What follows belongs to an exercise in optimizing a design on an open flow for small area and a short achievable clock period; a production flow would make more cautious choices. At most, simulation tests tie the RTL to the original design; equivalence was not proved. Not every run is shown, and edits may drop behaviour that the tests do not exercise. For runs 3, 9, 12, 13 and 22 to 25, only the layout was checked, not whether the RTL still works.

**Run 1: the whole layout, all layers**

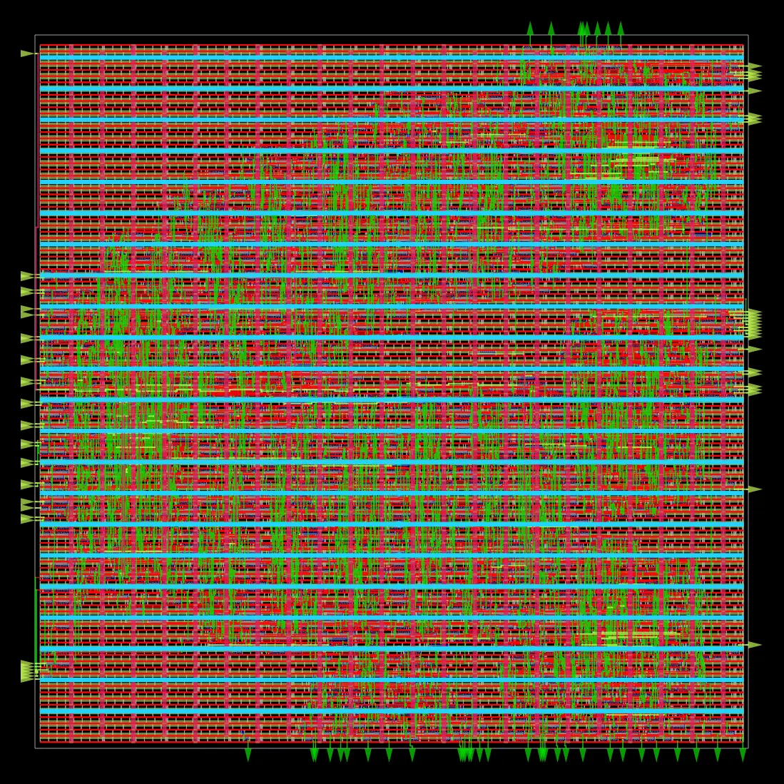
**Run 1: the metal 3 layer**

Drawn at 1 px/um.
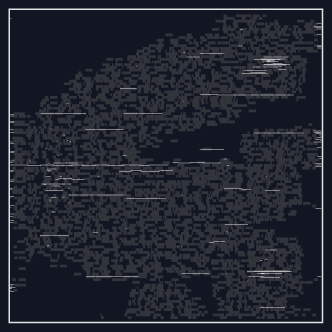
**Run 1: the metal 1 layer**

Drawn at 2 px/um.
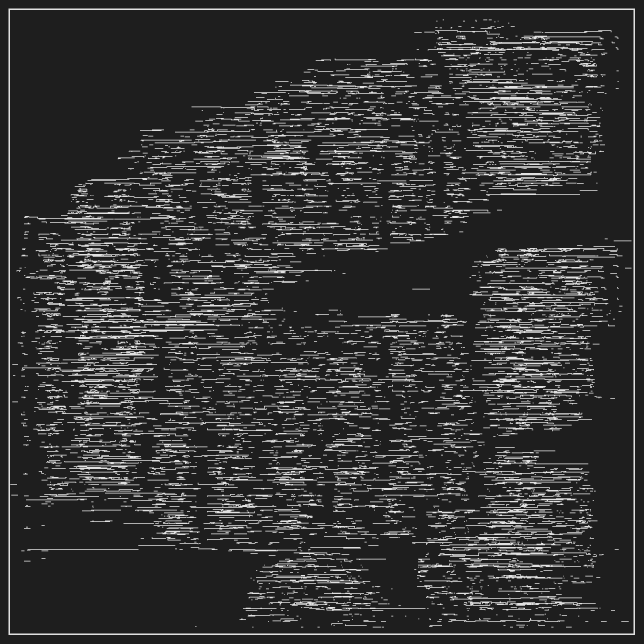
===== design.v =====
module DOUBLY_PIPELINE(clk,xi,yi,r,ang,xf,yf);
input signed [15:0] xi,yi;
input clk;
output signed [15:0] r,ang;
output signed [15:0] xf,yf;
reg signed [15:0] xr, yr;
reg signed [15:0] a2,a3,a4,a5,a6,a7,a8;
reg signed [15:0] b2,b3,b4,b5,b6,b7;
reg        t2;
reg [1:0]  t3;
reg [2:0]  t4;
reg [3:0]  t5;
reg [4:0]  t6;
reg [5:0]  t7;
reg [5:0]  t8;
reg signed [15:0] x2,x3,x4,x5,x6,x7,x8;
reg signed [15:0] y2,y3,y4,y5,y6,y7,y8;
reg signed [15:0] r_q, xf_q, yf_q;
reg [13:0] ang_q;
reg svn2, svn3, svn4, svn5, svn6;         
reg dxn1, dxn2, dxn3, dxn4, dxn5, dxn6;   
wire [15:0] sc_r, sc_x, sc_y;
scale16 u_sr(.v(a8), .q(sc_r));
scale16 u_sx(.v(x8), .q(sc_x));
scale16 u_sy(.v(y8), .q(sc_y));
wire signed [15:0] a1, b1;
wire c_a1, c_b1;
add_skl16 u_a1(.a(xr), .b(yr), .cin(1'b0), .s(a1), .cout(c_a1));
add_skl16 u_b1(.a(yr), .b(~xr), .cin(1'b1), .s(b1), .cout(c_b1));
wire signed [15:0] sh_a2 = b1 >>> 1;
wire [15:0] n_a2; wire co_a2;
add_skl16 u_a2(.a(a1), .b(sh_a2 ^ {16{b1[15]}}), .cin(b1[15]), .s(n_a2), .cout(co_a2));
wire signed [15:0] sh_b2 = a1 >>> 1;
wire [15:0] n_b2; wire co_b2;
add_skl16 u_b2(.a(b1), .b(sh_b2 ^ {16{~b1[15]}}), .cin(~b1[15]), .s(n_b2), .cout(co_b2));
wire signed [15:0] sh_x2 = b1 >>> 1;
wire [15:0] n_x2; wire co_x2;
add_skl16 u_x2(.a(a1), .b(sh_x2 ^ {16{~dxn1}}), .cin(~dxn1), .s(n_x2), .cout(co_x2));
wire signed [15:0] sh_y2 = a1 >>> 1;
wire [15:0] n_y2; wire co_y2;
add_skl16 u_y2(.a(b1), .b(sh_y2 ^ {16{~t3[0]}}), .cin(~t3[0]), .s(n_y2), .cout(co_y2));
wire signed [15:0] sh_a3 = b2 >>> 2;
wire [15:0] n_a3; wire co_a3;
add_skl8 u_a3(.a(a2), .b(sh_a3 ^ {16{b2[15]}}), .cin(b2[15]), .s(n_a3), .cout(co_a3));
wire signed [15:0] sh_b3 = a2 >>> 2;
wire [15:0] n_b3; wire co_b3;
add_skl8 u_b3(.a(b2), .b(sh_b3 ^ {16{svn2}}), .cin(svn2), .s(n_b3), .cout(co_b3));
wire signed [15:0] sh_a4 = b3 >>> 3;
wire [15:0] n_a4; wire co_a4;
add_skl8 u_a4(.a(a3), .b(sh_a4 ^ {16{b3[15]}}), .cin(b3[15]), .s(n_a4), .cout(co_a4));
wire signed [15:0] sh_b4 = a3 >>> 3;
wire [15:0] n_b4; wire co_b4;
add_skl8 u_b4(.a(b3), .b(sh_b4 ^ {16{svn3}}), .cin(svn3), .s(n_b4), .cout(co_b4));
wire signed [15:0] sh_a5 = b4 >>> 4;
wire [15:0] n_a5; wire co_a5;
add_skl8 u_a5(.a(a4), .b(sh_a5 ^ {16{b4[15]}}), .cin(b4[15]), .s(n_a5), .cout(co_a5));
wire signed [15:0] sh_b5 = a4 >>> 4;
wire [15:0] n_b5; wire co_b5;
add_skl8 u_b5(.a(b4), .b(sh_b5 ^ {16{svn4}}), .cin(svn4), .s(n_b5), .cout(co_b5));
wire signed [15:0] sh_a6 = b5 >>> 5;
wire [15:0] n_a6; wire co_a6;
add_skl8 u_a6(.a(a5), .b(sh_a6 ^ {16{b5[15]}}), .cin(b5[15]), .s(n_a6), .cout(co_a6));
wire signed [15:0] sh_b6 = a5 >>> 5;
wire [15:0] n_b6; wire co_b6;
add_skl8 u_b6(.a(b5), .b(sh_b6 ^ {16{svn5}}), .cin(svn5), .s(n_b6), .cout(co_b6));
wire signed [15:0] sh_a7 = b6 >>> 6;
wire [15:0] n_a7; wire co_a7;
add_skl8 u_a7(.a(a6), .b(sh_a7 ^ {16{b6[15]}}), .cin(b6[15]), .s(n_a7), .cout(co_a7));
wire signed [15:0] sh_b7 = a6 >>> 6;
wire [15:0] n_b7; wire co_b7;
add_skl8 u_b7(.a(b6), .b(sh_b7 ^ {16{svn6}}), .cin(svn6), .s(n_b7), .cout(co_b7));
wire signed [15:0] sh_a8 = b7 >>> 7;
wire [15:0] n_a8; wire co_a8;
add_skl8 u_a8(.a(a7), .b(sh_a8 ^ {16{b7[15]}}), .cin(b7[15]), .s(n_a8), .cout(co_a8));
wire signed [15:0] sh_x3 = y2 >>> 2;
wire [15:0] n_x3; wire co_x3;
add_skl8 u_x3(.a(x2), .b(sh_x3 ^ {16{~dxn2}}), .cin(~dxn2), .s(n_x3), .cout(co_x3));
wire signed [15:0] sh_y3 = x2 >>> 2;
wire [15:0] n_y3; wire co_y3;
add_skl8 u_y3(.a(y2), .b(sh_y3 ^ {16{~t4[1]}}), .cin(~t4[1]), .s(n_y3), .cout(co_y3));
wire signed [15:0] sh_x4 = y3 >>> 3;
wire [15:0] n_x4; wire co_x4;
add_skl8 u_x4(.a(x3), .b(sh_x4 ^ {16{~dxn3}}), .cin(~dxn3), .s(n_x4), .cout(co_x4));
wire signed [15:0] sh_y4 = x3 >>> 3;
wire [15:0] n_y4; wire co_y4;
add_skl8 u_y4(.a(y3), .b(sh_y4 ^ {16{~t5[2]}}), .cin(~t5[2]), .s(n_y4), .cout(co_y4));
wire signed [15:0] sh_x5 = y4 >>> 4;
wire [15:0] n_x5; wire co_x5;
add_skl8 u_x5(.a(x4), .b(sh_x5 ^ {16{~dxn4}}), .cin(~dxn4), .s(n_x5), .cout(co_x5));
wire signed [15:0] sh_y5 = x4 >>> 4;
wire [15:0] n_y5; wire co_y5;
add_skl8 u_y5(.a(y4), .b(sh_y5 ^ {16{~t6[3]}}), .cin(~t6[3]), .s(n_y5), .cout(co_y5));
wire signed [15:0] sh_x6 = y5 >>> 5;
wire [15:0] n_x6; wire co_x6;
add_skl8 u_x6(.a(x5), .b(sh_x6 ^ {16{~dxn5}}), .cin(~dxn5), .s(n_x6), .cout(co_x6));
wire signed [15:0] sh_y6 = x5 >>> 5;
wire [15:0] n_y6; wire co_y6;
add_skl8 u_y6(.a(y5), .b(sh_y6 ^ {16{~t7[4]}}), .cin(~t7[4]), .s(n_y6), .cout(co_y6));
wire signed [15:0] sh_x7 = y6 >>> 6;
wire [15:0] n_x7; wire co_x7;
add_skl8 u_x7(.a(x6), .b(sh_x7 ^ {16{~dxn6}}), .cin(~dxn6), .s(n_x7), .cout(co_x7));
wire signed [15:0] sh_y7 = x6 >>> 6;
wire [15:0] n_y7; wire co_y7;
add_skl8 u_y7(.a(y6), .b(sh_y7 ^ {16{~t8[5]}}), .cin(~t8[5]), .s(n_y7), .cout(co_y7));
wire signed [15:0] sh_x8 = y7 >>> 7;
wire [15:0] n_x8; wire co_x8;
add_skl8 u_x8(.a(x7), .b(sh_x8 ^ {16{1'b1}}), .cin(1'b1), .s(n_x8), .cout(co_x8));
wire signed [15:0] sh_y8 = x7 >>> 7;
wire [15:0] n_y8; wire co_y8;
add_skl8 u_y8(.a(y7), .b(sh_y8 ^ {16{1'b0}}), .cin(1'b0), .s(n_y8), .cout(co_y8));
wire [13:0] ang_half = 14'd4928 - (t8[0] ? 14'd2657 : 14'd0) - (t8[1] ? 14'd1404 : 14'd0)
                     - (t8[2] ? 14'd713 : 14'd0) - (t8[3] ? 14'd358 : 14'd0)
                     - (t8[4] ? 14'd179 : 14'd0) - (t8[5] ? 14'd89 : 14'd0);
always @(posedge clk) begin
  xr <= xi;
  yr <= yi;
  a2 <= n_a2; b2 <= n_b2;
  a3 <= n_a3; b3 <= n_b3;
  a4 <= n_a4; b4 <= n_b4;
  a5 <= n_a5; b5 <= n_b5;
  a6 <= n_a6; b6 <= n_b6;
  a7 <= n_a7; b7 <= n_b7;
  a8 <= n_a8;
  t2 <= b1[15];
  t3 <= {b2[15], t2};
  t4 <= {b3[15], t3};
  t5 <= {b4[15], t4};
  t6 <= {b5[15], t5};
  t7 <= {b6[15], t6};
  t8 <= t7;
  x2 <= n_x2; y2 <= n_y2;
  x3 <= n_x3; y3 <= n_y3;
  x4 <= n_x4; y4 <= n_y4;
  x5 <= n_x5; y5 <= n_y5;
  x6 <= n_x6; y6 <= n_y6;
  x7 <= n_x7; y7 <= n_y7;
  x8 <= n_x8; y8 <= n_y8;
  r_q   <= sc_r;
  xf_q  <= sc_x;
  yf_q  <= sc_y;
  ang_q <= ang_half;
  svn2 <= ~n_b2[15];
  svn3 <= ~n_b3[15];
  svn4 <= ~n_b4[15];
  svn5 <= ~n_b5[15];
  svn6 <= ~n_b6[15];
  dxn1 <= ~t2;
  dxn2 <= ~t3[1];
  dxn3 <= ~t4[2];
  dxn4 <= ~t5[3];
  dxn5 <= ~t6[4];
  dxn6 <= ~t7[5];
end
assign r = r_q;
assign xf = xf_q;
assign yf = yf_q;
assign ang = {ang_q[13], ang_q, 1'b0};
endmodule
module add_skl16(input [15:0] a, b, input cin, output [15:0] s, output cout);
wire [15:0] p = a ^ b; wire [15:0] g = a & b;
wire gg0 = g[0] | (p[0] & cin);
wire gg1 = g[2] | (p[2] & g[1]); wire pp1 = p[2] & p[1];
wire gg2 = g[4] | (p[4] & g[3]); wire pp2 = p[4] & p[3];
wire gg3 = g[6] | (p[6] & g[5]); wire pp3 = p[6] & p[5];
wire gg4 = g[8] | (p[8] & g[7]); wire pp4 = p[8] & p[7];
wire gg5 = g[10] | (p[10] & g[9]); wire pp5 = p[10] & p[9];
wire gg6 = g[12] | (p[12] & g[11]); wire pp6 = p[12] & p[11];
wire gg7 = g[14] | (p[14] & g[13]); wire pp7 = p[14] & p[13];
wire gg8 = g[1] | (p[1] & gg0);
wire gg9 = gg1 | (pp1 & gg0);
wire gg10 = g[5] | (p[5] & gg2); wire pp10 = p[5] & pp2;
wire gg11 = gg3 | (pp3 & gg2); wire pp11 = pp3 & pp2;
wire gg12 = g[9] | (p[9] & gg4); wire pp12 = p[9] & pp4;
wire gg13 = gg5 | (pp5 & gg4); wire pp13 = pp5 & pp4;
wire gg14 = g[13] | (p[13] & gg6); wire pp14 = p[13] & pp6;
wire gg15 = gg7 | (pp7 & gg6); wire pp15 = pp7 & pp6;
wire gg16 = g[3] | (p[3] & gg9);
wire gg17 = gg2 | (pp2 & gg9);
wire gg18 = gg10 | (pp10 & gg9);
wire gg19 = gg11 | (pp11 & gg9);
wire gg20 = g[11] | (p[11] & gg13); wire pp20 = p[11] & pp13;
wire gg21 = gg6 | (pp6 & gg13); wire pp21 = pp6 & pp13;
wire gg22 = gg14 | (pp14 & gg13); wire pp22 = pp14 & pp13;
wire gg23 = gg15 | (pp15 & gg13); wire pp23 = pp15 & pp13;
wire gg24 = g[7] | (p[7] & gg19);
wire gg25 = gg4 | (pp4 & gg19);
wire gg26 = gg12 | (pp12 & gg19);
wire gg27 = gg13 | (pp13 & gg19);
wire gg28 = gg20 | (pp20 & gg19);
wire gg29 = gg21 | (pp21 & gg19);
wire gg30 = gg22 | (pp22 & gg19);
wire gg31 = gg23 | (pp23 & gg19);
wire gg32 = g[15] | (p[15] & gg31);
assign s[0] = p[0] ^ cin;
assign s[1] = p[1] ^ gg0;
assign s[2] = p[2] ^ gg8;
assign s[3] = p[3] ^ gg9;
assign s[4] = p[4] ^ gg16;
assign s[5] = p[5] ^ gg17;
assign s[6] = p[6] ^ gg18;
assign s[7] = p[7] ^ gg19;
assign s[8] = p[8] ^ gg24;
assign s[9] = p[9] ^ gg25;
assign s[10] = p[10] ^ gg26;
assign s[11] = p[11] ^ gg27;
assign s[12] = p[12] ^ gg28;
assign s[13] = p[13] ^ gg29;
assign s[14] = p[14] ^ gg30;
assign s[15] = p[15] ^ gg31;
assign cout = gg32;
endmodule
module add_skl8(input [15:0] a, b, input cin, output [15:0] s, output cout);
wire [15:0] p = a ^ b; wire [15:0] g = a & b;
wire gg0 = g[0] | (p[0] & cin);
wire gg1 = g[2] | (p[2] & g[1]); wire pp1 = p[2] & p[1];
wire gg2 = g[4] | (p[4] & g[3]); wire pp2 = p[4] & p[3];
wire gg3 = g[6] | (p[6] & g[5]); wire pp3 = p[6] & p[5];
wire gg4 = g[1] | (p[1] & gg0);
wire gg5 = gg1 | (pp1 & gg0);
wire gg6 = g[5] | (p[5] & gg2); wire pp6 = p[5] & pp2;
wire gg7 = gg3 | (pp3 & gg2); wire pp7 = pp3 & pp2;
wire gg8 = g[3] | (p[3] & gg5);
wire gg9 = gg2 | (pp2 & gg5);
wire gg10 = gg6 | (pp6 & gg5);
wire gg11 = gg7 | (pp7 & gg5);
wire gg12 = g[7] | (p[7] & gg11);
assign s[0] = p[0] ^ cin;
assign s[1] = p[1] ^ gg0;
assign s[2] = p[2] ^ gg4;
assign s[3] = p[3] ^ gg5;
assign s[4] = p[4] ^ gg8;
assign s[5] = p[5] ^ gg9;
assign s[6] = p[6] ^ gg10;
assign s[7] = p[7] ^ gg11;
wire [16:8] c; assign c[8] = gg12;
assign s[8] = a[8]^b[8]^c[8]; assign c[9] = (a[8]&b[8]) | (c[8]&(a[8]^b[8]));
assign s[9] = a[9]^b[9]^c[9]; assign c[10] = (a[9]&b[9]) | (c[9]&(a[9]^b[9]));
assign s[10] = a[10]^b[10]^c[10]; assign c[11] = (a[10]&b[10]) | (c[10]&(a[10]^b[10]));
assign s[11] = a[11]^b[11]^c[11]; assign c[12] = (a[11]&b[11]) | (c[11]&(a[11]^b[11]));
assign s[12] = a[12]^b[12]^c[12]; assign c[13] = (a[12]&b[12]) | (c[12]&(a[12]^b[12]));
assign s[13] = a[13]^b[13]^c[13]; assign c[14] = (a[13]&b[13]) | (c[13]&(a[13]^b[13]));
assign s[14] = a[14]^b[14]^c[14]; assign c[15] = (a[14]&b[14]) | (c[14]&(a[14]^b[14]));
assign s[15] = a[15]^b[15]^c[15]; assign c[16] = (a[15]&b[15]) | (c[15]&(a[15]^b[15]));
assign cout = c[16];
endmodule
module scale16(input [15:0] v, output [15:0] q);
wire [15:0] nv = ~v;
wire fs0 = v[13] ^ v[7]; wire fc0 = v[13] & v[7];
wire fs1 = v[14] ^ v[8] ^ v[5]; wire fc1 = (v[14] & v[8]) | (v[14] & v[5]) | (v[8] & v[5]);
wire fs2 = nv[12] ^ nv[10]; wire fc2 = nv[12] & nv[10];
wire fs3 = v[9] ^ v[6] ^ nv[15]; wire fc3 = (v[9] & v[6]) | (v[9] & nv[15]) | (v[6] & nv[15]);
wire fs4 = v[13] ^ v[11] ^ v[3]; wire fc4 = (v[13] & v[11]) | (v[13] & v[3]) | (v[11] & v[3]);
wire fs5 = v[10] ^ v[7] ^ nv[14]; wire fc5 = (v[10] & v[7]) | (v[10] & nv[14]) | (v[7] & nv[14]);
wire fs6 = nv[12] ^ nv[4]; wire fc6 = nv[12] & nv[4];
wire fs7 = v[15] ^ v[11] ^ v[8]; wire fc7 = (v[15] & v[11]) | (v[15] & v[8]) | (v[11] & v[8]);
wire fs8 = v[13] ^ v[5] ^ v[3]; wire fc8 = (v[13] & v[5]) | (v[13] & v[3]) | (v[5] & v[3]);
wire fs9 = v[12] ^ v[9] ^ nv[14]; wire fc9 = (v[12] & v[9]) | (v[12] & nv[14]) | (v[9] & nv[14]);
wire fs10 = nv[6] ^ nv[4]; wire fc10 = nv[6] & nv[4];
wire fs11 = v[15] ^ v[13] ^ v[10]; wire fc11 = (v[15] & v[13]) | (v[15] & v[10]) | (v[13] & v[10]);
wire fs12 = v[14] ^ v[11] ^ v[0]; wire fc12 = (v[14] & v[11]) | (v[14] & v[0]) | (v[11] & v[0]);
wire fs13 = v[12] ^ v[1]; wire fc13 = v[12] & v[1];
wire fs14 = v[13] ^ v[2] ^ v[0]; wire fc14 = (v[13] & v[2]) | (v[13] & v[0]) | (v[2] & v[0]);
wire fs15 = v[14] ^ v[3] ^ v[1]; wire fc15 = (v[14] & v[3]) | (v[14] & v[1]) | (v[3] & v[1]);
wire fs16 = v[15] ^ nv[11]; wire fc16 = v[15] & nv[11];
wire fs17 = v[4] ^ v[2] ^ nv[15]; wire fc17 = (v[4] & v[2]) | (v[4] & nv[15]) | (v[2] & nv[15]);
wire fs18 = v[5] ^ v[3]; wire fc18 = v[5] & v[3];
wire fs19 = v[6] ^ v[4]; wire fc19 = v[6] & v[4];
wire fs20 = v[11] ^ v[5] ^ v[2]; wire fc20 = (v[11] & v[5]) | (v[11] & v[2]) | (v[5] & v[2]);
wire fs21 = v[12] ^ v[6] ^ v[3]; wire fc21 = (v[12] & v[6]) | (v[12] & v[3]) | (v[6] & v[3]);
wire fs22 = nv[10] ^ nv[8]; wire fc22 = nv[10] & nv[8];
wire fs23 = fs0 ^ v[4] ^ nv[11]; wire fc23 = (fs0 & v[4]) | (fs0 & nv[11]) | (v[4] & nv[11]);
wire fs24 = v[9] ^ v[1] ^ v[15]; wire fc24 = (v[9] & v[1]) | (v[9] & v[15]) | (v[1] & v[15]);
wire fs25 = fc0 ^ fs1 ^ fs2; wire fc25 = (fc0 & fs1) | (fc0 & fs2) | (fs1 & fs2);
wire fs26 = v[2] ^ v[0] ^ ~1'b1; wire fc26 = (v[2] & v[0]) | (v[2] & ~1'b1) | (v[0] & ~1'b1);
wire fs27 = fc1 ^ fc2 ^ fs3; wire fc27 = (fc1 & fc2) | (fc1 & fs3) | (fc2 & fs3);
wire fs28 = fs4 ^ v[1] ^ ~1'b1; wire fc28 = (fs4 & v[1]) | (fs4 & ~1'b1) | (v[1] & ~1'b1);
wire fs29 = fc3 ^ fs5 ^ fs6; wire fc29 = (fc3 & fs5) | (fc3 & fs6) | (fs5 & fs6);
wire fs30 = fc4 ^ v[2] ^ ~1'b1; wire fc30 = (fc4 & v[2]) | (fc4 & ~1'b1) | (v[2] & ~1'b1);
wire fs31 = fc5 ^ fc6 ^ fs7; wire fc31 = (fc5 & fc6) | (fc5 & fs7) | (fc6 & fs7);
wire fs32 = fs8 ^ v[0] ^ ~1'b1; wire fc32 = (fs8 & v[0]) | (fs8 & ~1'b1) | (v[0] & ~1'b1);
wire fs33 = fc7 ^ fs9 ^ fs10; wire fc33 = (fc7 & fs9) | (fc7 & fs10) | (fs9 & fs10);
wire fs34 = fc8 ^ v[1] ^ ~1'b1; wire fc34 = (fc8 & v[1]) | (fc8 & ~1'b1) | (v[1] & ~1'b1);
wire fs35 = fc9 ^ fc10 ^ fs11; wire fc35 = (fc9 & fc10) | (fc9 & fs11) | (fc10 & fs11);
wire fs36 = v[7] ^ v[5] ^ v[2]; wire fc36 = (v[7] & v[5]) | (v[7] & v[2]) | (v[5] & v[2]);
wire fs37 = fc11 ^ fs12 ^ nv[8]; wire fc37 = (fc11 & fs12) | (fc11 & nv[8]) | (fs12 & nv[8]);
wire fs38 = v[6] ^ v[3] ^ ~1'b1; wire fc38 = (v[6] & v[3]) | (v[6] & ~1'b1) | (v[3] & ~1'b1);
wire fs39 = fc12 ^ fs13 ^ nv[15]; wire fc39 = (fc12 & fs13) | (fc12 & nv[15]) | (fs13 & nv[15]);
wire fs40 = v[9] ^ v[7] ^ v[4]; wire fc40 = (v[9] & v[7]) | (v[9] & v[4]) | (v[7] & v[4]);
wire fs41 = fc13 ^ fs14 ^ nv[10]; wire fc41 = (fc13 & fs14) | (fc13 & nv[10]) | (fs14 & nv[10]);
wire fs42 = v[8] ^ v[5] ^ ~1'b1; wire fc42 = (v[8] & v[5]) | (v[8] & ~1'b1) | (v[5] & ~1'b1);
wire fs43 = fc14 ^ fs15 ^ fs16; wire fc43 = (fc14 & fs15) | (fc14 & fs16) | (fs15 & fs16);
wire fs44 = v[9] ^ v[6] ^ ~1'b1; wire fc44 = (v[9] & v[6]) | (v[9] & ~1'b1) | (v[6] & ~1'b1);
wire fs45 = fc15 ^ fc16 ^ fs17; wire fc45 = (fc15 & fc16) | (fc15 & fs17) | (fc16 & fs17);
wire fs46 = v[12] ^ v[10] ^ v[7]; wire fc46 = (v[12] & v[10]) | (v[12] & v[7]) | (v[10] & v[7]);
wire fs47 = fc17 ^ fs18 ^ nv[13]; wire fc47 = (fc17 & fs18) | (fc17 & nv[13]) | (fs18 & nv[13]);
wire fs48 = v[11] ^ v[8] ^ ~1'b1; wire fc48 = (v[11] & v[8]) | (v[11] & ~1'b1) | (v[8] & ~1'b1);
wire fs49 = fc18 ^ fs19 ^ nv[14]; wire fc49 = (fc18 & fs19) | (fc18 & nv[14]) | (fs19 & nv[14]);
wire fs50 = v[12] ^ v[9] ^ ~1'b1; wire fc50 = (v[12] & v[9]) | (v[12] & ~1'b1) | (v[9] & ~1'b1);
wire fs51 = fc19 ^ v[15] ^ v[7]; wire fc51 = (fc19 & v[15]) | (fc19 & v[7]) | (v[15] & v[7]);
wire fs52 = nv[5] ^ v[13] ^ v[10]; wire fc52 = (nv[5] & v[13]) | (nv[5] & v[10]) | (v[13] & v[10]);
wire fs53 = v[8] ^ v[6] ^ nv[14]; wire fc53 = (v[8] & v[6]) | (v[8] & nv[14]) | (v[6] & nv[14]);
wire fs54 = nv[11] ^ 1'b1; wire fc54 = nv[11] & 1'b1;
wire fs55 = v[15] ^ v[9] ^ v[7]; wire fc55 = (v[15] & v[9]) | (v[15] & v[7]) | (v[9] & v[7]);
wire fs56 = v[10] ^ v[8]; wire fc56 = v[10] & v[8];
wire fs57 = v[11] ^ v[9]; wire fc57 = v[11] & v[9];
wire fs58 = fs20 ^ nv[9]; wire fc58 = fs20 & nv[9];
wire fs59 = fc20 ^ fs21 ^ fs22; wire fc59 = (fc20 & fs21) | (fc20 & fs22) | (fs21 & fs22);
wire fs60 = fc21 ^ fc22 ^ fs23; wire fc60 = (fc21 & fc22) | (fc21 & fs23) | (fc22 & fs23);
wire fs61 = fc23 ^ fs25 ^ ~fc24; wire fc61 = (fc23 & fs25) | (fc23 & ~fc24) | (fs25 & ~fc24);
wire fs62 = fc25 ^ fs27 ^ ~fc26; wire fc62 = (fc25 & fs27) | (fc25 & ~fc26) | (fs27 & ~fc26);
wire fs63 = fc27 ^ fs29 ^ ~fc28; wire fc63 = (fc27 & fs29) | (fc27 & ~fc28) | (fs29 & ~fc28);
wire fs64 = fc29 ^ fs31 ^ ~fc30; wire fc64 = (fc29 & fs31) | (fc29 & ~fc30) | (fs31 & ~fc30);
wire fs65 = fc31 ^ fs33 ^ ~fc32; wire fc65 = (fc31 & fs33) | (fc31 & ~fc32) | (fs33 & ~fc32);
wire fs66 = fc33 ^ fs35 ^ ~fc34; wire fc66 = (fc33 & fs35) | (fc33 & ~fc34) | (fs35 & ~fc34);
wire fs67 = fc35 ^ fs37 ^ ~fc36; wire fc67 = (fc35 & fs37) | (fc35 & ~fc36) | (fs37 & ~fc36);
wire fs68 = fc37 ^ fs39 ^ ~fc38; wire fc68 = (fc37 & fs39) | (fc37 & ~fc38) | (fs39 & ~fc38);
wire fs69 = fc39 ^ fs41 ^ ~fc40; wire fc69 = (fc39 & fs41) | (fc39 & ~fc40) | (fs41 & ~fc40);
wire fs70 = fc41 ^ fs43 ^ ~fc42; wire fc70 = (fc41 & fs43) | (fc41 & ~fc42) | (fs43 & ~fc42);
wire fs71 = fc43 ^ fs45 ^ ~fc44; wire fc71 = (fc43 & fs45) | (fc43 & ~fc44) | (fs45 & ~fc44);
wire fs72 = fc45 ^ fs47 ^ ~fc46; wire fc72 = (fc45 & fs47) | (fc45 & ~fc46) | (fs47 & ~fc46);
wire fs73 = fc47 ^ fs49 ^ ~fc48; wire fc73 = (fc47 & fs49) | (fc47 & ~fc48) | (fs49 & ~fc48);
wire fs74 = fc49 ^ fs51 ^ ~fc50; wire fc74 = (fc49 & fs51) | (fc49 & ~fc50) | (fs51 & ~fc50);
wire fs75 = fc51 ^ fs53 ^ fs54; wire fc75 = (fc51 & fs53) | (fc51 & fs54) | (fs53 & fs54);
wire fs76 = fc53 ^ fc54 ^ fs55; wire fc76 = (fc53 & fc54) | (fc53 & fs55) | (fc54 & fs55);
wire fs77 = fc55 ^ fs56 ^ nv[13]; wire fc77 = (fc55 & fs56) | (fc55 & nv[13]) | (fs56 & nv[13]);
wire fs78 = fc56 ^ fs57 ^ nv[14]; wire fc78 = (fc56 & fs57) | (fc56 & nv[14]) | (fs57 & nv[14]);
wire fs79 = fc57 ^ v[15] ^ v[12]; wire fc79 = (fc57 & v[15]) | (fc57 & v[12]) | (v[15] & v[12]);
wire fs80 = v[13] ^ v[11]; wire fc80 = v[13] & v[11];
wire fs81 = v[14] ^ v[12]; wire fc81 = v[14] & v[12];
wire fs82 = fs58 ^ nv[7]; wire fc82 = fs58 & nv[7];
wire fs83 = fc58 ^ fs59 ^ nv[0]; wire fc83 = (fc58 & fs59) | (fc58 & nv[0]) | (fs59 & nv[0]);
wire fs84 = fc59 ^ fs60 ^ ~fs24; wire fc84 = (fc59 & fs60) | (fc59 & ~fs24) | (fs60 & ~fs24);
wire fs85 = fc60 ^ fs61 ^ ~fs26; wire fc85 = (fc60 & fs61) | (fc60 & ~fs26) | (fs61 & ~fs26);
wire fs86 = fc61 ^ fs62 ^ ~fs28; wire fc86 = (fc61 & fs62) | (fc61 & ~fs28) | (fs62 & ~fs28);
wire fs87 = fc62 ^ fs63 ^ ~fs30; wire fc87 = (fc62 & fs63) | (fc62 & ~fs30) | (fs63 & ~fs30);
wire fs88 = fc63 ^ fs64 ^ ~fs32; wire fc88 = (fc63 & fs64) | (fc63 & ~fs32) | (fs64 & ~fs32);
wire fs89 = fc64 ^ fs65 ^ ~fs34; wire fc89 = (fc64 & fs65) | (fc64 & ~fs34) | (fs65 & ~fs34);
wire fs90 = fc65 ^ fs66 ^ ~fs36; wire fc90 = (fc65 & fs66) | (fc65 & ~fs36) | (fs66 & ~fs36);
wire fs91 = fc66 ^ fs67 ^ ~fs38; wire fc91 = (fc66 & fs67) | (fc66 & ~fs38) | (fs67 & ~fs38);
wire fs92 = fc67 ^ fs68 ^ ~fs40; wire fc92 = (fc67 & fs68) | (fc67 & ~fs40) | (fs68 & ~fs40);
wire fs93 = fc68 ^ fs69 ^ ~fs42; wire fc93 = (fc68 & fs69) | (fc68 & ~fs42) | (fs69 & ~fs42);
wire fs94 = fc69 ^ fs70 ^ ~fs44; wire fc94 = (fc69 & fs70) | (fc69 & ~fs44) | (fs70 & ~fs44);
wire fs95 = fc70 ^ fs71 ^ ~fs46; wire fc95 = (fc70 & fs71) | (fc70 & ~fs46) | (fs71 & ~fs46);
wire fs96 = fc71 ^ fs72 ^ ~fs48; wire fc96 = (fc71 & fs72) | (fc71 & ~fs48) | (fs72 & ~fs48);
wire fs97 = fc72 ^ fs73 ^ ~fs50; wire fc97 = (fc72 & fs73) | (fc72 & ~fs50) | (fs73 & ~fs50);
wire fs98 = fc73 ^ fs74 ^ ~fs52; wire fc98 = (fc73 & fs74) | (fc73 & ~fs52) | (fs74 & ~fs52);
wire fs99 = fc74 ^ fs75 ^ ~fc52; wire fc99 = (fc74 & fs75) | (fc74 & ~fc52) | (fs75 & ~fc52);
wire fs100 = fc75 ^ fs76 ^ nv[12]; wire fc100 = (fc75 & fs76) | (fc75 & nv[12]) | (fs76 & nv[12]);
wire fs101 = fc76 ^ fs77 ^ 1'b1; wire fc101 = (fc76 & fs77) | (fc76 & 1'b1) | (fs77 & 1'b1);
wire fs102 = fc77 ^ fs78 ^ 1'b1; wire fc102 = (fc77 & fs78) | (fc77 & 1'b1) | (fs78 & 1'b1);
wire fs103 = fc78 ^ fs79 ^ v[10]; wire fc103 = (fc78 & fs79) | (fc78 & v[10]) | (fs79 & v[10]);
wire fs104 = fc79 ^ fs80 ^ 1'b1; wire fc104 = (fc79 & fs80) | (fc79 & 1'b1) | (fs80 & 1'b1);
wire fs105 = fc80 ^ fs81 ^ 1'b1; wire fc105 = (fc80 & fs81) | (fc80 & 1'b1) | (fs81 & 1'b1);
wire fs106 = fc81 ^ v[13] ^ nv[15]; wire fc106 = (fc81 & v[13]) | (fc81 & nv[15]) | (v[13] & nv[15]);
wire fs107 = v[14] ^ 1'b1; wire fc107 = v[14] & 1'b1;
wire [27:0] ra = {1'b1, fc107, fc106, fc105, fc104, fc103, fc102, fc101, fc100, fc99, fc98, fc97, fc96, fc95, fc94, fc93, fc92, fc91, fc90, fc89, fc88, fc87, fc86, fc85, fc84, fc83, fc82, fs82};
wire [27:0] rb = {1'b0, nv[15], fs107, fs106, fs105, fs104, fs103, fs102, fs101, fs100, fs99, fs98, fs97, fs96, fs95, fs94, fs93, fs92, fs91, fs90, fs89, fs88, fs87, fs86, fs85, fs84, fs83, 1'b1};
wire [27:0] rs; wire rco;
scale16_fin u_fin(.a(ra), .b(rb), .cin(1'b0), .s(rs), .cout(rco));
assign q = rs[27:12];
endmodule
module scale16_fin(input [27:0] a, b, input cin, output [27:0] s, output cout);
wire [27:0] p = a ^ b; wire [27:0] g = a & b;
wire gg0 = g[0] | (p[0] & cin);
wire gg1 = g[2] | (p[2] & g[1]); wire pp1 = p[2] & p[1];
wire gg2 = g[4] | (p[4] & g[3]); wire pp2 = p[4] & p[3];
wire gg3 = g[6] | (p[6] & g[5]); wire pp3 = p[6] & p[5];
wire gg4 = g[8] | (p[8] & g[7]); wire pp4 = p[8] & p[7];
wire gg5 = g[10] | (p[10] & g[9]); wire pp5 = p[10] & p[9];
wire gg6 = g[12] | (p[12] & g[11]); wire pp6 = p[12] & p[11];
wire gg7 = g[14] | (p[14] & g[13]); wire pp7 = p[14] & p[13];
wire gg8 = g[16] | (p[16] & g[15]); wire pp8 = p[16] & p[15];
wire gg9 = g[18] | (p[18] & g[17]); wire pp9 = p[18] & p[17];
wire gg10 = g[20] | (p[20] & g[19]); wire pp10 = p[20] & p[19];
wire gg11 = g[22] | (p[22] & g[21]); wire pp11 = p[22] & p[21];
wire gg12 = g[24] | (p[24] & g[23]); wire pp12 = p[24] & p[23];
wire gg13 = g[26] | (p[26] & g[25]); wire pp13 = p[26] & p[25];
wire gg14 = g[1] | (p[1] & gg0);
wire gg15 = gg1 | (pp1 & gg0);
wire gg16 = g[5] | (p[5] & gg2); wire pp16 = p[5] & pp2;
wire gg17 = gg3 | (pp3 & gg2); wire pp17 = pp3 & pp2;
wire gg18 = g[9] | (p[9] & gg4); wire pp18 = p[9] & pp4;
wire gg19 = gg5 | (pp5 & gg4); wire pp19 = pp5 & pp4;
wire gg20 = g[13] | (p[13] & gg6); wire pp20 = p[13] & pp6;
wire gg21 = gg7 | (pp7 & gg6); wire pp21 = pp7 & pp6;
wire gg22 = g[17] | (p[17] & gg8); wire pp22 = p[17] & pp8;
wire gg23 = gg9 | (pp9 & gg8); wire pp23 = pp9 & pp8;
wire gg24 = g[21] | (p[21] & gg10); wire pp24 = p[21] & pp10;
wire gg25 = gg11 | (pp11 & gg10); wire pp25 = pp11 & pp10;
wire gg26 = g[25] | (p[25] & gg12); wire pp26 = p[25] & pp12;
wire gg27 = gg13 | (pp13 & gg12); wire pp27 = pp13 & pp12;
wire gg28 = g[3] | (p[3] & gg15);
wire gg29 = gg2 | (pp2 & gg15);
wire gg30 = gg16 | (pp16 & gg15);
wire gg31 = gg17 | (pp17 & gg15);
wire gg32 = g[11] | (p[11] & gg19); wire pp32 = p[11] & pp19;
wire gg33 = gg6 | (pp6 & gg19); wire pp33 = pp6 & pp19;
wire gg34 = gg20 | (pp20 & gg19); wire pp34 = pp20 & pp19;
wire gg35 = gg21 | (pp21 & gg19); wire pp35 = pp21 & pp19;
wire gg36 = g[19] | (p[19] & gg23); wire pp36 = p[19] & pp23;
wire gg37 = gg10 | (pp10 & gg23); wire pp37 = pp10 & pp23;
wire gg38 = gg24 | (pp24 & gg23); wire pp38 = pp24 & pp23;
wire gg39 = gg25 | (pp25 & gg23); wire pp39 = pp25 & pp23;
wire gg40 = g[27] | (p[27] & gg27); wire pp40 = p[27] & pp27;
wire gg41 = g[7] | (p[7] & gg31);
wire gg42 = gg4 | (pp4 & gg31);
wire gg43 = gg18 | (pp18 & gg31);
wire gg44 = gg19 | (pp19 & gg31);
wire gg45 = gg32 | (pp32 & gg31);
wire gg46 = gg33 | (pp33 & gg31);
wire gg47 = gg34 | (pp34 & gg31);
wire gg48 = gg35 | (pp35 & gg31);
wire gg49 = g[23] | (p[23] & gg39); wire pp49 = p[23] & pp39;
wire gg50 = gg12 | (pp12 & gg39); wire pp50 = pp12 & pp39;
wire gg51 = gg26 | (pp26 & gg39); wire pp51 = pp26 & pp39;
wire gg52 = gg27 | (pp27 & gg39); wire pp52 = pp27 & pp39;
wire gg53 = gg40 | (pp40 & gg39); wire pp53 = pp40 & pp39;
wire gg54 = g[15] | (p[15] & gg48);
wire gg55 = gg8 | (pp8 & gg48);
wire gg56 = gg22 | (pp22 & gg48);
wire gg57 = gg23 | (pp23 & gg48);
wire gg58 = gg36 | (pp36 & gg48);
wire gg59 = gg37 | (pp37 & gg48);
wire gg60 = gg38 | (pp38 & gg48);
wire gg61 = gg39 | (pp39 & gg48);
wire gg62 = gg49 | (pp49 & gg48);
wire gg63 = gg50 | (pp50 & gg48);
wire gg64 = gg51 | (pp51 & gg48);
wire gg65 = gg52 | (pp52 & gg48);
wire gg66 = gg53 | (pp53 & gg48);
assign s[0] = p[0] ^ cin;
assign s[1] = p[1] ^ gg0;
assign s[2] = p[2] ^ gg14;
assign s[3] = p[3] ^ gg15;
assign s[4] = p[4] ^ gg28;
assign s[5] = p[5] ^ gg29;
assign s[6] = p[6] ^ gg30;
assign s[7] = p[7] ^ gg31;
assign s[8] = p[8] ^ gg41;
assign s[9] = p[9] ^ gg42;
assign s[10] = p[10] ^ gg43;
assign s[11] = p[11] ^ gg44;
assign s[12] = p[12] ^ gg45;
assign s[13] = p[13] ^ gg46;
assign s[14] = p[14] ^ gg47;
assign s[15] = p[15] ^ gg48;
assign s[16] = p[16] ^ gg54;
assign s[17] = p[17] ^ gg55;
assign s[18] = p[18] ^ gg56;
assign s[19] = p[19] ^ gg57;
assign s[20] = p[20] ^ gg58;
assign s[21] = p[21] ^ gg59;
assign s[22] = p[22] ^ gg60;
assign s[23] = p[23] ^ gg61;
assign s[24] = p[24] ^ gg62;
assign s[25] = p[25] ^ gg63;
assign s[26] = p[26] ^ gg64;
assign s[27] = p[27] ^ gg65;
assign cout = gg66;
endmodule

===== run.sh =====
#!/bin/bash
# synth_recipe.tcl (not shown) runs the flow's synth.tcl, then flattens the netlist and writes it again
# the make line also repeats each setting of config.mk as NAME=value (left out here)
make -C /OpenROAD-flow-scripts/flow DESIGN_CONFIG=/design/flow/config.mk WORK_HOME=/design/flow/orfs CLKGATE_MAP_FILE= SYNTH_SCRIPT=/design/flow/synth_recipe.tcl finish

===== config.mk =====
export PLATFORM = sky130hd
export DESIGN_NAME = DOUBLY_PIPELINE
export DESIGN_NICKNAME = DOUBLY_PIPELINE
export VERILOG_FILES = /design/flow/design.v
export SDC_FILE = /design/flow/constraint.sdc
export NUM_CORES = 4
export LEC_CHECK = 0
export CAP_MARGIN = 20
export CORE_MARGIN = 2
export CORE_UTILIZATION = 40
export CTS_CLUSTER_DIAMETER = 200
export CTS_CLUSTER_SIZE = 25
export GPL_TIMING_DRIVEN = 0
export SLEW_MARGIN = 20

===== constraint.sdc =====
create_clock -name core_clock -period 22.0 [get_ports {clk}]
set_input_delay 4.4000 -clock core_clock [delete_from_list [all_inputs] [get_ports {clk}]]
set_output_delay 4.4000 -clock core_clock [all_outputs]
set_load 0.01 [all_outputs]

==> flow_summary.toml, run 1 <==
[outcome]
status = "no timing/DRC/antenna violations"

[die]
ioPinCount = 97
rows = 112

[finish]
final_common_cell = "inv_1"
fin_cells = 4884
multi_input_gates = 2072
multiInputGateArea_um2 = 23400
layout.non_clock_buffers = 139
n_clock_buffer = 27
area_delta_synth_final_pct = 8.47

[worst_setup_path]
cp_top_family = "adder cells"
path_buf_inv = 3
cp-end-kind = "flop"
reg2reg_setup_slack_ns = 15.51
crit_start = "dxn2"
crit_fanout = 10
worst-path-stages = 21
reg2reg_depth = 21

[global_route]
grt_use_met1_pct = 17.7
grt_max_degree = 26
grt_pass1_wl_um = 114000

[yosys]
synth_area_leader_cell = "dfxtp_1"
synth_compound_area_share_pct = 5.98
ys_async_sr_fraction_pct = 0
postSynthNetCount = 4460
ys_ff_latch = 557
muxShareOfSynthArea_pct = 0.674
synth-simple-area-share_pct = 3.60
avgSynthCellArea_um2 = 10.8
yosys.area.top_type_share_pct = 29.4

[worst_hold_path]
whs_path_depth = 0
hp-class = "flop to flop"

[cts]
cts_buffers = 26
path_clk_slew_ns = 0.10
postCtsResizedCells = 0

[routing]
avgViaCountPerCell = 4.34
topRoutingLayerUsed = "met4"

[sta]
finClkSkew_ns = 0.0247
fin_setup_tns_ns = 0

[place]
hpwlAfterDp_um = 56700
## Picture notes: 'the whole layout, all layers'
Final Cell Area: 41100 um^2
Die Span Y: 312 um
Die ar.: 97200 um^2

## Picture notes: 'the metal 3 layer'
main direction: horizontal
share of all routed wire: 2.6%
nets with wire on the layer: 111
longest straight run: 76.6 um
met3 Track Usage GR: 1.64%
Post-Route WL: 66400 um
via count: 21200

## Picture notes: 'the metal 1 layer'
wire length on this layer: 29.5 mm
main direction: horizontal
share of all routed wire: 44%
nets with wire on the layer: 4313

==> run 2: changes to the inputs <==
--- a/config.mk
+++ b/config.mk
@@ -10,5 +10,4 @@
 export CORE_UTILIZATION = 40
 export CTS_CLUSTER_DIAMETER = 200
 export CTS_CLUSTER_SIZE = 25
-export GPL_TIMING_DRIVEN = 0
 export SLEW_MARGIN = 20
**Run 2: the metal 1 layer**

Drawn at 2 px/um.
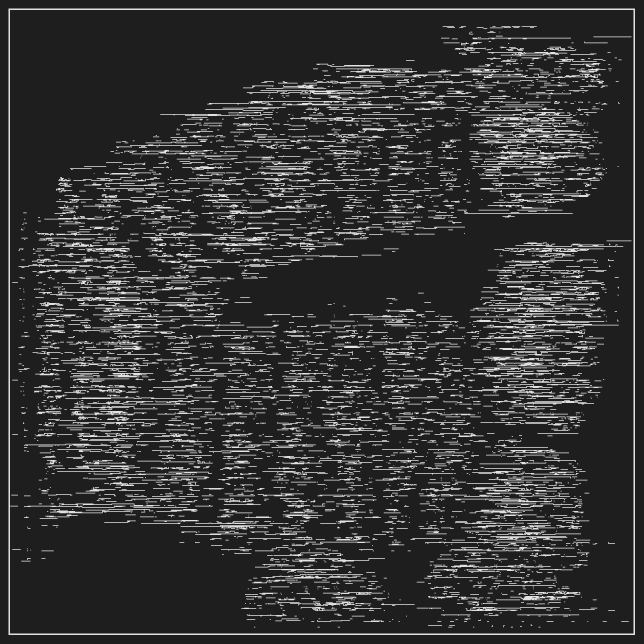
share of all routed wire: 45%
longest straight run: 53.8 um

**Run 2: the metal 3 layer**

Drawn at 1 px/um.
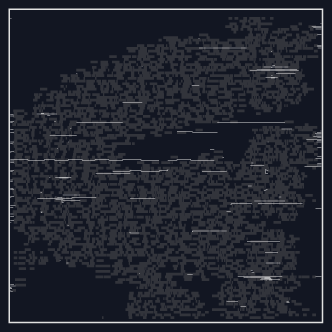
nets with wire on the layer: 107
main direction: horizontal
wire length on this layer: 1550 um
longest straight run: 67.4 um
share of all routed wire: 2.4%

**Run 2: the whole layout, all layers**

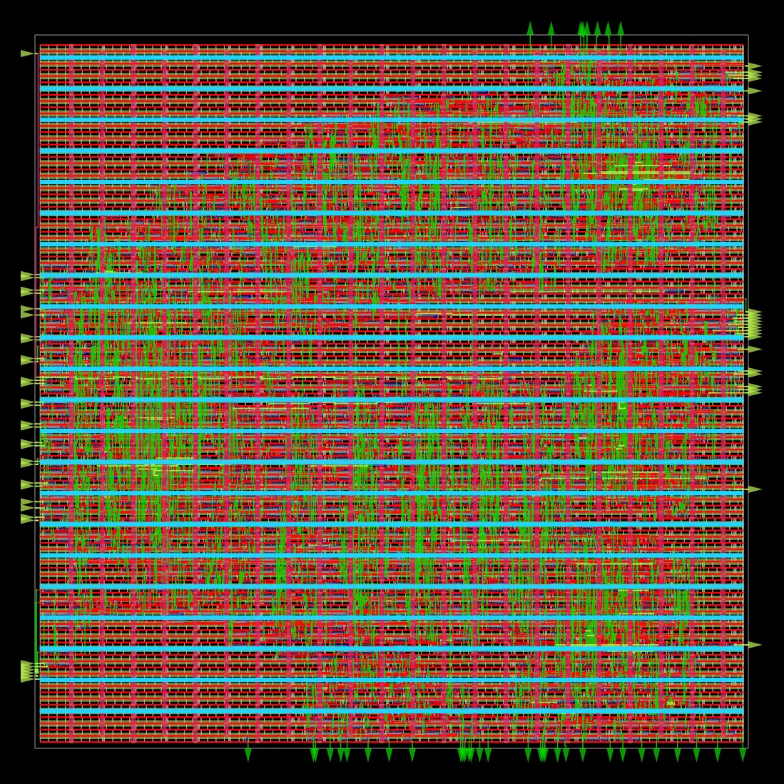
final non-filler cell total: 4842
Post-Route WL: 65000 um
Die Width: 312 um

==> flow_summary.toml, run 2 <==
[worst_setup_path]
worst-path-stages = 19
path_buf_inv = 3
crit_start = "a8[15]"
cp-end-kind = "flop"
crit_fanout = 8

[yosys]
postSynthNetCount = 4460
synth_compound_area_share_pct = 5.98
synth_area_leader_cell = "dfxtp_1"
muxShareOfSynthArea_pct = 0.674
yosys.area.top_type_share_pct = 29.4
ys_async_sr_fraction_pct = 0
ys_ff_latch = 557

[worst_hold_path]
whs_path_depth = 0

[finish]
final_common_cell = "inv_1"
multi_input_gates = 2072
layout.non_clock_buffers = 98
multiInputGateArea_um2 = 23400

[routing]
topRoutingLayerUsed = "met4"
avgViaCountPerCell = 4.33

[global_route]
grt_max_degree = 33

[outcome]
status = "no timing/DRC/antenna violations"

[sta]
fin_setup_tns_ns = 0

[cts]
cts_buffers = 26
path_clk_slew_ns = 0.09

[place]
hpwlAfterDp_um = 55800
==> run 3: changes to the inputs <==
--- a/design.v
+++ b/design.v
@@ -41,73 +41,73 @@
 add_skl16 u_y2(.a(b1), .b(sh_y2 ^ {16{~t3[0]}}), .cin(~t3[0]), .s(n_y2), .cout(co_y2));
 wire signed [15:0] sh_a3 = b2 >>> 2;
 wire [15:0] n_a3; wire co_a3;
-add_skl8 u_a3(.a(a2), .b(sh_a3 ^ {16{b2[15]}}), .cin(b2[15]), .s(n_a3), .cout(co_a3));
+add_skl12 u_a3(.a(a2), .b(sh_a3 ^ {16{b2[15]}}), .cin(b2[15]), .s(n_a3), .cout(co_a3));
 wire signed [15:0] sh_b3 = a2 >>> 2;
 wire [15:0] n_b3; wire co_b3;
-add_skl8 u_b3(.a(b2), .b(sh_b3 ^ {16{svn2}}), .cin(svn2), .s(n_b3), .cout(co_b3));
+add_skl12 u_b3(.a(b2), .b(sh_b3 ^ {16{svn2}}), .cin(svn2), .s(n_b3), .cout(co_b3));
 wire signed [15:0] sh_a4 = b3 >>> 3;
 wire [15:0] n_a4; wire co_a4;
-add_skl8 u_a4(.a(a3), .b(sh_a4 ^ {16{b3[15]}}), .cin(b3[15]), .s(n_a4), .cout(co_a4));
+add_skl12 u_a4(.a(a3), .b(sh_a4 ^ {16{b3[15]}}), .cin(b3[15]), .s(n_a4), .cout(co_a4));
 wire signed [15:0] sh_b4 = a3 >>> 3;
 wire [15:0] n_b4; wire co_b4;
-add_skl8 u_b4(.a(b3), .b(sh_b4 ^ {16{svn3}}), .cin(svn3), .s(n_b4), .cout(co_b4));
+add_skl12 u_b4(.a(b3), .b(sh_b4 ^ {16{svn3}}), .cin(svn3), .s(n_b4), .cout(co_b4));
 wire signed [15:0] sh_a5 = b4 >>> 4;
 wire [15:0] n_a5; wire co_a5;
-add_skl8 u_a5(.a(a4), .b(sh_a5 ^ {16{b4[15]}}), .cin(b4[15]), .s(n_a5), .cout(co_a5));
+add_skl12 u_a5(.a(a4), .b(sh_a5 ^ {16{b4[15]}}), .cin(b4[15]), .s(n_a5), .cout(co_a5));
 wire signed [15:0] sh_b5 = a4 >>> 4;
 wire [15:0] n_b5; wire co_b5;
-add_skl8 u_b5(.a(b4), .b(sh_b5 ^ {16{svn4}}), .cin(svn4), .s(n_b5), .cout(co_b5));
+add_skl12 u_b5(.a(b4), .b(sh_b5 ^ {16{svn4}}), .cin(svn4), .s(n_b5), .cout(co_b5));
 wire signed [15:0] sh_a6 = b5 >>> 5;
 wire [15:0] n_a6; wire co_a6;
-add_skl8 u_a6(.a(a5), .b(sh_a6 ^ {16{b5[15]}}), .cin(b5[15]), .s(n_a6), .cout(co_a6));
+add_skl12 u_a6(.a(a5), .b(sh_a6 ^ {16{b5[15]}}), .cin(b5[15]), .s(n_a6), .cout(co_a6));
 wire signed [15:0] sh_b6 = a5 >>> 5;
 wire [15:0] n_b6; wire co_b6;
-add_skl8 u_b6(.a(b5), .b(sh_b6 ^ {16{svn5}}), .cin(svn5), .s(n_b6), .cout(co_b6));
+add_skl12 u_b6(.a(b5), .b(sh_b6 ^ {16{svn5}}), .cin(svn5), .s(n_b6), .cout(co_b6));
 wire signed [15:0] sh_a7 = b6 >>> 6;
 wire [15:0] n_a7; wire co_a7;
-add_skl8 u_a7(.a(a6), .b(sh_a7 ^ {16{b6[15]}}), .cin(b6[15]), .s(n_a7), .cout(co_a7));
+add_skl12 u_a7(.a(a6), .b(sh_a7 ^ {16{b6[15]}}), .cin(b6[15]), .s(n_a7), .cout(co_a7));
 wire signed [15:0] sh_b7 = a6 >>> 6;
 wire [15:0] n_b7; wire co_b7;
-add_skl8 u_b7(.a(b6), .b(sh_b7 ^ {16{svn6}}), .cin(svn6), .s(n_b7), .cout(co_b7));
+add_skl12 u_b7(.a(b6), .b(sh_b7 ^ {16{svn6}}), .cin(svn6), .s(n_b7), .cout(co_b7));
 wire signed [15:0] sh_a8 = b7 >>> 7;
 wire [15:0] n_a8; wire co_a8;
-add_skl8 u_a8(.a(a7), .b(sh_a8 ^ {16{b7[15]}}), .cin(b7[15]), .s(n_a8), .cout(co_a8));
+add_skl12 u_a8(.a(a7), .b(sh_a8 ^ {16{b7[15]}}), .cin(b7[15]), .s(n_a8), .cout(co_a8));
 wire signed [15:0] sh_x3 = y2 >>> 2;
 wire [15:0] n_x3; wire co_x3;
-add_skl8 u_x3(.a(x2), .b(sh_x3 ^ {16{~dxn2}}), .cin(~dxn2), .s(n_x3), .cout(co_x3));
+add_skl12 u_x3(.a(x2), .b(sh_x3 ^ {16{~dxn2}}), .cin(~dxn2), .s(n_x3), .cout(co_x3));
 wire signed [15:0] sh_y3 = x2 >>> 2;
 wire [15:0] n_y3; wire co_y3;
-add_skl8 u_y3(.a(y2), .b(sh_y3 ^ {16{~t4[1]}}), .cin(~t4[1]), .s(n_y3), .cout(co_y3));
+add_skl12 u_y3(.a(y2), .b(sh_y3 ^ {16{~t4[1]}}), .cin(~t4[1]), .s(n_y3), .cout(co_y3));
 wire signed [15:0] sh_x4 = y3 >>> 3;
 wire [15:0] n_x4; wire co_x4;
-add_skl8 u_x4(.a(x3), .b(sh_x4 ^ {16{~dxn3}}), .cin(~dxn3), .s(n_x4), .cout(co_x4));
+add_skl12 u_x4(.a(x3), .b(sh_x4 ^ {16{~dxn3}}), .cin(~dxn3), .s(n_x4), .cout(co_x4));
 wire signed [15:0] sh_y4 = x3 >>> 3;
 wire [15:0] n_y4; wire co_y4;
-add_skl8 u_y4(.a(y3), .b(sh_y4 ^ {16{~t5[2]}}), .cin(~t5[2]), .s(n_y4), .cout(co_y4));
+add_skl12 u_y4(.a(y3), .b(sh_y4 ^ {16{~t5[2]}}), .cin(~t5[2]), .s(n_y4), .cout(co_y4));
 wire signed [15:0] sh_x5 = y4 >>> 4;
 wire [15:0] n_x5; wire co_x5;
-add_skl8 u_x5(.a(x4), .b(sh_x5 ^ {16{~dxn4}}), .cin(~dxn4), .s(n_x5), .cout(co_x5));
+add_skl12 u_x5(.a(x4), .b(sh_x5 ^ {16{~dxn4}}), .cin(~dxn4), .s(n_x5), .cout(co_x5));
 wire signed [15:0] sh_y5 = x4 >>> 4;
 wire [15:0] n_y5; wire co_y5;
-add_skl8 u_y5(.a(y4), .b(sh_y5 ^ {16{~t6[3]}}), .cin(~t6[3]), .s(n_y5), .cout(co_y5));
+add_skl12 u_y5(.a(y4), .b(sh_y5 ^ {16{~t6[3]}}), .cin(~t6[3]), .s(n_y5), .cout(co_y5));
 wire signed [15:0] sh_x6 = y5 >>> 5;
 wire [15:0] n_x6; wire co_x6;
-add_skl8 u_x6(.a(x5), .b(sh_x6 ^ {16{~dxn5}}), .cin(~dxn5), .s(n_x6), .cout(co_x6));
+add_skl12 u_x6(.a(x5), .b(sh_x6 ^ {16{~dxn5}}), .cin(~dxn5), .s(n_x6), .cout(co_x6));
 wire signed [15:0] sh_y6 = x5 >>> 5;
 wire [15:0] n_y6; wire co_y6;
-add_skl8 u_y6(.a(y5), .b(sh_y6 ^ {16{~t7[4]}}), .cin(~t7[4]), .s(n_y6), .cout(co_y6));
+add_skl12 u_y6(.a(y5), .b(sh_y6 ^ {16{~t7[4]}}), .cin(~t7[4]), .s(n_y6), .cout(co_y6));
 wire signed [15:0] sh_x7 = y6 >>> 6;
 wire [15:0] n_x7; wire co_x7;
-add_skl8 u_x7(.a(x6), .b(sh_x7 ^ {16{~dxn6}}), .cin(~dxn6), .s(n_x7), .cout(co_x7));
+add_skl12 u_x7(.a(x6), .b(sh_x7 ^ {16{~dxn6}}), .cin(~dxn6), .s(n_x7), .cout(co_x7));
 wire signed [15:0] sh_y7 = x6 >>> 6;
 wire [15:0] n_y7; wire co_y7;
-add_skl8 u_y7(.a(y6), .b(sh_y7 ^ {16{~t8[5]}}), .cin(~t8[5]), .s(n_y7), .cout(co_y7));
+add_skl12 u_y7(.a(y6), .b(sh_y7 ^ {16{~t8[5]}}), .cin(~t8[5]), .s(n_y7), .cout(co_y7));
 wire signed [15:0] sh_x8 = y7 >>> 7;
 wire [15:0] n_x8; wire co_x8;
-add_skl8 u_x8(.a(x7), .b(sh_x8 ^ {16{1'b1}}), .cin(1'b1), .s(n_x8), .cout(co_x8));
+add_skl12 u_x8(.a(x7), .b(sh_x8 ^ {16{1'b1}}), .cin(1'b1), .s(n_x8), .cout(co_x8));
 wire signed [15:0] sh_y8 = x7 >>> 7;
 wire [15:0] n_y8; wire co_y8;
-add_skl8 u_y8(.a(y7), .b(sh_y8 ^ {16{1'b0}}), .cin(1'b0), .s(n_y8), .cout(co_y8));
+add_skl12 u_y8(.a(y7), .b(sh_y8 ^ {16{1'b0}}), .cin(1'b0), .s(n_y8), .cout(co_y8));
 wire [13:0] ang_half = 14'd4928 - (t8[0] ? 14'd2657 : 14'd0) - (t8[1] ? 14'd1404 : 14'd0)
                      - (t8[2] ? 14'd713 : 14'd0) - (t8[3] ? 14'd358 : 14'd0)
                      - (t8[4] ? 14'd179 : 14'd0) - (t8[5] ? 14'd89 : 14'd0);
@@ -156,6 +156,49 @@
 assign yf = yf_q;
 assign ang = {ang_q[13], ang_q, 1'b0};
 endmodule
+module add_skl12(input [15:0] a, b, input cin, output [15:0] s, output cout);
+wire [15:0] p = a ^ b; wire [15:0] g = a & b;
+wire gg0 = g[0] | (p[0] & cin);
+wire gg1 = g[2] | (p[2] & g[1]); wire pp1 = p[2] & p[1];
+wire gg2 = g[4] | (p[4] & g[3]); wire pp2 = p[4] & p[3];
+wire gg3 = g[6] | (p[6] & g[5]); wire pp3 = p[6] & p[5];
+wire gg4 = g[8] | (p[8] & g[7]); wire pp4 = p[8] & p[7];
+wire gg5 = g[10] | (p[10] & g[9]); wire pp5 = p[10] & p[9];
+wire gg6 = g[1] | (p[1] & gg0);
+wire gg7 = gg1 | (pp1 & gg0);
+wire gg8 = g[5] | (p[5] & gg2); wire pp8 = p[5] & pp2;
+wire gg9 = gg3 | (pp3 & gg2); wire pp9 = pp3 & pp2;
+wire gg10 = g[9] | (p[9] & gg4); wire pp10 = p[9] & pp4;
+wire gg11 = gg5 | (pp5 & gg4); wire pp11 = pp5 & pp4;
+wire gg12 = g[3] | (p[3] & gg7);
+wire gg13 = gg2 | (pp2 & gg7);
+wire gg14 = gg8 | (pp8 & gg7);
+wire gg15 = gg9 | (pp9 & gg7);
+wire gg16 = g[11] | (p[11] & gg11); wire pp16 = p[11] & pp11;
+wire gg17 = g[7] | (p[7] & gg15);
+wire gg18 = gg4 | (pp4 & gg15);
+wire gg19 = gg10 | (pp10 & gg15);
+wire gg20 = gg11 | (pp11 & gg15);
+wire gg21 = gg16 | (pp16 & gg15);
+assign s[0] = p[0] ^ cin;
+assign s[1] = p[1] ^ gg0;
+assign s[2] = p[2] ^ gg6;
+assign s[3] = p[3] ^ gg7;
+assign s[4] = p[4] ^ gg12;
+assign s[5] = p[5] ^ gg13;
+assign s[6] = p[6] ^ gg14;
+assign s[7] = p[7] ^ gg15;
+assign s[8] = p[8] ^ gg17;
+assign s[9] = p[9] ^ gg18;
+assign s[10] = p[10] ^ gg19;
+assign s[11] = p[11] ^ gg20;
+wire [16:12] c; assign c[12] = gg21;
+assign s[12] = a[12]^b[12]^c[12]; assign c[13] = (a[12]&b[12]) | (c[12]&(a[12]^b[12]));
+assign s[13] = a[13]^b[13]^c[13]; assign c[14] = (a[13]&b[13]) | (c[13]&(a[13]^b[13]));
+assign s[14] = a[14]^b[14]^c[14]; assign c[15] = (a[14]&b[14]) | (c[14]&(a[14]^b[14]));
+assign s[15] = a[15]^b[15]^c[15]; assign c[16] = (a[15]&b[15]) | (c[15]&(a[15]^b[15]));
+assign cout = c[16];
+endmodule
 module add_skl16(input [15:0] a, b, input cin, output [15:0] s, output cout);
 wire [15:0] p = a ^ b; wire [15:0] g = a & b;
 wire gg0 = g[0] | (p[0] & cin);
@@ -209,40 +252,6 @@
 assign s[15] = p[15] ^ gg31;
 assign cout = gg32;
 endmodule
-module add_skl8(input [15:0] a, b, input cin, output [15:0] s, output cout);
-wire [15:0] p = a ^ b; wire [15:0] g = a & b;
-wire gg0 = g[0] | (p[0] & cin);
-wire gg1 = g[2] | (p[2] & g[1]); wire pp1 = p[2] & p[1];
-wire gg2 = g[4] | (p[4] & g[3]); wire pp2 = p[4] & p[3];
-wire gg3 = g[6] | (p[6] & g[5]); wire pp3 = p[6] & p[5];
-wire gg4 = g[1] | (p[1] & gg0);
-wire gg5 = gg1 | (pp1 & gg0);
-wire gg6 = g[5] | (p[5] & gg2); wire pp6 = p[5] & pp2;
-wire gg7 = gg3 | (pp3 & gg2); wire pp7 = pp3 & pp2;
-wire gg8 = g[3] | (p[3] & gg5);
-wire gg9 = gg2 | (pp2 & gg5);
-wire gg10 = gg6 | (pp6 & gg5);
-wire gg11 = gg7 | (pp7 & gg5);
-wire gg12 = g[7] | (p[7] & gg11);
-assign s[0] = p[0] ^ cin;
-assign s[1] = p[1] ^ gg0;
-assign s[2] = p[2] ^ gg4;
-assign s[3] = p[3] ^ gg5;
-assign s[4] = p[4] ^ gg8;
-assign s[5] = p[5] ^ gg9;
-assign s[6] = p[6] ^ gg10;
-assign s[7] = p[7] ^ gg11;
-wire [16:8] c; assign c[8] = gg12;
-assign s[8] = a[8]^b[8]^c[8]; assign c[9] = (a[8]&b[8]) | (c[8]&(a[8]^b[8]));
-assign s[9] = a[9]^b[9]^c[9]; assign c[10] = (a[9]&b[9]) | (c[9]&(a[9]^b[9]));
-assign s[10] = a[10]^b[10]^c[10]; assign c[11] = (a[10]&b[10]) | (c[10]&(a[10]^b[10]));
-assign s[11] = a[11]^b[11]^c[11]; assign c[12] = (a[11]&b[11]) | (c[11]&(a[11]^b[11]));
-assign s[12] = a[12]^b[12]^c[12]; assign c[13] = (a[12]&b[12]) | (c[12]&(a[12]^b[12]));
-assign s[13] = a[13]^b[13]^c[13]; assign c[14] = (a[13]&b[13]) | (c[13]&(a[13]^b[13]));
-assign s[14] = a[14]^b[14]^c[14]; assign c[15] = (a[14]&b[14]) | (c[14]&(a[14]^b[14]));
-assign s[15] = a[15]^b[15]^c[15]; assign c[16] = (a[15]&b[15]) | (c[15]&(a[15]^b[15]));
-assign cout = c[16];
-endmodule
 module scale16(input [15:0] v, output [15:0] q);
 wire [15:0] nv = ~v;
 wire fs0 = v[13] ^ v[7]; wire fc0 = v[13] & v[7];
**Run 3: the metal 1 layer**

Drawn at 2 px/um.
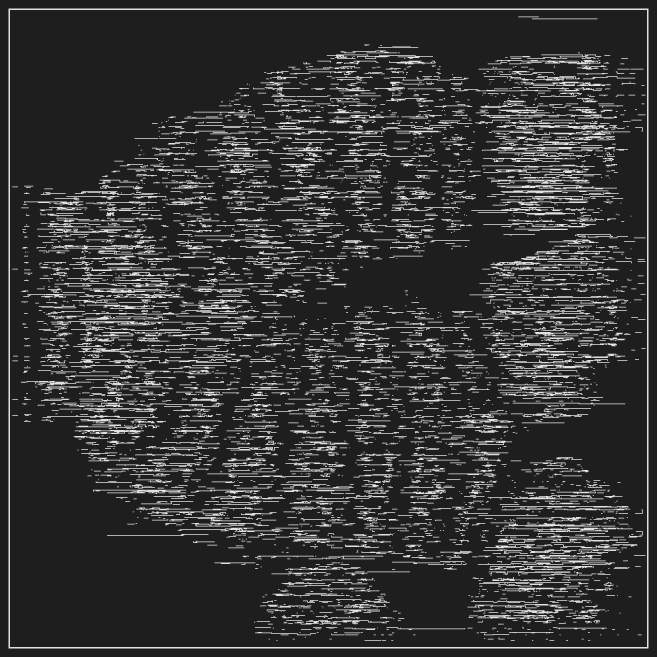
share of all routed wire: 46%
nets with wire on the layer: 4625

**Run 3: a small window of the routed layout**

Window x 60 to 100, y 60 to 100 um. Cells in grey, sequential cells in the stronger grey; small squares are vias.
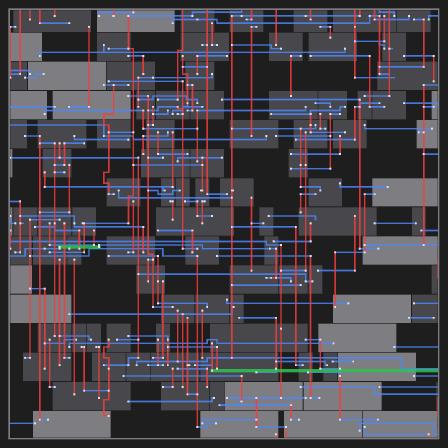
| layer | colour |
|---|---|
| M2 | red |
| M3 | green |
| M1 | blue |
netlist names of flops here include: x3 (6), y3 (4), y2 (3)
most frequent: xnor2_1 (17), dfxtp_1 (15), inv_1 (14)
sequential cells in the window: 15
cells with their middle in the window: 93

**Run 3: the whole layout, all layers**

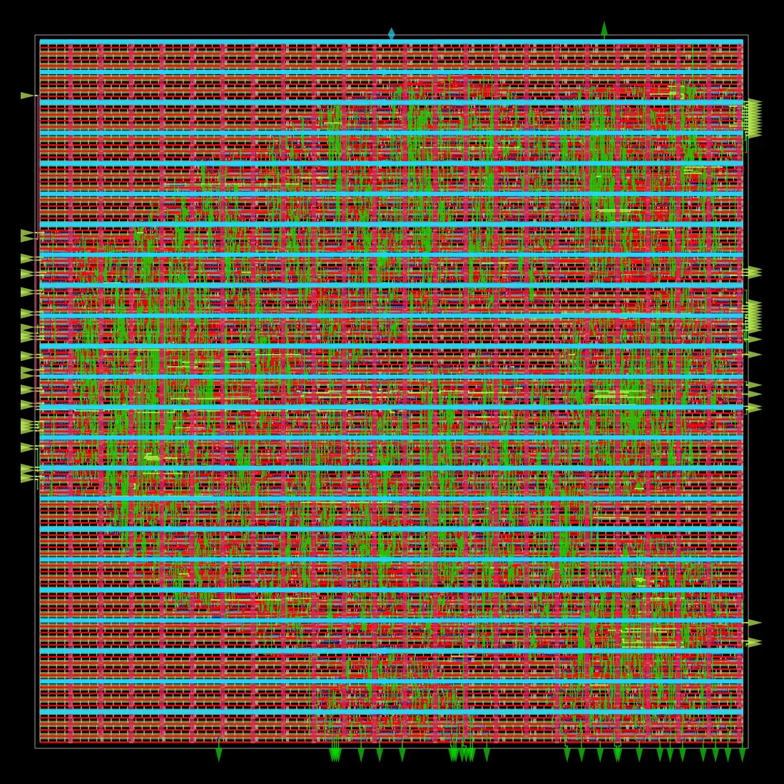
row count: 115
Post-Route WL: 71400 um

==> flow_summary.toml, run 3 <==
[global_route]
grt_max_degree = 26
gr-total-overflow = 0
antenna_found_initial = 0
grt_pass1_wl_um = 121000

[worst_setup_path]
worst-path-stages = 1
path_buf_inv = 1
cp-end-kind = "primary output"

[finish]
n_clock_buffer = 26
fin_cells = 5176
layout.non_clock_buffers = 106
multi_input_gates = 2467
multiInputGateArea_um2 = 25500
n_all_inverters = 731
final_common_cell = "inv_1"

[routing]
topRoutingLayerUsed = "met4"
wl_met3_um = 1580
avgViaCountPerCell = 4.52
drc_errors = 0

[yosys]
ys_async_sr_fraction_pct = 0
synth_compound_area_share_pct = 8.16
postSynthNetCount = 4764
yosys.area.top_type_share_pct = 28.2
ys_ff_latch = 557
muxShareOfSynthArea_pct = 0.471
synth_area_leader_cell = "dfxtp_1"

[die]
die_y_um = 318
die_w_um = 318
core_um2 = 98100
tapCellCount = 1287

[worst_hold_path]
whs_path_depth = 0

[cts]
path_clk_slew_ns = 0.10
cts_buffers = 26

[sta]
setup_viol = 0
fin_setup_tns_ns = 0
hold_viol_final = 0

[outcome]
status = "no timing/DRC/antenna violations"

[place]
hpwlAfterDp_um = 61100
==> run 4: changes to the inputs <==
--- a/design.v
+++ b/design.v
@@ -41,73 +41,73 @@
 add_skl16 u_y2(.a(b1), .b(sh_y2 ^ {16{~t3[0]}}), .cin(~t3[0]), .s(n_y2), .cout(co_y2));
 wire signed [15:0] sh_a3 = b2 >>> 2;
 wire [15:0] n_a3; wire co_a3;
-add_skl12 u_a3(.a(a2), .b(sh_a3 ^ {16{b2[15]}}), .cin(b2[15]), .s(n_a3), .cout(co_a3));
+add_skl10 u_a3(.a(a2), .b(sh_a3 ^ {16{b2[15]}}), .cin(b2[15]), .s(n_a3), .cout(co_a3));
 wire signed [15:0] sh_b3 = a2 >>> 2;
 wire [15:0] n_b3; wire co_b3;
-add_skl12 u_b3(.a(b2), .b(sh_b3 ^ {16{svn2}}), .cin(svn2), .s(n_b3), .cout(co_b3));
+add_skl10 u_b3(.a(b2), .b(sh_b3 ^ {16{svn2}}), .cin(svn2), .s(n_b3), .cout(co_b3));
 wire signed [15:0] sh_a4 = b3 >>> 3;
 wire [15:0] n_a4; wire co_a4;
-add_skl12 u_a4(.a(a3), .b(sh_a4 ^ {16{b3[15]}}), .cin(b3[15]), .s(n_a4), .cout(co_a4));
+add_skl10 u_a4(.a(a3), .b(sh_a4 ^ {16{b3[15]}}), .cin(b3[15]), .s(n_a4), .cout(co_a4));
 wire signed [15:0] sh_b4 = a3 >>> 3;
 wire [15:0] n_b4; wire co_b4;
-add_skl12 u_b4(.a(b3), .b(sh_b4 ^ {16{svn3}}), .cin(svn3), .s(n_b4), .cout(co_b4));
+add_skl10 u_b4(.a(b3), .b(sh_b4 ^ {16{svn3}}), .cin(svn3), .s(n_b4), .cout(co_b4));
 wire signed [15:0] sh_a5 = b4 >>> 4;
 wire [15:0] n_a5; wire co_a5;
-add_skl12 u_a5(.a(a4), .b(sh_a5 ^ {16{b4[15]}}), .cin(b4[15]), .s(n_a5), .cout(co_a5));
+add_skl10 u_a5(.a(a4), .b(sh_a5 ^ {16{b4[15]}}), .cin(b4[15]), .s(n_a5), .cout(co_a5));
 wire signed [15:0] sh_b5 = a4 >>> 4;
 wire [15:0] n_b5; wire co_b5;
-add_skl12 u_b5(.a(b4), .b(sh_b5 ^ {16{svn4}}), .cin(svn4), .s(n_b5), .cout(co_b5));
+add_skl10 u_b5(.a(b4), .b(sh_b5 ^ {16{svn4}}), .cin(svn4), .s(n_b5), .cout(co_b5));
 wire signed [15:0] sh_a6 = b5 >>> 5;
 wire [15:0] n_a6; wire co_a6;
-add_skl12 u_a6(.a(a5), .b(sh_a6 ^ {16{b5[15]}}), .cin(b5[15]), .s(n_a6), .cout(co_a6));
+add_skl10 u_a6(.a(a5), .b(sh_a6 ^ {16{b5[15]}}), .cin(b5[15]), .s(n_a6), .cout(co_a6));
 wire signed [15:0] sh_b6 = a5 >>> 5;
 wire [15:0] n_b6; wire co_b6;
-add_skl12 u_b6(.a(b5), .b(sh_b6 ^ {16{svn5}}), .cin(svn5), .s(n_b6), .cout(co_b6));
+add_skl10 u_b6(.a(b5), .b(sh_b6 ^ {16{svn5}}), .cin(svn5), .s(n_b6), .cout(co_b6));
 wire signed [15:0] sh_a7 = b6 >>> 6;
 wire [15:0] n_a7; wire co_a7;
-add_skl12 u_a7(.a(a6), .b(sh_a7 ^ {16{b6[15]}}), .cin(b6[15]), .s(n_a7), .cout(co_a7));
+add_skl10 u_a7(.a(a6), .b(sh_a7 ^ {16{b6[15]}}), .cin(b6[15]), .s(n_a7), .cout(co_a7));
 wire signed [15:0] sh_b7 = a6 >>> 6;
 wire [15:0] n_b7; wire co_b7;
-add_skl12 u_b7(.a(b6), .b(sh_b7 ^ {16{svn6}}), .cin(svn6), .s(n_b7), .cout(co_b7));
+add_skl10 u_b7(.a(b6), .b(sh_b7 ^ {16{svn6}}), .cin(svn6), .s(n_b7), .cout(co_b7));
 wire signed [15:0] sh_a8 = b7 >>> 7;
 wire [15:0] n_a8; wire co_a8;
-add_skl12 u_a8(.a(a7), .b(sh_a8 ^ {16{b7[15]}}), .cin(b7[15]), .s(n_a8), .cout(co_a8));
+add_skl10 u_a8(.a(a7), .b(sh_a8 ^ {16{b7[15]}}), .cin(b7[15]), .s(n_a8), .cout(co_a8));
 wire signed [15:0] sh_x3 = y2 >>> 2;
 wire [15:0] n_x3; wire co_x3;
-add_skl12 u_x3(.a(x2), .b(sh_x3 ^ {16{~dxn2}}), .cin(~dxn2), .s(n_x3), .cout(co_x3));
+add_skl10 u_x3(.a(x2), .b(sh_x3 ^ {16{~dxn2}}), .cin(~dxn2), .s(n_x3), .cout(co_x3));
 wire signed [15:0] sh_y3 = x2 >>> 2;
 wire [15:0] n_y3; wire co_y3;
-add_skl12 u_y3(.a(y2), .b(sh_y3 ^ {16{~t4[1]}}), .cin(~t4[1]), .s(n_y3), .cout(co_y3));
+add_skl10 u_y3(.a(y2), .b(sh_y3 ^ {16{~t4[1]}}), .cin(~t4[1]), .s(n_y3), .cout(co_y3));
 wire signed [15:0] sh_x4 = y3 >>> 3;
 wire [15:0] n_x4; wire co_x4;
-add_skl12 u_x4(.a(x3), .b(sh_x4 ^ {16{~dxn3}}), .cin(~dxn3), .s(n_x4), .cout(co_x4));
+add_skl10 u_x4(.a(x3), .b(sh_x4 ^ {16{~dxn3}}), .cin(~dxn3), .s(n_x4), .cout(co_x4));
 wire signed [15:0] sh_y4 = x3 >>> 3;
 wire [15:0] n_y4; wire co_y4;
-add_skl12 u_y4(.a(y3), .b(sh_y4 ^ {16{~t5[2]}}), .cin(~t5[2]), .s(n_y4), .cout(co_y4));
+add_skl10 u_y4(.a(y3), .b(sh_y4 ^ {16{~t5[2]}}), .cin(~t5[2]), .s(n_y4), .cout(co_y4));
 wire signed [15:0] sh_x5 = y4 >>> 4;
 wire [15:0] n_x5; wire co_x5;
-add_skl12 u_x5(.a(x4), .b(sh_x5 ^ {16{~dxn4}}), .cin(~dxn4), .s(n_x5), .cout(co_x5));
+add_skl10 u_x5(.a(x4), .b(sh_x5 ^ {16{~dxn4}}), .cin(~dxn4), .s(n_x5), .cout(co_x5));
 wire signed [15:0] sh_y5 = x4 >>> 4;
 wire [15:0] n_y5; wire co_y5;
-add_skl12 u_y5(.a(y4), .b(sh_y5 ^ {16{~t6[3]}}), .cin(~t6[3]), .s(n_y5), .cout(co_y5));
+add_skl10 u_y5(.a(y4), .b(sh_y5 ^ {16{~t6[3]}}), .cin(~t6[3]), .s(n_y5), .cout(co_y5));
 wire signed [15:0] sh_x6 = y5 >>> 5;
 wire [15:0] n_x6; wire co_x6;
-add_skl12 u_x6(.a(x5), .b(sh_x6 ^ {16{~dxn5}}), .cin(~dxn5), .s(n_x6), .cout(co_x6));
+add_skl10 u_x6(.a(x5), .b(sh_x6 ^ {16{~dxn5}}), .cin(~dxn5), .s(n_x6), .cout(co_x6));
 wire signed [15:0] sh_y6 = x5 >>> 5;
 wire [15:0] n_y6; wire co_y6;
-add_skl12 u_y6(.a(y5), .b(sh_y6 ^ {16{~t7[4]}}), .cin(~t7[4]), .s(n_y6), .cout(co_y6));
+add_skl10 u_y6(.a(y5), .b(sh_y6 ^ {16{~t7[4]}}), .cin(~t7[4]), .s(n_y6), .cout(co_y6));
 wire signed [15:0] sh_x7 = y6 >>> 6;
 wire [15:0] n_x7; wire co_x7;
-add_skl12 u_x7(.a(x6), .b(sh_x7 ^ {16{~dxn6}}), .cin(~dxn6), .s(n_x7), .cout(co_x7));
+add_skl10 u_x7(.a(x6), .b(sh_x7 ^ {16{~dxn6}}), .cin(~dxn6), .s(n_x7), .cout(co_x7));
 wire signed [15:0] sh_y7 = x6 >>> 6;
 wire [15:0] n_y7; wire co_y7;
-add_skl12 u_y7(.a(y6), .b(sh_y7 ^ {16{~t8[5]}}), .cin(~t8[5]), .s(n_y7), .cout(co_y7));
+add_skl10 u_y7(.a(y6), .b(sh_y7 ^ {16{~t8[5]}}), .cin(~t8[5]), .s(n_y7), .cout(co_y7));
 wire signed [15:0] sh_x8 = y7 >>> 7;
 wire [15:0] n_x8; wire co_x8;
-add_skl12 u_x8(.a(x7), .b(sh_x8 ^ {16{1'b1}}), .cin(1'b1), .s(n_x8), .cout(co_x8));
+add_skl10 u_x8(.a(x7), .b(sh_x8 ^ {16{1'b1}}), .cin(1'b1), .s(n_x8), .cout(co_x8));
 wire signed [15:0] sh_y8 = x7 >>> 7;
 wire [15:0] n_y8; wire co_y8;
-add_skl12 u_y8(.a(y7), .b(sh_y8 ^ {16{1'b0}}), .cin(1'b0), .s(n_y8), .cout(co_y8));
+add_skl10 u_y8(.a(y7), .b(sh_y8 ^ {16{1'b0}}), .cin(1'b0), .s(n_y8), .cout(co_y8));
 wire [13:0] ang_half = 14'd4928 - (t8[0] ? 14'd2657 : 14'd0) - (t8[1] ? 14'd1404 : 14'd0)
                      - (t8[2] ? 14'd713 : 14'd0) - (t8[3] ? 14'd358 : 14'd0)
                      - (t8[4] ? 14'd179 : 14'd0) - (t8[5] ? 14'd89 : 14'd0);
@@ -156,43 +156,38 @@
 assign yf = yf_q;
 assign ang = {ang_q[13], ang_q, 1'b0};
 endmodule
-module add_skl12(input [15:0] a, b, input cin, output [15:0] s, output cout);
+module add_skl10(input [15:0] a, b, input cin, output [15:0] s, output cout);
 wire [15:0] p = a ^ b; wire [15:0] g = a & b;
 wire gg0 = g[0] | (p[0] & cin);
 wire gg1 = g[2] | (p[2] & g[1]); wire pp1 = p[2] & p[1];
 wire gg2 = g[4] | (p[4] & g[3]); wire pp2 = p[4] & p[3];
 wire gg3 = g[6] | (p[6] & g[5]); wire pp3 = p[6] & p[5];
 wire gg4 = g[8] | (p[8] & g[7]); wire pp4 = p[8] & p[7];
-wire gg5 = g[10] | (p[10] & g[9]); wire pp5 = p[10] & p[9];
-wire gg6 = g[1] | (p[1] & gg0);
-wire gg7 = gg1 | (pp1 & gg0);
-wire gg8 = g[5] | (p[5] & gg2); wire pp8 = p[5] & pp2;
-wire gg9 = gg3 | (pp3 & gg2); wire pp9 = pp3 & pp2;
-wire gg10 = g[9] | (p[9] & gg4); wire pp10 = p[9] & pp4;
-wire gg11 = gg5 | (pp5 & gg4); wire pp11 = pp5 & pp4;
-wire gg12 = g[3] | (p[3] & gg7);
-wire gg13 = gg2 | (pp2 & gg7);
-wire gg14 = gg8 | (pp8 & gg7);
-wire gg15 = gg9 | (pp9 & gg7);
-wire gg16 = g[11] | (p[11] & gg11); wire pp16 = p[11] & pp11;
-wire gg17 = g[7] | (p[7] & gg15);
-wire gg18 = gg4 | (pp4 & gg15);
-wire gg19 = gg10 | (pp10 & gg15);
-wire gg20 = gg11 | (pp11 & gg15);
-wire gg21 = gg16 | (pp16 & gg15);
+wire gg5 = g[1] | (p[1] & gg0);
+wire gg6 = gg1 | (pp1 & gg0);
+wire gg7 = g[5] | (p[5] & gg2); wire pp7 = p[5] & pp2;
+wire gg8 = gg3 | (pp3 & gg2); wire pp8 = pp3 & pp2;
+wire gg9 = g[9] | (p[9] & gg4); wire pp9 = p[9] & pp4;
+wire gg10 = g[3] | (p[3] & gg6);
+wire gg11 = gg2 | (pp2 & gg6);
+wire gg12 = gg7 | (pp7 & gg6);
+wire gg13 = gg8 | (pp8 & gg6);
+wire gg14 = g[7] | (p[7] & gg13);
+wire gg15 = gg4 | (pp4 & gg13);
+wire gg16 = gg9 | (pp9 & gg13);
 assign s[0] = p[0] ^ cin;
 assign s[1] = p[1] ^ gg0;
-assign s[2] = p[2] ^ gg6;
-assign s[3] = p[3] ^ gg7;
-assign s[4] = p[4] ^ gg12;
-assign s[5] = p[5] ^ gg13;
-assign s[6] = p[6] ^ gg14;
-assign s[7] = p[7] ^ gg15;
-assign s[8] = p[8] ^ gg17;
-assign s[9] = p[9] ^ gg18;
-assign s[10] = p[10] ^ gg19;
-assign s[11] = p[11] ^ gg20;
-wire [16:12] c; assign c[12] = gg21;
+assign s[2] = p[2] ^ gg5;
+assign s[3] = p[3] ^ gg6;
+assign s[4] = p[4] ^ gg10;
+assign s[5] = p[5] ^ gg11;
+assign s[6] = p[6] ^ gg12;
+assign s[7] = p[7] ^ gg13;
+assign s[8] = p[8] ^ gg14;
+assign s[9] = p[9] ^ gg15;
+wire [16:10] c; assign c[10] = gg16;
+assign s[10] = a[10]^b[10]^c[10]; assign c[11] = (a[10]&b[10]) | (c[10]&(a[10]^b[10]));
+assign s[11] = a[11]^b[11]^c[11]; assign c[12] = (a[11]&b[11]) | (c[11]&(a[11]^b[11]));
 assign s[12] = a[12]^b[12]^c[12]; assign c[13] = (a[12]&b[12]) | (c[12]&(a[12]^b[12]));
 assign s[13] = a[13]^b[13]^c[13]; assign c[14] = (a[13]&b[13]) | (c[13]&(a[13]^b[13]));
 assign s[14] = a[14]^b[14]^c[14]; assign c[15] = (a[14]&b[14]) | (c[14]&(a[14]^b[14]));
**Run 4: the metal 3 layer**

Drawn at 1 px/um.
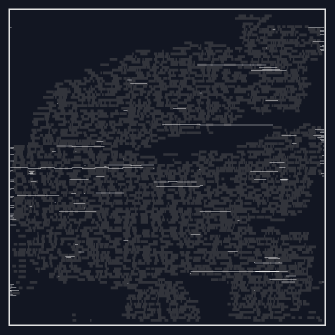
main direction: horizontal
wire length on this layer: 1430 um
longest straight run: 88.3 um
share of all routed wire: 2.2%
Post-Route WL: 66100 um
via count: 21300

**Run 4: a small window of the routed layout**

Window x 59 to 99, y 59 to 99 um. Cells in grey, sequential cells in the stronger grey; small squares are vias.
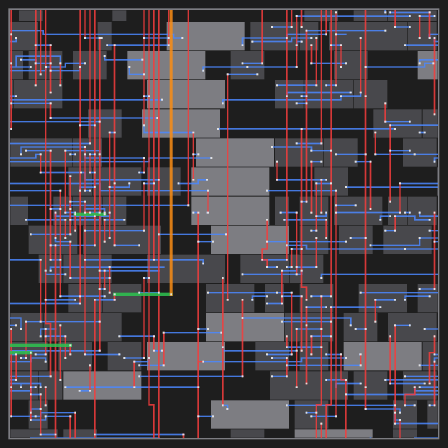
| layer | colour |
|---|---|
| M3 | green |
| M1 | blue |
| M2 | red |
| M4 | orange |
netlist names of flops here include: x2 (6), y2 (6)
cells with their middle in the window: 85
most frequent: xnor2_1 (16), ha_1 (16), dfxtp_1 (13)
sequential cells in the window: 13

**Run 4: the whole layout, all layers**

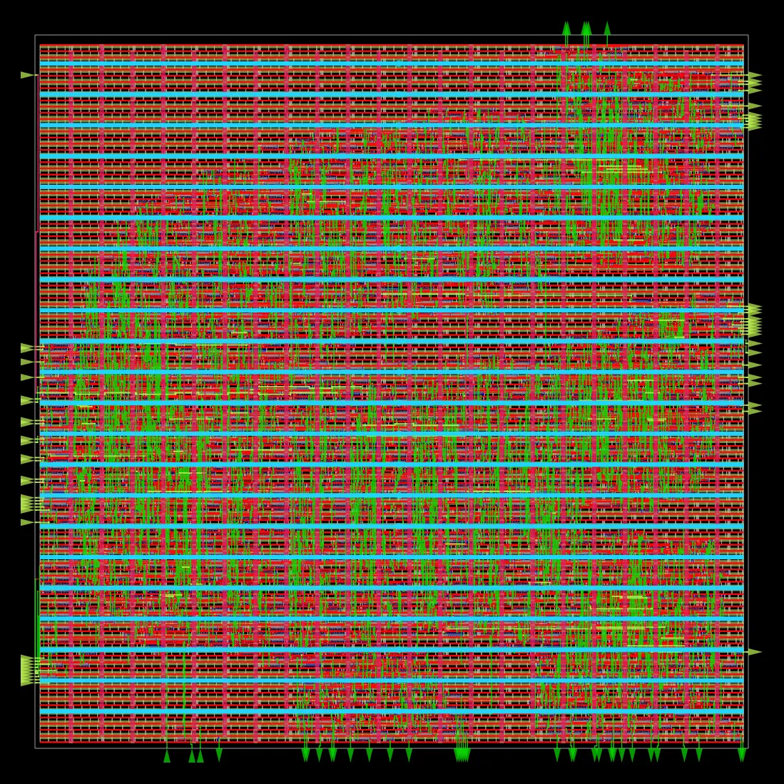
Final Cell Area: 41700 um^2
final non-filler cell total: 4911
Die Span Y: 315 um
Die Width: 315 um

==> flow_summary.toml, run 4 <==
[outcome]
status = "no timing/DRC/antenna violations"

[worst_setup_path]
path_buf_inv = 1
cp-end-kind = "primary output"
worst-path-stages = 1

[routing]
drc_errors = 0
topRoutingLayerUsed = "met4"
wl_met3_um = 1430
avgViaCountPerCell = 4.35

[yosys]
muxShareOfSynthArea_pct = 0.399
yosys.area.top_type_share_pct = 28.9
synth_compound_area_share_pct = 7.23
ys_async_sr_fraction_pct = 0
synth_area_leader_cell = "dfxtp_1"
synth_area_leaders = "dfxtp_1 (29%), fa_1 (22%), ha_1 (17%), inv_1 (7.1%), xnor2_1 (7.0%)"
ys_ff_latch = 557
postSynthNetCount = 4535

[sta]
fin_setup_tns_ns = 0
setup_viol = 0
grt_setup_unrepaired = "false"
hold_viol_final = 0

[global_route]
antenna_found_initial = 0
grt_pass1_wl_um = 115000
gr-total-overflow = 0
grt_max_degree = 31

[die]
tapCellCount = 1265
rows = 113
core_um2 = 95300

[place]
hpwlAfterDp_um = 57100

[cts]
path_clk_slew_ns = 0.10
clk_latency_ns = 0.62
cts_tree = "yes"

[finish]
multi_input_gates = 2225
n_clock_buffer = 27
n_all_inverters = 734
regArea_um2 = 11200
final_common_cell = "inv_1"
area_delta_synth_final_pct = 8.01
layout.non_clock_buffers = 101
multiInputGateArea_um2 = 24500
==> run 5: changes to the inputs <==
==> flow/run.sh (new file) <==
#!/bin/bash
set -euo pipefail
export BUFFER_PORTS_ARGS="-buffer_cell sky130_fd_sc_hd__buf_2"
bash standard.sh > standard_flow.log 2>&1
==> standard.sh (new file) <==
#!/bin/bash
# synth_recipe.tcl (not shown) runs the flow's synth.tcl, then flattens the netlist and writes it again
# the make line also repeats each setting of config.mk as NAME=value (left out here)
make -C /OpenROAD-flow-scripts/flow DESIGN_CONFIG=/design/flow/config.mk WORK_HOME=/design/flow/orfs CLKGATE_MAP_FILE= SYNTH_SCRIPT=/design/flow/synth_recipe.tcl "${@:-finish}"
--- a/config.mk
+++ b/config.mk
@@ -7,7 +7,8 @@
 export LEC_CHECK = 0
 export CAP_MARGIN = 20
 export CORE_MARGIN = 2
-export CORE_UTILIZATION = 40
+export CORE_UTILIZATION = 65
 export CTS_CLUSTER_DIAMETER = 200
 export CTS_CLUSTER_SIZE = 25
+export PLACE_DENSITY = 0.75
 export SLEW_MARGIN = 20
removed: run.sh
**Run 5: the metal 1 layer**

Drawn at 2 px/um.
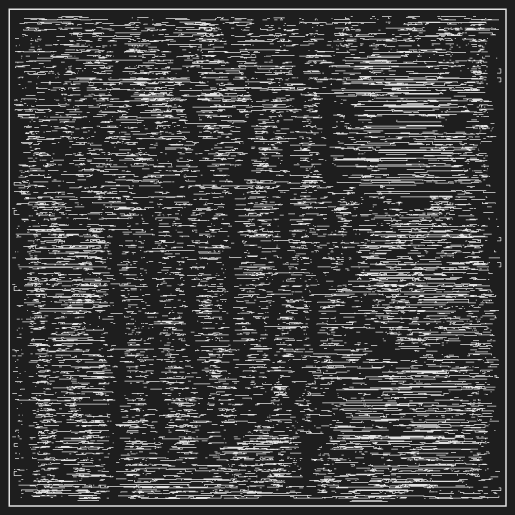
longest straight run: 53.1 um
share of all routed wire: 41%
main direction: horizontal
wire length on this layer: 29.3 mm
nets with wire on the layer: 4416
Post-Route WL: 71900 um
met1 Use GR: 27.8%
via count: 22600

**Run 5: the whole layout, all layers**

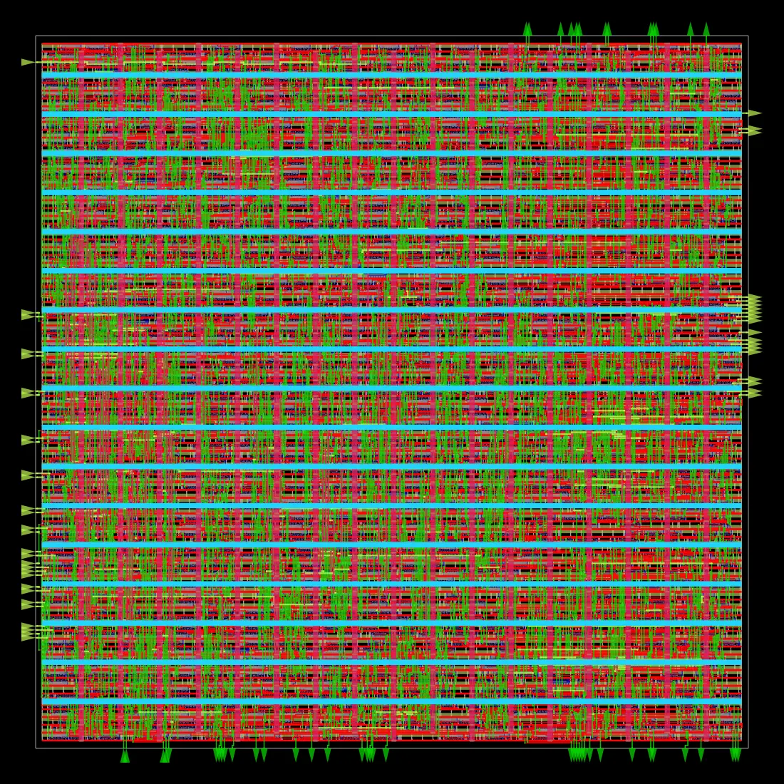
final non-filler cell total: 4419
Final Cell Area: 40600 um^2
row count: 89
IO Pins: 97
Die ar.: 61300 um^2

**Run 5: a small window of the routed layout**

Window x 42 to 82, y 42 to 82 um. Cells in grey, sequential cells in the stronger grey; small squares are vias.
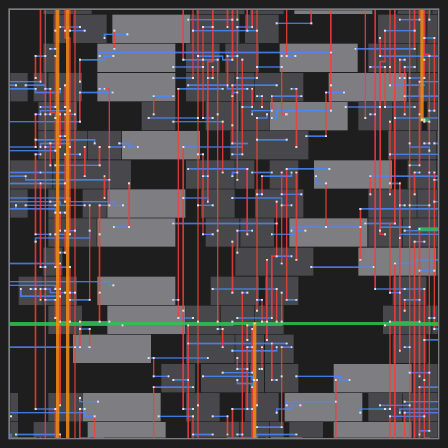
| layer | colour |
|---|---|
| M1 | blue |
| M3 | green |
| M4 | orange |
| M2 | red |
netlist names of flops here include: x2 (6), y2 (5), y3 (5)
sequential cells in the window: 20
most frequent: xnor2_1 (24), dfxtp_1 (20), ha_1 (17)
cells with their middle in the window: 99

==> flow_summary.toml, run 5 <==
[outcome]
status = "no timing/DRC/antenna violations"

[yosys]
muxShareOfSynthArea_pct = 0.399
ys_ff_latch = 557
ys_async_sr_fraction_pct = 0
postSynthNetCount = 4535

[sta]
setup_viol = 0
grt_setup_unrepaired = "false"
fin_setup_tns_ns = 0

[finish]
final_common_cell = "inv_1"
n_all_inverters = 734
layout.non_clock_buffers = 101
area_delta_synth_final_pct = 5.17
regArea_um2 = 11200
n_clock_buffer = 27
multiInputGateArea_um2 = 24500

[global_route]
grt_pass1_wl_um = 119000
grt_max_degree = 31
antenna_found_initial = 0

[cts]
cts_tree = "yes"
clk_latency_ns = 0.60

[place]
hpwlAfterDp_um = 61800

[die]
die_w_um = 248

[worst_setup_path]
cp-end-kind = "flop"
path_buf_inv = 2
==> run 6: changes to the inputs <==
--- a/config.mk
+++ b/config.mk
@@ -7,8 +7,7 @@
 export LEC_CHECK = 0
 export CAP_MARGIN = 20
 export CORE_MARGIN = 2
-export CORE_UTILIZATION = 65
+export CORE_UTILIZATION = 40
 export CTS_CLUSTER_DIAMETER = 200
 export CTS_CLUSTER_SIZE = 25
-export PLACE_DENSITY = 0.75
 export SLEW_MARGIN = 20
**Run 6: a small window of the routed layout**

Window x 59 to 99, y 59 to 99 um. Cells in grey, sequential cells in the stronger grey; small squares are vias.
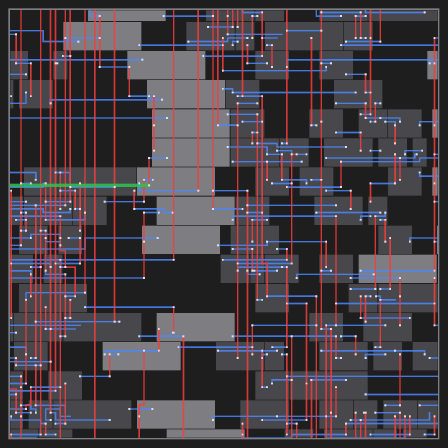
| layer | colour |
|---|---|
| M3 | green |
| M1 | blue |
| M2 | red |
netlist names of flops here include: y2 (6), x2 (5)
sequential cells in the window: 12
most frequent: xnor2_1 (16), ha_1 (12), dfxtp_1 (12)
cells with their middle in the window: 77

**Run 6: the metal 3 layer**

Drawn at 1 px/um.
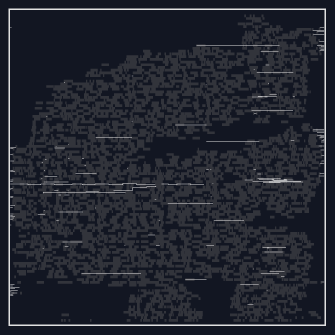
longest straight run: 82.8 um
nets with wire on the layer: 105

**Run 6: the metal 1 layer**

Drawn at 2 px/um.
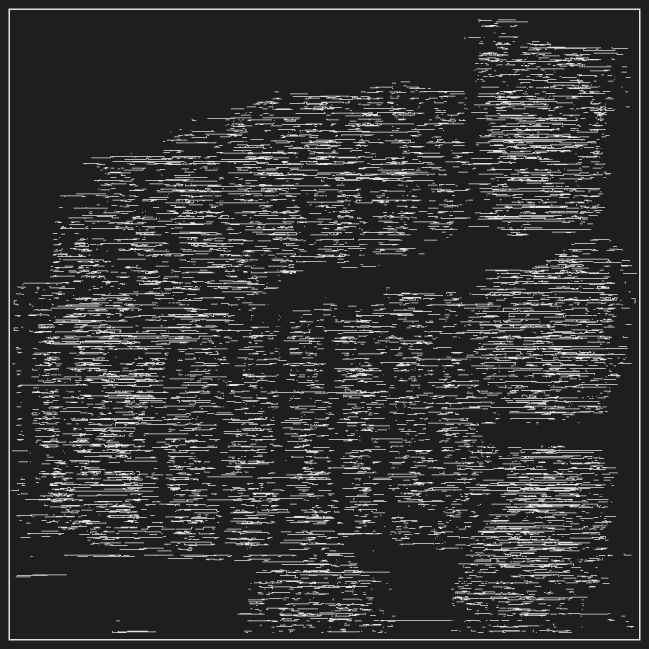
longest straight run: 45.4 um
wire length on this layer: 31.1 mm
main direction: horizontal
nets with wire on the layer: 4368
via count: 21600
Post-Route WL: 67600 um

==> flow_summary.toml, run 6 <==
[yosys]
synth_cell_types = 74
postSynthNetCount = 4535
muxShareOfSynthArea_pct = 0.399
yosys.area_share.adder_pct = 38.7
ys_async_sr_fraction_pct = 0
synth_area_leader_cell = "dfxtp_1"
ys_ff_latch = 557

[worst_setup_path]
worst-path-stages = 16
crit_path_start_kind = "flop"
cp-end-kind = "flop"
arrival_ns = 6.10
reg2reg_depth = 16
cp.required_ns = 22.50
critPathKind = "flop to flop"
path_buf_inv = 2
path_cells = "inv_1, fa_1, fa_1, fa_1, inv_1, fa_1, ha_1, or3_1, a221oi_1, o32ai_1, a41o_1, a41oi_1, a21oi_1, a211o_1, a21o_1, xor2_1"

[routing]
dr.pass1.iters = 5

[place]
place_congestion = 0.877
hpwlAfterDp_um = 58000

[finish]
area_delta_synth_final_pct = 6.76
layout.non_clock_buffers = 101
fin_cells = 4910
n_all_inverters = 734
multiInputGateArea_um2 = 24500
stdcell_area_um2 = 41200
final_common_cell = "inv_1"
regArea_um2 = 11200
seq_cells = 557
area_share_clock_buf_inv_pct = 1.69
largestClassByArea = "multi-input combinational cells"
n_clock_buffer = 27

[global_route]
antenna_found_initial = 0
grt_max_degree = 31
busiest_layer = "met2"
grt_pass1_vias = 23100
grt_util_all_layers_pct = 14.2
grt_use_met1_pct = 18.2
grt_pass1_wl_um = 115000

[run]
cap_violations = 0

[die]
rows = 113
die_w_um = 315
ioPinCount = 97
dieArea_um2 = 98900

[cts]
clk_path_buf_depth = 3
clk_latency_ns = 0.60
cts_buffers = 26
cts_tree = "yes"
path_clk_slew_ns = 0.11

[sta]
fin_ws_ns = 16.40
fin_setup_tns_ns = 0
setup_viol = 0
grt_setup_unrepaired = "false"

[worst_hold_path]
hp-class = "flop to flop"

[outcome]
status = "no timing/DRC/antenna violations"
==> run 7: changes to the inputs <==
--- a/config.mk
+++ b/config.mk
@@ -8,6 +8,6 @@
 export CAP_MARGIN = 20
 export CORE_MARGIN = 2
 export CORE_UTILIZATION = 40
-export CTS_CLUSTER_DIAMETER = 200
-export CTS_CLUSTER_SIZE = 25
+export CTS_CLUSTER_DIAMETER = 150
+export CTS_CLUSTER_SIZE = 30
 export SLEW_MARGIN = 20
**Run 7: the metal 1 layer**

Drawn at 2 px/um.
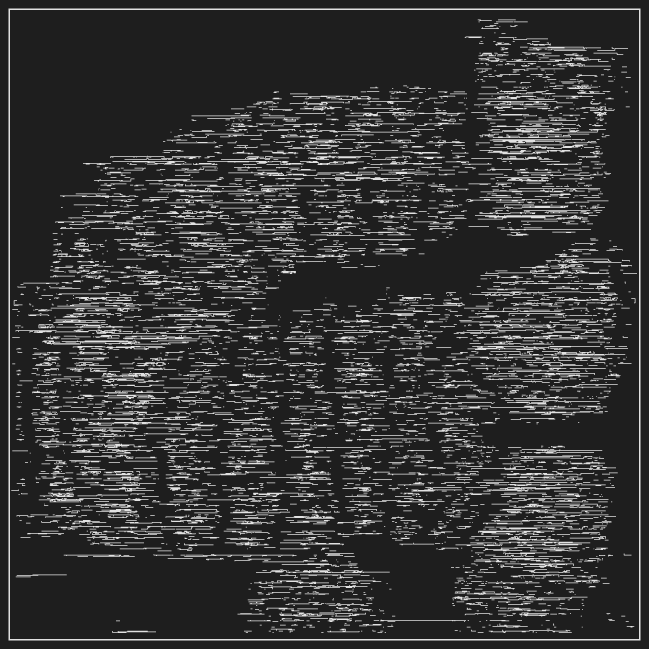
main direction: horizontal
wire length on this layer: 31.0 mm
share of all routed wire: 46%
nets with wire on the layer: 4374
longest straight run: 45.4 um
Post-Route WL: 67600 um
via count: 21600

**Run 7: the whole layout, all layers**

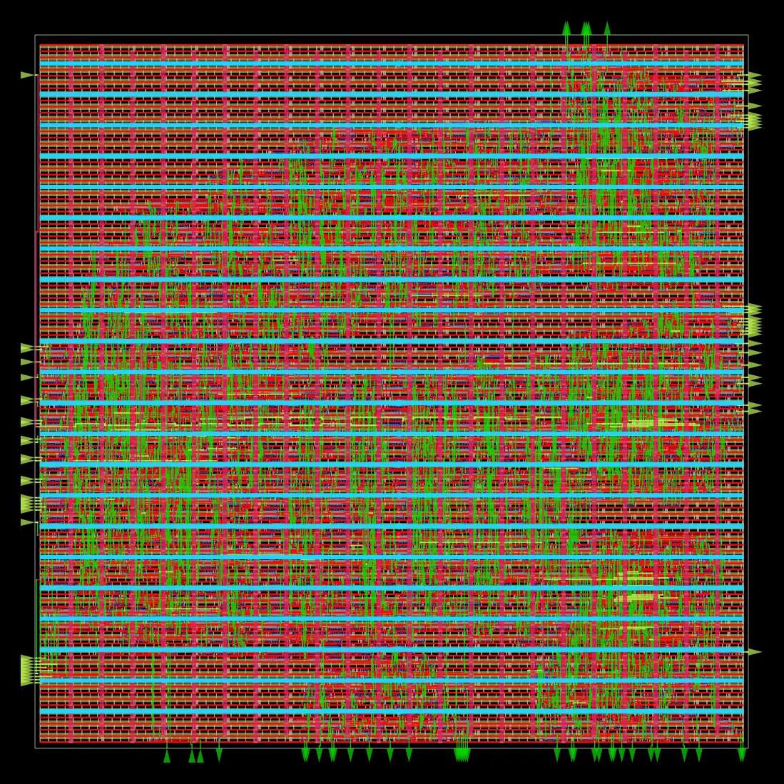
Final Cell Area: 41100 um^2
Die ar.: 98900 um^2
row count: 113

**Run 7: the metal 3 layer**

Drawn at 1 px/um.
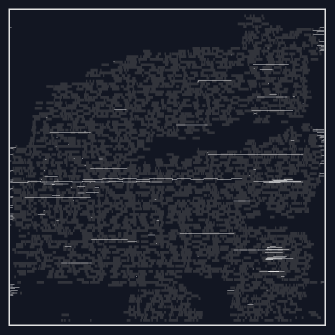
longest straight run: 95.0 um
nets with wire on the layer: 106
share of all routed wire: 2.5%
wire length on this layer: 1660 um
met3 Track Usage GR: 1.70%

==> flow_summary.toml, run 7 <==
[finish]
layout.non_clock_buffers = 101
n_all_inverters = 734
largestClassByArea = "multi-input combinational cells"
n_clock_buffer = 25
multiInputGateArea_um2 = 24500
area_share_clock_buf_inv_pct = 1.60
seq_cells = 557
final_common_cell = "inv_1"

[worst_setup_path]
crit_path_start_kind = "flop"
cp.required_ns = 22.51
crit_path_frequent_cell = "fa_1"
worst-path-stages = 16
arrival_ns = 6.12
critPathKind = "flop to flop"
reg2reg_depth = 16
path_cells = "inv_1, fa_1, fa_1, fa_1, inv_1, fa_1, ha_1, or3_1, a221oi_1, o32ai_1, a41o_1, a41oi_1, a21oi_1, a211o_1, a21o_1, xor2_1"
crit_start = "a8[15]"
path_buf_inv = 2

[yosys]
synth_area_leader_cell = "dfxtp_1"
muxShareOfSynthArea_pct = 0.399
ys_async_sr_fraction_pct = 0
ys_ff_latch = 557
synth_cell_types = 74
postSynthNetCount = 4535

[routing]
drc_errors = 0
dr_wl_met2_um = 33500

[sta]
fin_setup_tns_ns = 0
setup_viol = 0
fin_ws_ns = 16.39
grt_setup_unrepaired = "false"

[worst_hold_path]
hp-class = "flop to flop"

[outcome]
status = "no timing/DRC/antenna violations"

[global_route]
grt_util_all_layers_pct = 14.2
grt_pass1_wl_um = 115000
grt_max_degree = 31
antenna_found_initial = 0
busiest_layer = "met2"
grt_pass1_vias = 23100
grt_use_met1_pct = 18.2

[cts]
cts_buffers = 23
path_clk_slew_ns = 0.11
clk_path_buf_depth = 3
cts_tree = "yes"

[place]
place_congestion = 0.877
hpwlAfterDp_um = 58000

[die]
ioPinCount = 97
==> run 8: changes to the inputs <==
--- a/config.mk
+++ b/config.mk
@@ -9,5 +9,5 @@
 export CORE_MARGIN = 2
 export CORE_UTILIZATION = 40
 export CTS_CLUSTER_DIAMETER = 150
-export CTS_CLUSTER_SIZE = 30
+export CTS_CLUSTER_SIZE = 20
 export SLEW_MARGIN = 20
**Run 8: the whole layout, all layers**

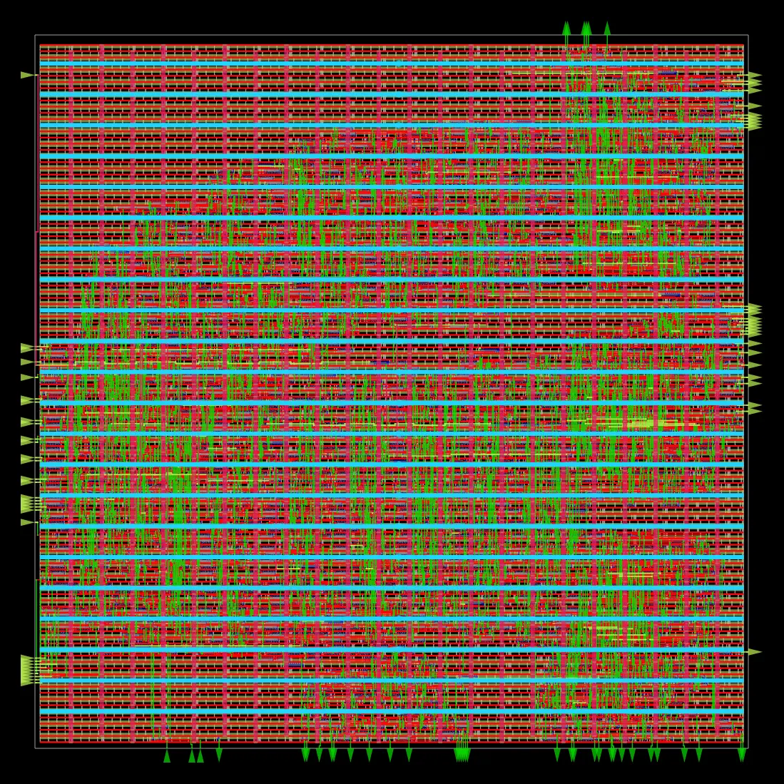
post-route core utilization: 43.3%
Final Cell Area: 41300 um^2
Post-Route WL: 67700 um

**Run 8: the metal 3 layer**

Drawn at 1 px/um.
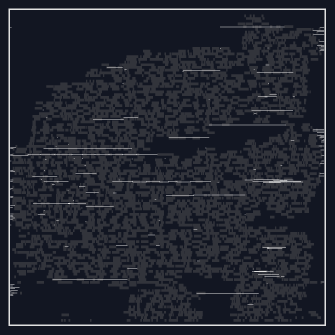
longest straight run: 88.3 um
share of all routed wire: 2.5%
nets with wire on the layer: 103
main direction: horizontal

**Run 8: the metal 1 layer**

Drawn at 2 px/um.
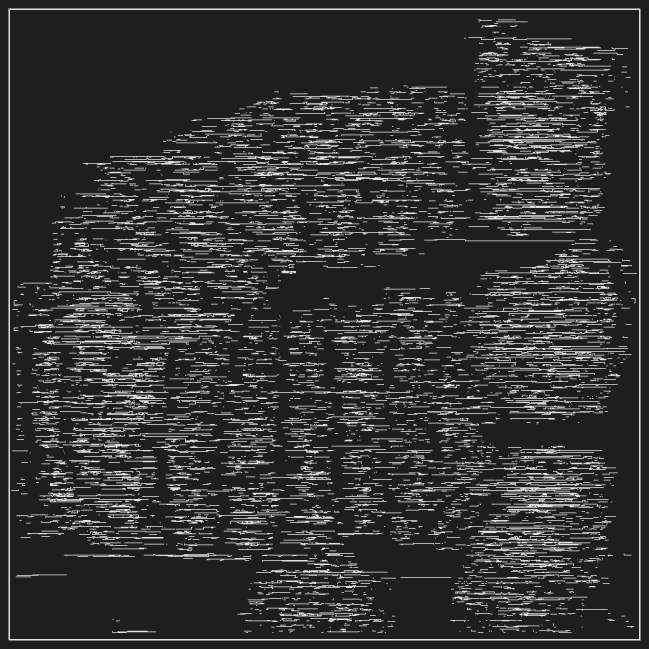
main direction: horizontal
share of all routed wire: 46%

==> flow_summary.toml, run 8 <==
[finish]
regArea_um2 = 11200
multiInputGateArea_um2 = 24500
n_clock_buffer = 31
seq_cells = 557
n_all_inverters = 734
multi_input_area_share_pct = 59.3
largestClassByArea = "multi-input combinational cells"
area_share_clock_buf_inv_pct = 1.89
final_common_cell = "inv_1"

[outcome]
status = "no timing/DRC/antenna violations"

[worst_setup_path]
path_buf_inv = 2
cp-end-kind = "flop"
crit_start = "a8[15]"
reg2reg_depth = 16
crit_path_start_kind = "flop"
arrival_ns = 6.10
cp.required_ns = 22.51
path_cells = "inv_1, fa_1, fa_1, fa_1, inv_1, fa_1, ha_1, or3_1, a221oi_1, o32ai_1, a41o_1, a41oi_1, a21oi_1, a211o_1, a21o_1, xor2_1"
crit_path_frequent_cell = "fa_1"
critPathKind = "flop to flop"

[cts]
postCtsResizedCells = 0
path_clk_slew_ns = 0.09
ctsHoldBuffers = 0
cts.sinks = 557
postCtsSetupBuffers = 0
cts_buffers = 31
clk_path_buf_depth = 3
cts_tree = "yes"

[global_route]
grt_util_all_layers_pct = 14.2
grt_pass1_vias = 23200
met3_usage_pct = 1.70
grt_pass1_wl_um = 115000
antenna_found_initial = 0
grt_max_degree = 31
grt_use_met1_pct = 18.2
busiest_layer = "met2"

[place]
place_congestion = 0.877
hpwlAfterDp_um = 58000

[yosys]
synth_cell_types = 74
synth_ff_type = "dfxtp_1"
postSynthNetCount = 4535
synth_area_leader_cell = "dfxtp_1"
ys_async_sr_fraction_pct = 0
muxShareOfSynthArea_pct = 0.399
ys_ff_latch = 557

[die]
ioPinCount = 97
rows = 113
dieArea_um2 = 98900

[sta]
fin_setup_tns_ns = 0
setup_viol = 0
grt_setup_unrepaired = "false"
fin_ws_ns = 16.42

[routing]
num_vias = 21600
drc_errors = 0

[worst_hold_path]
hp-class = "flop to flop"
==> run 9: changes to the inputs <==
--- a/design.v
+++ b/design.v
@@ -3,7 +3,7 @@
 input clk;
 output signed [15:0] r,ang;
 output signed [15:0] xf,yf;
-reg signed [15:0] xr, yr;
+reg signed [15:6] xr, yr;   
 reg signed [15:0] a2,a3,a4,a5,a6,a7,a8;
 reg signed [15:0] b2,b3,b4,b5,b6,b7;
 reg        t2;
@@ -25,8 +25,15 @@
 scale16 u_sy(.v(y8), .q(sc_y));
 wire signed [15:0] a1, b1;
 wire c_a1, c_b1;
-add_skl16 u_a1(.a(xr), .b(yr), .cin(1'b0), .s(a1), .cout(c_a1));
-add_skl16 u_b1(.a(yr), .b(~xr), .cin(1'b1), .s(b1), .cout(c_b1));
+wire [5:0] a1lo_n, b1lo_n; wire ca_n, cb_n;
+add6_skl u_a1lo(.a(xi[5:0]), .b(yi[5:0]), .cin(1'b0), .s(a1lo_n), .cout(ca_n));
+add6_skl u_b1lo(.a(yi[5:0]), .b(~xi[5:0]), .cin(1'b1), .s(b1lo_n), .cout(cb_n));
+reg [5:0] a1lo, b1lo; reg ca, cb;
+wire [9:0] a1hi, b1hi;
+add10_skl u_a1hi(.a(xr[15:6]), .b(yr[15:6]), .cin(ca), .s(a1hi), .cout(c_a1));
+add10_skl u_b1hi(.a(yr[15:6]), .b(~xr[15:6]), .cin(cb), .s(b1hi), .cout(c_b1));
+assign a1 = {a1hi, a1lo};
+assign b1 = {b1hi, b1lo};
 wire signed [15:0] sh_a2 = b1 >>> 1;
 wire [15:0] n_a2; wire co_a2;
 add_skl16 u_a2(.a(a1), .b(sh_a2 ^ {16{b1[15]}}), .cin(b1[15]), .s(n_a2), .cout(co_a2));
@@ -112,8 +119,9 @@
                      - (t8[2] ? 14'd713 : 14'd0) - (t8[3] ? 14'd358 : 14'd0)
                      - (t8[4] ? 14'd179 : 14'd0) - (t8[5] ? 14'd89 : 14'd0);
 always @(posedge clk) begin
-  xr <= xi;
-  yr <= yi;
+  xr <= xi[15:6];
+  yr <= yi[15:6];
+  a1lo <= a1lo_n; b1lo <= b1lo_n; ca <= ca_n; cb <= cb_n;
   a2 <= n_a2; b2 <= n_b2;
   a3 <= n_a3; b3 <= n_b3;
   a4 <= n_a4; b4 <= n_b4;
@@ -156,6 +164,56 @@
 assign yf = yf_q;
 assign ang = {ang_q[13], ang_q, 1'b0};
 endmodule
+module add10_skl(input [9:0] a, b, input cin, output [9:0] s, output cout);
+wire [9:0] p = a ^ b; wire [9:0] g = a & b;
+wire gg0 = g[0] | (p[0] & cin);
+wire gg1 = g[2] | (p[2] & g[1]); wire pp1 = p[2] & p[1];
+wire gg2 = g[4] | (p[4] & g[3]); wire pp2 = p[4] & p[3];
+wire gg3 = g[6] | (p[6] & g[5]); wire pp3 = p[6] & p[5];
+wire gg4 = g[8] | (p[8] & g[7]); wire pp4 = p[8] & p[7];
+wire gg5 = g[1] | (p[1] & gg0);
+wire gg6 = gg1 | (pp1 & gg0);
+wire gg7 = g[5] | (p[5] & gg2); wire pp7 = p[5] & pp2;
+wire gg8 = gg3 | (pp3 & gg2); wire pp8 = pp3 & pp2;
+wire gg9 = g[9] | (p[9] & gg4); wire pp9 = p[9] & pp4;
+wire gg10 = g[3] | (p[3] & gg6);
+wire gg11 = gg2 | (pp2 & gg6);
+wire gg12 = gg7 | (pp7 & gg6);
+wire gg13 = gg8 | (pp8 & gg6);
+wire gg14 = g[7] | (p[7] & gg13);
+wire gg15 = gg4 | (pp4 & gg13);
+wire gg16 = gg9 | (pp9 & gg13);
+assign s[0] = p[0] ^ cin;
+assign s[1] = p[1] ^ gg0;
+assign s[2] = p[2] ^ gg5;
+assign s[3] = p[3] ^ gg6;
+assign s[4] = p[4] ^ gg10;
+assign s[5] = p[5] ^ gg11;
+assign s[6] = p[6] ^ gg12;
+assign s[7] = p[7] ^ gg13;
+assign s[8] = p[8] ^ gg14;
+assign s[9] = p[9] ^ gg15;
+assign cout = gg16;
+endmodule
+module add6_skl(input [5:0] a, b, input cin, output [5:0] s, output cout);
+wire [5:0] p = a ^ b; wire [5:0] g = a & b;
+wire gg0 = g[0] | (p[0] & cin);
+wire gg1 = g[2] | (p[2] & g[1]); wire pp1 = p[2] & p[1];
+wire gg2 = g[4] | (p[4] & g[3]); wire pp2 = p[4] & p[3];
+wire gg3 = g[1] | (p[1] & gg0);
+wire gg4 = gg1 | (pp1 & gg0);
+wire gg5 = g[5] | (p[5] & gg2); wire pp5 = p[5] & pp2;
+wire gg6 = g[3] | (p[3] & gg4);
+wire gg7 = gg2 | (pp2 & gg4);
+wire gg8 = gg5 | (pp5 & gg4);
+assign s[0] = p[0] ^ cin;
+assign s[1] = p[1] ^ gg0;
+assign s[2] = p[2] ^ gg3;
+assign s[3] = p[3] ^ gg4;
+assign s[4] = p[4] ^ gg6;
+assign s[5] = p[5] ^ gg7;
+assign cout = gg8;
+endmodule
 module add_skl10(input [15:0] a, b, input cin, output [15:0] s, output cout);
 wire [15:0] p = a ^ b; wire [15:0] g = a & b;
 wire gg0 = g[0] | (p[0] & cin);
--- a/config.mk
+++ b/config.mk
@@ -8,6 +8,6 @@
 export CAP_MARGIN = 20
 export CORE_MARGIN = 2
 export CORE_UTILIZATION = 40
-export CTS_CLUSTER_DIAMETER = 150
-export CTS_CLUSTER_SIZE = 20
+export CTS_CLUSTER_DIAMETER = 200
+export CTS_CLUSTER_SIZE = 25
 export SLEW_MARGIN = 20
**Run 9: the whole layout, all layers**

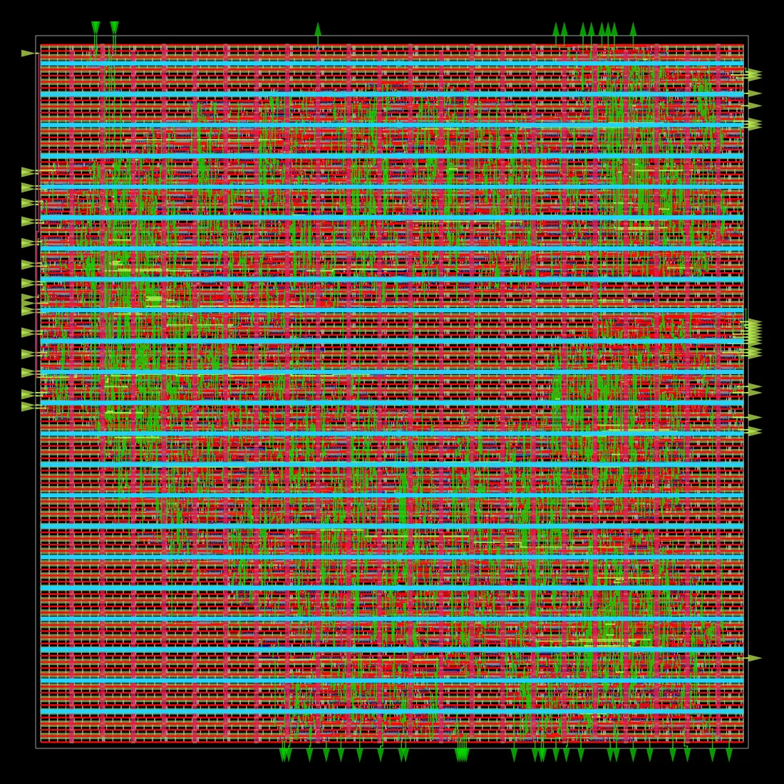
post-route core utilization: 43.2%
Die Span Y: 314 um
final non-filler cell total: 4939

**Run 9: the metal 3 layer**

Drawn at 1 px/um.
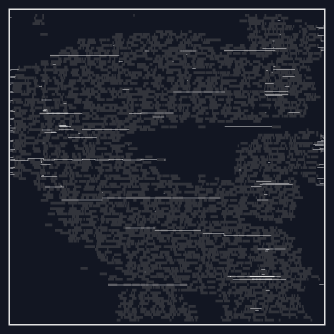
main direction: horizontal
nets with wire on the layer: 111

**Run 9: a small window of the routed layout**

Window x 59 to 99, y 59 to 99 um. Cells in grey, sequential cells in the stronger grey; small squares are vias.
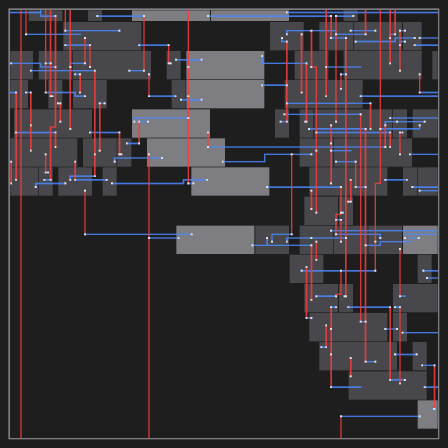
| layer | colour |
|---|---|
| M2 | red |
| M1 | blue |
cells with their middle in the window: 55
sequential cells in the window: 6
most frequent: inv_1 (15), fa_1 (13), xor2_1 (10)
netlist names of flops here include: x3 (3), y3 (3)

==> flow_summary.toml, run 9 <==
[outcome]
status = "no timing/DRC/antenna violations"

[yosys]
ys_ff_latch = 556
synth_cell_types = 63
ys_async_sr_fraction_pct = 0
muxShareOfSynthArea_pct = 0.585
synth_area_leader_cell = "dfxtp_1"

[global_route]
grt_util_all_layers_pct = 14.0
grt_use_met1_pct = 18.2
antenna_found_initial = 0
grt_max_degree = 34
grt_pass1_vias = 23000

[finish]
largestClassByArea = "multi-input combinational cells"
multi_input_area_share_pct = 59.2
regArea_um2 = 11100
final_common_cell = "inv_1"

[cts]
cts_tree = "yes"
postCtsSetupBuffers = 0
ctsHoldBuffers = 0

[die]
dieArea_um2 = 98700

[worst_setup_path]
path_buf_inv = 2
reg2reg_depth = 16
cp.required_ns = 22.54

[routing]
postRouteWirelength_um = 66200
num_vias = 21600

[sta]
fin_ws_ns = 16.45
grt_setup_unrepaired = "false"
==> run 10: changes to the inputs <==
--- a/design.v
+++ b/design.v
@@ -54,31 +54,31 @@
 add_skl10 u_b3(.a(b2), .b(sh_b3 ^ {16{svn2}}), .cin(svn2), .s(n_b3), .cout(co_b3));
 wire signed [15:0] sh_a4 = b3 >>> 3;
 wire [15:0] n_a4; wire co_a4;
-add_skl10 u_a4(.a(a3), .b(sh_a4 ^ {16{b3[15]}}), .cin(b3[15]), .s(n_a4), .cout(co_a4));
+add_skl8 u_a4(.a(a3), .b(sh_a4 ^ {16{b3[15]}}), .cin(b3[15]), .s(n_a4), .cout(co_a4));
 wire signed [15:0] sh_b4 = a3 >>> 3;
 wire [15:0] n_b4; wire co_b4;
 add_skl10 u_b4(.a(b3), .b(sh_b4 ^ {16{svn3}}), .cin(svn3), .s(n_b4), .cout(co_b4));
 wire signed [15:0] sh_a5 = b4 >>> 4;
 wire [15:0] n_a5; wire co_a5;
-add_skl10 u_a5(.a(a4), .b(sh_a5 ^ {16{b4[15]}}), .cin(b4[15]), .s(n_a5), .cout(co_a5));
+add_skl8 u_a5(.a(a4), .b(sh_a5 ^ {16{b4[15]}}), .cin(b4[15]), .s(n_a5), .cout(co_a5));
 wire signed [15:0] sh_b5 = a4 >>> 4;
 wire [15:0] n_b5; wire co_b5;
 add_skl10 u_b5(.a(b4), .b(sh_b5 ^ {16{svn4}}), .cin(svn4), .s(n_b5), .cout(co_b5));
 wire signed [15:0] sh_a6 = b5 >>> 5;
 wire [15:0] n_a6; wire co_a6;
-add_skl10 u_a6(.a(a5), .b(sh_a6 ^ {16{b5[15]}}), .cin(b5[15]), .s(n_a6), .cout(co_a6));
+add_skl8 u_a6(.a(a5), .b(sh_a6 ^ {16{b5[15]}}), .cin(b5[15]), .s(n_a6), .cout(co_a6));
 wire signed [15:0] sh_b6 = a5 >>> 5;
 wire [15:0] n_b6; wire co_b6;
 add_skl10 u_b6(.a(b5), .b(sh_b6 ^ {16{svn5}}), .cin(svn5), .s(n_b6), .cout(co_b6));
 wire signed [15:0] sh_a7 = b6 >>> 6;
 wire [15:0] n_a7; wire co_a7;
-add_skl10 u_a7(.a(a6), .b(sh_a7 ^ {16{b6[15]}}), .cin(b6[15]), .s(n_a7), .cout(co_a7));
+add_skl8 u_a7(.a(a6), .b(sh_a7 ^ {16{b6[15]}}), .cin(b6[15]), .s(n_a7), .cout(co_a7));
 wire signed [15:0] sh_b7 = a6 >>> 6;
 wire [15:0] n_b7; wire co_b7;
 add_skl10 u_b7(.a(b6), .b(sh_b7 ^ {16{svn6}}), .cin(svn6), .s(n_b7), .cout(co_b7));
 wire signed [15:0] sh_a8 = b7 >>> 7;
 wire [15:0] n_a8; wire co_a8;
-add_skl10 u_a8(.a(a7), .b(sh_a8 ^ {16{b7[15]}}), .cin(b7[15]), .s(n_a8), .cout(co_a8));
+add_skl8 u_a8(.a(a7), .b(sh_a8 ^ {16{b7[15]}}), .cin(b7[15]), .s(n_a8), .cout(co_a8));
 wire signed [15:0] sh_x3 = y2 >>> 2;
 wire [15:0] n_x3; wire co_x3;
 add_skl10 u_x3(.a(x2), .b(sh_x3 ^ {16{~dxn2}}), .cin(~dxn2), .s(n_x3), .cout(co_x3));
@@ -111,10 +111,10 @@
 add_skl10 u_y7(.a(y6), .b(sh_y7 ^ {16{~t8[5]}}), .cin(~t8[5]), .s(n_y7), .cout(co_y7));
 wire signed [15:0] sh_x8 = y7 >>> 7;
 wire [15:0] n_x8; wire co_x8;
-add_skl10 u_x8(.a(x7), .b(sh_x8 ^ {16{1'b1}}), .cin(1'b1), .s(n_x8), .cout(co_x8));
+add_skl8 u_x8(.a(x7), .b(sh_x8 ^ {16{1'b1}}), .cin(1'b1), .s(n_x8), .cout(co_x8));
 wire signed [15:0] sh_y8 = x7 >>> 7;
 wire [15:0] n_y8; wire co_y8;
-add_skl10 u_y8(.a(y7), .b(sh_y8 ^ {16{1'b0}}), .cin(1'b0), .s(n_y8), .cout(co_y8));
+add_skl8 u_y8(.a(y7), .b(sh_y8 ^ {16{1'b0}}), .cin(1'b0), .s(n_y8), .cout(co_y8));
 wire [13:0] ang_half = 14'd4928 - (t8[0] ? 14'd2657 : 14'd0) - (t8[1] ? 14'd1404 : 14'd0)
                      - (t8[2] ? 14'd713 : 14'd0) - (t8[3] ? 14'd358 : 14'd0)
                      - (t8[4] ? 14'd179 : 14'd0) - (t8[5] ? 14'd89 : 14'd0);
@@ -305,6 +305,40 @@
 assign s[15] = p[15] ^ gg31;
 assign cout = gg32;
 endmodule
+module add_skl8(input [15:0] a, b, input cin, output [15:0] s, output cout);
+wire [15:0] p = a ^ b; wire [15:0] g = a & b;
+wire gg0 = g[0] | (p[0] & cin);
+wire gg1 = g[2] | (p[2] & g[1]); wire pp1 = p[2] & p[1];
+wire gg2 = g[4] | (p[4] & g[3]); wire pp2 = p[4] & p[3];
+wire gg3 = g[6] | (p[6] & g[5]); wire pp3 = p[6] & p[5];
+wire gg4 = g[1] | (p[1] & gg0);
+wire gg5 = gg1 | (pp1 & gg0);
+wire gg6 = g[5] | (p[5] & gg2); wire pp6 = p[5] & pp2;
+wire gg7 = gg3 | (pp3 & gg2); wire pp7 = pp3 & pp2;
+wire gg8 = g[3] | (p[3] & gg5);
+wire gg9 = gg2 | (pp2 & gg5);
+wire gg10 = gg6 | (pp6 & gg5);
+wire gg11 = gg7 | (pp7 & gg5);
+wire gg12 = g[7] | (p[7] & gg11);
+assign s[0] = p[0] ^ cin;
+assign s[1] = p[1] ^ gg0;
+assign s[2] = p[2] ^ gg4;
+assign s[3] = p[3] ^ gg5;
+assign s[4] = p[4] ^ gg8;
+assign s[5] = p[5] ^ gg9;
+assign s[6] = p[6] ^ gg10;
+assign s[7] = p[7] ^ gg11;
+wire [16:8] c; assign c[8] = gg12;
+assign s[8] = a[8]^b[8]^c[8]; assign c[9] = (a[8]&b[8]) | (c[8]&(a[8]^b[8]));
+assign s[9] = a[9]^b[9]^c[9]; assign c[10] = (a[9]&b[9]) | (c[9]&(a[9]^b[9]));
+assign s[10] = a[10]^b[10]^c[10]; assign c[11] = (a[10]&b[10]) | (c[10]&(a[10]^b[10]));
+assign s[11] = a[11]^b[11]^c[11]; assign c[12] = (a[11]&b[11]) | (c[11]&(a[11]^b[11]));
+assign s[12] = a[12]^b[12]^c[12]; assign c[13] = (a[12]&b[12]) | (c[12]&(a[12]^b[12]));
+assign s[13] = a[13]^b[13]^c[13]; assign c[14] = (a[13]&b[13]) | (c[13]&(a[13]^b[13]));
+assign s[14] = a[14]^b[14]^c[14]; assign c[15] = (a[14]&b[14]) | (c[14]&(a[14]^b[14]));
+assign s[15] = a[15]^b[15]^c[15]; assign c[16] = (a[15]&b[15]) | (c[15]&(a[15]^b[15]));
+assign cout = c[16];
+endmodule
 module scale16(input [15:0] v, output [15:0] q);
 wire [15:0] nv = ~v;
 wire fs0 = v[13] ^ v[7]; wire fc0 = v[13] & v[7];
**Run 10: the metal 1 layer**

Drawn at 2 px/um.
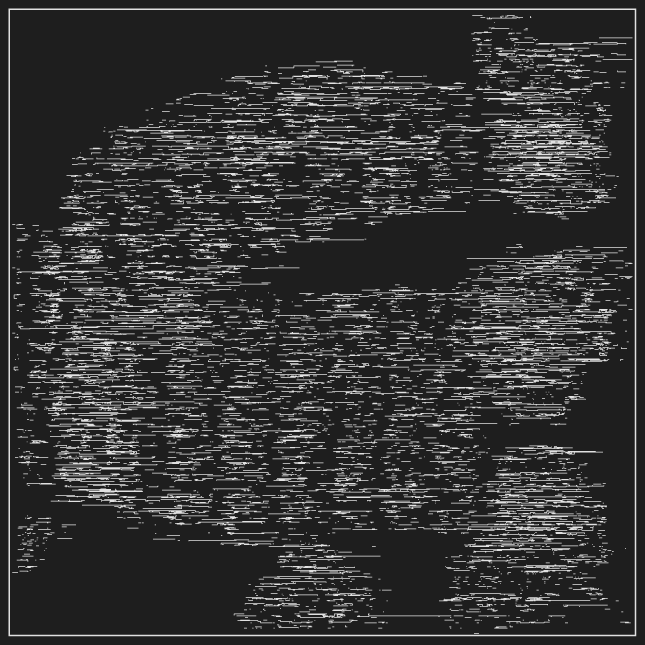
nets with wire on the layer: 4308
longest straight run: 49.2 um
main direction: horizontal
wire length on this layer: 29.6 mm
via count: 21300
met1 Use GR: 17.6%

**Run 10: the whole layout, all layers**

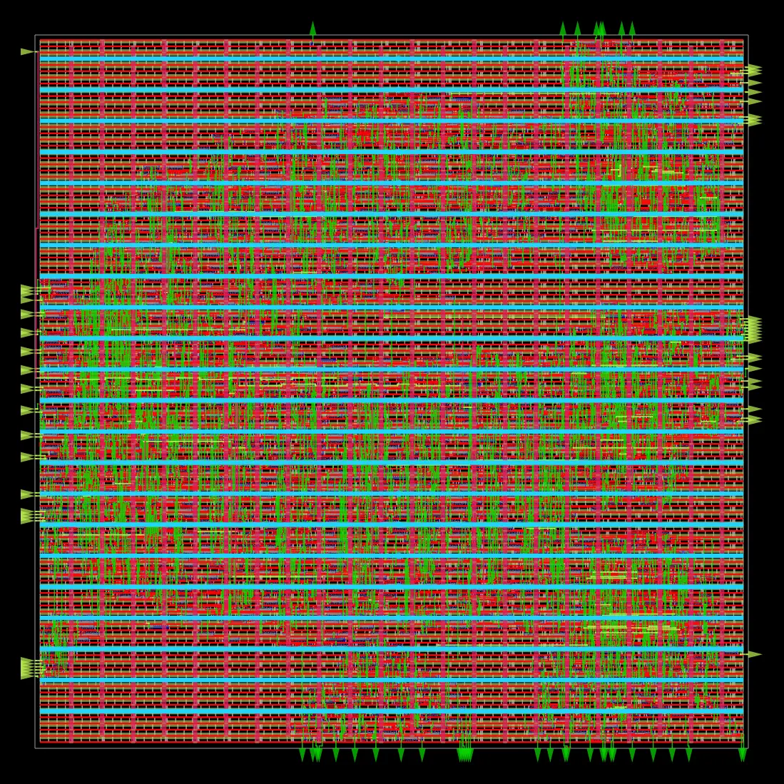
Final Cell Area: 40700 um^2
Die Span Y: 312 um
final non-filler cell total: 4853
post-route core utilization: 43.0%
Die Width: 312 um

**Run 10: a small window of the routed layout**

Window x 58 to 98, y 58 to 98 um. Cells in grey, sequential cells in the stronger grey; small squares are vias.
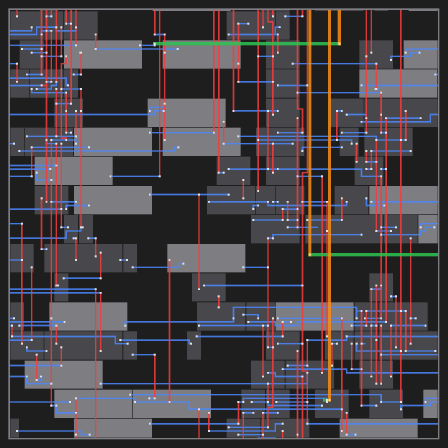
| layer | colour |
|---|---|
| M3 | green |
| M4 | orange |
| M1 | blue |
| M2 | red |
netlist names of flops here include: x2 (6), y2 (5), b2 (2)
cells with their middle in the window: 77
sequential cells in the window: 17
most frequent: dfxtp_1 (17), xnor2_1 (12), ha_1 (11)

==> flow_summary.toml, run 10 <==
[die]
tapCellCount = 1265
rows = 113
dieArea_um2 = 97600

[worst_setup_path]
reg2reg_depth = 17
crit_fanout = 8
path_buf_inv = 2
cp.required_ns = 22.48

[outcome]
status = "no timing/DRC/antenna violations"

[place]
placed_cells = 4825
place_congestion = 0.886
place_ws_ns = 15.78

[sta]
grt_setup_unrepaired = "false"
fin_ws_ns = 15.84
period_minus_slack_ns = 6.16
setup_viol = 0
slew_violations = 0

[yosys]
synth_area_leaders = "dfxtp_1 (29%), fa_1 (23%), ha_1 (17%), inv_1 (7.5%), xnor2_1 (7.0%)"
ys_ff_latch = 556
synth_area_leader_cell = "dfxtp_1"
muxShareOfSynthArea_pct = 0.378
ys_async_sr_fraction_pct = 0
synth_cell_types = 53
synth_compound_area_share_pct = 6.74
yosys.area.top_type_share_pct = 29.3

[cts]
ctsHoldBuffers = 0
cts_tree = "yes"
postCtsSetupBuffers = 0

[finish]
multi_input_area_share_pct = 58.7
regArea_um2 = 11100
largestClassByArea = "multi-input combinational cells"
final_common_cell = "inv_1"
fillers = 8974

[run]
cap_violations = 0

[global_route]
grt_util_all_layers_pct = 14.0
grt_max_degree = 30
antenna_found_initial = 0
grt_pass1_vias = 23000

[routing]
postRouteWirelength_um = 65600
wl_met3_um = 1660
wire_per_inst_um = 13.5
dr.pass1.iters = 6

[worst_hold_path]
whs_path_depth = 0
==> run 11: changes to the inputs <==
==> flow/run.sh (replaced) <==
#!/bin/bash
set -euo pipefail
export BUFFER_PORTS_ARGS="-buffer_cell sky130_fd_sc_hd__buf_2"
export SETUP_SLACK_MARGIN=16.5
bash standard.sh > standard_flow.log 2>&1
**Run 11: a small window of the routed layout**

Window x 58 to 98, y 58 to 98 um. Cells in grey, sequential cells in the stronger grey; small squares are vias.
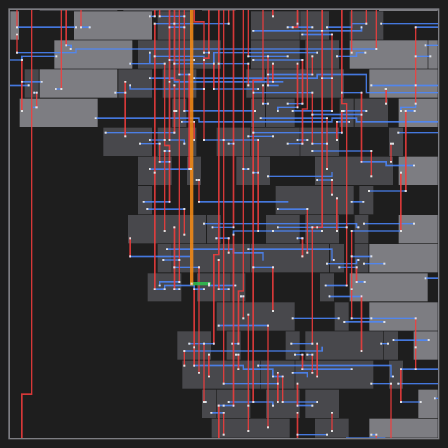
| layer | colour |
|---|---|
| M1 | blue |
| M2 | red |
| M4 | orange |
| M3 | green |
most frequent: inv_1 (21), dfxtp_1 (13)
sequential cells in the window: 13
cells with their middle in the window: 75
netlist names of flops here include: y3 (6), x2 (4), x3 (3)

**Run 11: the metal 1 layer**

Drawn at 2 px/um.
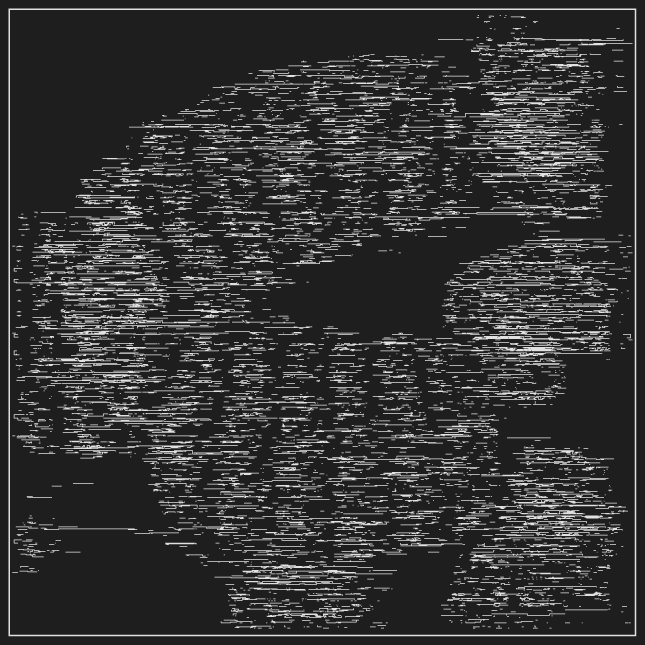
longest straight run: 38.2 um
share of all routed wire: 45%
main direction: horizontal

**Run 11: the metal 3 layer**

Drawn at 1 px/um.
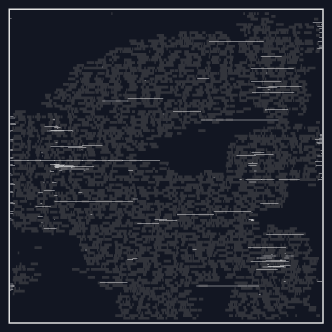
main direction: horizontal
longest straight run: 78.2 um
nets with wire on the layer: 127
wire length on this layer: 1840 um
share of all routed wire: 2.7%

==> flow_summary.toml, run 11 <==
[finish]
post-route-util_pct = 43.4
fillers = 8935

[sta]
period_minus_slack_ns = 5.46
fin_ws_ns = 16.54
setup_viol = 0

[yosys]
synth_cell_types = 53
yosys.area.top_type_share_pct = 29.3
synth_compound_area_share_pct = 6.74
muxShareOfSynthArea_pct = 0.378

[worst_setup_path]
crit_fanout = 1

[die]
tapCellCount = 1265
rows = 113
die_w_um = 312
die_y_um = 312

[place]
place_congestion = 0.873
place_ws_ns = 15.79
placed_cells = 4819

[routing]
dr.pass1.iters = 5
num_vias = 21400
postRouteWirelength_um = 67200

[worst_hold_path]
whs_path_depth = 0

[global_route]
grt_pass1_vias = 23100
grt_max_degree = 30

[outcome]
status = "no timing/DRC/antenna violations"

[cts]
postCtsSetupBuffers = 1
==> run 12: changes to the inputs <==
--- a/design.v
+++ b/design.v
@@ -42,7 +42,7 @@
 add_skl16 u_b2(.a(b1), .b(sh_b2 ^ {16{~b1[15]}}), .cin(~b1[15]), .s(n_b2), .cout(co_b2));
 wire signed [15:0] sh_x2 = b1 >>> 1;
 wire [15:0] n_x2; wire co_x2;
-add_skl16 u_x2(.a(a1), .b(sh_x2 ^ {16{~dxn1}}), .cin(~dxn1), .s(n_x2), .cout(co_x2));
+add_skl16 u_x2(.a(a1), .b(sh_x2 ^ {16{t3[0]}}), .cin(t3[0]), .s(n_x2), .cout(co_x2));
 wire signed [15:0] sh_y2 = a1 >>> 1;
 wire [15:0] n_y2; wire co_y2;
 add_skl16 u_y2(.a(b1), .b(sh_y2 ^ {16{~t3[0]}}), .cin(~t3[0]), .s(n_y2), .cout(co_y2));
@@ -51,61 +51,61 @@
 add_skl10 u_a3(.a(a2), .b(sh_a3 ^ {16{b2[15]}}), .cin(b2[15]), .s(n_a3), .cout(co_a3));
 wire signed [15:0] sh_b3 = a2 >>> 2;
 wire [15:0] n_b3; wire co_b3;
-add_skl10 u_b3(.a(b2), .b(sh_b3 ^ {16{svn2}}), .cin(svn2), .s(n_b3), .cout(co_b3));
+add_skl10 u_b3(.a(b2), .b(sh_b3 ^ {16{~b2[15]}}), .cin(~b2[15]), .s(n_b3), .cout(co_b3));
 wire signed [15:0] sh_a4 = b3 >>> 3;
 wire [15:0] n_a4; wire co_a4;
 add_skl8 u_a4(.a(a3), .b(sh_a4 ^ {16{b3[15]}}), .cin(b3[15]), .s(n_a4), .cout(co_a4));
 wire signed [15:0] sh_b4 = a3 >>> 3;
 wire [15:0] n_b4; wire co_b4;
-add_skl10 u_b4(.a(b3), .b(sh_b4 ^ {16{svn3}}), .cin(svn3), .s(n_b4), .cout(co_b4));
+add_skl10 u_b4(.a(b3), .b(sh_b4 ^ {16{~b3[15]}}), .cin(~b3[15]), .s(n_b4), .cout(co_b4));
 wire signed [15:0] sh_a5 = b4 >>> 4;
 wire [15:0] n_a5; wire co_a5;
 add_skl8 u_a5(.a(a4), .b(sh_a5 ^ {16{b4[15]}}), .cin(b4[15]), .s(n_a5), .cout(co_a5));
 wire signed [15:0] sh_b5 = a4 >>> 4;
 wire [15:0] n_b5; wire co_b5;
-add_skl10 u_b5(.a(b4), .b(sh_b5 ^ {16{svn4}}), .cin(svn4), .s(n_b5), .cout(co_b5));
+add_skl10 u_b5(.a(b4), .b(sh_b5 ^ {16{~b4[15]}}), .cin(~b4[15]), .s(n_b5), .cout(co_b5));
 wire signed [15:0] sh_a6 = b5 >>> 5;
 wire [15:0] n_a6; wire co_a6;
 add_skl8 u_a6(.a(a5), .b(sh_a6 ^ {16{b5[15]}}), .cin(b5[15]), .s(n_a6), .cout(co_a6));
 wire signed [15:0] sh_b6 = a5 >>> 5;
 wire [15:0] n_b6; wire co_b6;
-add_skl10 u_b6(.a(b5), .b(sh_b6 ^ {16{svn5}}), .cin(svn5), .s(n_b6), .cout(co_b6));
+add_skl10 u_b6(.a(b5), .b(sh_b6 ^ {16{~b5[15]}}), .cin(~b5[15]), .s(n_b6), .cout(co_b6));
 wire signed [15:0] sh_a7 = b6 >>> 6;
 wire [15:0] n_a7; wire co_a7;
 add_skl8 u_a7(.a(a6), .b(sh_a7 ^ {16{b6[15]}}), .cin(b6[15]), .s(n_a7), .cout(co_a7));
 wire signed [15:0] sh_b7 = a6 >>> 6;
 wire [15:0] n_b7; wire co_b7;
-add_skl10 u_b7(.a(b6), .b(sh_b7 ^ {16{svn6}}), .cin(svn6), .s(n_b7), .cout(co_b7));
+add_skl10 u_b7(.a(b6), .b(sh_b7 ^ {16{~b6[15]}}), .cin(~b6[15]), .s(n_b7), .cout(co_b7));
 wire signed [15:0] sh_a8 = b7 >>> 7;
 wire [15:0] n_a8; wire co_a8;
 add_skl8 u_a8(.a(a7), .b(sh_a8 ^ {16{b7[15]}}), .cin(b7[15]), .s(n_a8), .cout(co_a8));
 wire signed [15:0] sh_x3 = y2 >>> 2;
 wire [15:0] n_x3; wire co_x3;
-add_skl10 u_x3(.a(x2), .b(sh_x3 ^ {16{~dxn2}}), .cin(~dxn2), .s(n_x3), .cout(co_x3));
+add_skl10 u_x3(.a(x2), .b(sh_x3 ^ {16{t4[1]}}), .cin(t4[1]), .s(n_x3), .cout(co_x3));
 wire signed [15:0] sh_y3 = x2 >>> 2;
 wire [15:0] n_y3; wire co_y3;
 add_skl10 u_y3(.a(y2), .b(sh_y3 ^ {16{~t4[1]}}), .cin(~t4[1]), .s(n_y3), .cout(co_y3));
 wire signed [15:0] sh_x4 = y3 >>> 3;
 wire [15:0] n_x4; wire co_x4;
-add_skl10 u_x4(.a(x3), .b(sh_x4 ^ {16{~dxn3}}), .cin(~dxn3), .s(n_x4), .cout(co_x4));
+add_skl10 u_x4(.a(x3), .b(sh_x4 ^ {16{t5[2]}}), .cin(t5[2]), .s(n_x4), .cout(co_x4));
 wire signed [15:0] sh_y4 = x3 >>> 3;
 wire [15:0] n_y4; wire co_y4;
 add_skl10 u_y4(.a(y3), .b(sh_y4 ^ {16{~t5[2]}}), .cin(~t5[2]), .s(n_y4), .cout(co_y4));
 wire signed [15:0] sh_x5 = y4 >>> 4;
 wire [15:0] n_x5; wire co_x5;
-add_skl10 u_x5(.a(x4), .b(sh_x5 ^ {16{~dxn4}}), .cin(~dxn4), .s(n_x5), .cout(co_x5));
+add_skl10 u_x5(.a(x4), .b(sh_x5 ^ {16{t6[3]}}), .cin(t6[3]), .s(n_x5), .cout(co_x5));
 wire signed [15:0] sh_y5 = x4 >>> 4;
 wire [15:0] n_y5; wire co_y5;
 add_skl10 u_y5(.a(y4), .b(sh_y5 ^ {16{~t6[3]}}), .cin(~t6[3]), .s(n_y5), .cout(co_y5));
 wire signed [15:0] sh_x6 = y5 >>> 5;
 wire [15:0] n_x6; wire co_x6;
-add_skl10 u_x6(.a(x5), .b(sh_x6 ^ {16{~dxn5}}), .cin(~dxn5), .s(n_x6), .cout(co_x6));
+add_skl10 u_x6(.a(x5), .b(sh_x6 ^ {16{t7[4]}}), .cin(t7[4]), .s(n_x6), .cout(co_x6));
 wire signed [15:0] sh_y6 = x5 >>> 5;
 wire [15:0] n_y6; wire co_y6;
 add_skl10 u_y6(.a(y5), .b(sh_y6 ^ {16{~t7[4]}}), .cin(~t7[4]), .s(n_y6), .cout(co_y6));
 wire signed [15:0] sh_x7 = y6 >>> 6;
 wire [15:0] n_x7; wire co_x7;
-add_skl10 u_x7(.a(x6), .b(sh_x7 ^ {16{~dxn6}}), .cin(~dxn6), .s(n_x7), .cout(co_x7));
+add_skl10 u_x7(.a(x6), .b(sh_x7 ^ {16{t8[5]}}), .cin(t8[5]), .s(n_x7), .cout(co_x7));
 wire signed [15:0] sh_y7 = x6 >>> 6;
 wire [15:0] n_y7; wire co_y7;
 add_skl10 u_y7(.a(y6), .b(sh_y7 ^ {16{~t8[5]}}), .cin(~t8[5]), .s(n_y7), .cout(co_y7));
@@ -147,17 +147,6 @@
   xf_q  <= sc_x;
   yf_q  <= sc_y;
   ang_q <= ang_half;
-  svn2 <= ~n_b2[15];
-  svn3 <= ~n_b3[15];
-  svn4 <= ~n_b4[15];
-  svn5 <= ~n_b5[15];
-  svn6 <= ~n_b6[15];
-  dxn1 <= ~t2;
-  dxn2 <= ~t3[1];
-  dxn3 <= ~t4[2];
-  dxn4 <= ~t5[3];
-  dxn5 <= ~t6[4];
-  dxn6 <= ~t7[5];
 end
 assign r = r_q;
 assign xf = xf_q;
**Run 12: the metal 3 layer**

Drawn at 1 px/um.
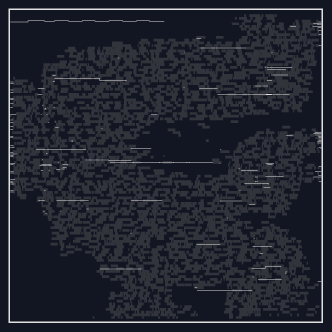
nets with wire on the layer: 101
wire length on this layer: 1360 um
via count: 21000
met3 Track Usage GR: 1.50%
Post-Route WL: 64300 um

**Run 12: the whole layout, all layers**

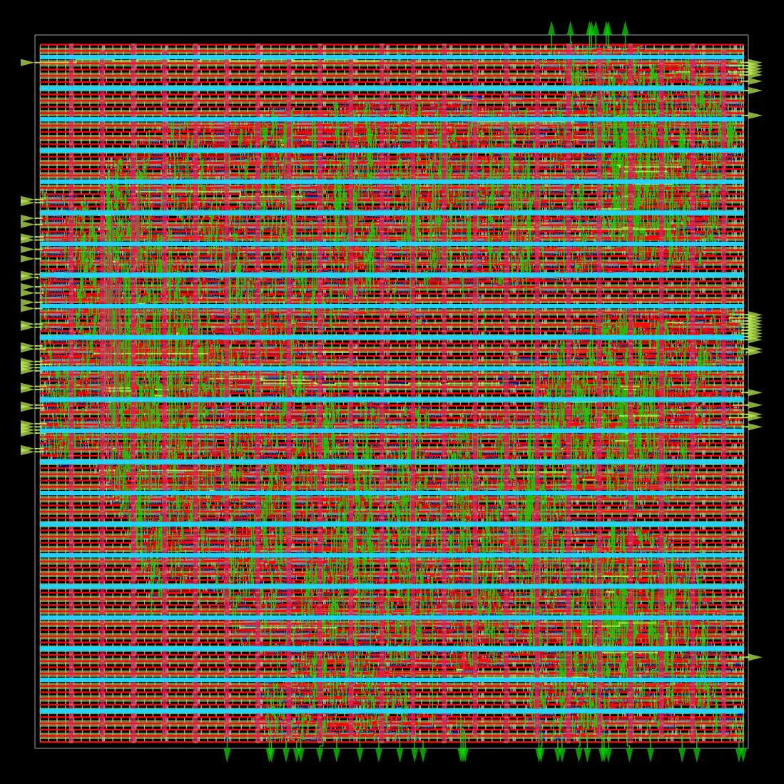
Final Cell Area: 40600 um^2
final non-filler cell total: 4824
Die ar.: 97100 um^2

**Run 12: the metal 1 layer**

Drawn at 2 px/um.
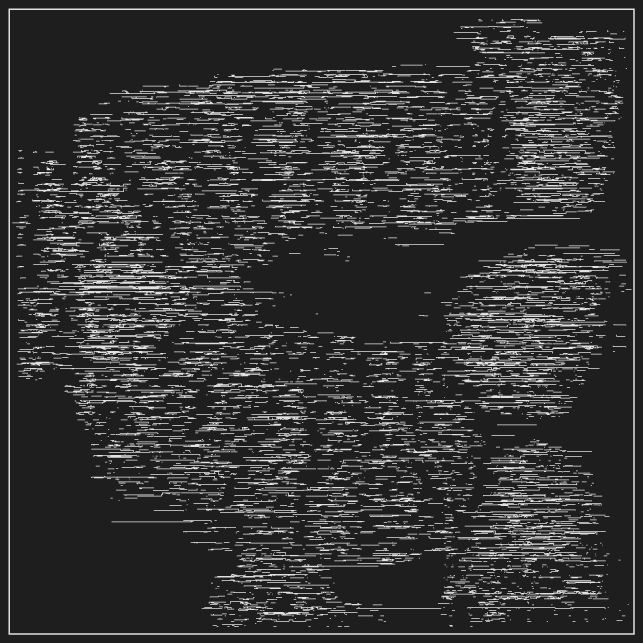
nets with wire on the layer: 4281
share of all routed wire: 47%
met1 Use GR: 17.8%

==> flow_summary.toml, run 12 <==
[yosys]
synth_cell_types = 68
synth_compound_area_share_pct = 7.00
muxShareOfSynthArea_pct = 0.407
yosys.area_share.adder_pct = 39.8
yosys.area.top_type_share_pct = 28.8
synth_area_leaders = "dfxtp_1 (29%), fa_1 (23%), ha_1 (17%), inv_1 (7.4%), xnor2_1 (6.3%)"
syn_inst = 3475

[worst_setup_path]
crit_fanout = 2
reg2reg_from = "y8[10]"

[routing]
dr.pass1.iters = 6
dr_wl_met2_um = 30900

[cts]
postCtsSetupBuffers = 0
clk_path_buf_depth = 3
cts_buffers = 25

[outcome]
status = "no timing/DRC/antenna violations"

[die]
die_w_um = 312
tapCellCount = 1254
die_y_um = 312
rows = 112

[finish]
n_all_inverters = 748
final_common_cell = "inv_1"
fillers = 8943
post-route-util_pct = 43.4
multiInputGateArea_um2 = 24000

[place]
placed_cells = 4795
place_ws_ns = 16.15
place_congestion = 0.883

[global_route]
grt_pass1_vias = 22700
grt_max_degree = 31
gr-total-overflow = 0

[worst_hold_path]
holdPathEnd = "t8[5]"
whs_path_depth = 0

[sta]
period_minus_slack_ns = 5.45
setup_viol = 0
fin_ws_ns = 16.55
==> run 13: changes to the inputs <==
--- a/design.v
+++ b/design.v
@@ -42,10 +42,10 @@
 add_skl16 u_b2(.a(b1), .b(sh_b2 ^ {16{~b1[15]}}), .cin(~b1[15]), .s(n_b2), .cout(co_b2));
 wire signed [15:0] sh_x2 = b1 >>> 1;
 wire [15:0] n_x2; wire co_x2;
-add_skl16 u_x2(.a(a1), .b(sh_x2 ^ {16{t3[0]}}), .cin(t3[0]), .s(n_x2), .cout(co_x2));
+add_skl10 u_x2(.a(a1), .b(sh_x2 ^ {16{t3[0]}}), .cin(t3[0]), .s(n_x2), .cout(co_x2));
 wire signed [15:0] sh_y2 = a1 >>> 1;
 wire [15:0] n_y2; wire co_y2;
-add_skl16 u_y2(.a(b1), .b(sh_y2 ^ {16{~t3[0]}}), .cin(~t3[0]), .s(n_y2), .cout(co_y2));
+add_skl10 u_y2(.a(b1), .b(sh_y2 ^ {16{~t3[0]}}), .cin(~t3[0]), .s(n_y2), .cout(co_y2));
 wire signed [15:0] sh_a3 = b2 >>> 2;
 wire [15:0] n_a3; wire co_a3;
 add_skl10 u_a3(.a(a2), .b(sh_a3 ^ {16{b2[15]}}), .cin(b2[15]), .s(n_a3), .cout(co_a3));
**Run 13: the whole layout, all layers**

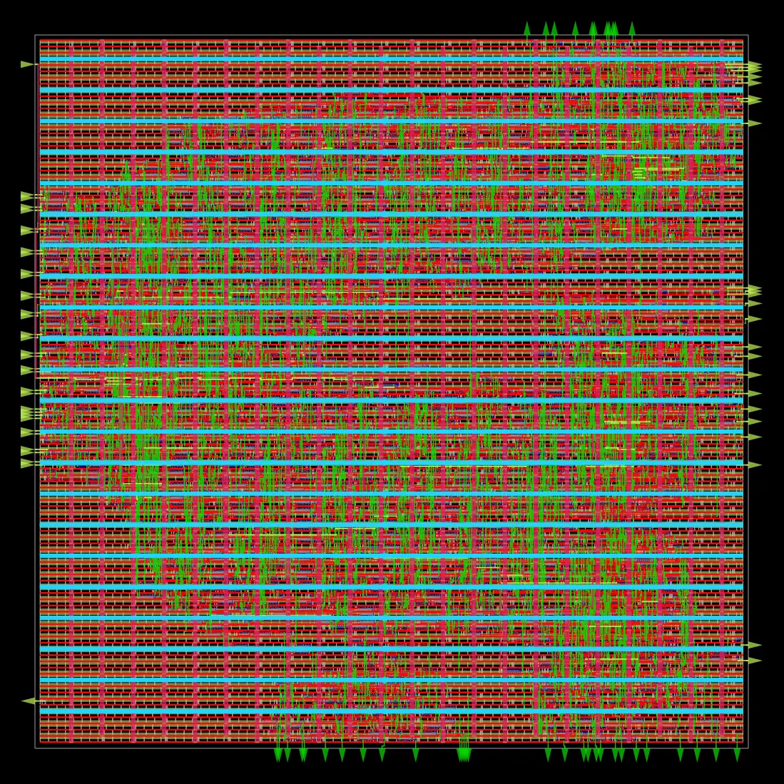
post-route core utilization: 43.2%
Die Width: 312 um
Post-Route WL: 64400 um
Die ar.: 97600 um^2

**Run 13: a small window of the routed layout**

Window x 58 to 98, y 58 to 98 um. Cells in grey, sequential cells in the stronger grey; small squares are vias.
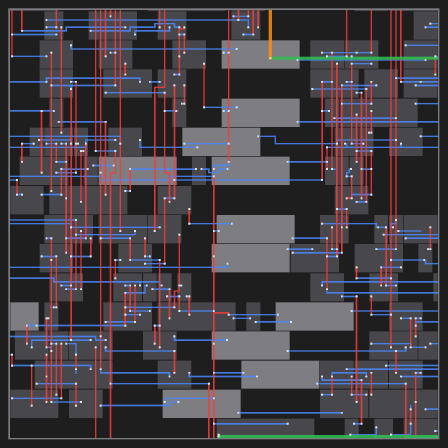
| layer | colour |
|---|---|
| M2 | red |
| M1 | blue |
| M3 | green |
| M4 | orange |
netlist names of flops here include: y3 (7), x3 (4)
most frequent: inv_1 (17), ha_1 (13), xor2_1 (12)
sequential cells in the window: 11
cells with their middle in the window: 89

**Run 13: the metal 1 layer**

Drawn at 2 px/um.
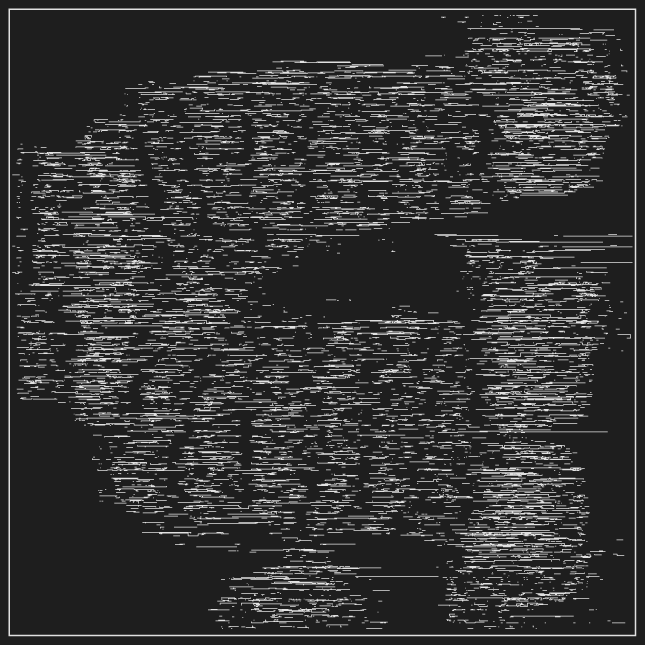
wire length on this layer: 29.6 mm
main direction: horizontal
share of all routed wire: 46%
nets with wire on the layer: 4361
via count: 21100
met1 Use GR: 17.7%

==> flow_summary.toml, run 13 <==
[yosys]
synth_compound_area_share_pct = 7.06
syn_inst = 3531
yosys.area.top_type_share_pct = 28.7
synth_cell_types = 61
yosys.area_share.adder_pct = 39.8
yosys_warnings = 1
synth_area_leaders = "dfxtp_1 (29%), fa_1 (23%), ha_1 (16%), inv_1 (8.4%), xnor2_1 (6.7%)"
muxShareOfSynthArea_pct = 0.404

[finish]
final_common_cell = "inv_1"
multiInputGateArea_um2 = 23800
fin_cells = 4894
stdcell_area_um2 = 40900
fillers = 9095
n_all_inverters = 854

[sta]
fin_ws_ns = 16.50
max_freq_ghz = 0.182
setup_viol = 0
period_minus_slack_ns = 5.50

[place]
placed_cells = 4866
place_ws_ns = 16.15
place_congestion = 0.871
hpwlAfterDp_um = 55100

[global_route]
gr-total-overflow = 0
met3_usage_pct = 1.21
grt_max_degree = 31
grt_pass1_vias = 22900

[worst_setup_path]
crit_fanout = 1
crit_start = "yf_q[10]"
worst-path-stages = 1
reg2reg_from = "y7[8]"
cp-end-kind = "primary output"

[cts]
clk_path_buf_depth = 3
postCtsSetupBuffers = 0
cts_buffers = 25

[worst_hold_path]
hold_start = "t5[3]"
whs_path_depth = 0
hp-class = "flop to flop"
holdPathEnd = "t6[3]"

[outcome]
status = "no timing/DRC/antenna violations"

[routing]
dr.pass1.iters = 4
dr_wl_met2_um = 32100

[run]
cap_violations = 0

[die]
tapCellCount = 1265
core_um2 = 94600
rows = 113
==> run 14: changes to the inputs <==
--- a/design.v
+++ b/design.v
@@ -42,10 +42,10 @@
 add_skl16 u_b2(.a(b1), .b(sh_b2 ^ {16{~b1[15]}}), .cin(~b1[15]), .s(n_b2), .cout(co_b2));
 wire signed [15:0] sh_x2 = b1 >>> 1;
 wire [15:0] n_x2; wire co_x2;
-add_skl10 u_x2(.a(a1), .b(sh_x2 ^ {16{t3[0]}}), .cin(t3[0]), .s(n_x2), .cout(co_x2));
+add_skl12 u_x2(.a(a1), .b(sh_x2 ^ {16{t3[0]}}), .cin(t3[0]), .s(n_x2), .cout(co_x2));
 wire signed [15:0] sh_y2 = a1 >>> 1;
 wire [15:0] n_y2; wire co_y2;
-add_skl10 u_y2(.a(b1), .b(sh_y2 ^ {16{~t3[0]}}), .cin(~t3[0]), .s(n_y2), .cout(co_y2));
+add_skl12 u_y2(.a(b1), .b(sh_y2 ^ {16{~t3[0]}}), .cin(~t3[0]), .s(n_y2), .cout(co_y2));
 wire signed [15:0] sh_a3 = b2 >>> 2;
 wire [15:0] n_a3; wire co_a3;
 add_skl10 u_a3(.a(a2), .b(sh_a3 ^ {16{b2[15]}}), .cin(b2[15]), .s(n_a3), .cout(co_a3));
@@ -238,6 +238,49 @@
 assign s[12] = a[12]^b[12]^c[12]; assign c[13] = (a[12]&b[12]) | (c[12]&(a[12]^b[12]));
 assign s[13] = a[13]^b[13]^c[13]; assign c[14] = (a[13]&b[13]) | (c[13]&(a[13]^b[13]));
 assign s[14] = a[14]^b[14]^c[14]; assign c[15] = (a[14]&b[14]) | (c[14]&(a[14]^b[14]));
+assign s[15] = a[15]^b[15]^c[15]; assign c[16] = (a[15]&b[15]) | (c[15]&(a[15]^b[15]));
+assign cout = c[16];
+endmodule
+module add_skl12(input [15:0] a, b, input cin, output [15:0] s, output cout);
+wire [15:0] p = a ^ b; wire [15:0] g = a & b;
+wire gg0 = g[0] | (p[0] & cin);
+wire gg1 = g[2] | (p[2] & g[1]); wire pp1 = p[2] & p[1];
+wire gg2 = g[4] | (p[4] & g[3]); wire pp2 = p[4] & p[3];
+wire gg3 = g[6] | (p[6] & g[5]); wire pp3 = p[6] & p[5];
+wire gg4 = g[8] | (p[8] & g[7]); wire pp4 = p[8] & p[7];
+wire gg5 = g[10] | (p[10] & g[9]); wire pp5 = p[10] & p[9];
+wire gg6 = g[1] | (p[1] & gg0);
+wire gg7 = gg1 | (pp1 & gg0);
+wire gg8 = g[5] | (p[5] & gg2); wire pp8 = p[5] & pp2;
+wire gg9 = gg3 | (pp3 & gg2); wire pp9 = pp3 & pp2;
+wire gg10 = g[9] | (p[9] & gg4); wire pp10 = p[9] & pp4;
+wire gg11 = gg5 | (pp5 & gg4); wire pp11 = pp5 & pp4;
+wire gg12 = g[3] | (p[3] & gg7);
+wire gg13 = gg2 | (pp2 & gg7);
+wire gg14 = gg8 | (pp8 & gg7);
+wire gg15 = gg9 | (pp9 & gg7);
+wire gg16 = g[11] | (p[11] & gg11); wire pp16 = p[11] & pp11;
+wire gg17 = g[7] | (p[7] & gg15);
+wire gg18 = gg4 | (pp4 & gg15);
+wire gg19 = gg10 | (pp10 & gg15);
+wire gg20 = gg11 | (pp11 & gg15);
+wire gg21 = gg16 | (pp16 & gg15);
+assign s[0] = p[0] ^ cin;
+assign s[1] = p[1] ^ gg0;
+assign s[2] = p[2] ^ gg6;
+assign s[3] = p[3] ^ gg7;
+assign s[4] = p[4] ^ gg12;
+assign s[5] = p[5] ^ gg13;
+assign s[6] = p[6] ^ gg14;
+assign s[7] = p[7] ^ gg15;
+assign s[8] = p[8] ^ gg17;
+assign s[9] = p[9] ^ gg18;
+assign s[10] = p[10] ^ gg19;
+assign s[11] = p[11] ^ gg20;
+wire [16:12] c; assign c[12] = gg21;
+assign s[12] = a[12]^b[12]^c[12]; assign c[13] = (a[12]&b[12]) | (c[12]&(a[12]^b[12]));
+assign s[13] = a[13]^b[13]^c[13]; assign c[14] = (a[13]&b[13]) | (c[13]&(a[13]^b[13]));
+assign s[14] = a[14]^b[14]^c[14]; assign c[15] = (a[14]&b[14]) | (c[14]&(a[14]^b[14]));
 assign s[15] = a[15]^b[15]^c[15]; assign c[16] = (a[15]&b[15]) | (c[15]&(a[15]^b[15]));
 assign cout = c[16];
 endmodule
**Run 14: the metal 3 layer**

Drawn at 1 px/um.
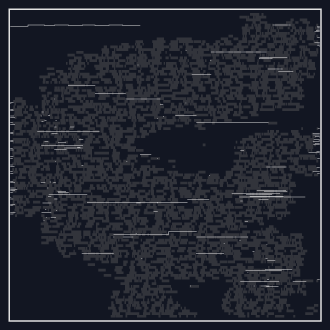
nets with wire on the layer: 109
share of all routed wire: 2.7%
main direction: horizontal
wire length on this layer: 1720 um
Post-Route WL: 63400 um
via count: 20600
met3 Track Usage GR: 1.38%

**Run 14: a small window of the routed layout**

Window x 58 to 98, y 58 to 98 um. Cells in grey, sequential cells in the stronger grey; small squares are vias.
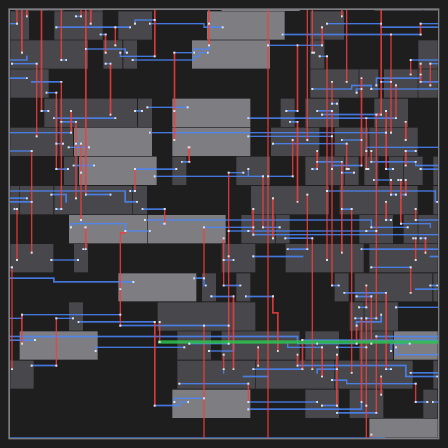
| layer | colour |
|---|---|
| M1 | blue |
| M2 | red |
| M3 | green |
sequential cells in the window: 13
cells with their middle in the window: 77
most frequent: inv_1 (22), fa_1 (14), dfxtp_1 (13)
netlist names of flops here include: x3 (6), y3 (5)

**Run 14: the whole layout, all layers**

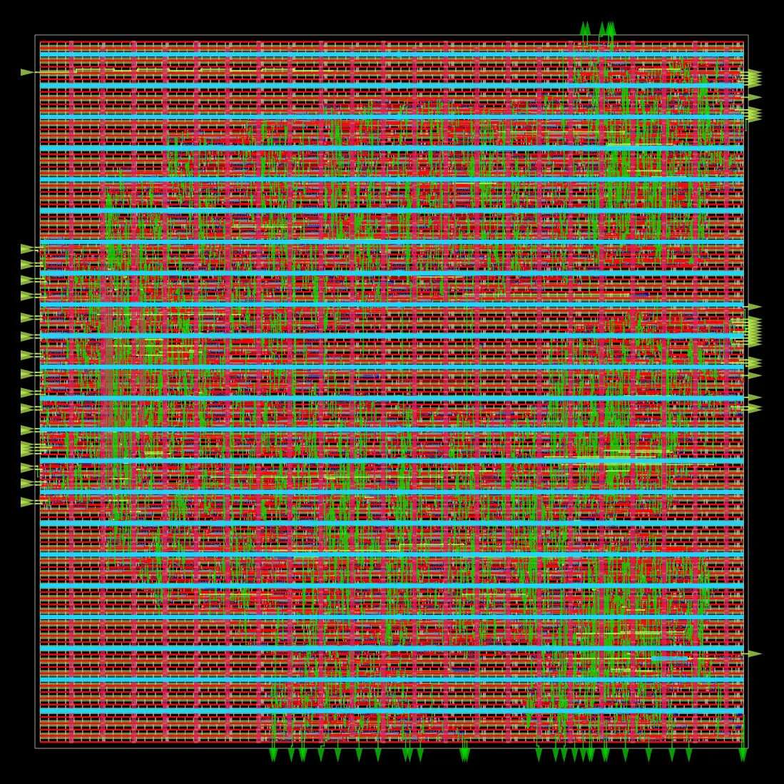
Die Width: 310 um
Die ar.: 96300 um^2

==> flow_summary.toml, run 14 <==
[place]
place_congestion = 0.872
hpwlAfterDp_um = 54100
placed_cells = 4752
place_ws_ns = 15.93

[worst_hold_path]
whs_path_depth = 0
hp-class = "flop to flop"
holdPathEnd = "t5[2]"

[outcome]
status = "no timing/DRC/antenna violations"

[die]
tapCellCount = 1254
core_um2 = 93200

[run]
cap_violations = 0

[cts]
clk_path_buf_depth = 3
cts_buffers = 25
postCtsSetupBuffers = 0

[global_route]
grt_use_met1_pct = 18.0
gr-total-overflow = 0
grt_pass1_vias = 21900
grt_max_degree = 30

[yosys]
yosys_warnings = 1
yosys.area_share.adder_pct = 40.2
synth_cell_types = 59
synth_area_leaders = "dfxtp_1 (29%), fa_1 (24%), ha_1 (17%), inv_1 (7.5%), xnor2_1 (6.5%)"
synth_compound_area_share_pct = 6.65

[worst_setup_path]
reg2reg_from = "x7[8]"
worst-path-stages = 1
cp_top_family = "flip-flops"
crit_fanout = 1

[routing]
dr.pass1.iters = 4

[sta]
fin_ws_ns = 16.54
setup_viol = 0

[finish]
n_all_inverters = 755
multiInputGateArea_um2 = 23700
fin_cells = 4782
fillers = 8891
==> run 15: changes to the inputs <==
--- a/config.mk
+++ b/config.mk
@@ -10,4 +10,5 @@
 export CORE_UTILIZATION = 40
 export CTS_CLUSTER_DIAMETER = 200
 export CTS_CLUSTER_SIZE = 25
+export PLACE_DENSITY = 0.7
 export SLEW_MARGIN = 20
**Run 15: the whole layout, all layers**

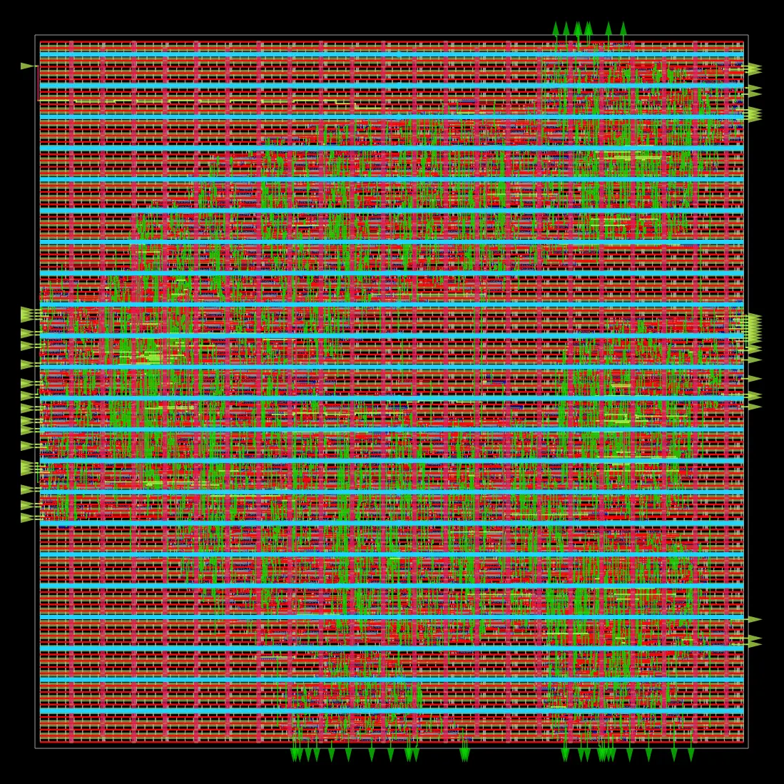
post-route core utilization: 43.4%
Die Span Y: 310 um

**Run 15: a small window of the routed layout**

Window x 58 to 98, y 58 to 98 um. Cells in grey, sequential cells in the stronger grey; small squares are vias.
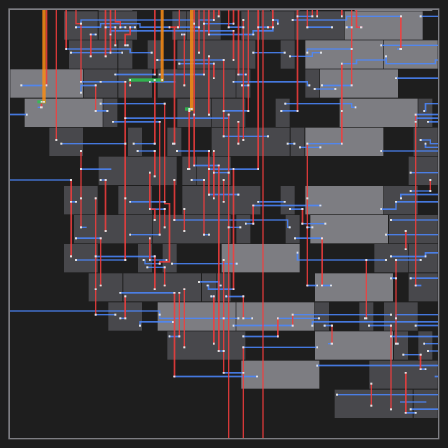
| layer | colour |
|---|---|
| M2 | red |
| M1 | blue |
| M3 | green |
| M4 | orange |
cells with their middle in the window: 76
sequential cells in the window: 16
most frequent: inv_1 (24), dfxtp_1 (16), fa_1 (12)
netlist names of flops here include: x3 (7), y3 (7)

**Run 15: the metal 1 layer**

Drawn at 2 px/um.
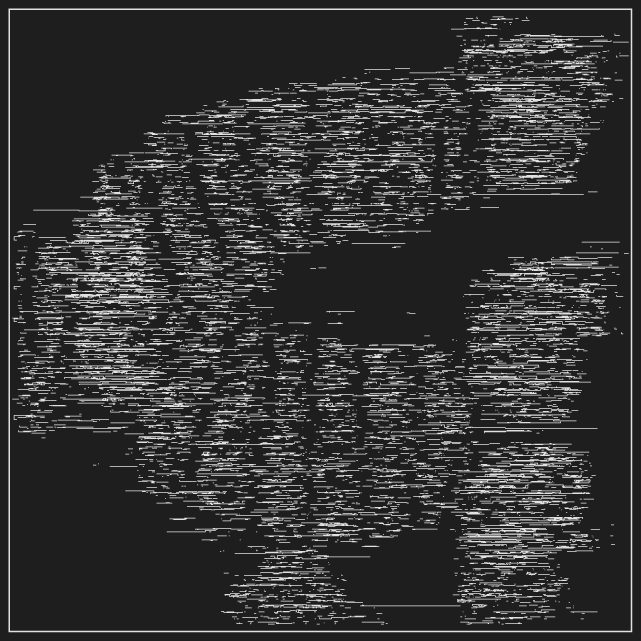
nets with wire on the layer: 4247
share of all routed wire: 45%
longest straight run: 55.2 um
Post-Route WL: 63900 um
met1 Use GR: 17.8%
via count: 21200

==> flow_summary.toml, run 15 <==
[finish]
drive_gt1_share_pct = 6.75
fin_cells = 4779
area_delta_synth_final_pct = 7.65
fillers = 8784
multiInputGateArea_um2 = 23700

[place]
place_ws_ns = 16.06
hpwlAfterDp_um = 54100
io_buffers = 95
placed_cells = 4750

[worst_setup_path]
worst-path-stages = 1
cpMaxStageDelayCell = "dfxtp_2"
crit_fanout = 1
cp_top_family = "flip-flops"
reg2reg_from = "y7[8]"
cp.required_ns = 17.60

[routing]
drc_errors = 0
dr.pass1.iters = 6
dr_wl_met2_um = 31600
topRoutingLayerUsed = "met4"

[cts]
clk_path_buf_depth = 3
cts_buffers = 25
postCtsSetupBuffers = 0

[die]
die_w_um = 310
dieArea_um2 = 96300
core_um2 = 93200

[outcome]
status = "no timing/DRC/antenna violations"

[run]
cap_violations = 0

[worst_hold_path]
holdPathEnd = "t7[1]"
hp-class = "flop to flop"
whs_path_depth = 0

[yosys]
muxShareOfSynthArea_pct = 0.383
synth_area_leaders = "dfxtp_1 (29%), fa_1 (24%), ha_1 (17%), inv_1 (7.5%), xnor2_1 (6.5%)"
yosys_warnings = 1
avgSynthCellArea_um2 = 11.0
synth_top_family_by_area = "adder cells"
yosys.area_share.adder_pct = 40.2
synth_area_leader_cell = "dfxtp_1"
synth_compound_area_share_pct = 6.65
synth_cell_types = 59

[global_route]
grt_pass1_vias = 22700
met3_usage_pct = 1.38
grt_max_degree = 30

[sta]
grt_setup_unrepaired = "true"
setup_viol = 0
==> run 16: changes to the inputs <==
==> flow/run.sh (replaced) <==
#!/bin/bash
set -euo pipefail
export BUFFER_PORTS_ARGS="-buffer_cell sky130_fd_sc_hd__buf_2"
bash standard.sh > standard_flow.log 2>&1
--- a/config.mk
+++ b/config.mk
@@ -10,5 +10,4 @@
 export CORE_UTILIZATION = 40
 export CTS_CLUSTER_DIAMETER = 200
 export CTS_CLUSTER_SIZE = 25
-export PLACE_DENSITY = 0.7
 export SLEW_MARGIN = 20
**Run 16: the metal 1 layer**

Drawn at 2 px/um.
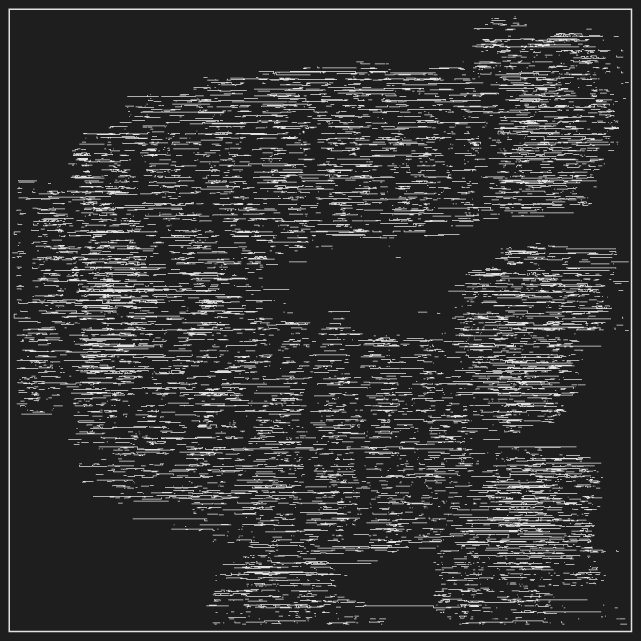
wire length on this layer: 29.6 mm
nets with wire on the layer: 4247
main direction: horizontal
longest straight run: 40.9 um
met1 Use GR: 18.2%
via count: 20700

**Run 16: the whole layout, all layers**

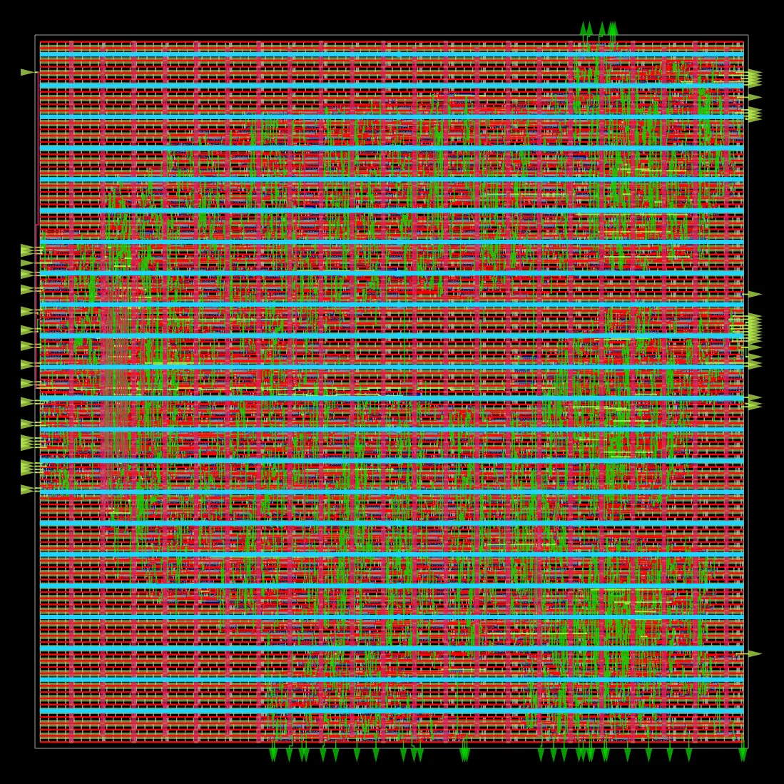
row count: 112
post-route core utilization: 43.1%
final non-filler cell total: 4779

**Run 16: a small window of the routed layout**

Window x 58 to 98, y 58 to 98 um. Cells in grey, sequential cells in the stronger grey; small squares are vias.
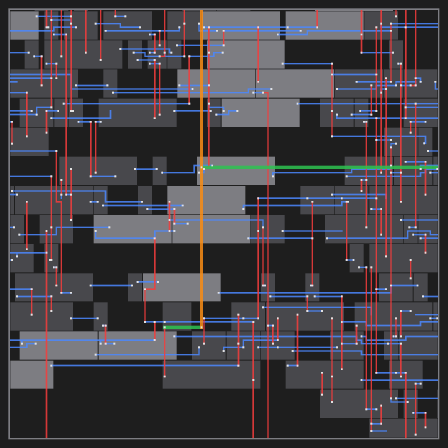
| layer | colour |
|---|---|
| M3 | green |
| M4 | orange |
| M2 | red |
| M1 | blue |
most frequent: inv_1 (25), fa_1 (16), dfxtp_1 (14)
netlist names of flops here include: x3 (7), y3 (6)
cells with their middle in the window: 83
sequential cells in the window: 14

==> flow_summary.toml, run 16 <==
[yosys]
synth_top_family_by_area = "adder cells"
yosys_warnings = 1
muxShareOfSynthArea_pct = 0.383
avgSynthCellArea_um2 = 11.0
synth_area_leader_cell = "dfxtp_1"
synth_cell_types = 59
synth_area_leaders = "dfxtp_1 (29%), fa_1 (24%), ha_1 (17%), inv_1 (7.5%), xnor2_1 (6.5%)"

[cts]
postCtsSetupBuffers = 0
cts_buffers = 25
clk_path_buf_depth = 3

[place]
io_buffers = 95
place_ws_ns = 16.02
hpwlAfterDp_um = 54300

[outcome]
status = "no timing/DRC/antenna violations"

[finish]
drive_gt1_share_pct = 5.36
multiInputGateArea_um2 = 23600
area_delta_synth_final_pct = 7.03

[worst_hold_path]
holdPathEnd = "t5[2]"
whs_path_depth = 0
hp-class = "flop to flop"

[run]
cap_violations = 0

[die]
dieArea_um2 = 96300

[global_route]
grt_max_degree = 30

[worst_setup_path]
worst-path-stages = 19
crit_fanout = 7
reg2reg_from = "x8[14]"
cp.required_ns = 22.50

[routing]
postRouteWirelength_um = 63500
dr_wl_met2_um = 30500
dr.pass1.iters = 5
==> run 17: changes to the inputs <==
==> flow/run.sh (replaced) <==
#!/bin/bash
set -euo pipefail
export BUFFER_PORTS_ARGS="-buffer_cell sky130_fd_sc_hd__buf_2"
export SETUP_SLACK_MARGIN=16.65
bash standard.sh > standard_flow.log 2>&1
**Run 17: the metal 1 layer**

Drawn at 2 px/um.
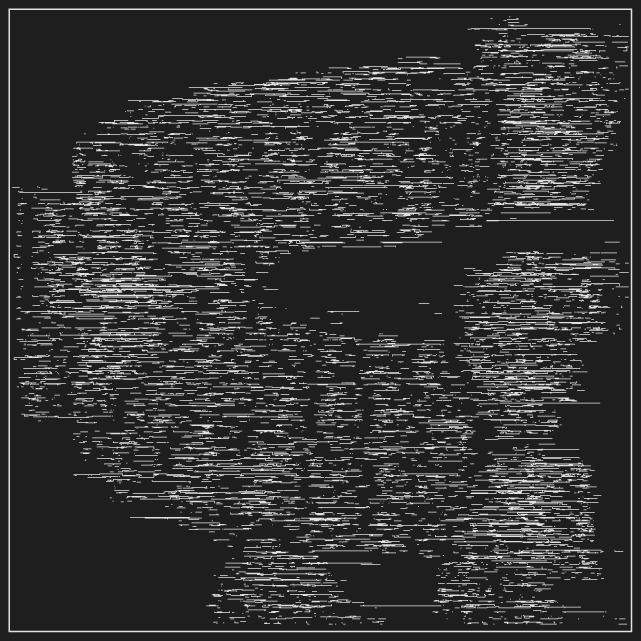
share of all routed wire: 47%
wire length on this layer: 30.0 mm
longest straight run: 63.5 um
main direction: horizontal
nets with wire on the layer: 4268
via count: 20700
met1 Use GR: 18.0%
Post-Route WL: 64200 um

**Run 17: the metal 3 layer**

Drawn at 1 px/um.
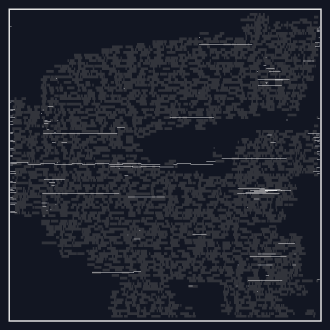
longest straight run: 76.6 um
nets with wire on the layer: 103
share of all routed wire: 2.2%
main direction: horizontal

**Run 17: a small window of the routed layout**

Window x 58 to 98, y 58 to 98 um. Cells in grey, sequential cells in the stronger grey; small squares are vias.
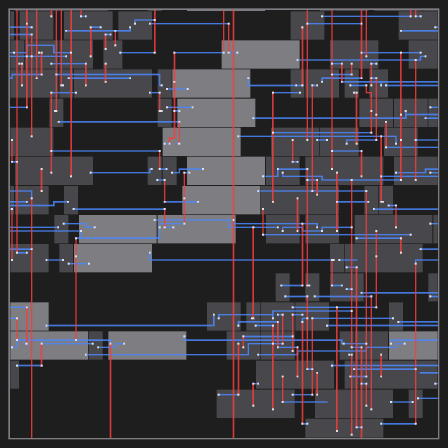
| layer | colour |
|---|---|
| M1 | blue |
| M2 | red |
most frequent: inv_1 (23), fa_1 (13), dfxtp_1 (12)
netlist names of flops here include: x3 (7), y3 (4)
sequential cells in the window: 12
cells with their middle in the window: 77

==> flow_summary.toml, run 17 <==
[cts]
clk_path_buf_depth = 3
root_buffer = "clkbuf_16"
cts_tree = "yes"

[worst_setup_path]
crit_fanout = 1
arrival_ns = 1.05
worst-path-stages = 1
reg2reg_from = "x7[8]"
cp.required_ns = 17.60

[sta]
finalCritPeriodShare_pct = 24.8
fin_ws_ns = 16.55
hold_viol_final = 0

[finish]
multi_input_area_share_pct = 58.5
multiInputGateArea_um2 = 23700
fin_cells = 4784
regArea_um2 = 11000
area_delta_synth_final_pct = 7.99
drive_gt1_share_pct = 7.28

[outcome]
status = "no timing/DRC/antenna violations"

[place]
hpwlAfterDp_um = 54300
io_buffers = 95
place_ws_ns = 15.99

[yosys]
synth_area_leader_cell = "dfxtp_1"
ys_async_sr_fraction_pct = 0
muxShareOfSynthArea_pct = 0.383
synth_top_family_by_area = "adder cells"
synth_area_leaders = "dfxtp_1 (29%), fa_1 (24%), ha_1 (17%), inv_1 (7.5%), xnor2_1 (6.5%)"
synth_cell_types = 59
yosys_warnings = 1
avgSynthCellArea_um2 = 11.0

[global_route]
grt_max_degree = 30
grt_use_met2_pct = 24.8

[die]
rows = 112
dieArea_um2 = 96300

[routing]
dr.pass1.iters = 4
dr_wl_met2_um = 31200

[worst_hold_path]
hp-class = "flop to flop"
whs_path_depth = 0

[run]
cap_violations = 0
==> run 18: changes to the inputs <==
==> flow/run.sh (replaced) <==
#!/bin/bash
set -euo pipefail
export BUFFER_PORTS_ARGS="-buffer_cell sky130_fd_sc_hd__buf_2"
export SETUP_SLACK_MARGIN=16.5
bash standard.sh > standard_flow.log 2>&1
--- a/config.mk
+++ b/config.mk
@@ -8,6 +8,7 @@
 export CAP_MARGIN = 20
 export CORE_MARGIN = 2
 export CORE_UTILIZATION = 40
+export CTS_BUF_LIST = sky130_fd_sc_hd__clkbuf_8 sky130_fd_sc_hd__clkbuf_16
 export CTS_CLUSTER_DIAMETER = 200
 export CTS_CLUSTER_SIZE = 25
 export SLEW_MARGIN = 20
**Run 18: the metal 1 layer**

Drawn at 2 px/um.
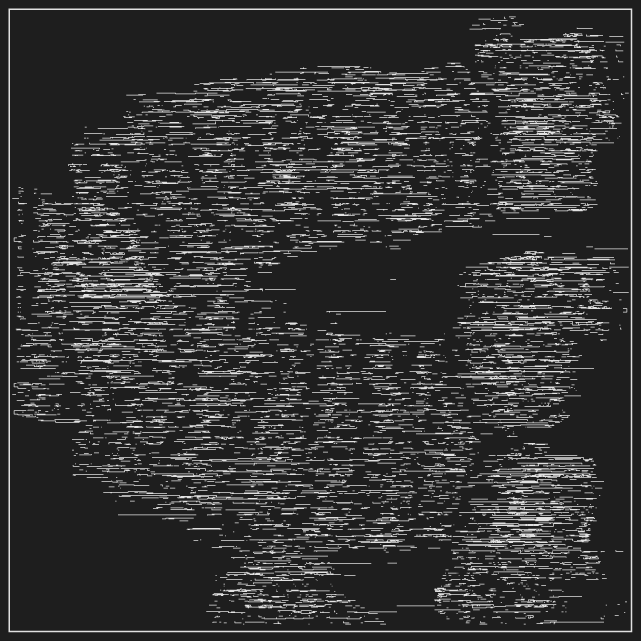
longest straight run: 39.6 um
share of all routed wire: 47%

==> flow_summary.toml, run 18 <==
[outcome]
status = "no timing/DRC/antenna violations"

[finish]
fin_cells = 4782
multi_input_area_share_pct = 58.6
drive_gt1_share_pct = 6.83
multiInputGateArea_um2 = 23700
final_cell_mix = "inv_1 (749), dfxtp_1 (509), ha_1 (498)"
regArea_um2 = 11000
area_share_clock_buf_inv_pct = 1.59
area_delta_synth_final_pct = 7.64

[routing]
postRouteWirelength_um = 63400
drc_errors = 0
dr_wl_met2_um = 30500
num_vias = 20600
dr.pass1.iters = 4

[worst_setup_path]
arrival_ns = 1.06
crit_start = "yf_q[0]"
crit_fanout = 1
reg2reg_from = "x7[8]"
worst-path-stages = 1
cpMaxStageDelayCell = "dfxtp_2"
cp.required_ns = 17.60

[global_route]
grt_use_met1_pct = 18.0
busiest_layer = "met2"
grt_util_all_layers_pct = 13.8
grt_use_met2_pct = 24.2
grt_max_degree = 30

[yosys]
ys_async_sr_fraction_pct = 0
avgSynthCellArea_um2 = 11.0
yosys_warnings = 1
synth_top_family_by_area = "adder cells"
syn_inst = 3427
synth_cell_types = 59
synth_area_leaders = "dfxtp_1 (29%), fa_1 (24%), ha_1 (17%), inv_1 (7.5%), xnor2_1 (6.5%)"
muxShareOfSynthArea_pct = 0.383
synth_area_leader_cell = "dfxtp_1"

[run]
cap_violations = 0

[cts]
root_buffer = "clkbuf_16"
htreeDepth = 1
path_clk_slew_ns = 0.12
clk_path_buf_depth = 3
cts_tree = "yes"

[sta]
fin_ws_ns = 16.54
slew_violations = 0
hold_viol_final = 0
finalCritPeriodShare_pct = 24.8

[place]
io_buffers = 95
place_ws_ns = 15.93
hpwlAfterDp_um = 54100

[worst_hold_path]
hp-class = "flop to flop"
whs_path_depth = 0

[die]
rows = 112
==> run 19: changes to the inputs <==
--- a/config.mk
+++ b/config.mk
@@ -7,8 +7,8 @@
 export LEC_CHECK = 0
 export CAP_MARGIN = 20
 export CORE_MARGIN = 2
-export CORE_UTILIZATION = 40
-export CTS_BUF_LIST = sky130_fd_sc_hd__clkbuf_8 sky130_fd_sc_hd__clkbuf_16
+export CORE_UTILIZATION = 60
 export CTS_CLUSTER_DIAMETER = 200
 export CTS_CLUSTER_SIZE = 25
+export PLACE_DENSITY = 0.72
 export SLEW_MARGIN = 20
**Run 19: the whole layout, all layers**

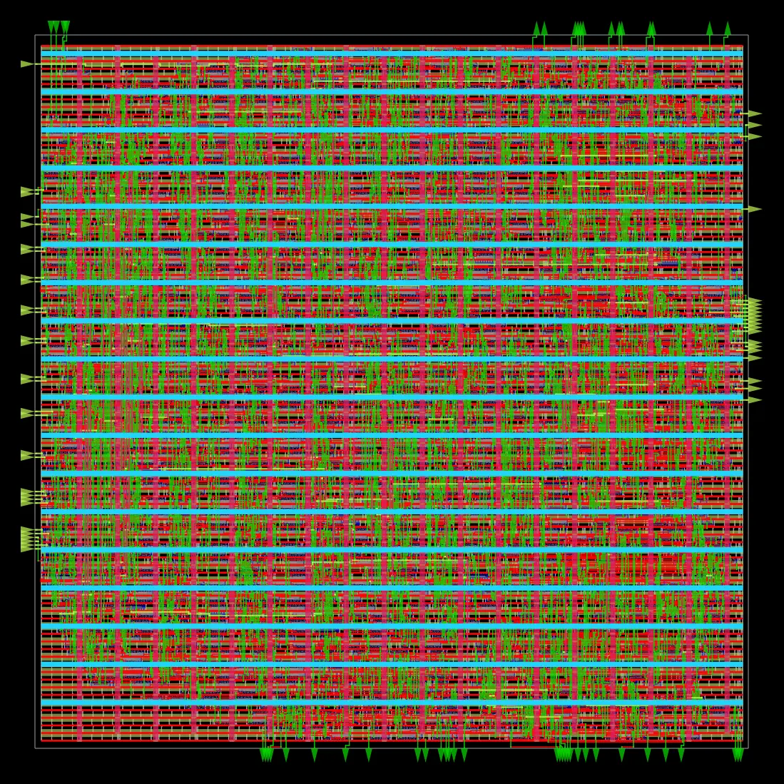
Die Span Y: 254 um
Post-Route WL: 66400 um
Die ar.: 64600 um^2
row count: 91
final non-filler cell total: 4362

**Run 19: a small window of the routed layout**

Window x 44 to 84, y 44 to 84 um. Cells in grey, sequential cells in the stronger grey; small squares are vias.
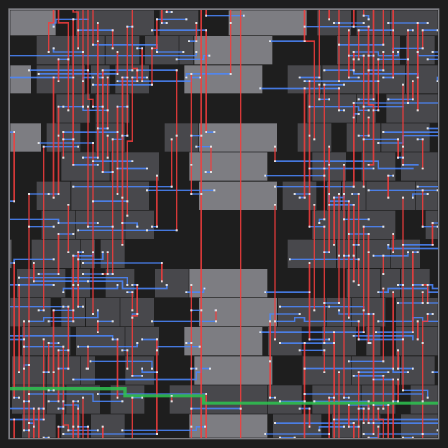
| layer | colour |
|---|---|
| M3 | green |
| M2 | red |
| M1 | blue |
netlist names of flops here include: x3 (6), y3 (5)
cells with their middle in the window: 111
sequential cells in the window: 12
most frequent: ha_1 (23), xor2_1 (20), xnor2_1 (20)

**Run 19: the metal 1 layer**

Drawn at 2 px/um.
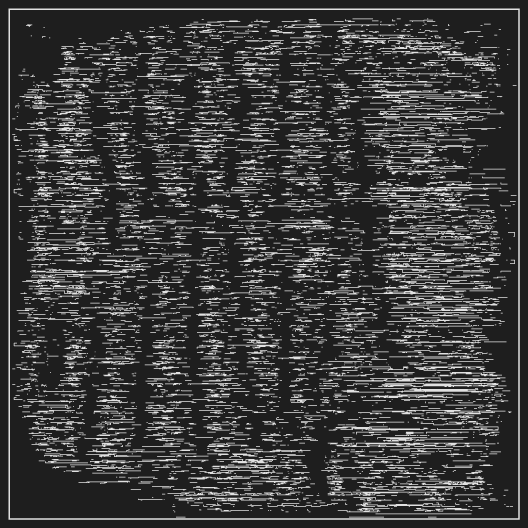
wire length on this layer: 26.8 mm
nets with wire on the layer: 4269
main direction: horizontal
share of all routed wire: 40%
met1 Use GR: 25.0%
via count: 21600

==> flow_summary.toml, run 19 <==
[finish]
regArea_um2 = 10900
area_delta_synth_final_pct = 5.97
area_share_clock_buf_inv_pct = 1.61
drive_gt1_share_pct = 6.24
multiInputGateArea_um2 = 23700
layout.non_clock_buffers = 109
multi_input_area_share_pct = 59.5
final_cell_mix = "inv_1 (750), dfxtp_1 (524), ha_1 (498)"

[sta]
hold_viol_final = 0
finalCritPeriodShare_pct = 24.8

[place]
place_ws_ns = 15.96
hpwlAfterDp_um = 57500
io_buffers = 95

[cts]
cts_tree = "yes"
root_buffer = "clkbuf_16"
path_clk_slew_ns = 0.10
clk_path_buf_depth = 3
postCtsResizedCells = 14
htreeDepth = 1

[worst_hold_path]
whs_path_depth = 0
hp-class = "flop to flop"

[run]
cap_violations = 0

[yosys]
muxShareOfSynthArea_pct = 0.383
ys_async_sr_fraction_pct = 0
yosys_warnings = 1
synth_top_family_by_area = "adder cells"

[routing]
dr.pass1.iters = 5
drc_errors = 0

[outcome]
status = "no timing/DRC/antenna violations"

[worst_setup_path]
reg2reg_from = "yr[6]"
arrival_ns = 1.05
cpMaxStageDelayCell = "dfxtp_2"
crit_fanout = 1
cp.required_ns = 17.60

[global_route]
busiest_layer = "met2"
grt_util_all_layers_pct = 21.8
grt_max_degree = 30
==> run 20: changes to the inputs <==
--- a/config.mk
+++ b/config.mk
@@ -7,8 +7,7 @@
 export LEC_CHECK = 0
 export CAP_MARGIN = 20
 export CORE_MARGIN = 2
-export CORE_UTILIZATION = 60
-export CTS_CLUSTER_DIAMETER = 200
-export CTS_CLUSTER_SIZE = 25
-export PLACE_DENSITY = 0.72
+export CORE_UTILIZATION = 40
+export CTS_CLUSTER_DIAMETER = 150
+export CTS_CLUSTER_SIZE = 20
 export SLEW_MARGIN = 20
**Run 20: a small window of the routed layout**

Window x 58 to 98, y 58 to 98 um. Cells in grey, sequential cells in the stronger grey; small squares are vias.
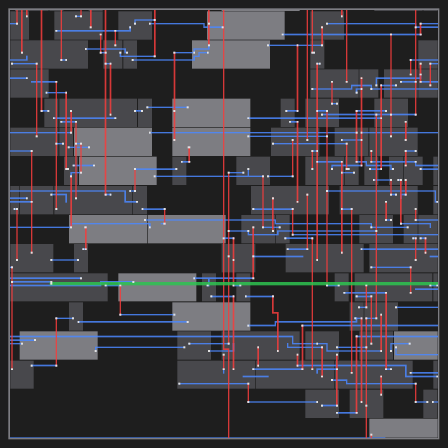
| layer | colour |
|---|---|
| M3 | green |
| M2 | red |
| M1 | blue |
sequential cells in the window: 13
most frequent: inv_1 (22), fa_1 (14), dfxtp_1 (13)
cells with their middle in the window: 77
netlist names of flops here include: x3 (6), y3 (5)

**Run 20: the metal 3 layer**

Drawn at 1 px/um.
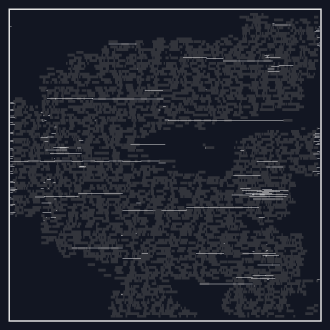
nets with wire on the layer: 114
wire length on this layer: 1830 um
main direction: horizontal
longest straight run: 115 um
share of all routed wire: 2.9%
Post-Route WL: 63500 um
met3 Track Usage GR: 1.53%
via count: 20600

**Run 20: the metal 1 layer**

Drawn at 2 px/um.
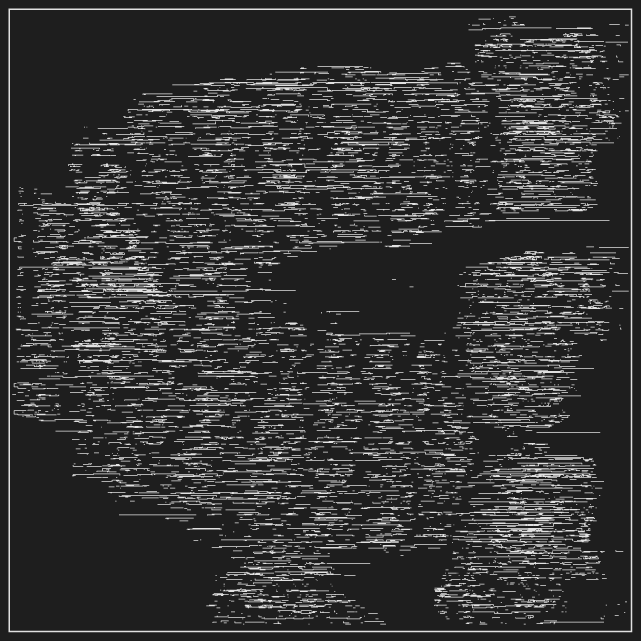
longest straight run: 60.3 um
main direction: horizontal
share of all routed wire: 46%
wire length on this layer: 29.3 mm
nets with wire on the layer: 4236

==> flow_summary.toml, run 20 <==
[yosys]
synth_top_family_by_area = "adder cells"
ys_async_sr_fraction_pct = 0
muxShareOfSynthArea_pct = 0.383
yosys_warnings = 1

[die]
rows = 112
dieArea_um2 = 96300
die_y_um = 310

[worst_setup_path]
crit_fanout = 1
reg2reg_from = "a8[5]"
crit_path_start_kind = "flop"
cp.required_ns = 17.60
arrival_ns = 1.07

[place]
hpwlAfterDp_um = 54100
place_ws_ns = 15.93

[global_route]
busiest_layer = "met2"
grt_util_all_layers_pct = 13.8
grt_pass1_wl_um = 109000
grt_max_degree = 30

[finish]
area_delta_synth_final_pct = 8.36
layout.non_clock_buffers = 112
final_cell_mix = "inv_1 (750), dfxtp_1 (500), ha_1 (498)"
fin_cells = 4788
multiInputGateArea_um2 = 23700
area_share_clock_buf_inv_pct = 1.96
drive_gt1_share_pct = 7.19

[worst_hold_path]
hp-class = "flop to flop"
whs_path_depth = 0

[sta]
finalCritPeriodShare_pct = 24.9

[cts]
cts_tree = "yes"
postCtsResizedCells = 19
htreeDepth = 1
path_clk_slew_ns = 0.09
clk_path_buf_depth = 3

[routing]
drc_errors = 0
dr.pass1.iters = 6

[outcome]
status = "no timing/DRC/antenna violations"

[run]
cap_violations = 0
==> run 21: changes to the inputs <==
==> run.sh (new file) <==
#!/bin/bash
# synth_recipe.tcl (not shown) runs the flow's synth.tcl, then flattens the netlist and writes it again
# the make line also repeats each setting of config.mk as NAME=value (left out here)
make -C /OpenROAD-flow-scripts/flow DESIGN_CONFIG=/design/flow/config.mk WORK_HOME=/design/flow/orfs CLKGATE_MAP_FILE= SYNTH_SCRIPT=/design/flow/synth_recipe.tcl finish
--- a/config.mk
+++ b/config.mk
@@ -8,6 +8,6 @@
 export CAP_MARGIN = 20
 export CORE_MARGIN = 2
 export CORE_UTILIZATION = 40
-export CTS_CLUSTER_DIAMETER = 150
-export CTS_CLUSTER_SIZE = 20
+export CTS_CLUSTER_DIAMETER = 200
+export CTS_CLUSTER_SIZE = 25
 export SLEW_MARGIN = 20
removed: flow/run.sh
removed: standard.sh
**Run 21: the metal 3 layer**

Drawn at 1 px/um.
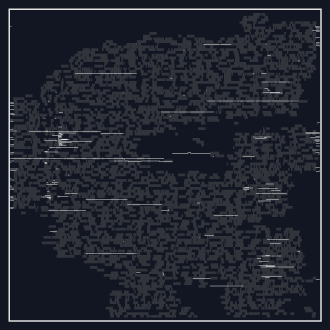
longest straight run: 92.2 um
share of all routed wire: 2.7%
met3 Track Usage GR: 1.51%
via count: 20900
Post-Route WL: 64500 um

**Run 21: the whole layout, all layers**

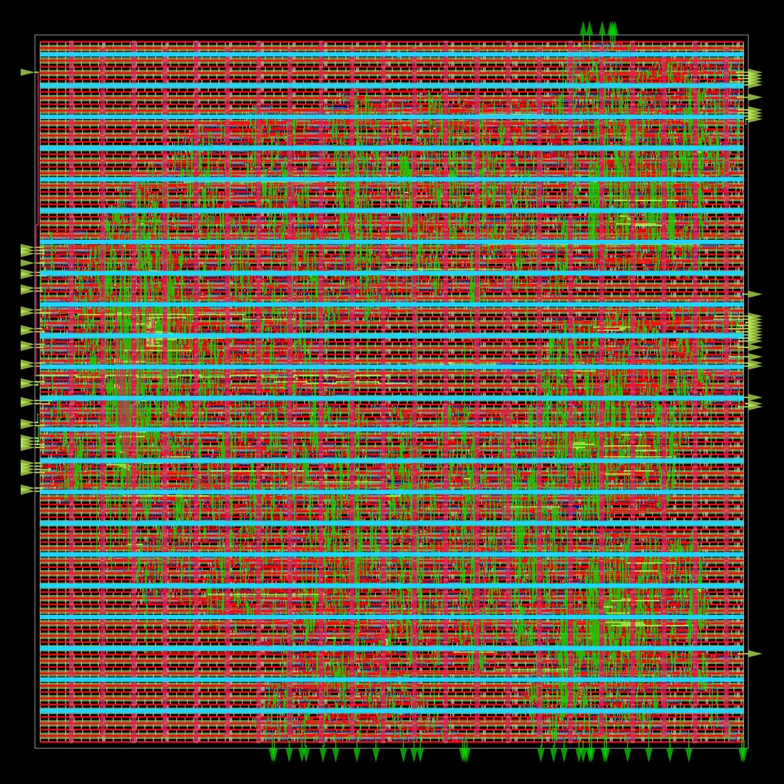
Die Span Y: 310 um
final non-filler cell total: 4778
row count: 112
Die ar.: 96300 um^2
post-route core utilization: 43.6%

**Run 21: a small window of the routed layout**

Window x 58 to 98, y 58 to 98 um. Cells in grey, sequential cells in the stronger grey; small squares are vias.
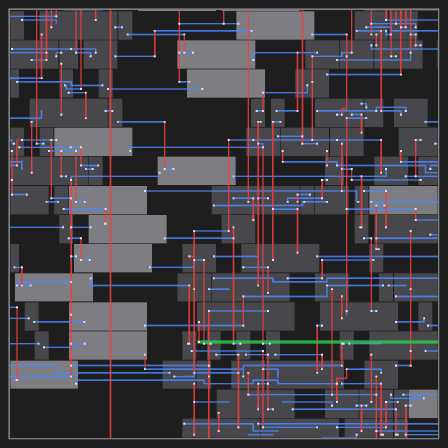
| layer | colour |
|---|---|
| M1 | blue |
| M2 | red |
| M3 | green |
netlist names of flops here include: x3 (7), y3 (5)
most frequent: inv_1 (28), fa_1 (13), dfxtp_1 (13)
cells with their middle in the window: 88
sequential cells in the window: 13

==> flow_summary.toml, run 21 <==
[cts]
postCtsResizedCells = 0
htreeDepth = 1
path_clk_slew_ns = 0.10
clk_path_buf_depth = 3
cts_tree = "yes"

[yosys]
ys_async_sr_fraction_pct = 0
synth-simple-area-share_pct = 2.97

[worst_setup_path]
crit_fanout = 7
arrival_ns = 6.57
crit_path_start_kind = "flop"
cp.required_ns = 22.48
reg2reg_from = "x8[14]"

[finish]
drive_gt1_share_pct = 2.61
layout.non_clock_buffers = 107
final_cell_mix = "inv_1 (753), dfxtp_1 (545), ha_1 (500)"
area_delta_synth_final_pct = 8.29
multiInputGateArea_um2 = 23600
area_share_clock_buf_inv_pct = 1.64

[outcome]
status = "no timing/DRC/antenna violations"

[worst_hold_path]
hp-class = "flop to flop"
whs_path_depth = 0

[routing]
dr.pass1.iters = 5

[global_route]
grt_pass1_wl_um = 110000
grt_util_all_layers_pct = 14.1
grt_max_degree = 30

[run]
cap_violations = 0

[place]
place_ws_ns = 15.64

[sta]
finalCritPeriodShare_pct = 27.7
==> run 22: changes to the inputs <==
--- a/design.v
+++ b/design.v
@@ -36,10 +36,10 @@
 assign b1 = {b1hi, b1lo};
 wire signed [15:0] sh_a2 = b1 >>> 1;
 wire [15:0] n_a2; wire co_a2;
-add_skl16 u_a2(.a(a1), .b(sh_a2 ^ {16{b1[15]}}), .cin(b1[15]), .s(n_a2), .cout(co_a2));
+add_skl12 u_a2(.a(a1), .b(sh_a2 ^ {16{b1[15]}}), .cin(b1[15]), .s(n_a2), .cout(co_a2));
 wire signed [15:0] sh_b2 = a1 >>> 1;
 wire [15:0] n_b2; wire co_b2;
-add_skl16 u_b2(.a(b1), .b(sh_b2 ^ {16{~b1[15]}}), .cin(~b1[15]), .s(n_b2), .cout(co_b2));
+add_skl12 u_b2(.a(b1), .b(sh_b2 ^ {16{~b1[15]}}), .cin(~b1[15]), .s(n_b2), .cout(co_b2));
 wire signed [15:0] sh_x2 = b1 >>> 1;
 wire [15:0] n_x2; wire co_x2;
 add_skl12 u_x2(.a(a1), .b(sh_x2 ^ {16{t3[0]}}), .cin(t3[0]), .s(n_x2), .cout(co_x2));
@@ -284,59 +284,6 @@
 assign s[15] = a[15]^b[15]^c[15]; assign c[16] = (a[15]&b[15]) | (c[15]&(a[15]^b[15]));
 assign cout = c[16];
 endmodule
-module add_skl16(input [15:0] a, b, input cin, output [15:0] s, output cout);
-wire [15:0] p = a ^ b; wire [15:0] g = a & b;
-wire gg0 = g[0] | (p[0] & cin);
-wire gg1 = g[2] | (p[2] & g[1]); wire pp1 = p[2] & p[1];
-wire gg2 = g[4] | (p[4] & g[3]); wire pp2 = p[4] & p[3];
-wire gg3 = g[6] | (p[6] & g[5]); wire pp3 = p[6] & p[5];
-wire gg4 = g[8] | (p[8] & g[7]); wire pp4 = p[8] & p[7];
-wire gg5 = g[10] | (p[10] & g[9]); wire pp5 = p[10] & p[9];
-wire gg6 = g[12] | (p[12] & g[11]); wire pp6 = p[12] & p[11];
-wire gg7 = g[14] | (p[14] & g[13]); wire pp7 = p[14] & p[13];
-wire gg8 = g[1] | (p[1] & gg0);
-wire gg9 = gg1 | (pp1 & gg0);
-wire gg10 = g[5] | (p[5] & gg2); wire pp10 = p[5] & pp2;
-wire gg11 = gg3 | (pp3 & gg2); wire pp11 = pp3 & pp2;
-wire gg12 = g[9] | (p[9] & gg4); wire pp12 = p[9] & pp4;
-wire gg13 = gg5 | (pp5 & gg4); wire pp13 = pp5 & pp4;
-wire gg14 = g[13] | (p[13] & gg6); wire pp14 = p[13] & pp6;
-wire gg15 = gg7 | (pp7 & gg6); wire pp15 = pp7 & pp6;
-wire gg16 = g[3] | (p[3] & gg9);
-wire gg17 = gg2 | (pp2 & gg9);
-wire gg18 = gg10 | (pp10 & gg9);
-wire gg19 = gg11 | (pp11 & gg9);
-wire gg20 = g[11] | (p[11] & gg13); wire pp20 = p[11] & pp13;
-wire gg21 = gg6 | (pp6 & gg13); wire pp21 = pp6 & pp13;
-wire gg22 = gg14 | (pp14 & gg13); wire pp22 = pp14 & pp13;
-wire gg23 = gg15 | (pp15 & gg13); wire pp23 = pp15 & pp13;
-wire gg24 = g[7] | (p[7] & gg19);
-wire gg25 = gg4 | (pp4 & gg19);
-wire gg26 = gg12 | (pp12 & gg19);
-wire gg27 = gg13 | (pp13 & gg19);
-wire gg28 = gg20 | (pp20 & gg19);
-wire gg29 = gg21 | (pp21 & gg19);
-wire gg30 = gg22 | (pp22 & gg19);
-wire gg31 = gg23 | (pp23 & gg19);
-wire gg32 = g[15] | (p[15] & gg31);
-assign s[0] = p[0] ^ cin;
-assign s[1] = p[1] ^ gg0;
-assign s[2] = p[2] ^ gg8;
-assign s[3] = p[3] ^ gg9;
-assign s[4] = p[4] ^ gg16;
-assign s[5] = p[5] ^ gg17;
-assign s[6] = p[6] ^ gg18;
-assign s[7] = p[7] ^ gg19;
-assign s[8] = p[8] ^ gg24;
-assign s[9] = p[9] ^ gg25;
-assign s[10] = p[10] ^ gg26;
-assign s[11] = p[11] ^ gg27;
-assign s[12] = p[12] ^ gg28;
-assign s[13] = p[13] ^ gg29;
-assign s[14] = p[14] ^ gg30;
-assign s[15] = p[15] ^ gg31;
-assign cout = gg32;
-endmodule
 module add_skl8(input [15:0] a, b, input cin, output [15:0] s, output cout);
 wire [15:0] p = a ^ b; wire [15:0] g = a & b;
 wire gg0 = g[0] | (p[0] & cin);
==> flow/run.sh (new file) <==
#!/bin/bash
set -euo pipefail
export BUFFER_PORTS_ARGS="-buffer_cell sky130_fd_sc_hd__buf_2"
export SETUP_SLACK_MARGIN=16.5
bash standard.sh > standard_flow.log 2>&1
==> standard.sh (new file) <==
#!/bin/bash
# synth_recipe.tcl (not shown) runs the flow's synth.tcl, then flattens the netlist and writes it again
# the make line also repeats each setting of config.mk as NAME=value (left out here)
make -C /OpenROAD-flow-scripts/flow DESIGN_CONFIG=/design/flow/config.mk WORK_HOME=/design/flow/orfs CLKGATE_MAP_FILE= SYNTH_SCRIPT=/design/flow/synth_recipe.tcl "${@:-finish}"
removed: run.sh
**Run 22: the whole layout, all layers**

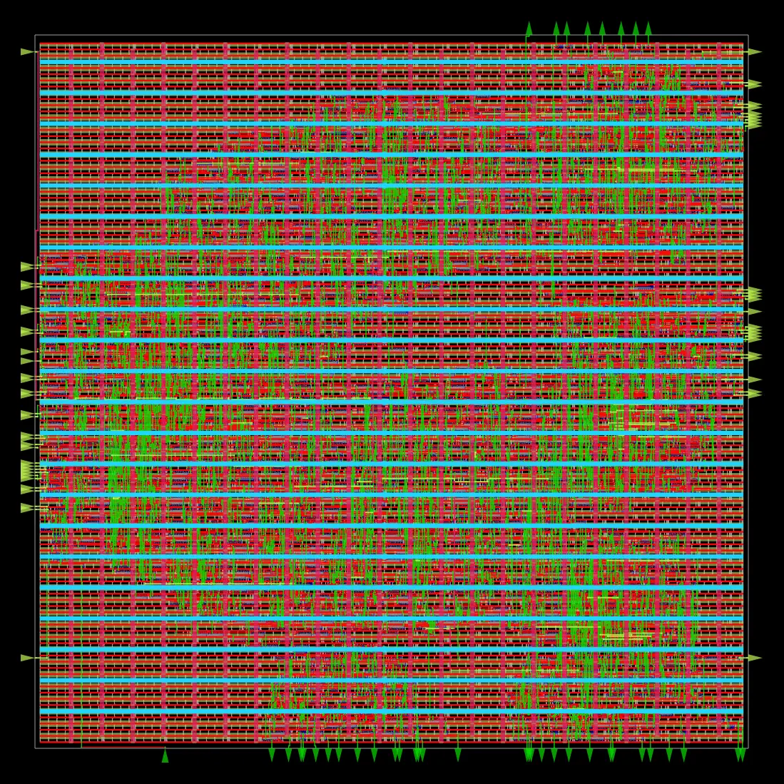
Post-Route WL: 65900 um
Die Span Y: 314 um
final non-filler cell total: 4981
Die ar.: 98400 um^2

**Run 22: a small window of the routed layout**

Window x 58 to 98, y 58 to 98 um. Cells in grey, sequential cells in the stronger grey; small squares are vias.
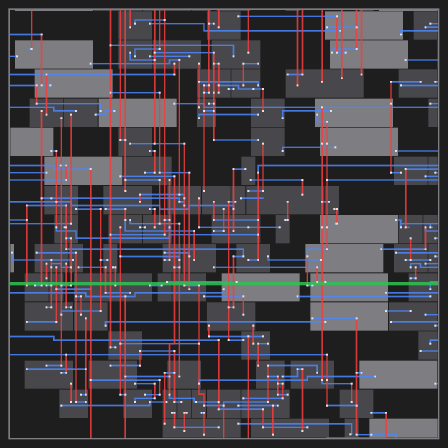
| layer | colour |
|---|---|
| M2 | red |
| M3 | green |
| M1 | blue |
most frequent: dfxtp_1 (16), ha_1 (13), inv_1 (11)
cells with their middle in the window: 86
sequential cells in the window: 16
netlist names of flops here include: y3 (6), x3 (5), y2 (4)

**Run 22: the metal 1 layer**

Drawn at 2 px/um.
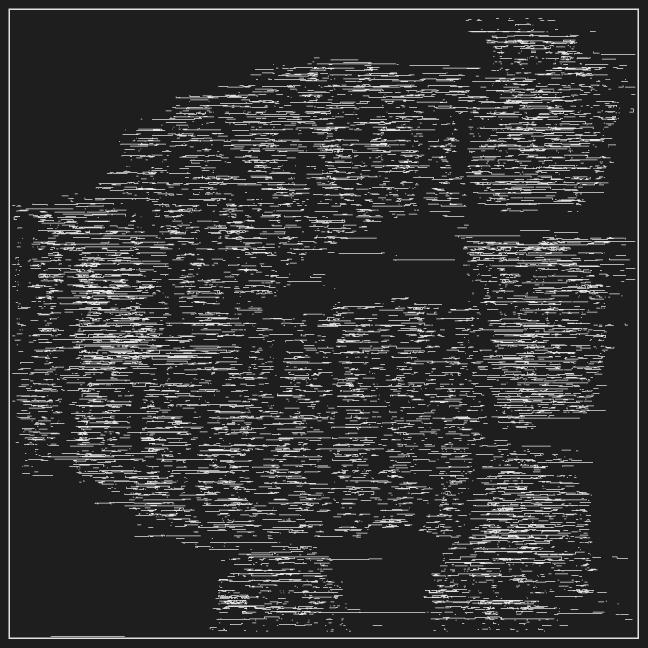
main direction: horizontal
share of all routed wire: 46%
via count: 21900
met1 Use GR: 17.9%

==> flow_summary.toml, run 22 <==
[finish]
drive_gt1_share_pct = 7.43
multiInputGateArea_um2 = 24300
post-route-util_pct = 43.7
area_share_clock_buf_inv_pct = 1.55
area_delta_synth_final_pct = 8.18

[worst_setup_path]
endpoint = "yf[10]"
crit_fanout = 1
arrival_ns = 1.09
reg2reg_from = "xr[8]"

[cts]
htreeDepth = 1
clk_path_buf_depth = 3
cts_tree = "yes"

[routing]
ant_nets = 0

[global_route]
grt_util_all_layers_pct = 13.9
grt_pass1_wl_um = 114000
met3_usage_pct = 1.38

[worst_hold_path]
whs_path_depth = 0
hp-class = "flop to flop"

[sta]
finalCritPeriodShare_pct = 25.0

[outcome]
status = "no timing/DRC/antenna violations"

[run]
cap_violations = 0

[place]
place_ws_ns = 16.18
==> run 23: changes to the inputs <==
--- a/design.v
+++ b/design.v
@@ -36,16 +36,16 @@
 assign b1 = {b1hi, b1lo};
 wire signed [15:0] sh_a2 = b1 >>> 1;
 wire [15:0] n_a2; wire co_a2;
-add_skl12 u_a2(.a(a1), .b(sh_a2 ^ {16{b1[15]}}), .cin(b1[15]), .s(n_a2), .cout(co_a2));
+add_skl16 u_a2(.a(a1), .b(sh_a2 ^ {16{b1[15]}}), .cin(b1[15]), .s(n_a2), .cout(co_a2));
 wire signed [15:0] sh_b2 = a1 >>> 1;
 wire [15:0] n_b2; wire co_b2;
-add_skl12 u_b2(.a(b1), .b(sh_b2 ^ {16{~b1[15]}}), .cin(~b1[15]), .s(n_b2), .cout(co_b2));
+add_skl16 u_b2(.a(b1), .b(sh_b2 ^ {16{~b1[15]}}), .cin(~b1[15]), .s(n_b2), .cout(co_b2));
 wire signed [15:0] sh_x2 = b1 >>> 1;
 wire [15:0] n_x2; wire co_x2;
-add_skl12 u_x2(.a(a1), .b(sh_x2 ^ {16{t3[0]}}), .cin(t3[0]), .s(n_x2), .cout(co_x2));
+add_skl16 u_x2(.a(a1), .b(sh_x2 ^ {16{t3[0]}}), .cin(t3[0]), .s(n_x2), .cout(co_x2));
 wire signed [15:0] sh_y2 = a1 >>> 1;
 wire [15:0] n_y2; wire co_y2;
-add_skl12 u_y2(.a(b1), .b(sh_y2 ^ {16{~t3[0]}}), .cin(~t3[0]), .s(n_y2), .cout(co_y2));
+add_skl16 u_y2(.a(b1), .b(sh_y2 ^ {16{~t3[0]}}), .cin(~t3[0]), .s(n_y2), .cout(co_y2));
 wire signed [15:0] sh_a3 = b2 >>> 2;
 wire [15:0] n_a3; wire co_a3;
 add_skl10 u_a3(.a(a2), .b(sh_a3 ^ {16{b2[15]}}), .cin(b2[15]), .s(n_a3), .cout(co_a3));
@@ -54,31 +54,31 @@
 add_skl10 u_b3(.a(b2), .b(sh_b3 ^ {16{~b2[15]}}), .cin(~b2[15]), .s(n_b3), .cout(co_b3));
 wire signed [15:0] sh_a4 = b3 >>> 3;
 wire [15:0] n_a4; wire co_a4;
-add_skl8 u_a4(.a(a3), .b(sh_a4 ^ {16{b3[15]}}), .cin(b3[15]), .s(n_a4), .cout(co_a4));
+add_skl10 u_a4(.a(a3), .b(sh_a4 ^ {16{b3[15]}}), .cin(b3[15]), .s(n_a4), .cout(co_a4));
 wire signed [15:0] sh_b4 = a3 >>> 3;
 wire [15:0] n_b4; wire co_b4;
 add_skl10 u_b4(.a(b3), .b(sh_b4 ^ {16{~b3[15]}}), .cin(~b3[15]), .s(n_b4), .cout(co_b4));
 wire signed [15:0] sh_a5 = b4 >>> 4;
 wire [15:0] n_a5; wire co_a5;
-add_skl8 u_a5(.a(a4), .b(sh_a5 ^ {16{b4[15]}}), .cin(b4[15]), .s(n_a5), .cout(co_a5));
+add_skl10 u_a5(.a(a4), .b(sh_a5 ^ {16{b4[15]}}), .cin(b4[15]), .s(n_a5), .cout(co_a5));
 wire signed [15:0] sh_b5 = a4 >>> 4;
 wire [15:0] n_b5; wire co_b5;
 add_skl10 u_b5(.a(b4), .b(sh_b5 ^ {16{~b4[15]}}), .cin(~b4[15]), .s(n_b5), .cout(co_b5));
 wire signed [15:0] sh_a6 = b5 >>> 5;
 wire [15:0] n_a6; wire co_a6;
-add_skl8 u_a6(.a(a5), .b(sh_a6 ^ {16{b5[15]}}), .cin(b5[15]), .s(n_a6), .cout(co_a6));
+add_skl10 u_a6(.a(a5), .b(sh_a6 ^ {16{b5[15]}}), .cin(b5[15]), .s(n_a6), .cout(co_a6));
 wire signed [15:0] sh_b6 = a5 >>> 5;
 wire [15:0] n_b6; wire co_b6;
 add_skl10 u_b6(.a(b5), .b(sh_b6 ^ {16{~b5[15]}}), .cin(~b5[15]), .s(n_b6), .cout(co_b6));
 wire signed [15:0] sh_a7 = b6 >>> 6;
 wire [15:0] n_a7; wire co_a7;
-add_skl8 u_a7(.a(a6), .b(sh_a7 ^ {16{b6[15]}}), .cin(b6[15]), .s(n_a7), .cout(co_a7));
+add_skl10 u_a7(.a(a6), .b(sh_a7 ^ {16{b6[15]}}), .cin(b6[15]), .s(n_a7), .cout(co_a7));
 wire signed [15:0] sh_b7 = a6 >>> 6;
 wire [15:0] n_b7; wire co_b7;
 add_skl10 u_b7(.a(b6), .b(sh_b7 ^ {16{~b6[15]}}), .cin(~b6[15]), .s(n_b7), .cout(co_b7));
 wire signed [15:0] sh_a8 = b7 >>> 7;
 wire [15:0] n_a8; wire co_a8;
-add_skl8 u_a8(.a(a7), .b(sh_a8 ^ {16{b7[15]}}), .cin(b7[15]), .s(n_a8), .cout(co_a8));
+add_skl10 u_a8(.a(a7), .b(sh_a8 ^ {16{b7[15]}}), .cin(b7[15]), .s(n_a8), .cout(co_a8));
 wire signed [15:0] sh_x3 = y2 >>> 2;
 wire [15:0] n_x3; wire co_x3;
 add_skl10 u_x3(.a(x2), .b(sh_x3 ^ {16{t4[1]}}), .cin(t4[1]), .s(n_x3), .cout(co_x3));
@@ -111,10 +111,10 @@
 add_skl10 u_y7(.a(y6), .b(sh_y7 ^ {16{~t8[5]}}), .cin(~t8[5]), .s(n_y7), .cout(co_y7));
 wire signed [15:0] sh_x8 = y7 >>> 7;
 wire [15:0] n_x8; wire co_x8;
-add_skl8 u_x8(.a(x7), .b(sh_x8 ^ {16{1'b1}}), .cin(1'b1), .s(n_x8), .cout(co_x8));
+add_skl10 u_x8(.a(x7), .b(sh_x8 ^ {16{1'b1}}), .cin(1'b1), .s(n_x8), .cout(co_x8));
 wire signed [15:0] sh_y8 = x7 >>> 7;
 wire [15:0] n_y8; wire co_y8;
-add_skl8 u_y8(.a(y7), .b(sh_y8 ^ {16{1'b0}}), .cin(1'b0), .s(n_y8), .cout(co_y8));
+add_skl10 u_y8(.a(y7), .b(sh_y8 ^ {16{1'b0}}), .cin(1'b0), .s(n_y8), .cout(co_y8));
 wire [13:0] ang_half = 14'd4928 - (t8[0] ? 14'd2657 : 14'd0) - (t8[1] ? 14'd1404 : 14'd0)
                      - (t8[2] ? 14'd713 : 14'd0) - (t8[3] ? 14'd358 : 14'd0)
                      - (t8[4] ? 14'd179 : 14'd0) - (t8[5] ? 14'd89 : 14'd0);
@@ -241,7 +241,7 @@
 assign s[15] = a[15]^b[15]^c[15]; assign c[16] = (a[15]&b[15]) | (c[15]&(a[15]^b[15]));
 assign cout = c[16];
 endmodule
-module add_skl12(input [15:0] a, b, input cin, output [15:0] s, output cout);
+module add_skl16(input [15:0] a, b, input cin, output [15:0] s, output cout);
 wire [15:0] p = a ^ b; wire [15:0] g = a & b;
 wire gg0 = g[0] | (p[0] & cin);
 wire gg1 = g[2] | (p[2] & g[1]); wire pp1 = p[2] & p[1];
@@ -249,74 +249,50 @@
 wire gg3 = g[6] | (p[6] & g[5]); wire pp3 = p[6] & p[5];
 wire gg4 = g[8] | (p[8] & g[7]); wire pp4 = p[8] & p[7];
 wire gg5 = g[10] | (p[10] & g[9]); wire pp5 = p[10] & p[9];
-wire gg6 = g[1] | (p[1] & gg0);
-wire gg7 = gg1 | (pp1 & gg0);
-wire gg8 = g[5] | (p[5] & gg2); wire pp8 = p[5] & pp2;
-wire gg9 = gg3 | (pp3 & gg2); wire pp9 = pp3 & pp2;
-wire gg10 = g[9] | (p[9] & gg4); wire pp10 = p[9] & pp4;
-wire gg11 = gg5 | (pp5 & gg4); wire pp11 = pp5 & pp4;
-wire gg12 = g[3] | (p[3] & gg7);
-wire gg13 = gg2 | (pp2 & gg7);
-wire gg14 = gg8 | (pp8 & gg7);
-wire gg15 = gg9 | (pp9 & gg7);
-wire gg16 = g[11] | (p[11] & gg11); wire pp16 = p[11] & pp11;
-wire gg17 = g[7] | (p[7] & gg15);
-wire gg18 = gg4 | (pp4 & gg15);
-wire gg19 = gg10 | (pp10 & gg15);
-wire gg20 = gg11 | (pp11 & gg15);
-wire gg21 = gg16 | (pp16 & gg15);
+wire gg6 = g[12] | (p[12] & g[11]); wire pp6 = p[12] & p[11];
+wire gg7 = g[14] | (p[14] & g[13]); wire pp7 = p[14] & p[13];
+wire gg8 = g[1] | (p[1] & gg0);
+wire gg9 = gg1 | (pp1 & gg0);
+wire gg10 = g[5] | (p[5] & gg2); wire pp10 = p[5] & pp2;
+wire gg11 = gg3 | (pp3 & gg2); wire pp11 = pp3 & pp2;
+wire gg12 = g[9] | (p[9] & gg4); wire pp12 = p[9] & pp4;
+wire gg13 = gg5 | (pp5 & gg4); wire pp13 = pp5 & pp4;
+wire gg14 = g[13] | (p[13] & gg6); wire pp14 = p[13] & pp6;
+wire gg15 = gg7 | (pp7 & gg6); wire pp15 = pp7 & pp6;
+wire gg16 = g[3] | (p[3] & gg9);
+wire gg17 = gg2 | (pp2 & gg9);
+wire gg18 = gg10 | (pp10 & gg9);
+wire gg19 = gg11 | (pp11 & gg9);
+wire gg20 = g[11] | (p[11] & gg13); wire pp20 = p[11] & pp13;
+wire gg21 = gg6 | (pp6 & gg13); wire pp21 = pp6 & pp13;
+wire gg22 = gg14 | (pp14 & gg13); wire pp22 = pp14 & pp13;
+wire gg23 = gg15 | (pp15 & gg13); wire pp23 = pp15 & pp13;
+wire gg24 = g[7] | (p[7] & gg19);
+wire gg25 = gg4 | (pp4 & gg19);
+wire gg26 = gg12 | (pp12 & gg19);
+wire gg27 = gg13 | (pp13 & gg19);
+wire gg28 = gg20 | (pp20 & gg19);
+wire gg29 = gg21 | (pp21 & gg19);
+wire gg30 = gg22 | (pp22 & gg19);
+wire gg31 = gg23 | (pp23 & gg19);
+wire gg32 = g[15] | (p[15] & gg31);
 assign s[0] = p[0] ^ cin;
 assign s[1] = p[1] ^ gg0;
-assign s[2] = p[2] ^ gg6;
-assign s[3] = p[3] ^ gg7;
-assign s[4] = p[4] ^ gg12;
-assign s[5] = p[5] ^ gg13;
-assign s[6] = p[6] ^ gg14;
-assign s[7] = p[7] ^ gg15;
-assign s[8] = p[8] ^ gg17;
-assign s[9] = p[9] ^ gg18;
-assign s[10] = p[10] ^ gg19;
-assign s[11] = p[11] ^ gg20;
-wire [16:12] c; assign c[12] = gg21;
-assign s[12] = a[12]^b[12]^c[12]; assign c[13] = (a[12]&b[12]) | (c[12]&(a[12]^b[12]));
-assign s[13] = a[13]^b[13]^c[13]; assign c[14] = (a[13]&b[13]) | (c[13]&(a[13]^b[13]));
-assign s[14] = a[14]^b[14]^c[14]; assign c[15] = (a[14]&b[14]) | (c[14]&(a[14]^b[14]));
-assign s[15] = a[15]^b[15]^c[15]; assign c[16] = (a[15]&b[15]) | (c[15]&(a[15]^b[15]));
-assign cout = c[16];
-endmodule
-module add_skl8(input [15:0] a, b, input cin, output [15:0] s, output cout);
-wire [15:0] p = a ^ b; wire [15:0] g = a & b;
-wire gg0 = g[0] | (p[0] & cin);
-wire gg1 = g[2] | (p[2] & g[1]); wire pp1 = p[2] & p[1];
-wire gg2 = g[4] | (p[4] & g[3]); wire pp2 = p[4] & p[3];
-wire gg3 = g[6] | (p[6] & g[5]); wire pp3 = p[6] & p[5];
-wire gg4 = g[1] | (p[1] & gg0);
-wire gg5 = gg1 | (pp1 & gg0);
-wire gg6 = g[5] | (p[5] & gg2); wire pp6 = p[5] & pp2;
-wire gg7 = gg3 | (pp3 & gg2); wire pp7 = pp3 & pp2;
-wire gg8 = g[3] | (p[3] & gg5);
-wire gg9 = gg2 | (pp2 & gg5);
-wire gg10 = gg6 | (pp6 & gg5);
-wire gg11 = gg7 | (pp7 & gg5);
-wire gg12 = g[7] | (p[7] & gg11);
-assign s[0] = p[0] ^ cin;
-assign s[1] = p[1] ^ gg0;
-assign s[2] = p[2] ^ gg4;
-assign s[3] = p[3] ^ gg5;
-assign s[4] = p[4] ^ gg8;
-assign s[5] = p[5] ^ gg9;
-assign s[6] = p[6] ^ gg10;
-assign s[7] = p[7] ^ gg11;
-wire [16:8] c; assign c[8] = gg12;
-assign s[8] = a[8]^b[8]^c[8]; assign c[9] = (a[8]&b[8]) | (c[8]&(a[8]^b[8]));
-assign s[9] = a[9]^b[9]^c[9]; assign c[10] = (a[9]&b[9]) | (c[9]&(a[9]^b[9]));
-assign s[10] = a[10]^b[10]^c[10]; assign c[11] = (a[10]&b[10]) | (c[10]&(a[10]^b[10]));
-assign s[11] = a[11]^b[11]^c[11]; assign c[12] = (a[11]&b[11]) | (c[11]&(a[11]^b[11]));
-assign s[12] = a[12]^b[12]^c[12]; assign c[13] = (a[12]&b[12]) | (c[12]&(a[12]^b[12]));
-assign s[13] = a[13]^b[13]^c[13]; assign c[14] = (a[13]&b[13]) | (c[13]&(a[13]^b[13]));
-assign s[14] = a[14]^b[14]^c[14]; assign c[15] = (a[14]&b[14]) | (c[14]&(a[14]^b[14]));
-assign s[15] = a[15]^b[15]^c[15]; assign c[16] = (a[15]&b[15]) | (c[15]&(a[15]^b[15]));
-assign cout = c[16];
+assign s[2] = p[2] ^ gg8;
+assign s[3] = p[3] ^ gg9;
+assign s[4] = p[4] ^ gg16;
+assign s[5] = p[5] ^ gg17;
+assign s[6] = p[6] ^ gg18;
+assign s[7] = p[7] ^ gg19;
+assign s[8] = p[8] ^ gg24;
+assign s[9] = p[9] ^ gg25;
+assign s[10] = p[10] ^ gg26;
+assign s[11] = p[11] ^ gg27;
+assign s[12] = p[12] ^ gg28;
+assign s[13] = p[13] ^ gg29;
+assign s[14] = p[14] ^ gg30;
+assign s[15] = p[15] ^ gg31;
+assign cout = gg32;
 endmodule
 module scale16(input [15:0] v, output [15:0] q);
 wire [15:0] nv = ~v;
**Run 23: the metal 1 layer**

Drawn at 2 px/um.
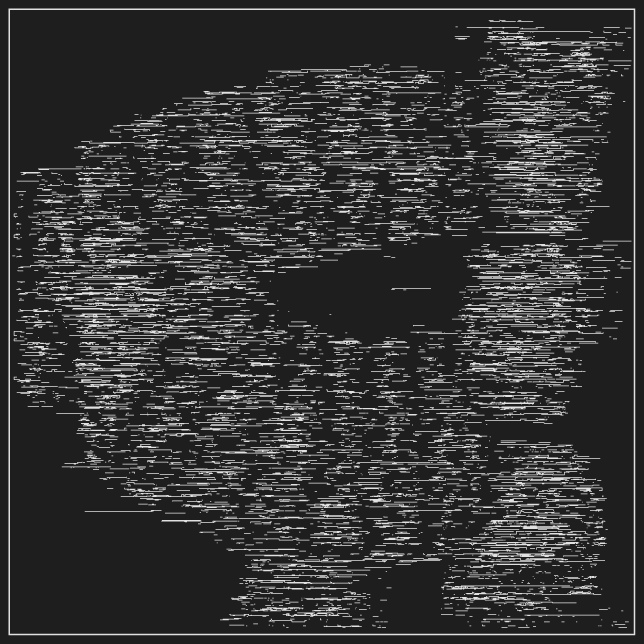
longest straight run: 54.3 um
nets with wire on the layer: 4336
wire length on this layer: 31.0 mm
met1 Use GR: 18.2%
Post-Route WL: 65500 um

**Run 23: a small window of the routed layout**

Window x 58 to 98, y 58 to 98 um. Cells in grey, sequential cells in the stronger grey; small squares are vias.
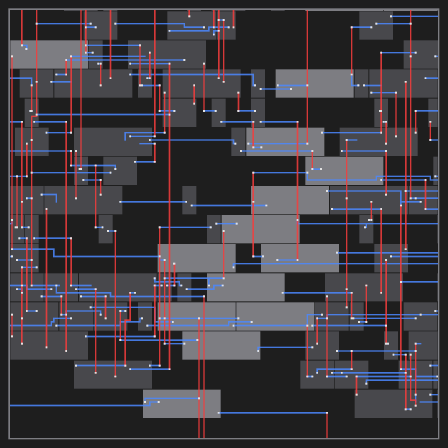
| layer | colour |
|---|---|
| M1 | blue |
| M2 | red |
sequential cells in the window: 13
netlist names of flops here include: x3 (6), y3 (5)
most frequent: inv_1 (21), fa_1 (14), dfxtp_1 (13)
cells with their middle in the window: 71

**Run 23: the metal 3 layer**

Drawn at 1 px/um.
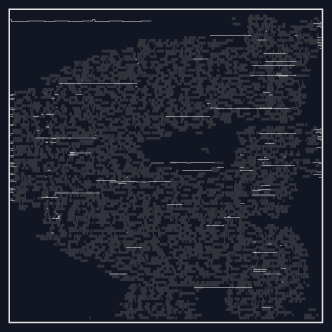
main direction: horizontal
wire length on this layer: 1620 um
longest straight run: 78.9 um
share of all routed wire: 2.5%
nets with wire on the layer: 119

==> flow_summary.toml, run 23 <==
[worst_setup_path]
arrival_ns = 1.05
endpoint = "r[15]"
path_cells = "buf_6"
crit_fanout = 1
reg2reg_from = "a8[15]"

[routing]
ant_nets = 0
num_vias = 21300
wire_per_inst_um = 13.5

[finish]
final_common_cell = "inv_1"
area_share_clock_buf_inv_pct = 1.55
drive_gt1_share_pct = 6.57
fin_cells = 4859
multiInputGateArea_um2 = 24100
area_delta_synth_final_pct = 7.70
post-route-util_pct = 43.6

[die]
die_y_um = 312
dieArea_um2 = 97300

[yosys]
seq_area_frac_synth_pct = 28.8
synth-simple-area-share_pct = 3.13
synth_xor_area_share_pct = 13.0
yosys.area_share.adder_pct = 39.6

[global_route]
grt_util_all_layers_pct = 13.9
grt_pass1_wl_um = 112000
met3_usage_pct = 1.50

[outcome]
status = "no timing/DRC/antenna violations"

[place]
place_ws_ns = 16.16

[worst_hold_path]
hp-class = "flop to flop"
whs_path_depth = 0

[sta]
finalCritPeriodShare_pct = 24.8
period_minus_slack_ns = 5.45
grt_setup_unrepaired = "true"
worst_pin_slew_ns = 0.974

[cts]
cts_tree = "yes"
clk_latency_ns = 0.59
clk_path_buf_depth = 3
path_clk_slew_ns = 0.10
htreeDepth = 1

[run]
cap_violations = 0
==> run 24: changes to the inputs <==
--- a/design.v
+++ b/design.v
@@ -3,7 +3,7 @@
 input clk;
 output signed [15:0] r,ang;
 output signed [15:0] xf,yf;
-reg signed [15:6] xr, yr;   
+reg signed [15:0] xr, yr;
 reg signed [15:0] a2,a3,a4,a5,a6,a7,a8;
 reg signed [15:0] b2,b3,b4,b5,b6,b7;
 reg        t2;
@@ -20,20 +20,14 @@
 reg svn2, svn3, svn4, svn5, svn6;         
 reg dxn1, dxn2, dxn3, dxn4, dxn5, dxn6;   
 wire [15:0] sc_r, sc_x, sc_y;
-scale16 u_sr(.v(a8), .q(sc_r));
-scale16 u_sx(.v(x8), .q(sc_x));
-scale16 u_sy(.v(y8), .q(sc_y));
+reg a8sn, x8sn, y8sn;
+scale16 u_sr(.v(a8), .vn15(a8sn), .q(sc_r));
+scale16 u_sx(.v(x8), .vn15(x8sn), .q(sc_x));
+scale16 u_sy(.v(y8), .vn15(y8sn), .q(sc_y));
 wire signed [15:0] a1, b1;
 wire c_a1, c_b1;
-wire [5:0] a1lo_n, b1lo_n; wire ca_n, cb_n;
-add6_skl u_a1lo(.a(xi[5:0]), .b(yi[5:0]), .cin(1'b0), .s(a1lo_n), .cout(ca_n));
-add6_skl u_b1lo(.a(yi[5:0]), .b(~xi[5:0]), .cin(1'b1), .s(b1lo_n), .cout(cb_n));
-reg [5:0] a1lo, b1lo; reg ca, cb;
-wire [9:0] a1hi, b1hi;
-add10_skl u_a1hi(.a(xr[15:6]), .b(yr[15:6]), .cin(ca), .s(a1hi), .cout(c_a1));
-add10_skl u_b1hi(.a(yr[15:6]), .b(~xr[15:6]), .cin(cb), .s(b1hi), .cout(c_b1));
-assign a1 = {a1hi, a1lo};
-assign b1 = {b1hi, b1lo};
+add_skl16 u_a1(.a(xr), .b(yr), .cin(1'b0), .s(a1), .cout(c_a1));
+add_skl16 u_b1(.a(yr), .b(~xr), .cin(1'b1), .s(b1), .cout(c_b1));
 wire signed [15:0] sh_a2 = b1 >>> 1;
 wire [15:0] n_a2; wire co_a2;
 add_skl16 u_a2(.a(a1), .b(sh_a2 ^ {16{b1[15]}}), .cin(b1[15]), .s(n_a2), .cout(co_a2));
@@ -42,7 +36,7 @@
 add_skl16 u_b2(.a(b1), .b(sh_b2 ^ {16{~b1[15]}}), .cin(~b1[15]), .s(n_b2), .cout(co_b2));
 wire signed [15:0] sh_x2 = b1 >>> 1;
 wire [15:0] n_x2; wire co_x2;
-add_skl16 u_x2(.a(a1), .b(sh_x2 ^ {16{t3[0]}}), .cin(t3[0]), .s(n_x2), .cout(co_x2));
+add_skl16 u_x2(.a(a1), .b(sh_x2 ^ {16{~dxn1}}), .cin(~dxn1), .s(n_x2), .cout(co_x2));
 wire signed [15:0] sh_y2 = a1 >>> 1;
 wire [15:0] n_y2; wire co_y2;
 add_skl16 u_y2(.a(b1), .b(sh_y2 ^ {16{~t3[0]}}), .cin(~t3[0]), .s(n_y2), .cout(co_y2));
@@ -51,77 +45,76 @@
 add_skl10 u_a3(.a(a2), .b(sh_a3 ^ {16{b2[15]}}), .cin(b2[15]), .s(n_a3), .cout(co_a3));
 wire signed [15:0] sh_b3 = a2 >>> 2;
 wire [15:0] n_b3; wire co_b3;
-add_skl10 u_b3(.a(b2), .b(sh_b3 ^ {16{~b2[15]}}), .cin(~b2[15]), .s(n_b3), .cout(co_b3));
+add_skl10 u_b3(.a(b2), .b(sh_b3 ^ {16{svn2}}), .cin(svn2), .s(n_b3), .cout(co_b3));
 wire signed [15:0] sh_a4 = b3 >>> 3;
 wire [15:0] n_a4; wire co_a4;
-add_skl10 u_a4(.a(a3), .b(sh_a4 ^ {16{b3[15]}}), .cin(b3[15]), .s(n_a4), .cout(co_a4));
+add_skl6 u_a4(.a(a3), .b(sh_a4 ^ {16{b3[15]}}), .cin(b3[15]), .s(n_a4), .cout(co_a4));
 wire signed [15:0] sh_b4 = a3 >>> 3;
 wire [15:0] n_b4; wire co_b4;
-add_skl10 u_b4(.a(b3), .b(sh_b4 ^ {16{~b3[15]}}), .cin(~b3[15]), .s(n_b4), .cout(co_b4));
+add_skl10 u_b4(.a(b3), .b(sh_b4 ^ {16{svn3}}), .cin(svn3), .s(n_b4), .cout(co_b4));
 wire signed [15:0] sh_a5 = b4 >>> 4;
 wire [15:0] n_a5; wire co_a5;
-add_skl10 u_a5(.a(a4), .b(sh_a5 ^ {16{b4[15]}}), .cin(b4[15]), .s(n_a5), .cout(co_a5));
+add_skl6 u_a5(.a(a4), .b(sh_a5 ^ {16{b4[15]}}), .cin(b4[15]), .s(n_a5), .cout(co_a5));
 wire signed [15:0] sh_b5 = a4 >>> 4;
 wire [15:0] n_b5; wire co_b5;
-add_skl10 u_b5(.a(b4), .b(sh_b5 ^ {16{~b4[15]}}), .cin(~b4[15]), .s(n_b5), .cout(co_b5));
+add_skl10 u_b5(.a(b4), .b(sh_b5 ^ {16{svn4}}), .cin(svn4), .s(n_b5), .cout(co_b5));
 wire signed [15:0] sh_a6 = b5 >>> 5;
 wire [15:0] n_a6; wire co_a6;
-add_skl10 u_a6(.a(a5), .b(sh_a6 ^ {16{b5[15]}}), .cin(b5[15]), .s(n_a6), .cout(co_a6));
+add_skl6 u_a6(.a(a5), .b(sh_a6 ^ {16{b5[15]}}), .cin(b5[15]), .s(n_a6), .cout(co_a6));
 wire signed [15:0] sh_b6 = a5 >>> 5;
 wire [15:0] n_b6; wire co_b6;
-add_skl10 u_b6(.a(b5), .b(sh_b6 ^ {16{~b5[15]}}), .cin(~b5[15]), .s(n_b6), .cout(co_b6));
+add_skl10 u_b6(.a(b5), .b(sh_b6 ^ {16{svn5}}), .cin(svn5), .s(n_b6), .cout(co_b6));
 wire signed [15:0] sh_a7 = b6 >>> 6;
 wire [15:0] n_a7; wire co_a7;
-add_skl10 u_a7(.a(a6), .b(sh_a7 ^ {16{b6[15]}}), .cin(b6[15]), .s(n_a7), .cout(co_a7));
+add_skl6 u_a7(.a(a6), .b(sh_a7 ^ {16{b6[15]}}), .cin(b6[15]), .s(n_a7), .cout(co_a7));
 wire signed [15:0] sh_b7 = a6 >>> 6;
 wire [15:0] n_b7; wire co_b7;
-add_skl10 u_b7(.a(b6), .b(sh_b7 ^ {16{~b6[15]}}), .cin(~b6[15]), .s(n_b7), .cout(co_b7));
+add_skl10 u_b7(.a(b6), .b(sh_b7 ^ {16{svn6}}), .cin(svn6), .s(n_b7), .cout(co_b7));
 wire signed [15:0] sh_a8 = b7 >>> 7;
 wire [15:0] n_a8; wire co_a8;
-add_skl10 u_a8(.a(a7), .b(sh_a8 ^ {16{b7[15]}}), .cin(b7[15]), .s(n_a8), .cout(co_a8));
+add_skl6 u_a8(.a(a7), .b(sh_a8 ^ {16{b7[15]}}), .cin(b7[15]), .s(n_a8), .cout(co_a8));
 wire signed [15:0] sh_x3 = y2 >>> 2;
 wire [15:0] n_x3; wire co_x3;
-add_skl10 u_x3(.a(x2), .b(sh_x3 ^ {16{t4[1]}}), .cin(t4[1]), .s(n_x3), .cout(co_x3));
+add_skl10 u_x3(.a(x2), .b(sh_x3 ^ {16{~dxn2}}), .cin(~dxn2), .s(n_x3), .cout(co_x3));
 wire signed [15:0] sh_y3 = x2 >>> 2;
 wire [15:0] n_y3; wire co_y3;
 add_skl10 u_y3(.a(y2), .b(sh_y3 ^ {16{~t4[1]}}), .cin(~t4[1]), .s(n_y3), .cout(co_y3));
 wire signed [15:0] sh_x4 = y3 >>> 3;
 wire [15:0] n_x4; wire co_x4;
-add_skl10 u_x4(.a(x3), .b(sh_x4 ^ {16{t5[2]}}), .cin(t5[2]), .s(n_x4), .cout(co_x4));
+add_skl10 u_x4(.a(x3), .b(sh_x4 ^ {16{~dxn3}}), .cin(~dxn3), .s(n_x4), .cout(co_x4));
 wire signed [15:0] sh_y4 = x3 >>> 3;
 wire [15:0] n_y4; wire co_y4;
 add_skl10 u_y4(.a(y3), .b(sh_y4 ^ {16{~t5[2]}}), .cin(~t5[2]), .s(n_y4), .cout(co_y4));
 wire signed [15:0] sh_x5 = y4 >>> 4;
 wire [15:0] n_x5; wire co_x5;
-add_skl10 u_x5(.a(x4), .b(sh_x5 ^ {16{t6[3]}}), .cin(t6[3]), .s(n_x5), .cout(co_x5));
+add_skl10 u_x5(.a(x4), .b(sh_x5 ^ {16{~dxn4}}), .cin(~dxn4), .s(n_x5), .cout(co_x5));
 wire signed [15:0] sh_y5 = x4 >>> 4;
 wire [15:0] n_y5; wire co_y5;
 add_skl10 u_y5(.a(y4), .b(sh_y5 ^ {16{~t6[3]}}), .cin(~t6[3]), .s(n_y5), .cout(co_y5));
 wire signed [15:0] sh_x6 = y5 >>> 5;
 wire [15:0] n_x6; wire co_x6;
-add_skl10 u_x6(.a(x5), .b(sh_x6 ^ {16{t7[4]}}), .cin(t7[4]), .s(n_x6), .cout(co_x6));
+add_skl10 u_x6(.a(x5), .b(sh_x6 ^ {16{~dxn5}}), .cin(~dxn5), .s(n_x6), .cout(co_x6));
 wire signed [15:0] sh_y6 = x5 >>> 5;
 wire [15:0] n_y6; wire co_y6;
 add_skl10 u_y6(.a(y5), .b(sh_y6 ^ {16{~t7[4]}}), .cin(~t7[4]), .s(n_y6), .cout(co_y6));
 wire signed [15:0] sh_x7 = y6 >>> 6;
 wire [15:0] n_x7; wire co_x7;
-add_skl10 u_x7(.a(x6), .b(sh_x7 ^ {16{t8[5]}}), .cin(t8[5]), .s(n_x7), .cout(co_x7));
+add_skl10 u_x7(.a(x6), .b(sh_x7 ^ {16{~dxn6}}), .cin(~dxn6), .s(n_x7), .cout(co_x7));
 wire signed [15:0] sh_y7 = x6 >>> 6;
 wire [15:0] n_y7; wire co_y7;
 add_skl10 u_y7(.a(y6), .b(sh_y7 ^ {16{~t8[5]}}), .cin(~t8[5]), .s(n_y7), .cout(co_y7));
 wire signed [15:0] sh_x8 = y7 >>> 7;
 wire [15:0] n_x8; wire co_x8;
-add_skl10 u_x8(.a(x7), .b(sh_x8 ^ {16{1'b1}}), .cin(1'b1), .s(n_x8), .cout(co_x8));
+add_skl6 u_x8(.a(x7), .b(sh_x8 ^ {16{1'b1}}), .cin(1'b1), .s(n_x8), .cout(co_x8));
 wire signed [15:0] sh_y8 = x7 >>> 7;
 wire [15:0] n_y8; wire co_y8;
-add_skl10 u_y8(.a(y7), .b(sh_y8 ^ {16{1'b0}}), .cin(1'b0), .s(n_y8), .cout(co_y8));
+add_skl6 u_y8(.a(y7), .b(sh_y8 ^ {16{1'b0}}), .cin(1'b0), .s(n_y8), .cout(co_y8));
 wire [13:0] ang_half = 14'd4928 - (t8[0] ? 14'd2657 : 14'd0) - (t8[1] ? 14'd1404 : 14'd0)
                      - (t8[2] ? 14'd713 : 14'd0) - (t8[3] ? 14'd358 : 14'd0)
                      - (t8[4] ? 14'd179 : 14'd0) - (t8[5] ? 14'd89 : 14'd0);
 always @(posedge clk) begin
-  xr <= xi[15:6];
-  yr <= yi[15:6];
-  a1lo <= a1lo_n; b1lo <= b1lo_n; ca <= ca_n; cb <= cb_n;
+  xr <= xi;
+  yr <= yi;
   a2 <= n_a2; b2 <= n_b2;
   a3 <= n_a3; b3 <= n_b3;
   a4 <= n_a4; b4 <= n_b4;
@@ -143,66 +136,28 @@
   x6 <= n_x6; y6 <= n_y6;
   x7 <= n_x7; y7 <= n_y7;
   x8 <= n_x8; y8 <= n_y8;
+  a8sn <= ~n_a8[15]; x8sn <= ~n_x8[15]; y8sn <= ~n_y8[15];
   r_q   <= sc_r;
   xf_q  <= sc_x;
   yf_q  <= sc_y;
   ang_q <= ang_half;
+  svn2 <= ~n_b2[15];
+  svn3 <= ~n_b3[15];
+  svn4 <= ~n_b4[15];
+  svn5 <= ~n_b5[15];
+  svn6 <= ~n_b6[15];
+  dxn1 <= ~t2;
+  dxn2 <= ~t3[1];
+  dxn3 <= ~t4[2];
+  dxn4 <= ~t5[3];
+  dxn5 <= ~t6[4];
+  dxn6 <= ~t7[5];
 end
 assign r = r_q;
 assign xf = xf_q;
 assign yf = yf_q;
 assign ang = {ang_q[13], ang_q, 1'b0};
 endmodule
-module add10_skl(input [9:0] a, b, input cin, output [9:0] s, output cout);
-wire [9:0] p = a ^ b; wire [9:0] g = a & b;
-wire gg0 = g[0] | (p[0] & cin);
-wire gg1 = g[2] | (p[2] & g[1]); wire pp1 = p[2] & p[1];
-wire gg2 = g[4] | (p[4] & g[3]); wire pp2 = p[4] & p[3];
-wire gg3 = g[6] | (p[6] & g[5]); wire pp3 = p[6] & p[5];
-wire gg4 = g[8] | (p[8] & g[7]); wire pp4 = p[8] & p[7];
-wire gg5 = g[1] | (p[1] & gg0);
-wire gg6 = gg1 | (pp1 & gg0);
-wire gg7 = g[5] | (p[5] & gg2); wire pp7 = p[5] & pp2;
-wire gg8 = gg3 | (pp3 & gg2); wire pp8 = pp3 & pp2;
-wire gg9 = g[9] | (p[9] & gg4); wire pp9 = p[9] & pp4;
-wire gg10 = g[3] | (p[3] & gg6);
-wire gg11 = gg2 | (pp2 & gg6);
-wire gg12 = gg7 | (pp7 & gg6);
-wire gg13 = gg8 | (pp8 & gg6);
-wire gg14 = g[7] | (p[7] & gg13);
-wire gg15 = gg4 | (pp4 & gg13);
-wire gg16 = gg9 | (pp9 & gg13);
-assign s[0] = p[0] ^ cin;
-assign s[1] = p[1] ^ gg0;
-assign s[2] = p[2] ^ gg5;
-assign s[3] = p[3] ^ gg6;
-assign s[4] = p[4] ^ gg10;
-assign s[5] = p[5] ^ gg11;
-assign s[6] = p[6] ^ gg12;
-assign s[7] = p[7] ^ gg13;
-assign s[8] = p[8] ^ gg14;
-assign s[9] = p[9] ^ gg15;
-assign cout = gg16;
-endmodule
-module add6_skl(input [5:0] a, b, input cin, output [5:0] s, output cout);
-wire [5:0] p = a ^ b; wire [5:0] g = a & b;
-wire gg0 = g[0] | (p[0] & cin);
-wire gg1 = g[2] | (p[2] & g[1]); wire pp1 = p[2] & p[1];
-wire gg2 = g[4] | (p[4] & g[3]); wire pp2 = p[4] & p[3];
-wire gg3 = g[1] | (p[1] & gg0);
-wire gg4 = gg1 | (pp1 & gg0);
-wire gg5 = g[5] | (p[5] & gg2); wire pp5 = p[5] & pp2;
-wire gg6 = g[3] | (p[3] & gg4);
-wire gg7 = gg2 | (pp2 & gg4);
-wire gg8 = gg5 | (pp5 & gg4);
-assign s[0] = p[0] ^ cin;
-assign s[1] = p[1] ^ gg0;
-assign s[2] = p[2] ^ gg3;
-assign s[3] = p[3] ^ gg4;
-assign s[4] = p[4] ^ gg6;
-assign s[5] = p[5] ^ gg7;
-assign cout = gg8;
-endmodule
 module add_skl10(input [15:0] a, b, input cin, output [15:0] s, output cout);
 wire [15:0] p = a ^ b; wire [15:0] g = a & b;
 wire gg0 = g[0] | (p[0] & cin);
@@ -294,8 +249,38 @@
 assign s[15] = p[15] ^ gg31;
 assign cout = gg32;
 endmodule
-module scale16(input [15:0] v, output [15:0] q);
-wire [15:0] nv = ~v;
+module add_skl6(input [15:0] a, b, input cin, output [15:0] s, output cout);
+wire [15:0] p = a ^ b; wire [15:0] g = a & b;
+wire gg0 = g[0] | (p[0] & cin);
+wire gg1 = g[2] | (p[2] & g[1]); wire pp1 = p[2] & p[1];
+wire gg2 = g[4] | (p[4] & g[3]); wire pp2 = p[4] & p[3];
+wire gg3 = g[1] | (p[1] & gg0);
+wire gg4 = gg1 | (pp1 & gg0);
+wire gg5 = g[5] | (p[5] & gg2); wire pp5 = p[5] & pp2;
+wire gg6 = g[3] | (p[3] & gg4);
+wire gg7 = gg2 | (pp2 & gg4);
+wire gg8 = gg5 | (pp5 & gg4);
+assign s[0] = p[0] ^ cin;
+assign s[1] = p[1] ^ gg0;
+assign s[2] = p[2] ^ gg3;
+assign s[3] = p[3] ^ gg4;
+assign s[4] = p[4] ^ gg6;
+assign s[5] = p[5] ^ gg7;
+wire [16:6] c; assign c[6] = gg8;
+assign s[6] = a[6]^b[6]^c[6]; assign c[7] = (a[6]&b[6]) | (c[6]&(a[6]^b[6]));
+assign s[7] = a[7]^b[7]^c[7]; assign c[8] = (a[7]&b[7]) | (c[7]&(a[7]^b[7]));
+assign s[8] = a[8]^b[8]^c[8]; assign c[9] = (a[8]&b[8]) | (c[8]&(a[8]^b[8]));
+assign s[9] = a[9]^b[9]^c[9]; assign c[10] = (a[9]&b[9]) | (c[9]&(a[9]^b[9]));
+assign s[10] = a[10]^b[10]^c[10]; assign c[11] = (a[10]&b[10]) | (c[10]&(a[10]^b[10]));
+assign s[11] = a[11]^b[11]^c[11]; assign c[12] = (a[11]&b[11]) | (c[11]&(a[11]^b[11]));
+assign s[12] = a[12]^b[12]^c[12]; assign c[13] = (a[12]&b[12]) | (c[12]&(a[12]^b[12]));
+assign s[13] = a[13]^b[13]^c[13]; assign c[14] = (a[13]&b[13]) | (c[13]&(a[13]^b[13]));
+assign s[14] = a[14]^b[14]^c[14]; assign c[15] = (a[14]&b[14]) | (c[14]&(a[14]^b[14]));
+assign s[15] = a[15]^b[15]^c[15]; assign c[16] = (a[15]&b[15]) | (c[15]&(a[15]^b[15]));
+assign cout = c[16];
+endmodule
+module scale16(input [15:0] v, input vn15, output [15:0] q);
+wire [15:0] nv = {vn15, ~v[14:0]};
 wire fs0 = v[13] ^ v[7]; wire fc0 = v[13] & v[7];
 wire fs1 = v[14] ^ v[8] ^ v[5]; wire fc1 = (v[14] & v[8]) | (v[14] & v[5]) | (v[8] & v[5]);
 wire fs2 = nv[12] ^ nv[10]; wire fc2 = nv[12] & nv[10];
==> flow/run.sh (replaced) <==
#!/bin/bash
set -euo pipefail
export BUFFER_PORTS_ARGS="-buffer_cell sky130_fd_sc_hd__buf_2"
bash standard.sh > standard_flow.log 2>&1
**Run 24: the metal 1 layer**

Drawn at 2 px/um.
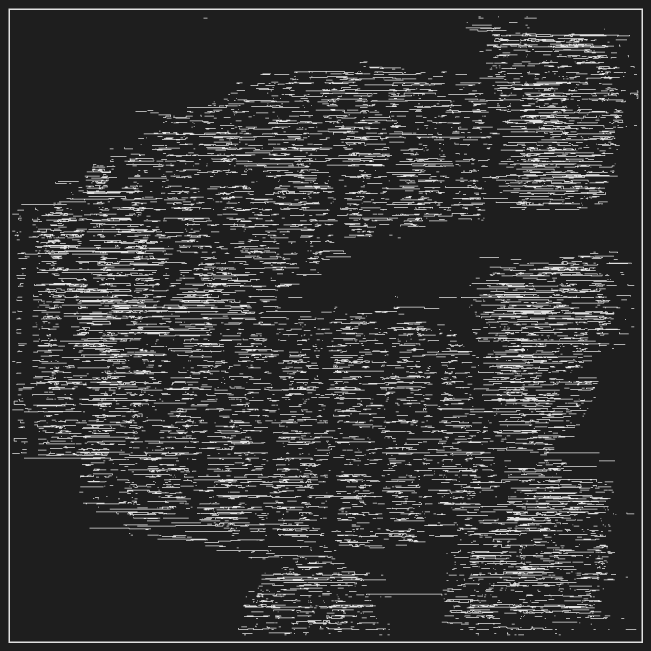
nets with wire on the layer: 4493
longest straight run: 52.4 um
wire length on this layer: 31.0 mm

**Run 24: the metal 3 layer**

Drawn at 1 px/um.
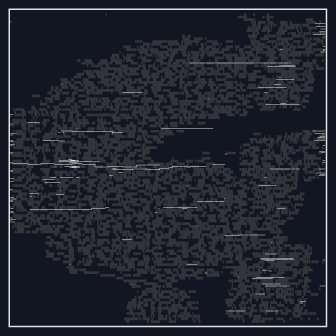
share of all routed wire: 2.4%
wire length on this layer: 1620 um

**Run 24: the whole layout, all layers**

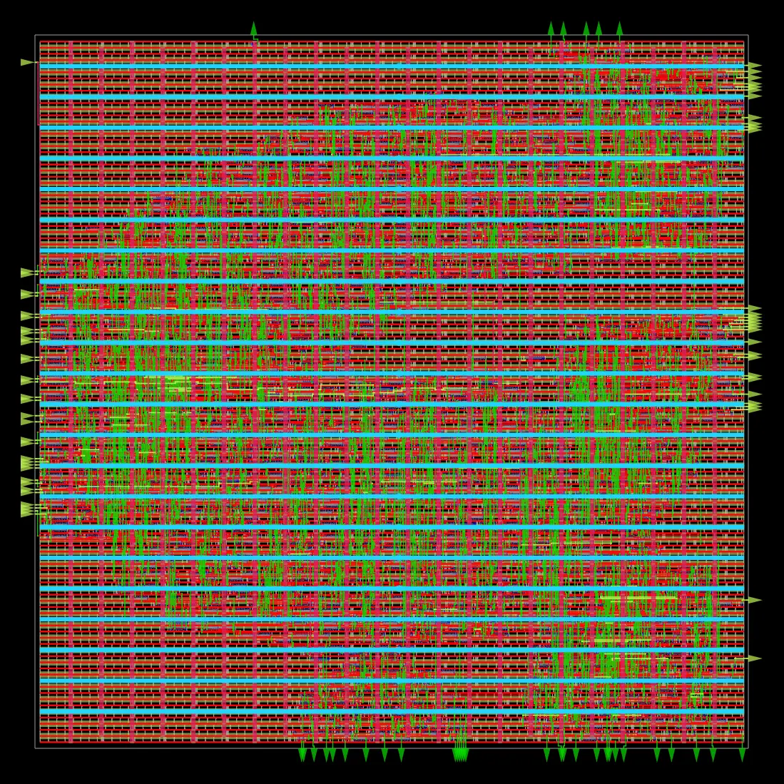
Die Span Y: 316 um
Die Width: 316 um

==> flow_summary.toml, run 24 <==
[sta]
period_minus_slack_ns = 5.95
finalCritPeriodShare_pct = 27.0
grt_setup_unrepaired = "false"
worst_pin_slew_ns = 0.930

[cts]
path_clk_slew_ns = 0.11
cts_tree = "yes"
htreeDepth = 1

[worst_hold_path]
whs_path_depth = 0
hp-class = "flop to flop"

[global_route]
met3_usage_pct = 1.38
grt_use_met1_pct = 18.3
grt_pass1_wl_um = 116000
grt_util_all_layers_pct = 14.2

[routing]
wire_per_inst_um = 13.3
postRouteWirelength_um = 67300
num_vias = 22000
ant_nets = 0

[finish]
area_share_clock_buf_inv_pct = 1.67
post-route-util_pct = 43.0
area_delta_synth_final_pct = 6.80
fin_cells = 5042
multiInputGateArea_um2 = 24200
final_common_cell = "inv_1"
drive_gt1_share_pct = 4.43

[yosys]
synth-simple-area-share_pct = 3.45
synth_xor_area_share_pct = 12.8
yosys.area_share.adder_pct = 38.6

[worst_setup_path]
arrival_ns = 6.45
crit_fanout = 7
endpoint = "r_q[14]"

[place]
place_ws_ns = 16.04

[die]
dieArea_um2 = 99700

[outcome]
status = "no timing/DRC/antenna violations"
==> run 25: too many edits to list; what changed since run 24 <==
design.v: 496 -> 537 lines; modules unchanged: 4
  DOUBLY_PIPELINE: edited, 160 -> 158 lines
  add_skl12: new, 43 lines
  scale16: edited, 116 -> 116 lines
**Run 25: a small window of the routed layout**

Window x 59 to 99, y 59 to 99 um. Cells in grey, sequential cells in the stronger grey; small squares are vias.
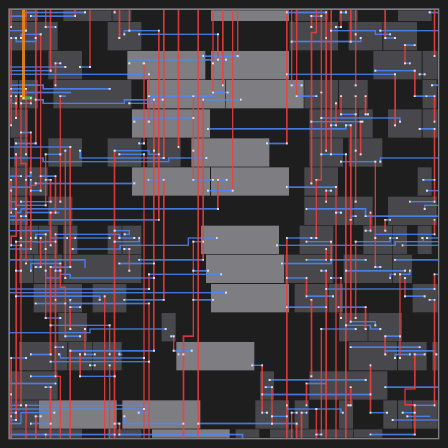
| layer | colour |
|---|---|
| M4 | orange |
| M3 | green |
| M1 | blue |
| M2 | red |
cells with their middle in the window: 86
netlist names of flops here include: y2 (5), x2 (4), b2 (3)
most frequent: xnor2_1 (14), dfxtp_1 (14), inv_1 (13)
sequential cells in the window: 14

**Run 25: the metal 3 layer**

Drawn at 1 px/um.
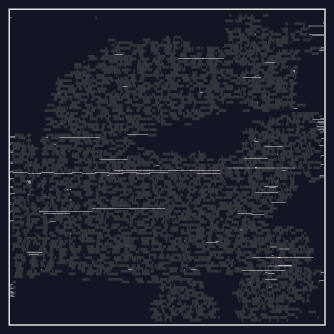
nets with wire on the layer: 102
longest straight run: 72.7 um

**Run 25: the metal 1 layer**

Drawn at 2 px/um.
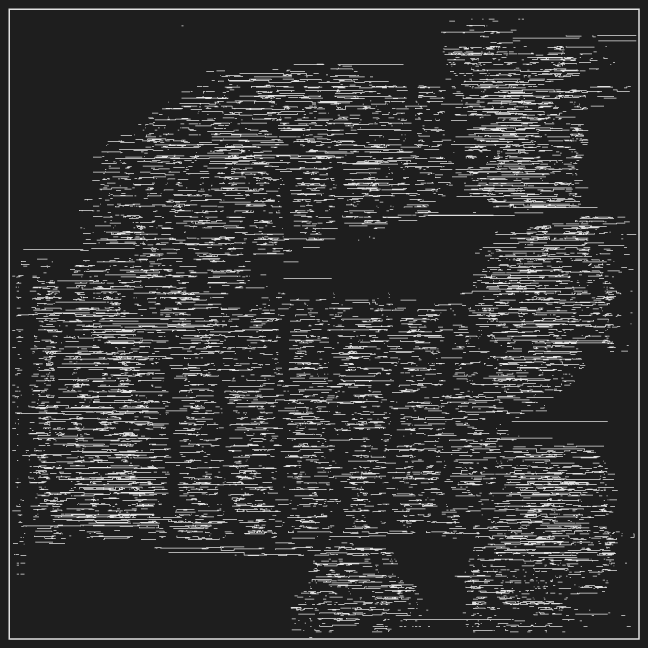
nets with wire on the layer: 4429
main direction: horizontal
wire length on this layer: 30.0 mm

==> flow_summary.toml, run 25 <==
[worst_setup_path]
crit_fanout = 9
cpMaxStageDelayCell = "o41ai_1"
arrival_ns = 6.19

[finish]
area_share_clock_buf_inv_pct = 1.68
post-route-util_pct = 43.2
area_delta_synth_final_pct = 6.74
multiInputGateArea_um2 = 23800
final_common_cell = "inv_1"
drive_gt1_share_pct = 4.57

[routing]
ant_nets = 0
wire_per_inst_um = 13.3
postRouteWirelength_um = 65900

[global_route]
grt_use_met1_pct = 17.6
met3_usage_pct = 1.37
grt_pass1_wl_um = 113000

[sta]
grt_setup_unrepaired = "false"
finalCritPeriodShare_pct = 25.8
period_minus_slack_ns = 5.68
worst_pin_slew_ns = 0.904

[die]
die_w_um = 314
die_y_um = 314
dieArea_um2 = 98700

[cts]
path_clk_slew_ns = 0.11
htreeDepth = 1
cts_tree = "yes"

[yosys]
synth_xor_area_share_pct = 12.8
yosys.area_share.adder_pct = 39.2
synth-simple-area-share_pct = 3.15

[worst_hold_path]
hp-class = "flop to flop"
whs_path_depth = 0

[outcome]
status = "no timing/DRC/antenna violations"

[place]
place_ws_ns = 16.29

-- static timing again, ports no longer ideal --
The results above use ideal ports. As a check the final layouts listed here were re-extracted and re-timed, cells and wires unchanged. Step 1 (the two cells are an assumption about what drives the block):
set clk [get_ports {clk}]
set_driving_cell -lib_cell sky130_fd_sc_hd__clkbuf_16 $clk
set_driving_cell -lib_cell sky130_fd_sc_hd__buf_2 [delete_from_list [all_inputs] $clk]
Step 2 adds t to the input delays and takes it off the output delays; t is the mean of the earliest and latest rising clock arrival at the registers after step 1. Input paths then give back, and output paths get back, about the clock's delay inside the block. Three values: ideal ports, drivers, drivers and shift; two values: the first two.
| run | t, ns | setup slack, ns | worst setup path after step 2 | latest minus earliest clock arrival (ns) | pins driven straight from the clock port |
|---|---|---|---|---|---|
| run 1 | 0.662 | 15.513 / 15.513 / 15.513 | register to register | 0.026 / 0.026 | 1 |
| run 2 | 0.653 | 15.905 / 15.905 / 15.905 | register to register | 0.026 / 0.025 | 1 |
| run 3 | 0.678 | 16.043 / 15.978 / 16.425 | register to register | 0.023 / 0.022 | 1 |
| run 4 | 0.657 | 16.128 / 16.068 / 16.435 | register to register | 0.039 / 0.039 | 1 |
| run 5 | 0.654 | 16.293 / 16.293 / 16.293 | register to register | 0.027 / 0.026 | 1 |
| run 6 | 0.655 | 16.404 / 16.404 / 16.404 | register to register | 0.022 / 0.023 | 1 |
| run 7 | 0.653 | 16.390 / 16.390 / 16.390 | register to register | 0.032 / 0.033 | 1 |
| run 8 | 0.667 | 16.416 / 16.416 / 16.416 | register to register | 0.026 / 0.026 | 1 |
| run 9 | 0.649 | 16.446 / 16.433 / 16.163 | input to register | 0.031 / 0.032 | 1 |
| run 10 | 0.647 | 15.839 / 15.839 / 15.839 | register to register | 0.025 / 0.025 | 1 |
| run 11 | 0.658 | 16.543 / 16.482 / 16.085 | input to register | 0.034 / 0.034 | 1 |
| run 12 | 0.655 | 16.547 / 16.483 / 16.177 | input to register | 0.027 / 0.026 | 1 |
| run 13 | 0.655 | 16.504 / 16.442 / 16.158 | input to register | 0.038 / 0.038 | 1 |
| run 14 | 0.656 | 16.540 / 16.479 / 16.144 | input to register | 0.042 / 0.042 | 1 |
| run 15 | 0.645 | 16.562 / 16.499 / 16.174 | input to register | 0.022 / 0.023 | 1 |
| run 16 | 0.657 | 15.983 / 15.983 / 15.983 | register to register | 0.028 / 0.028 | 1 |
| run 17 | 0.657 | 16.547 / 16.484 / 16.182 | input to register | 0.030 / 0.029 | 1 |
| run 18 | 0.656 | 16.540 / 16.479 / 16.144 | input to register | 0.042 / 0.042 | 1 |
| run 19 | 0.637 | 16.554 / 16.494 / 16.177 | input to register | 0.045 / 0.046 | 1 |
| run 20 | 0.664 | 16.532 / 16.471 / 16.127 | input to register | 0.034 / 0.034 | 1 |
| run 21 | 0.643 | 15.908 / 15.908 / 15.652 | input to register | 0.026 / 0.025 | 1 |
| run 22 | 0.649 | 16.510 / 16.447 / 16.178 | input to register | 0.017 / 0.017 | 1 |
| run 23 | 0.646 | 16.553 / 16.488 / 16.157 | input to register | 0.037 / 0.038 | 1 |
| run 24 | 0.657 | 16.052 / 16.052 / 16.052 | register to register | 0.026 / 0.027 | 1 |
| run 25 | 0.675 | 16.322 / 16.322 / 16.322 | register to register | 0.024 / 0.025 | 1 |
After both steps every run listed still meets setup and hold. For run 11, which loses most, drivers alone change the setup slack by -0.061 ns; drivers and shift together by -0.458 ns.
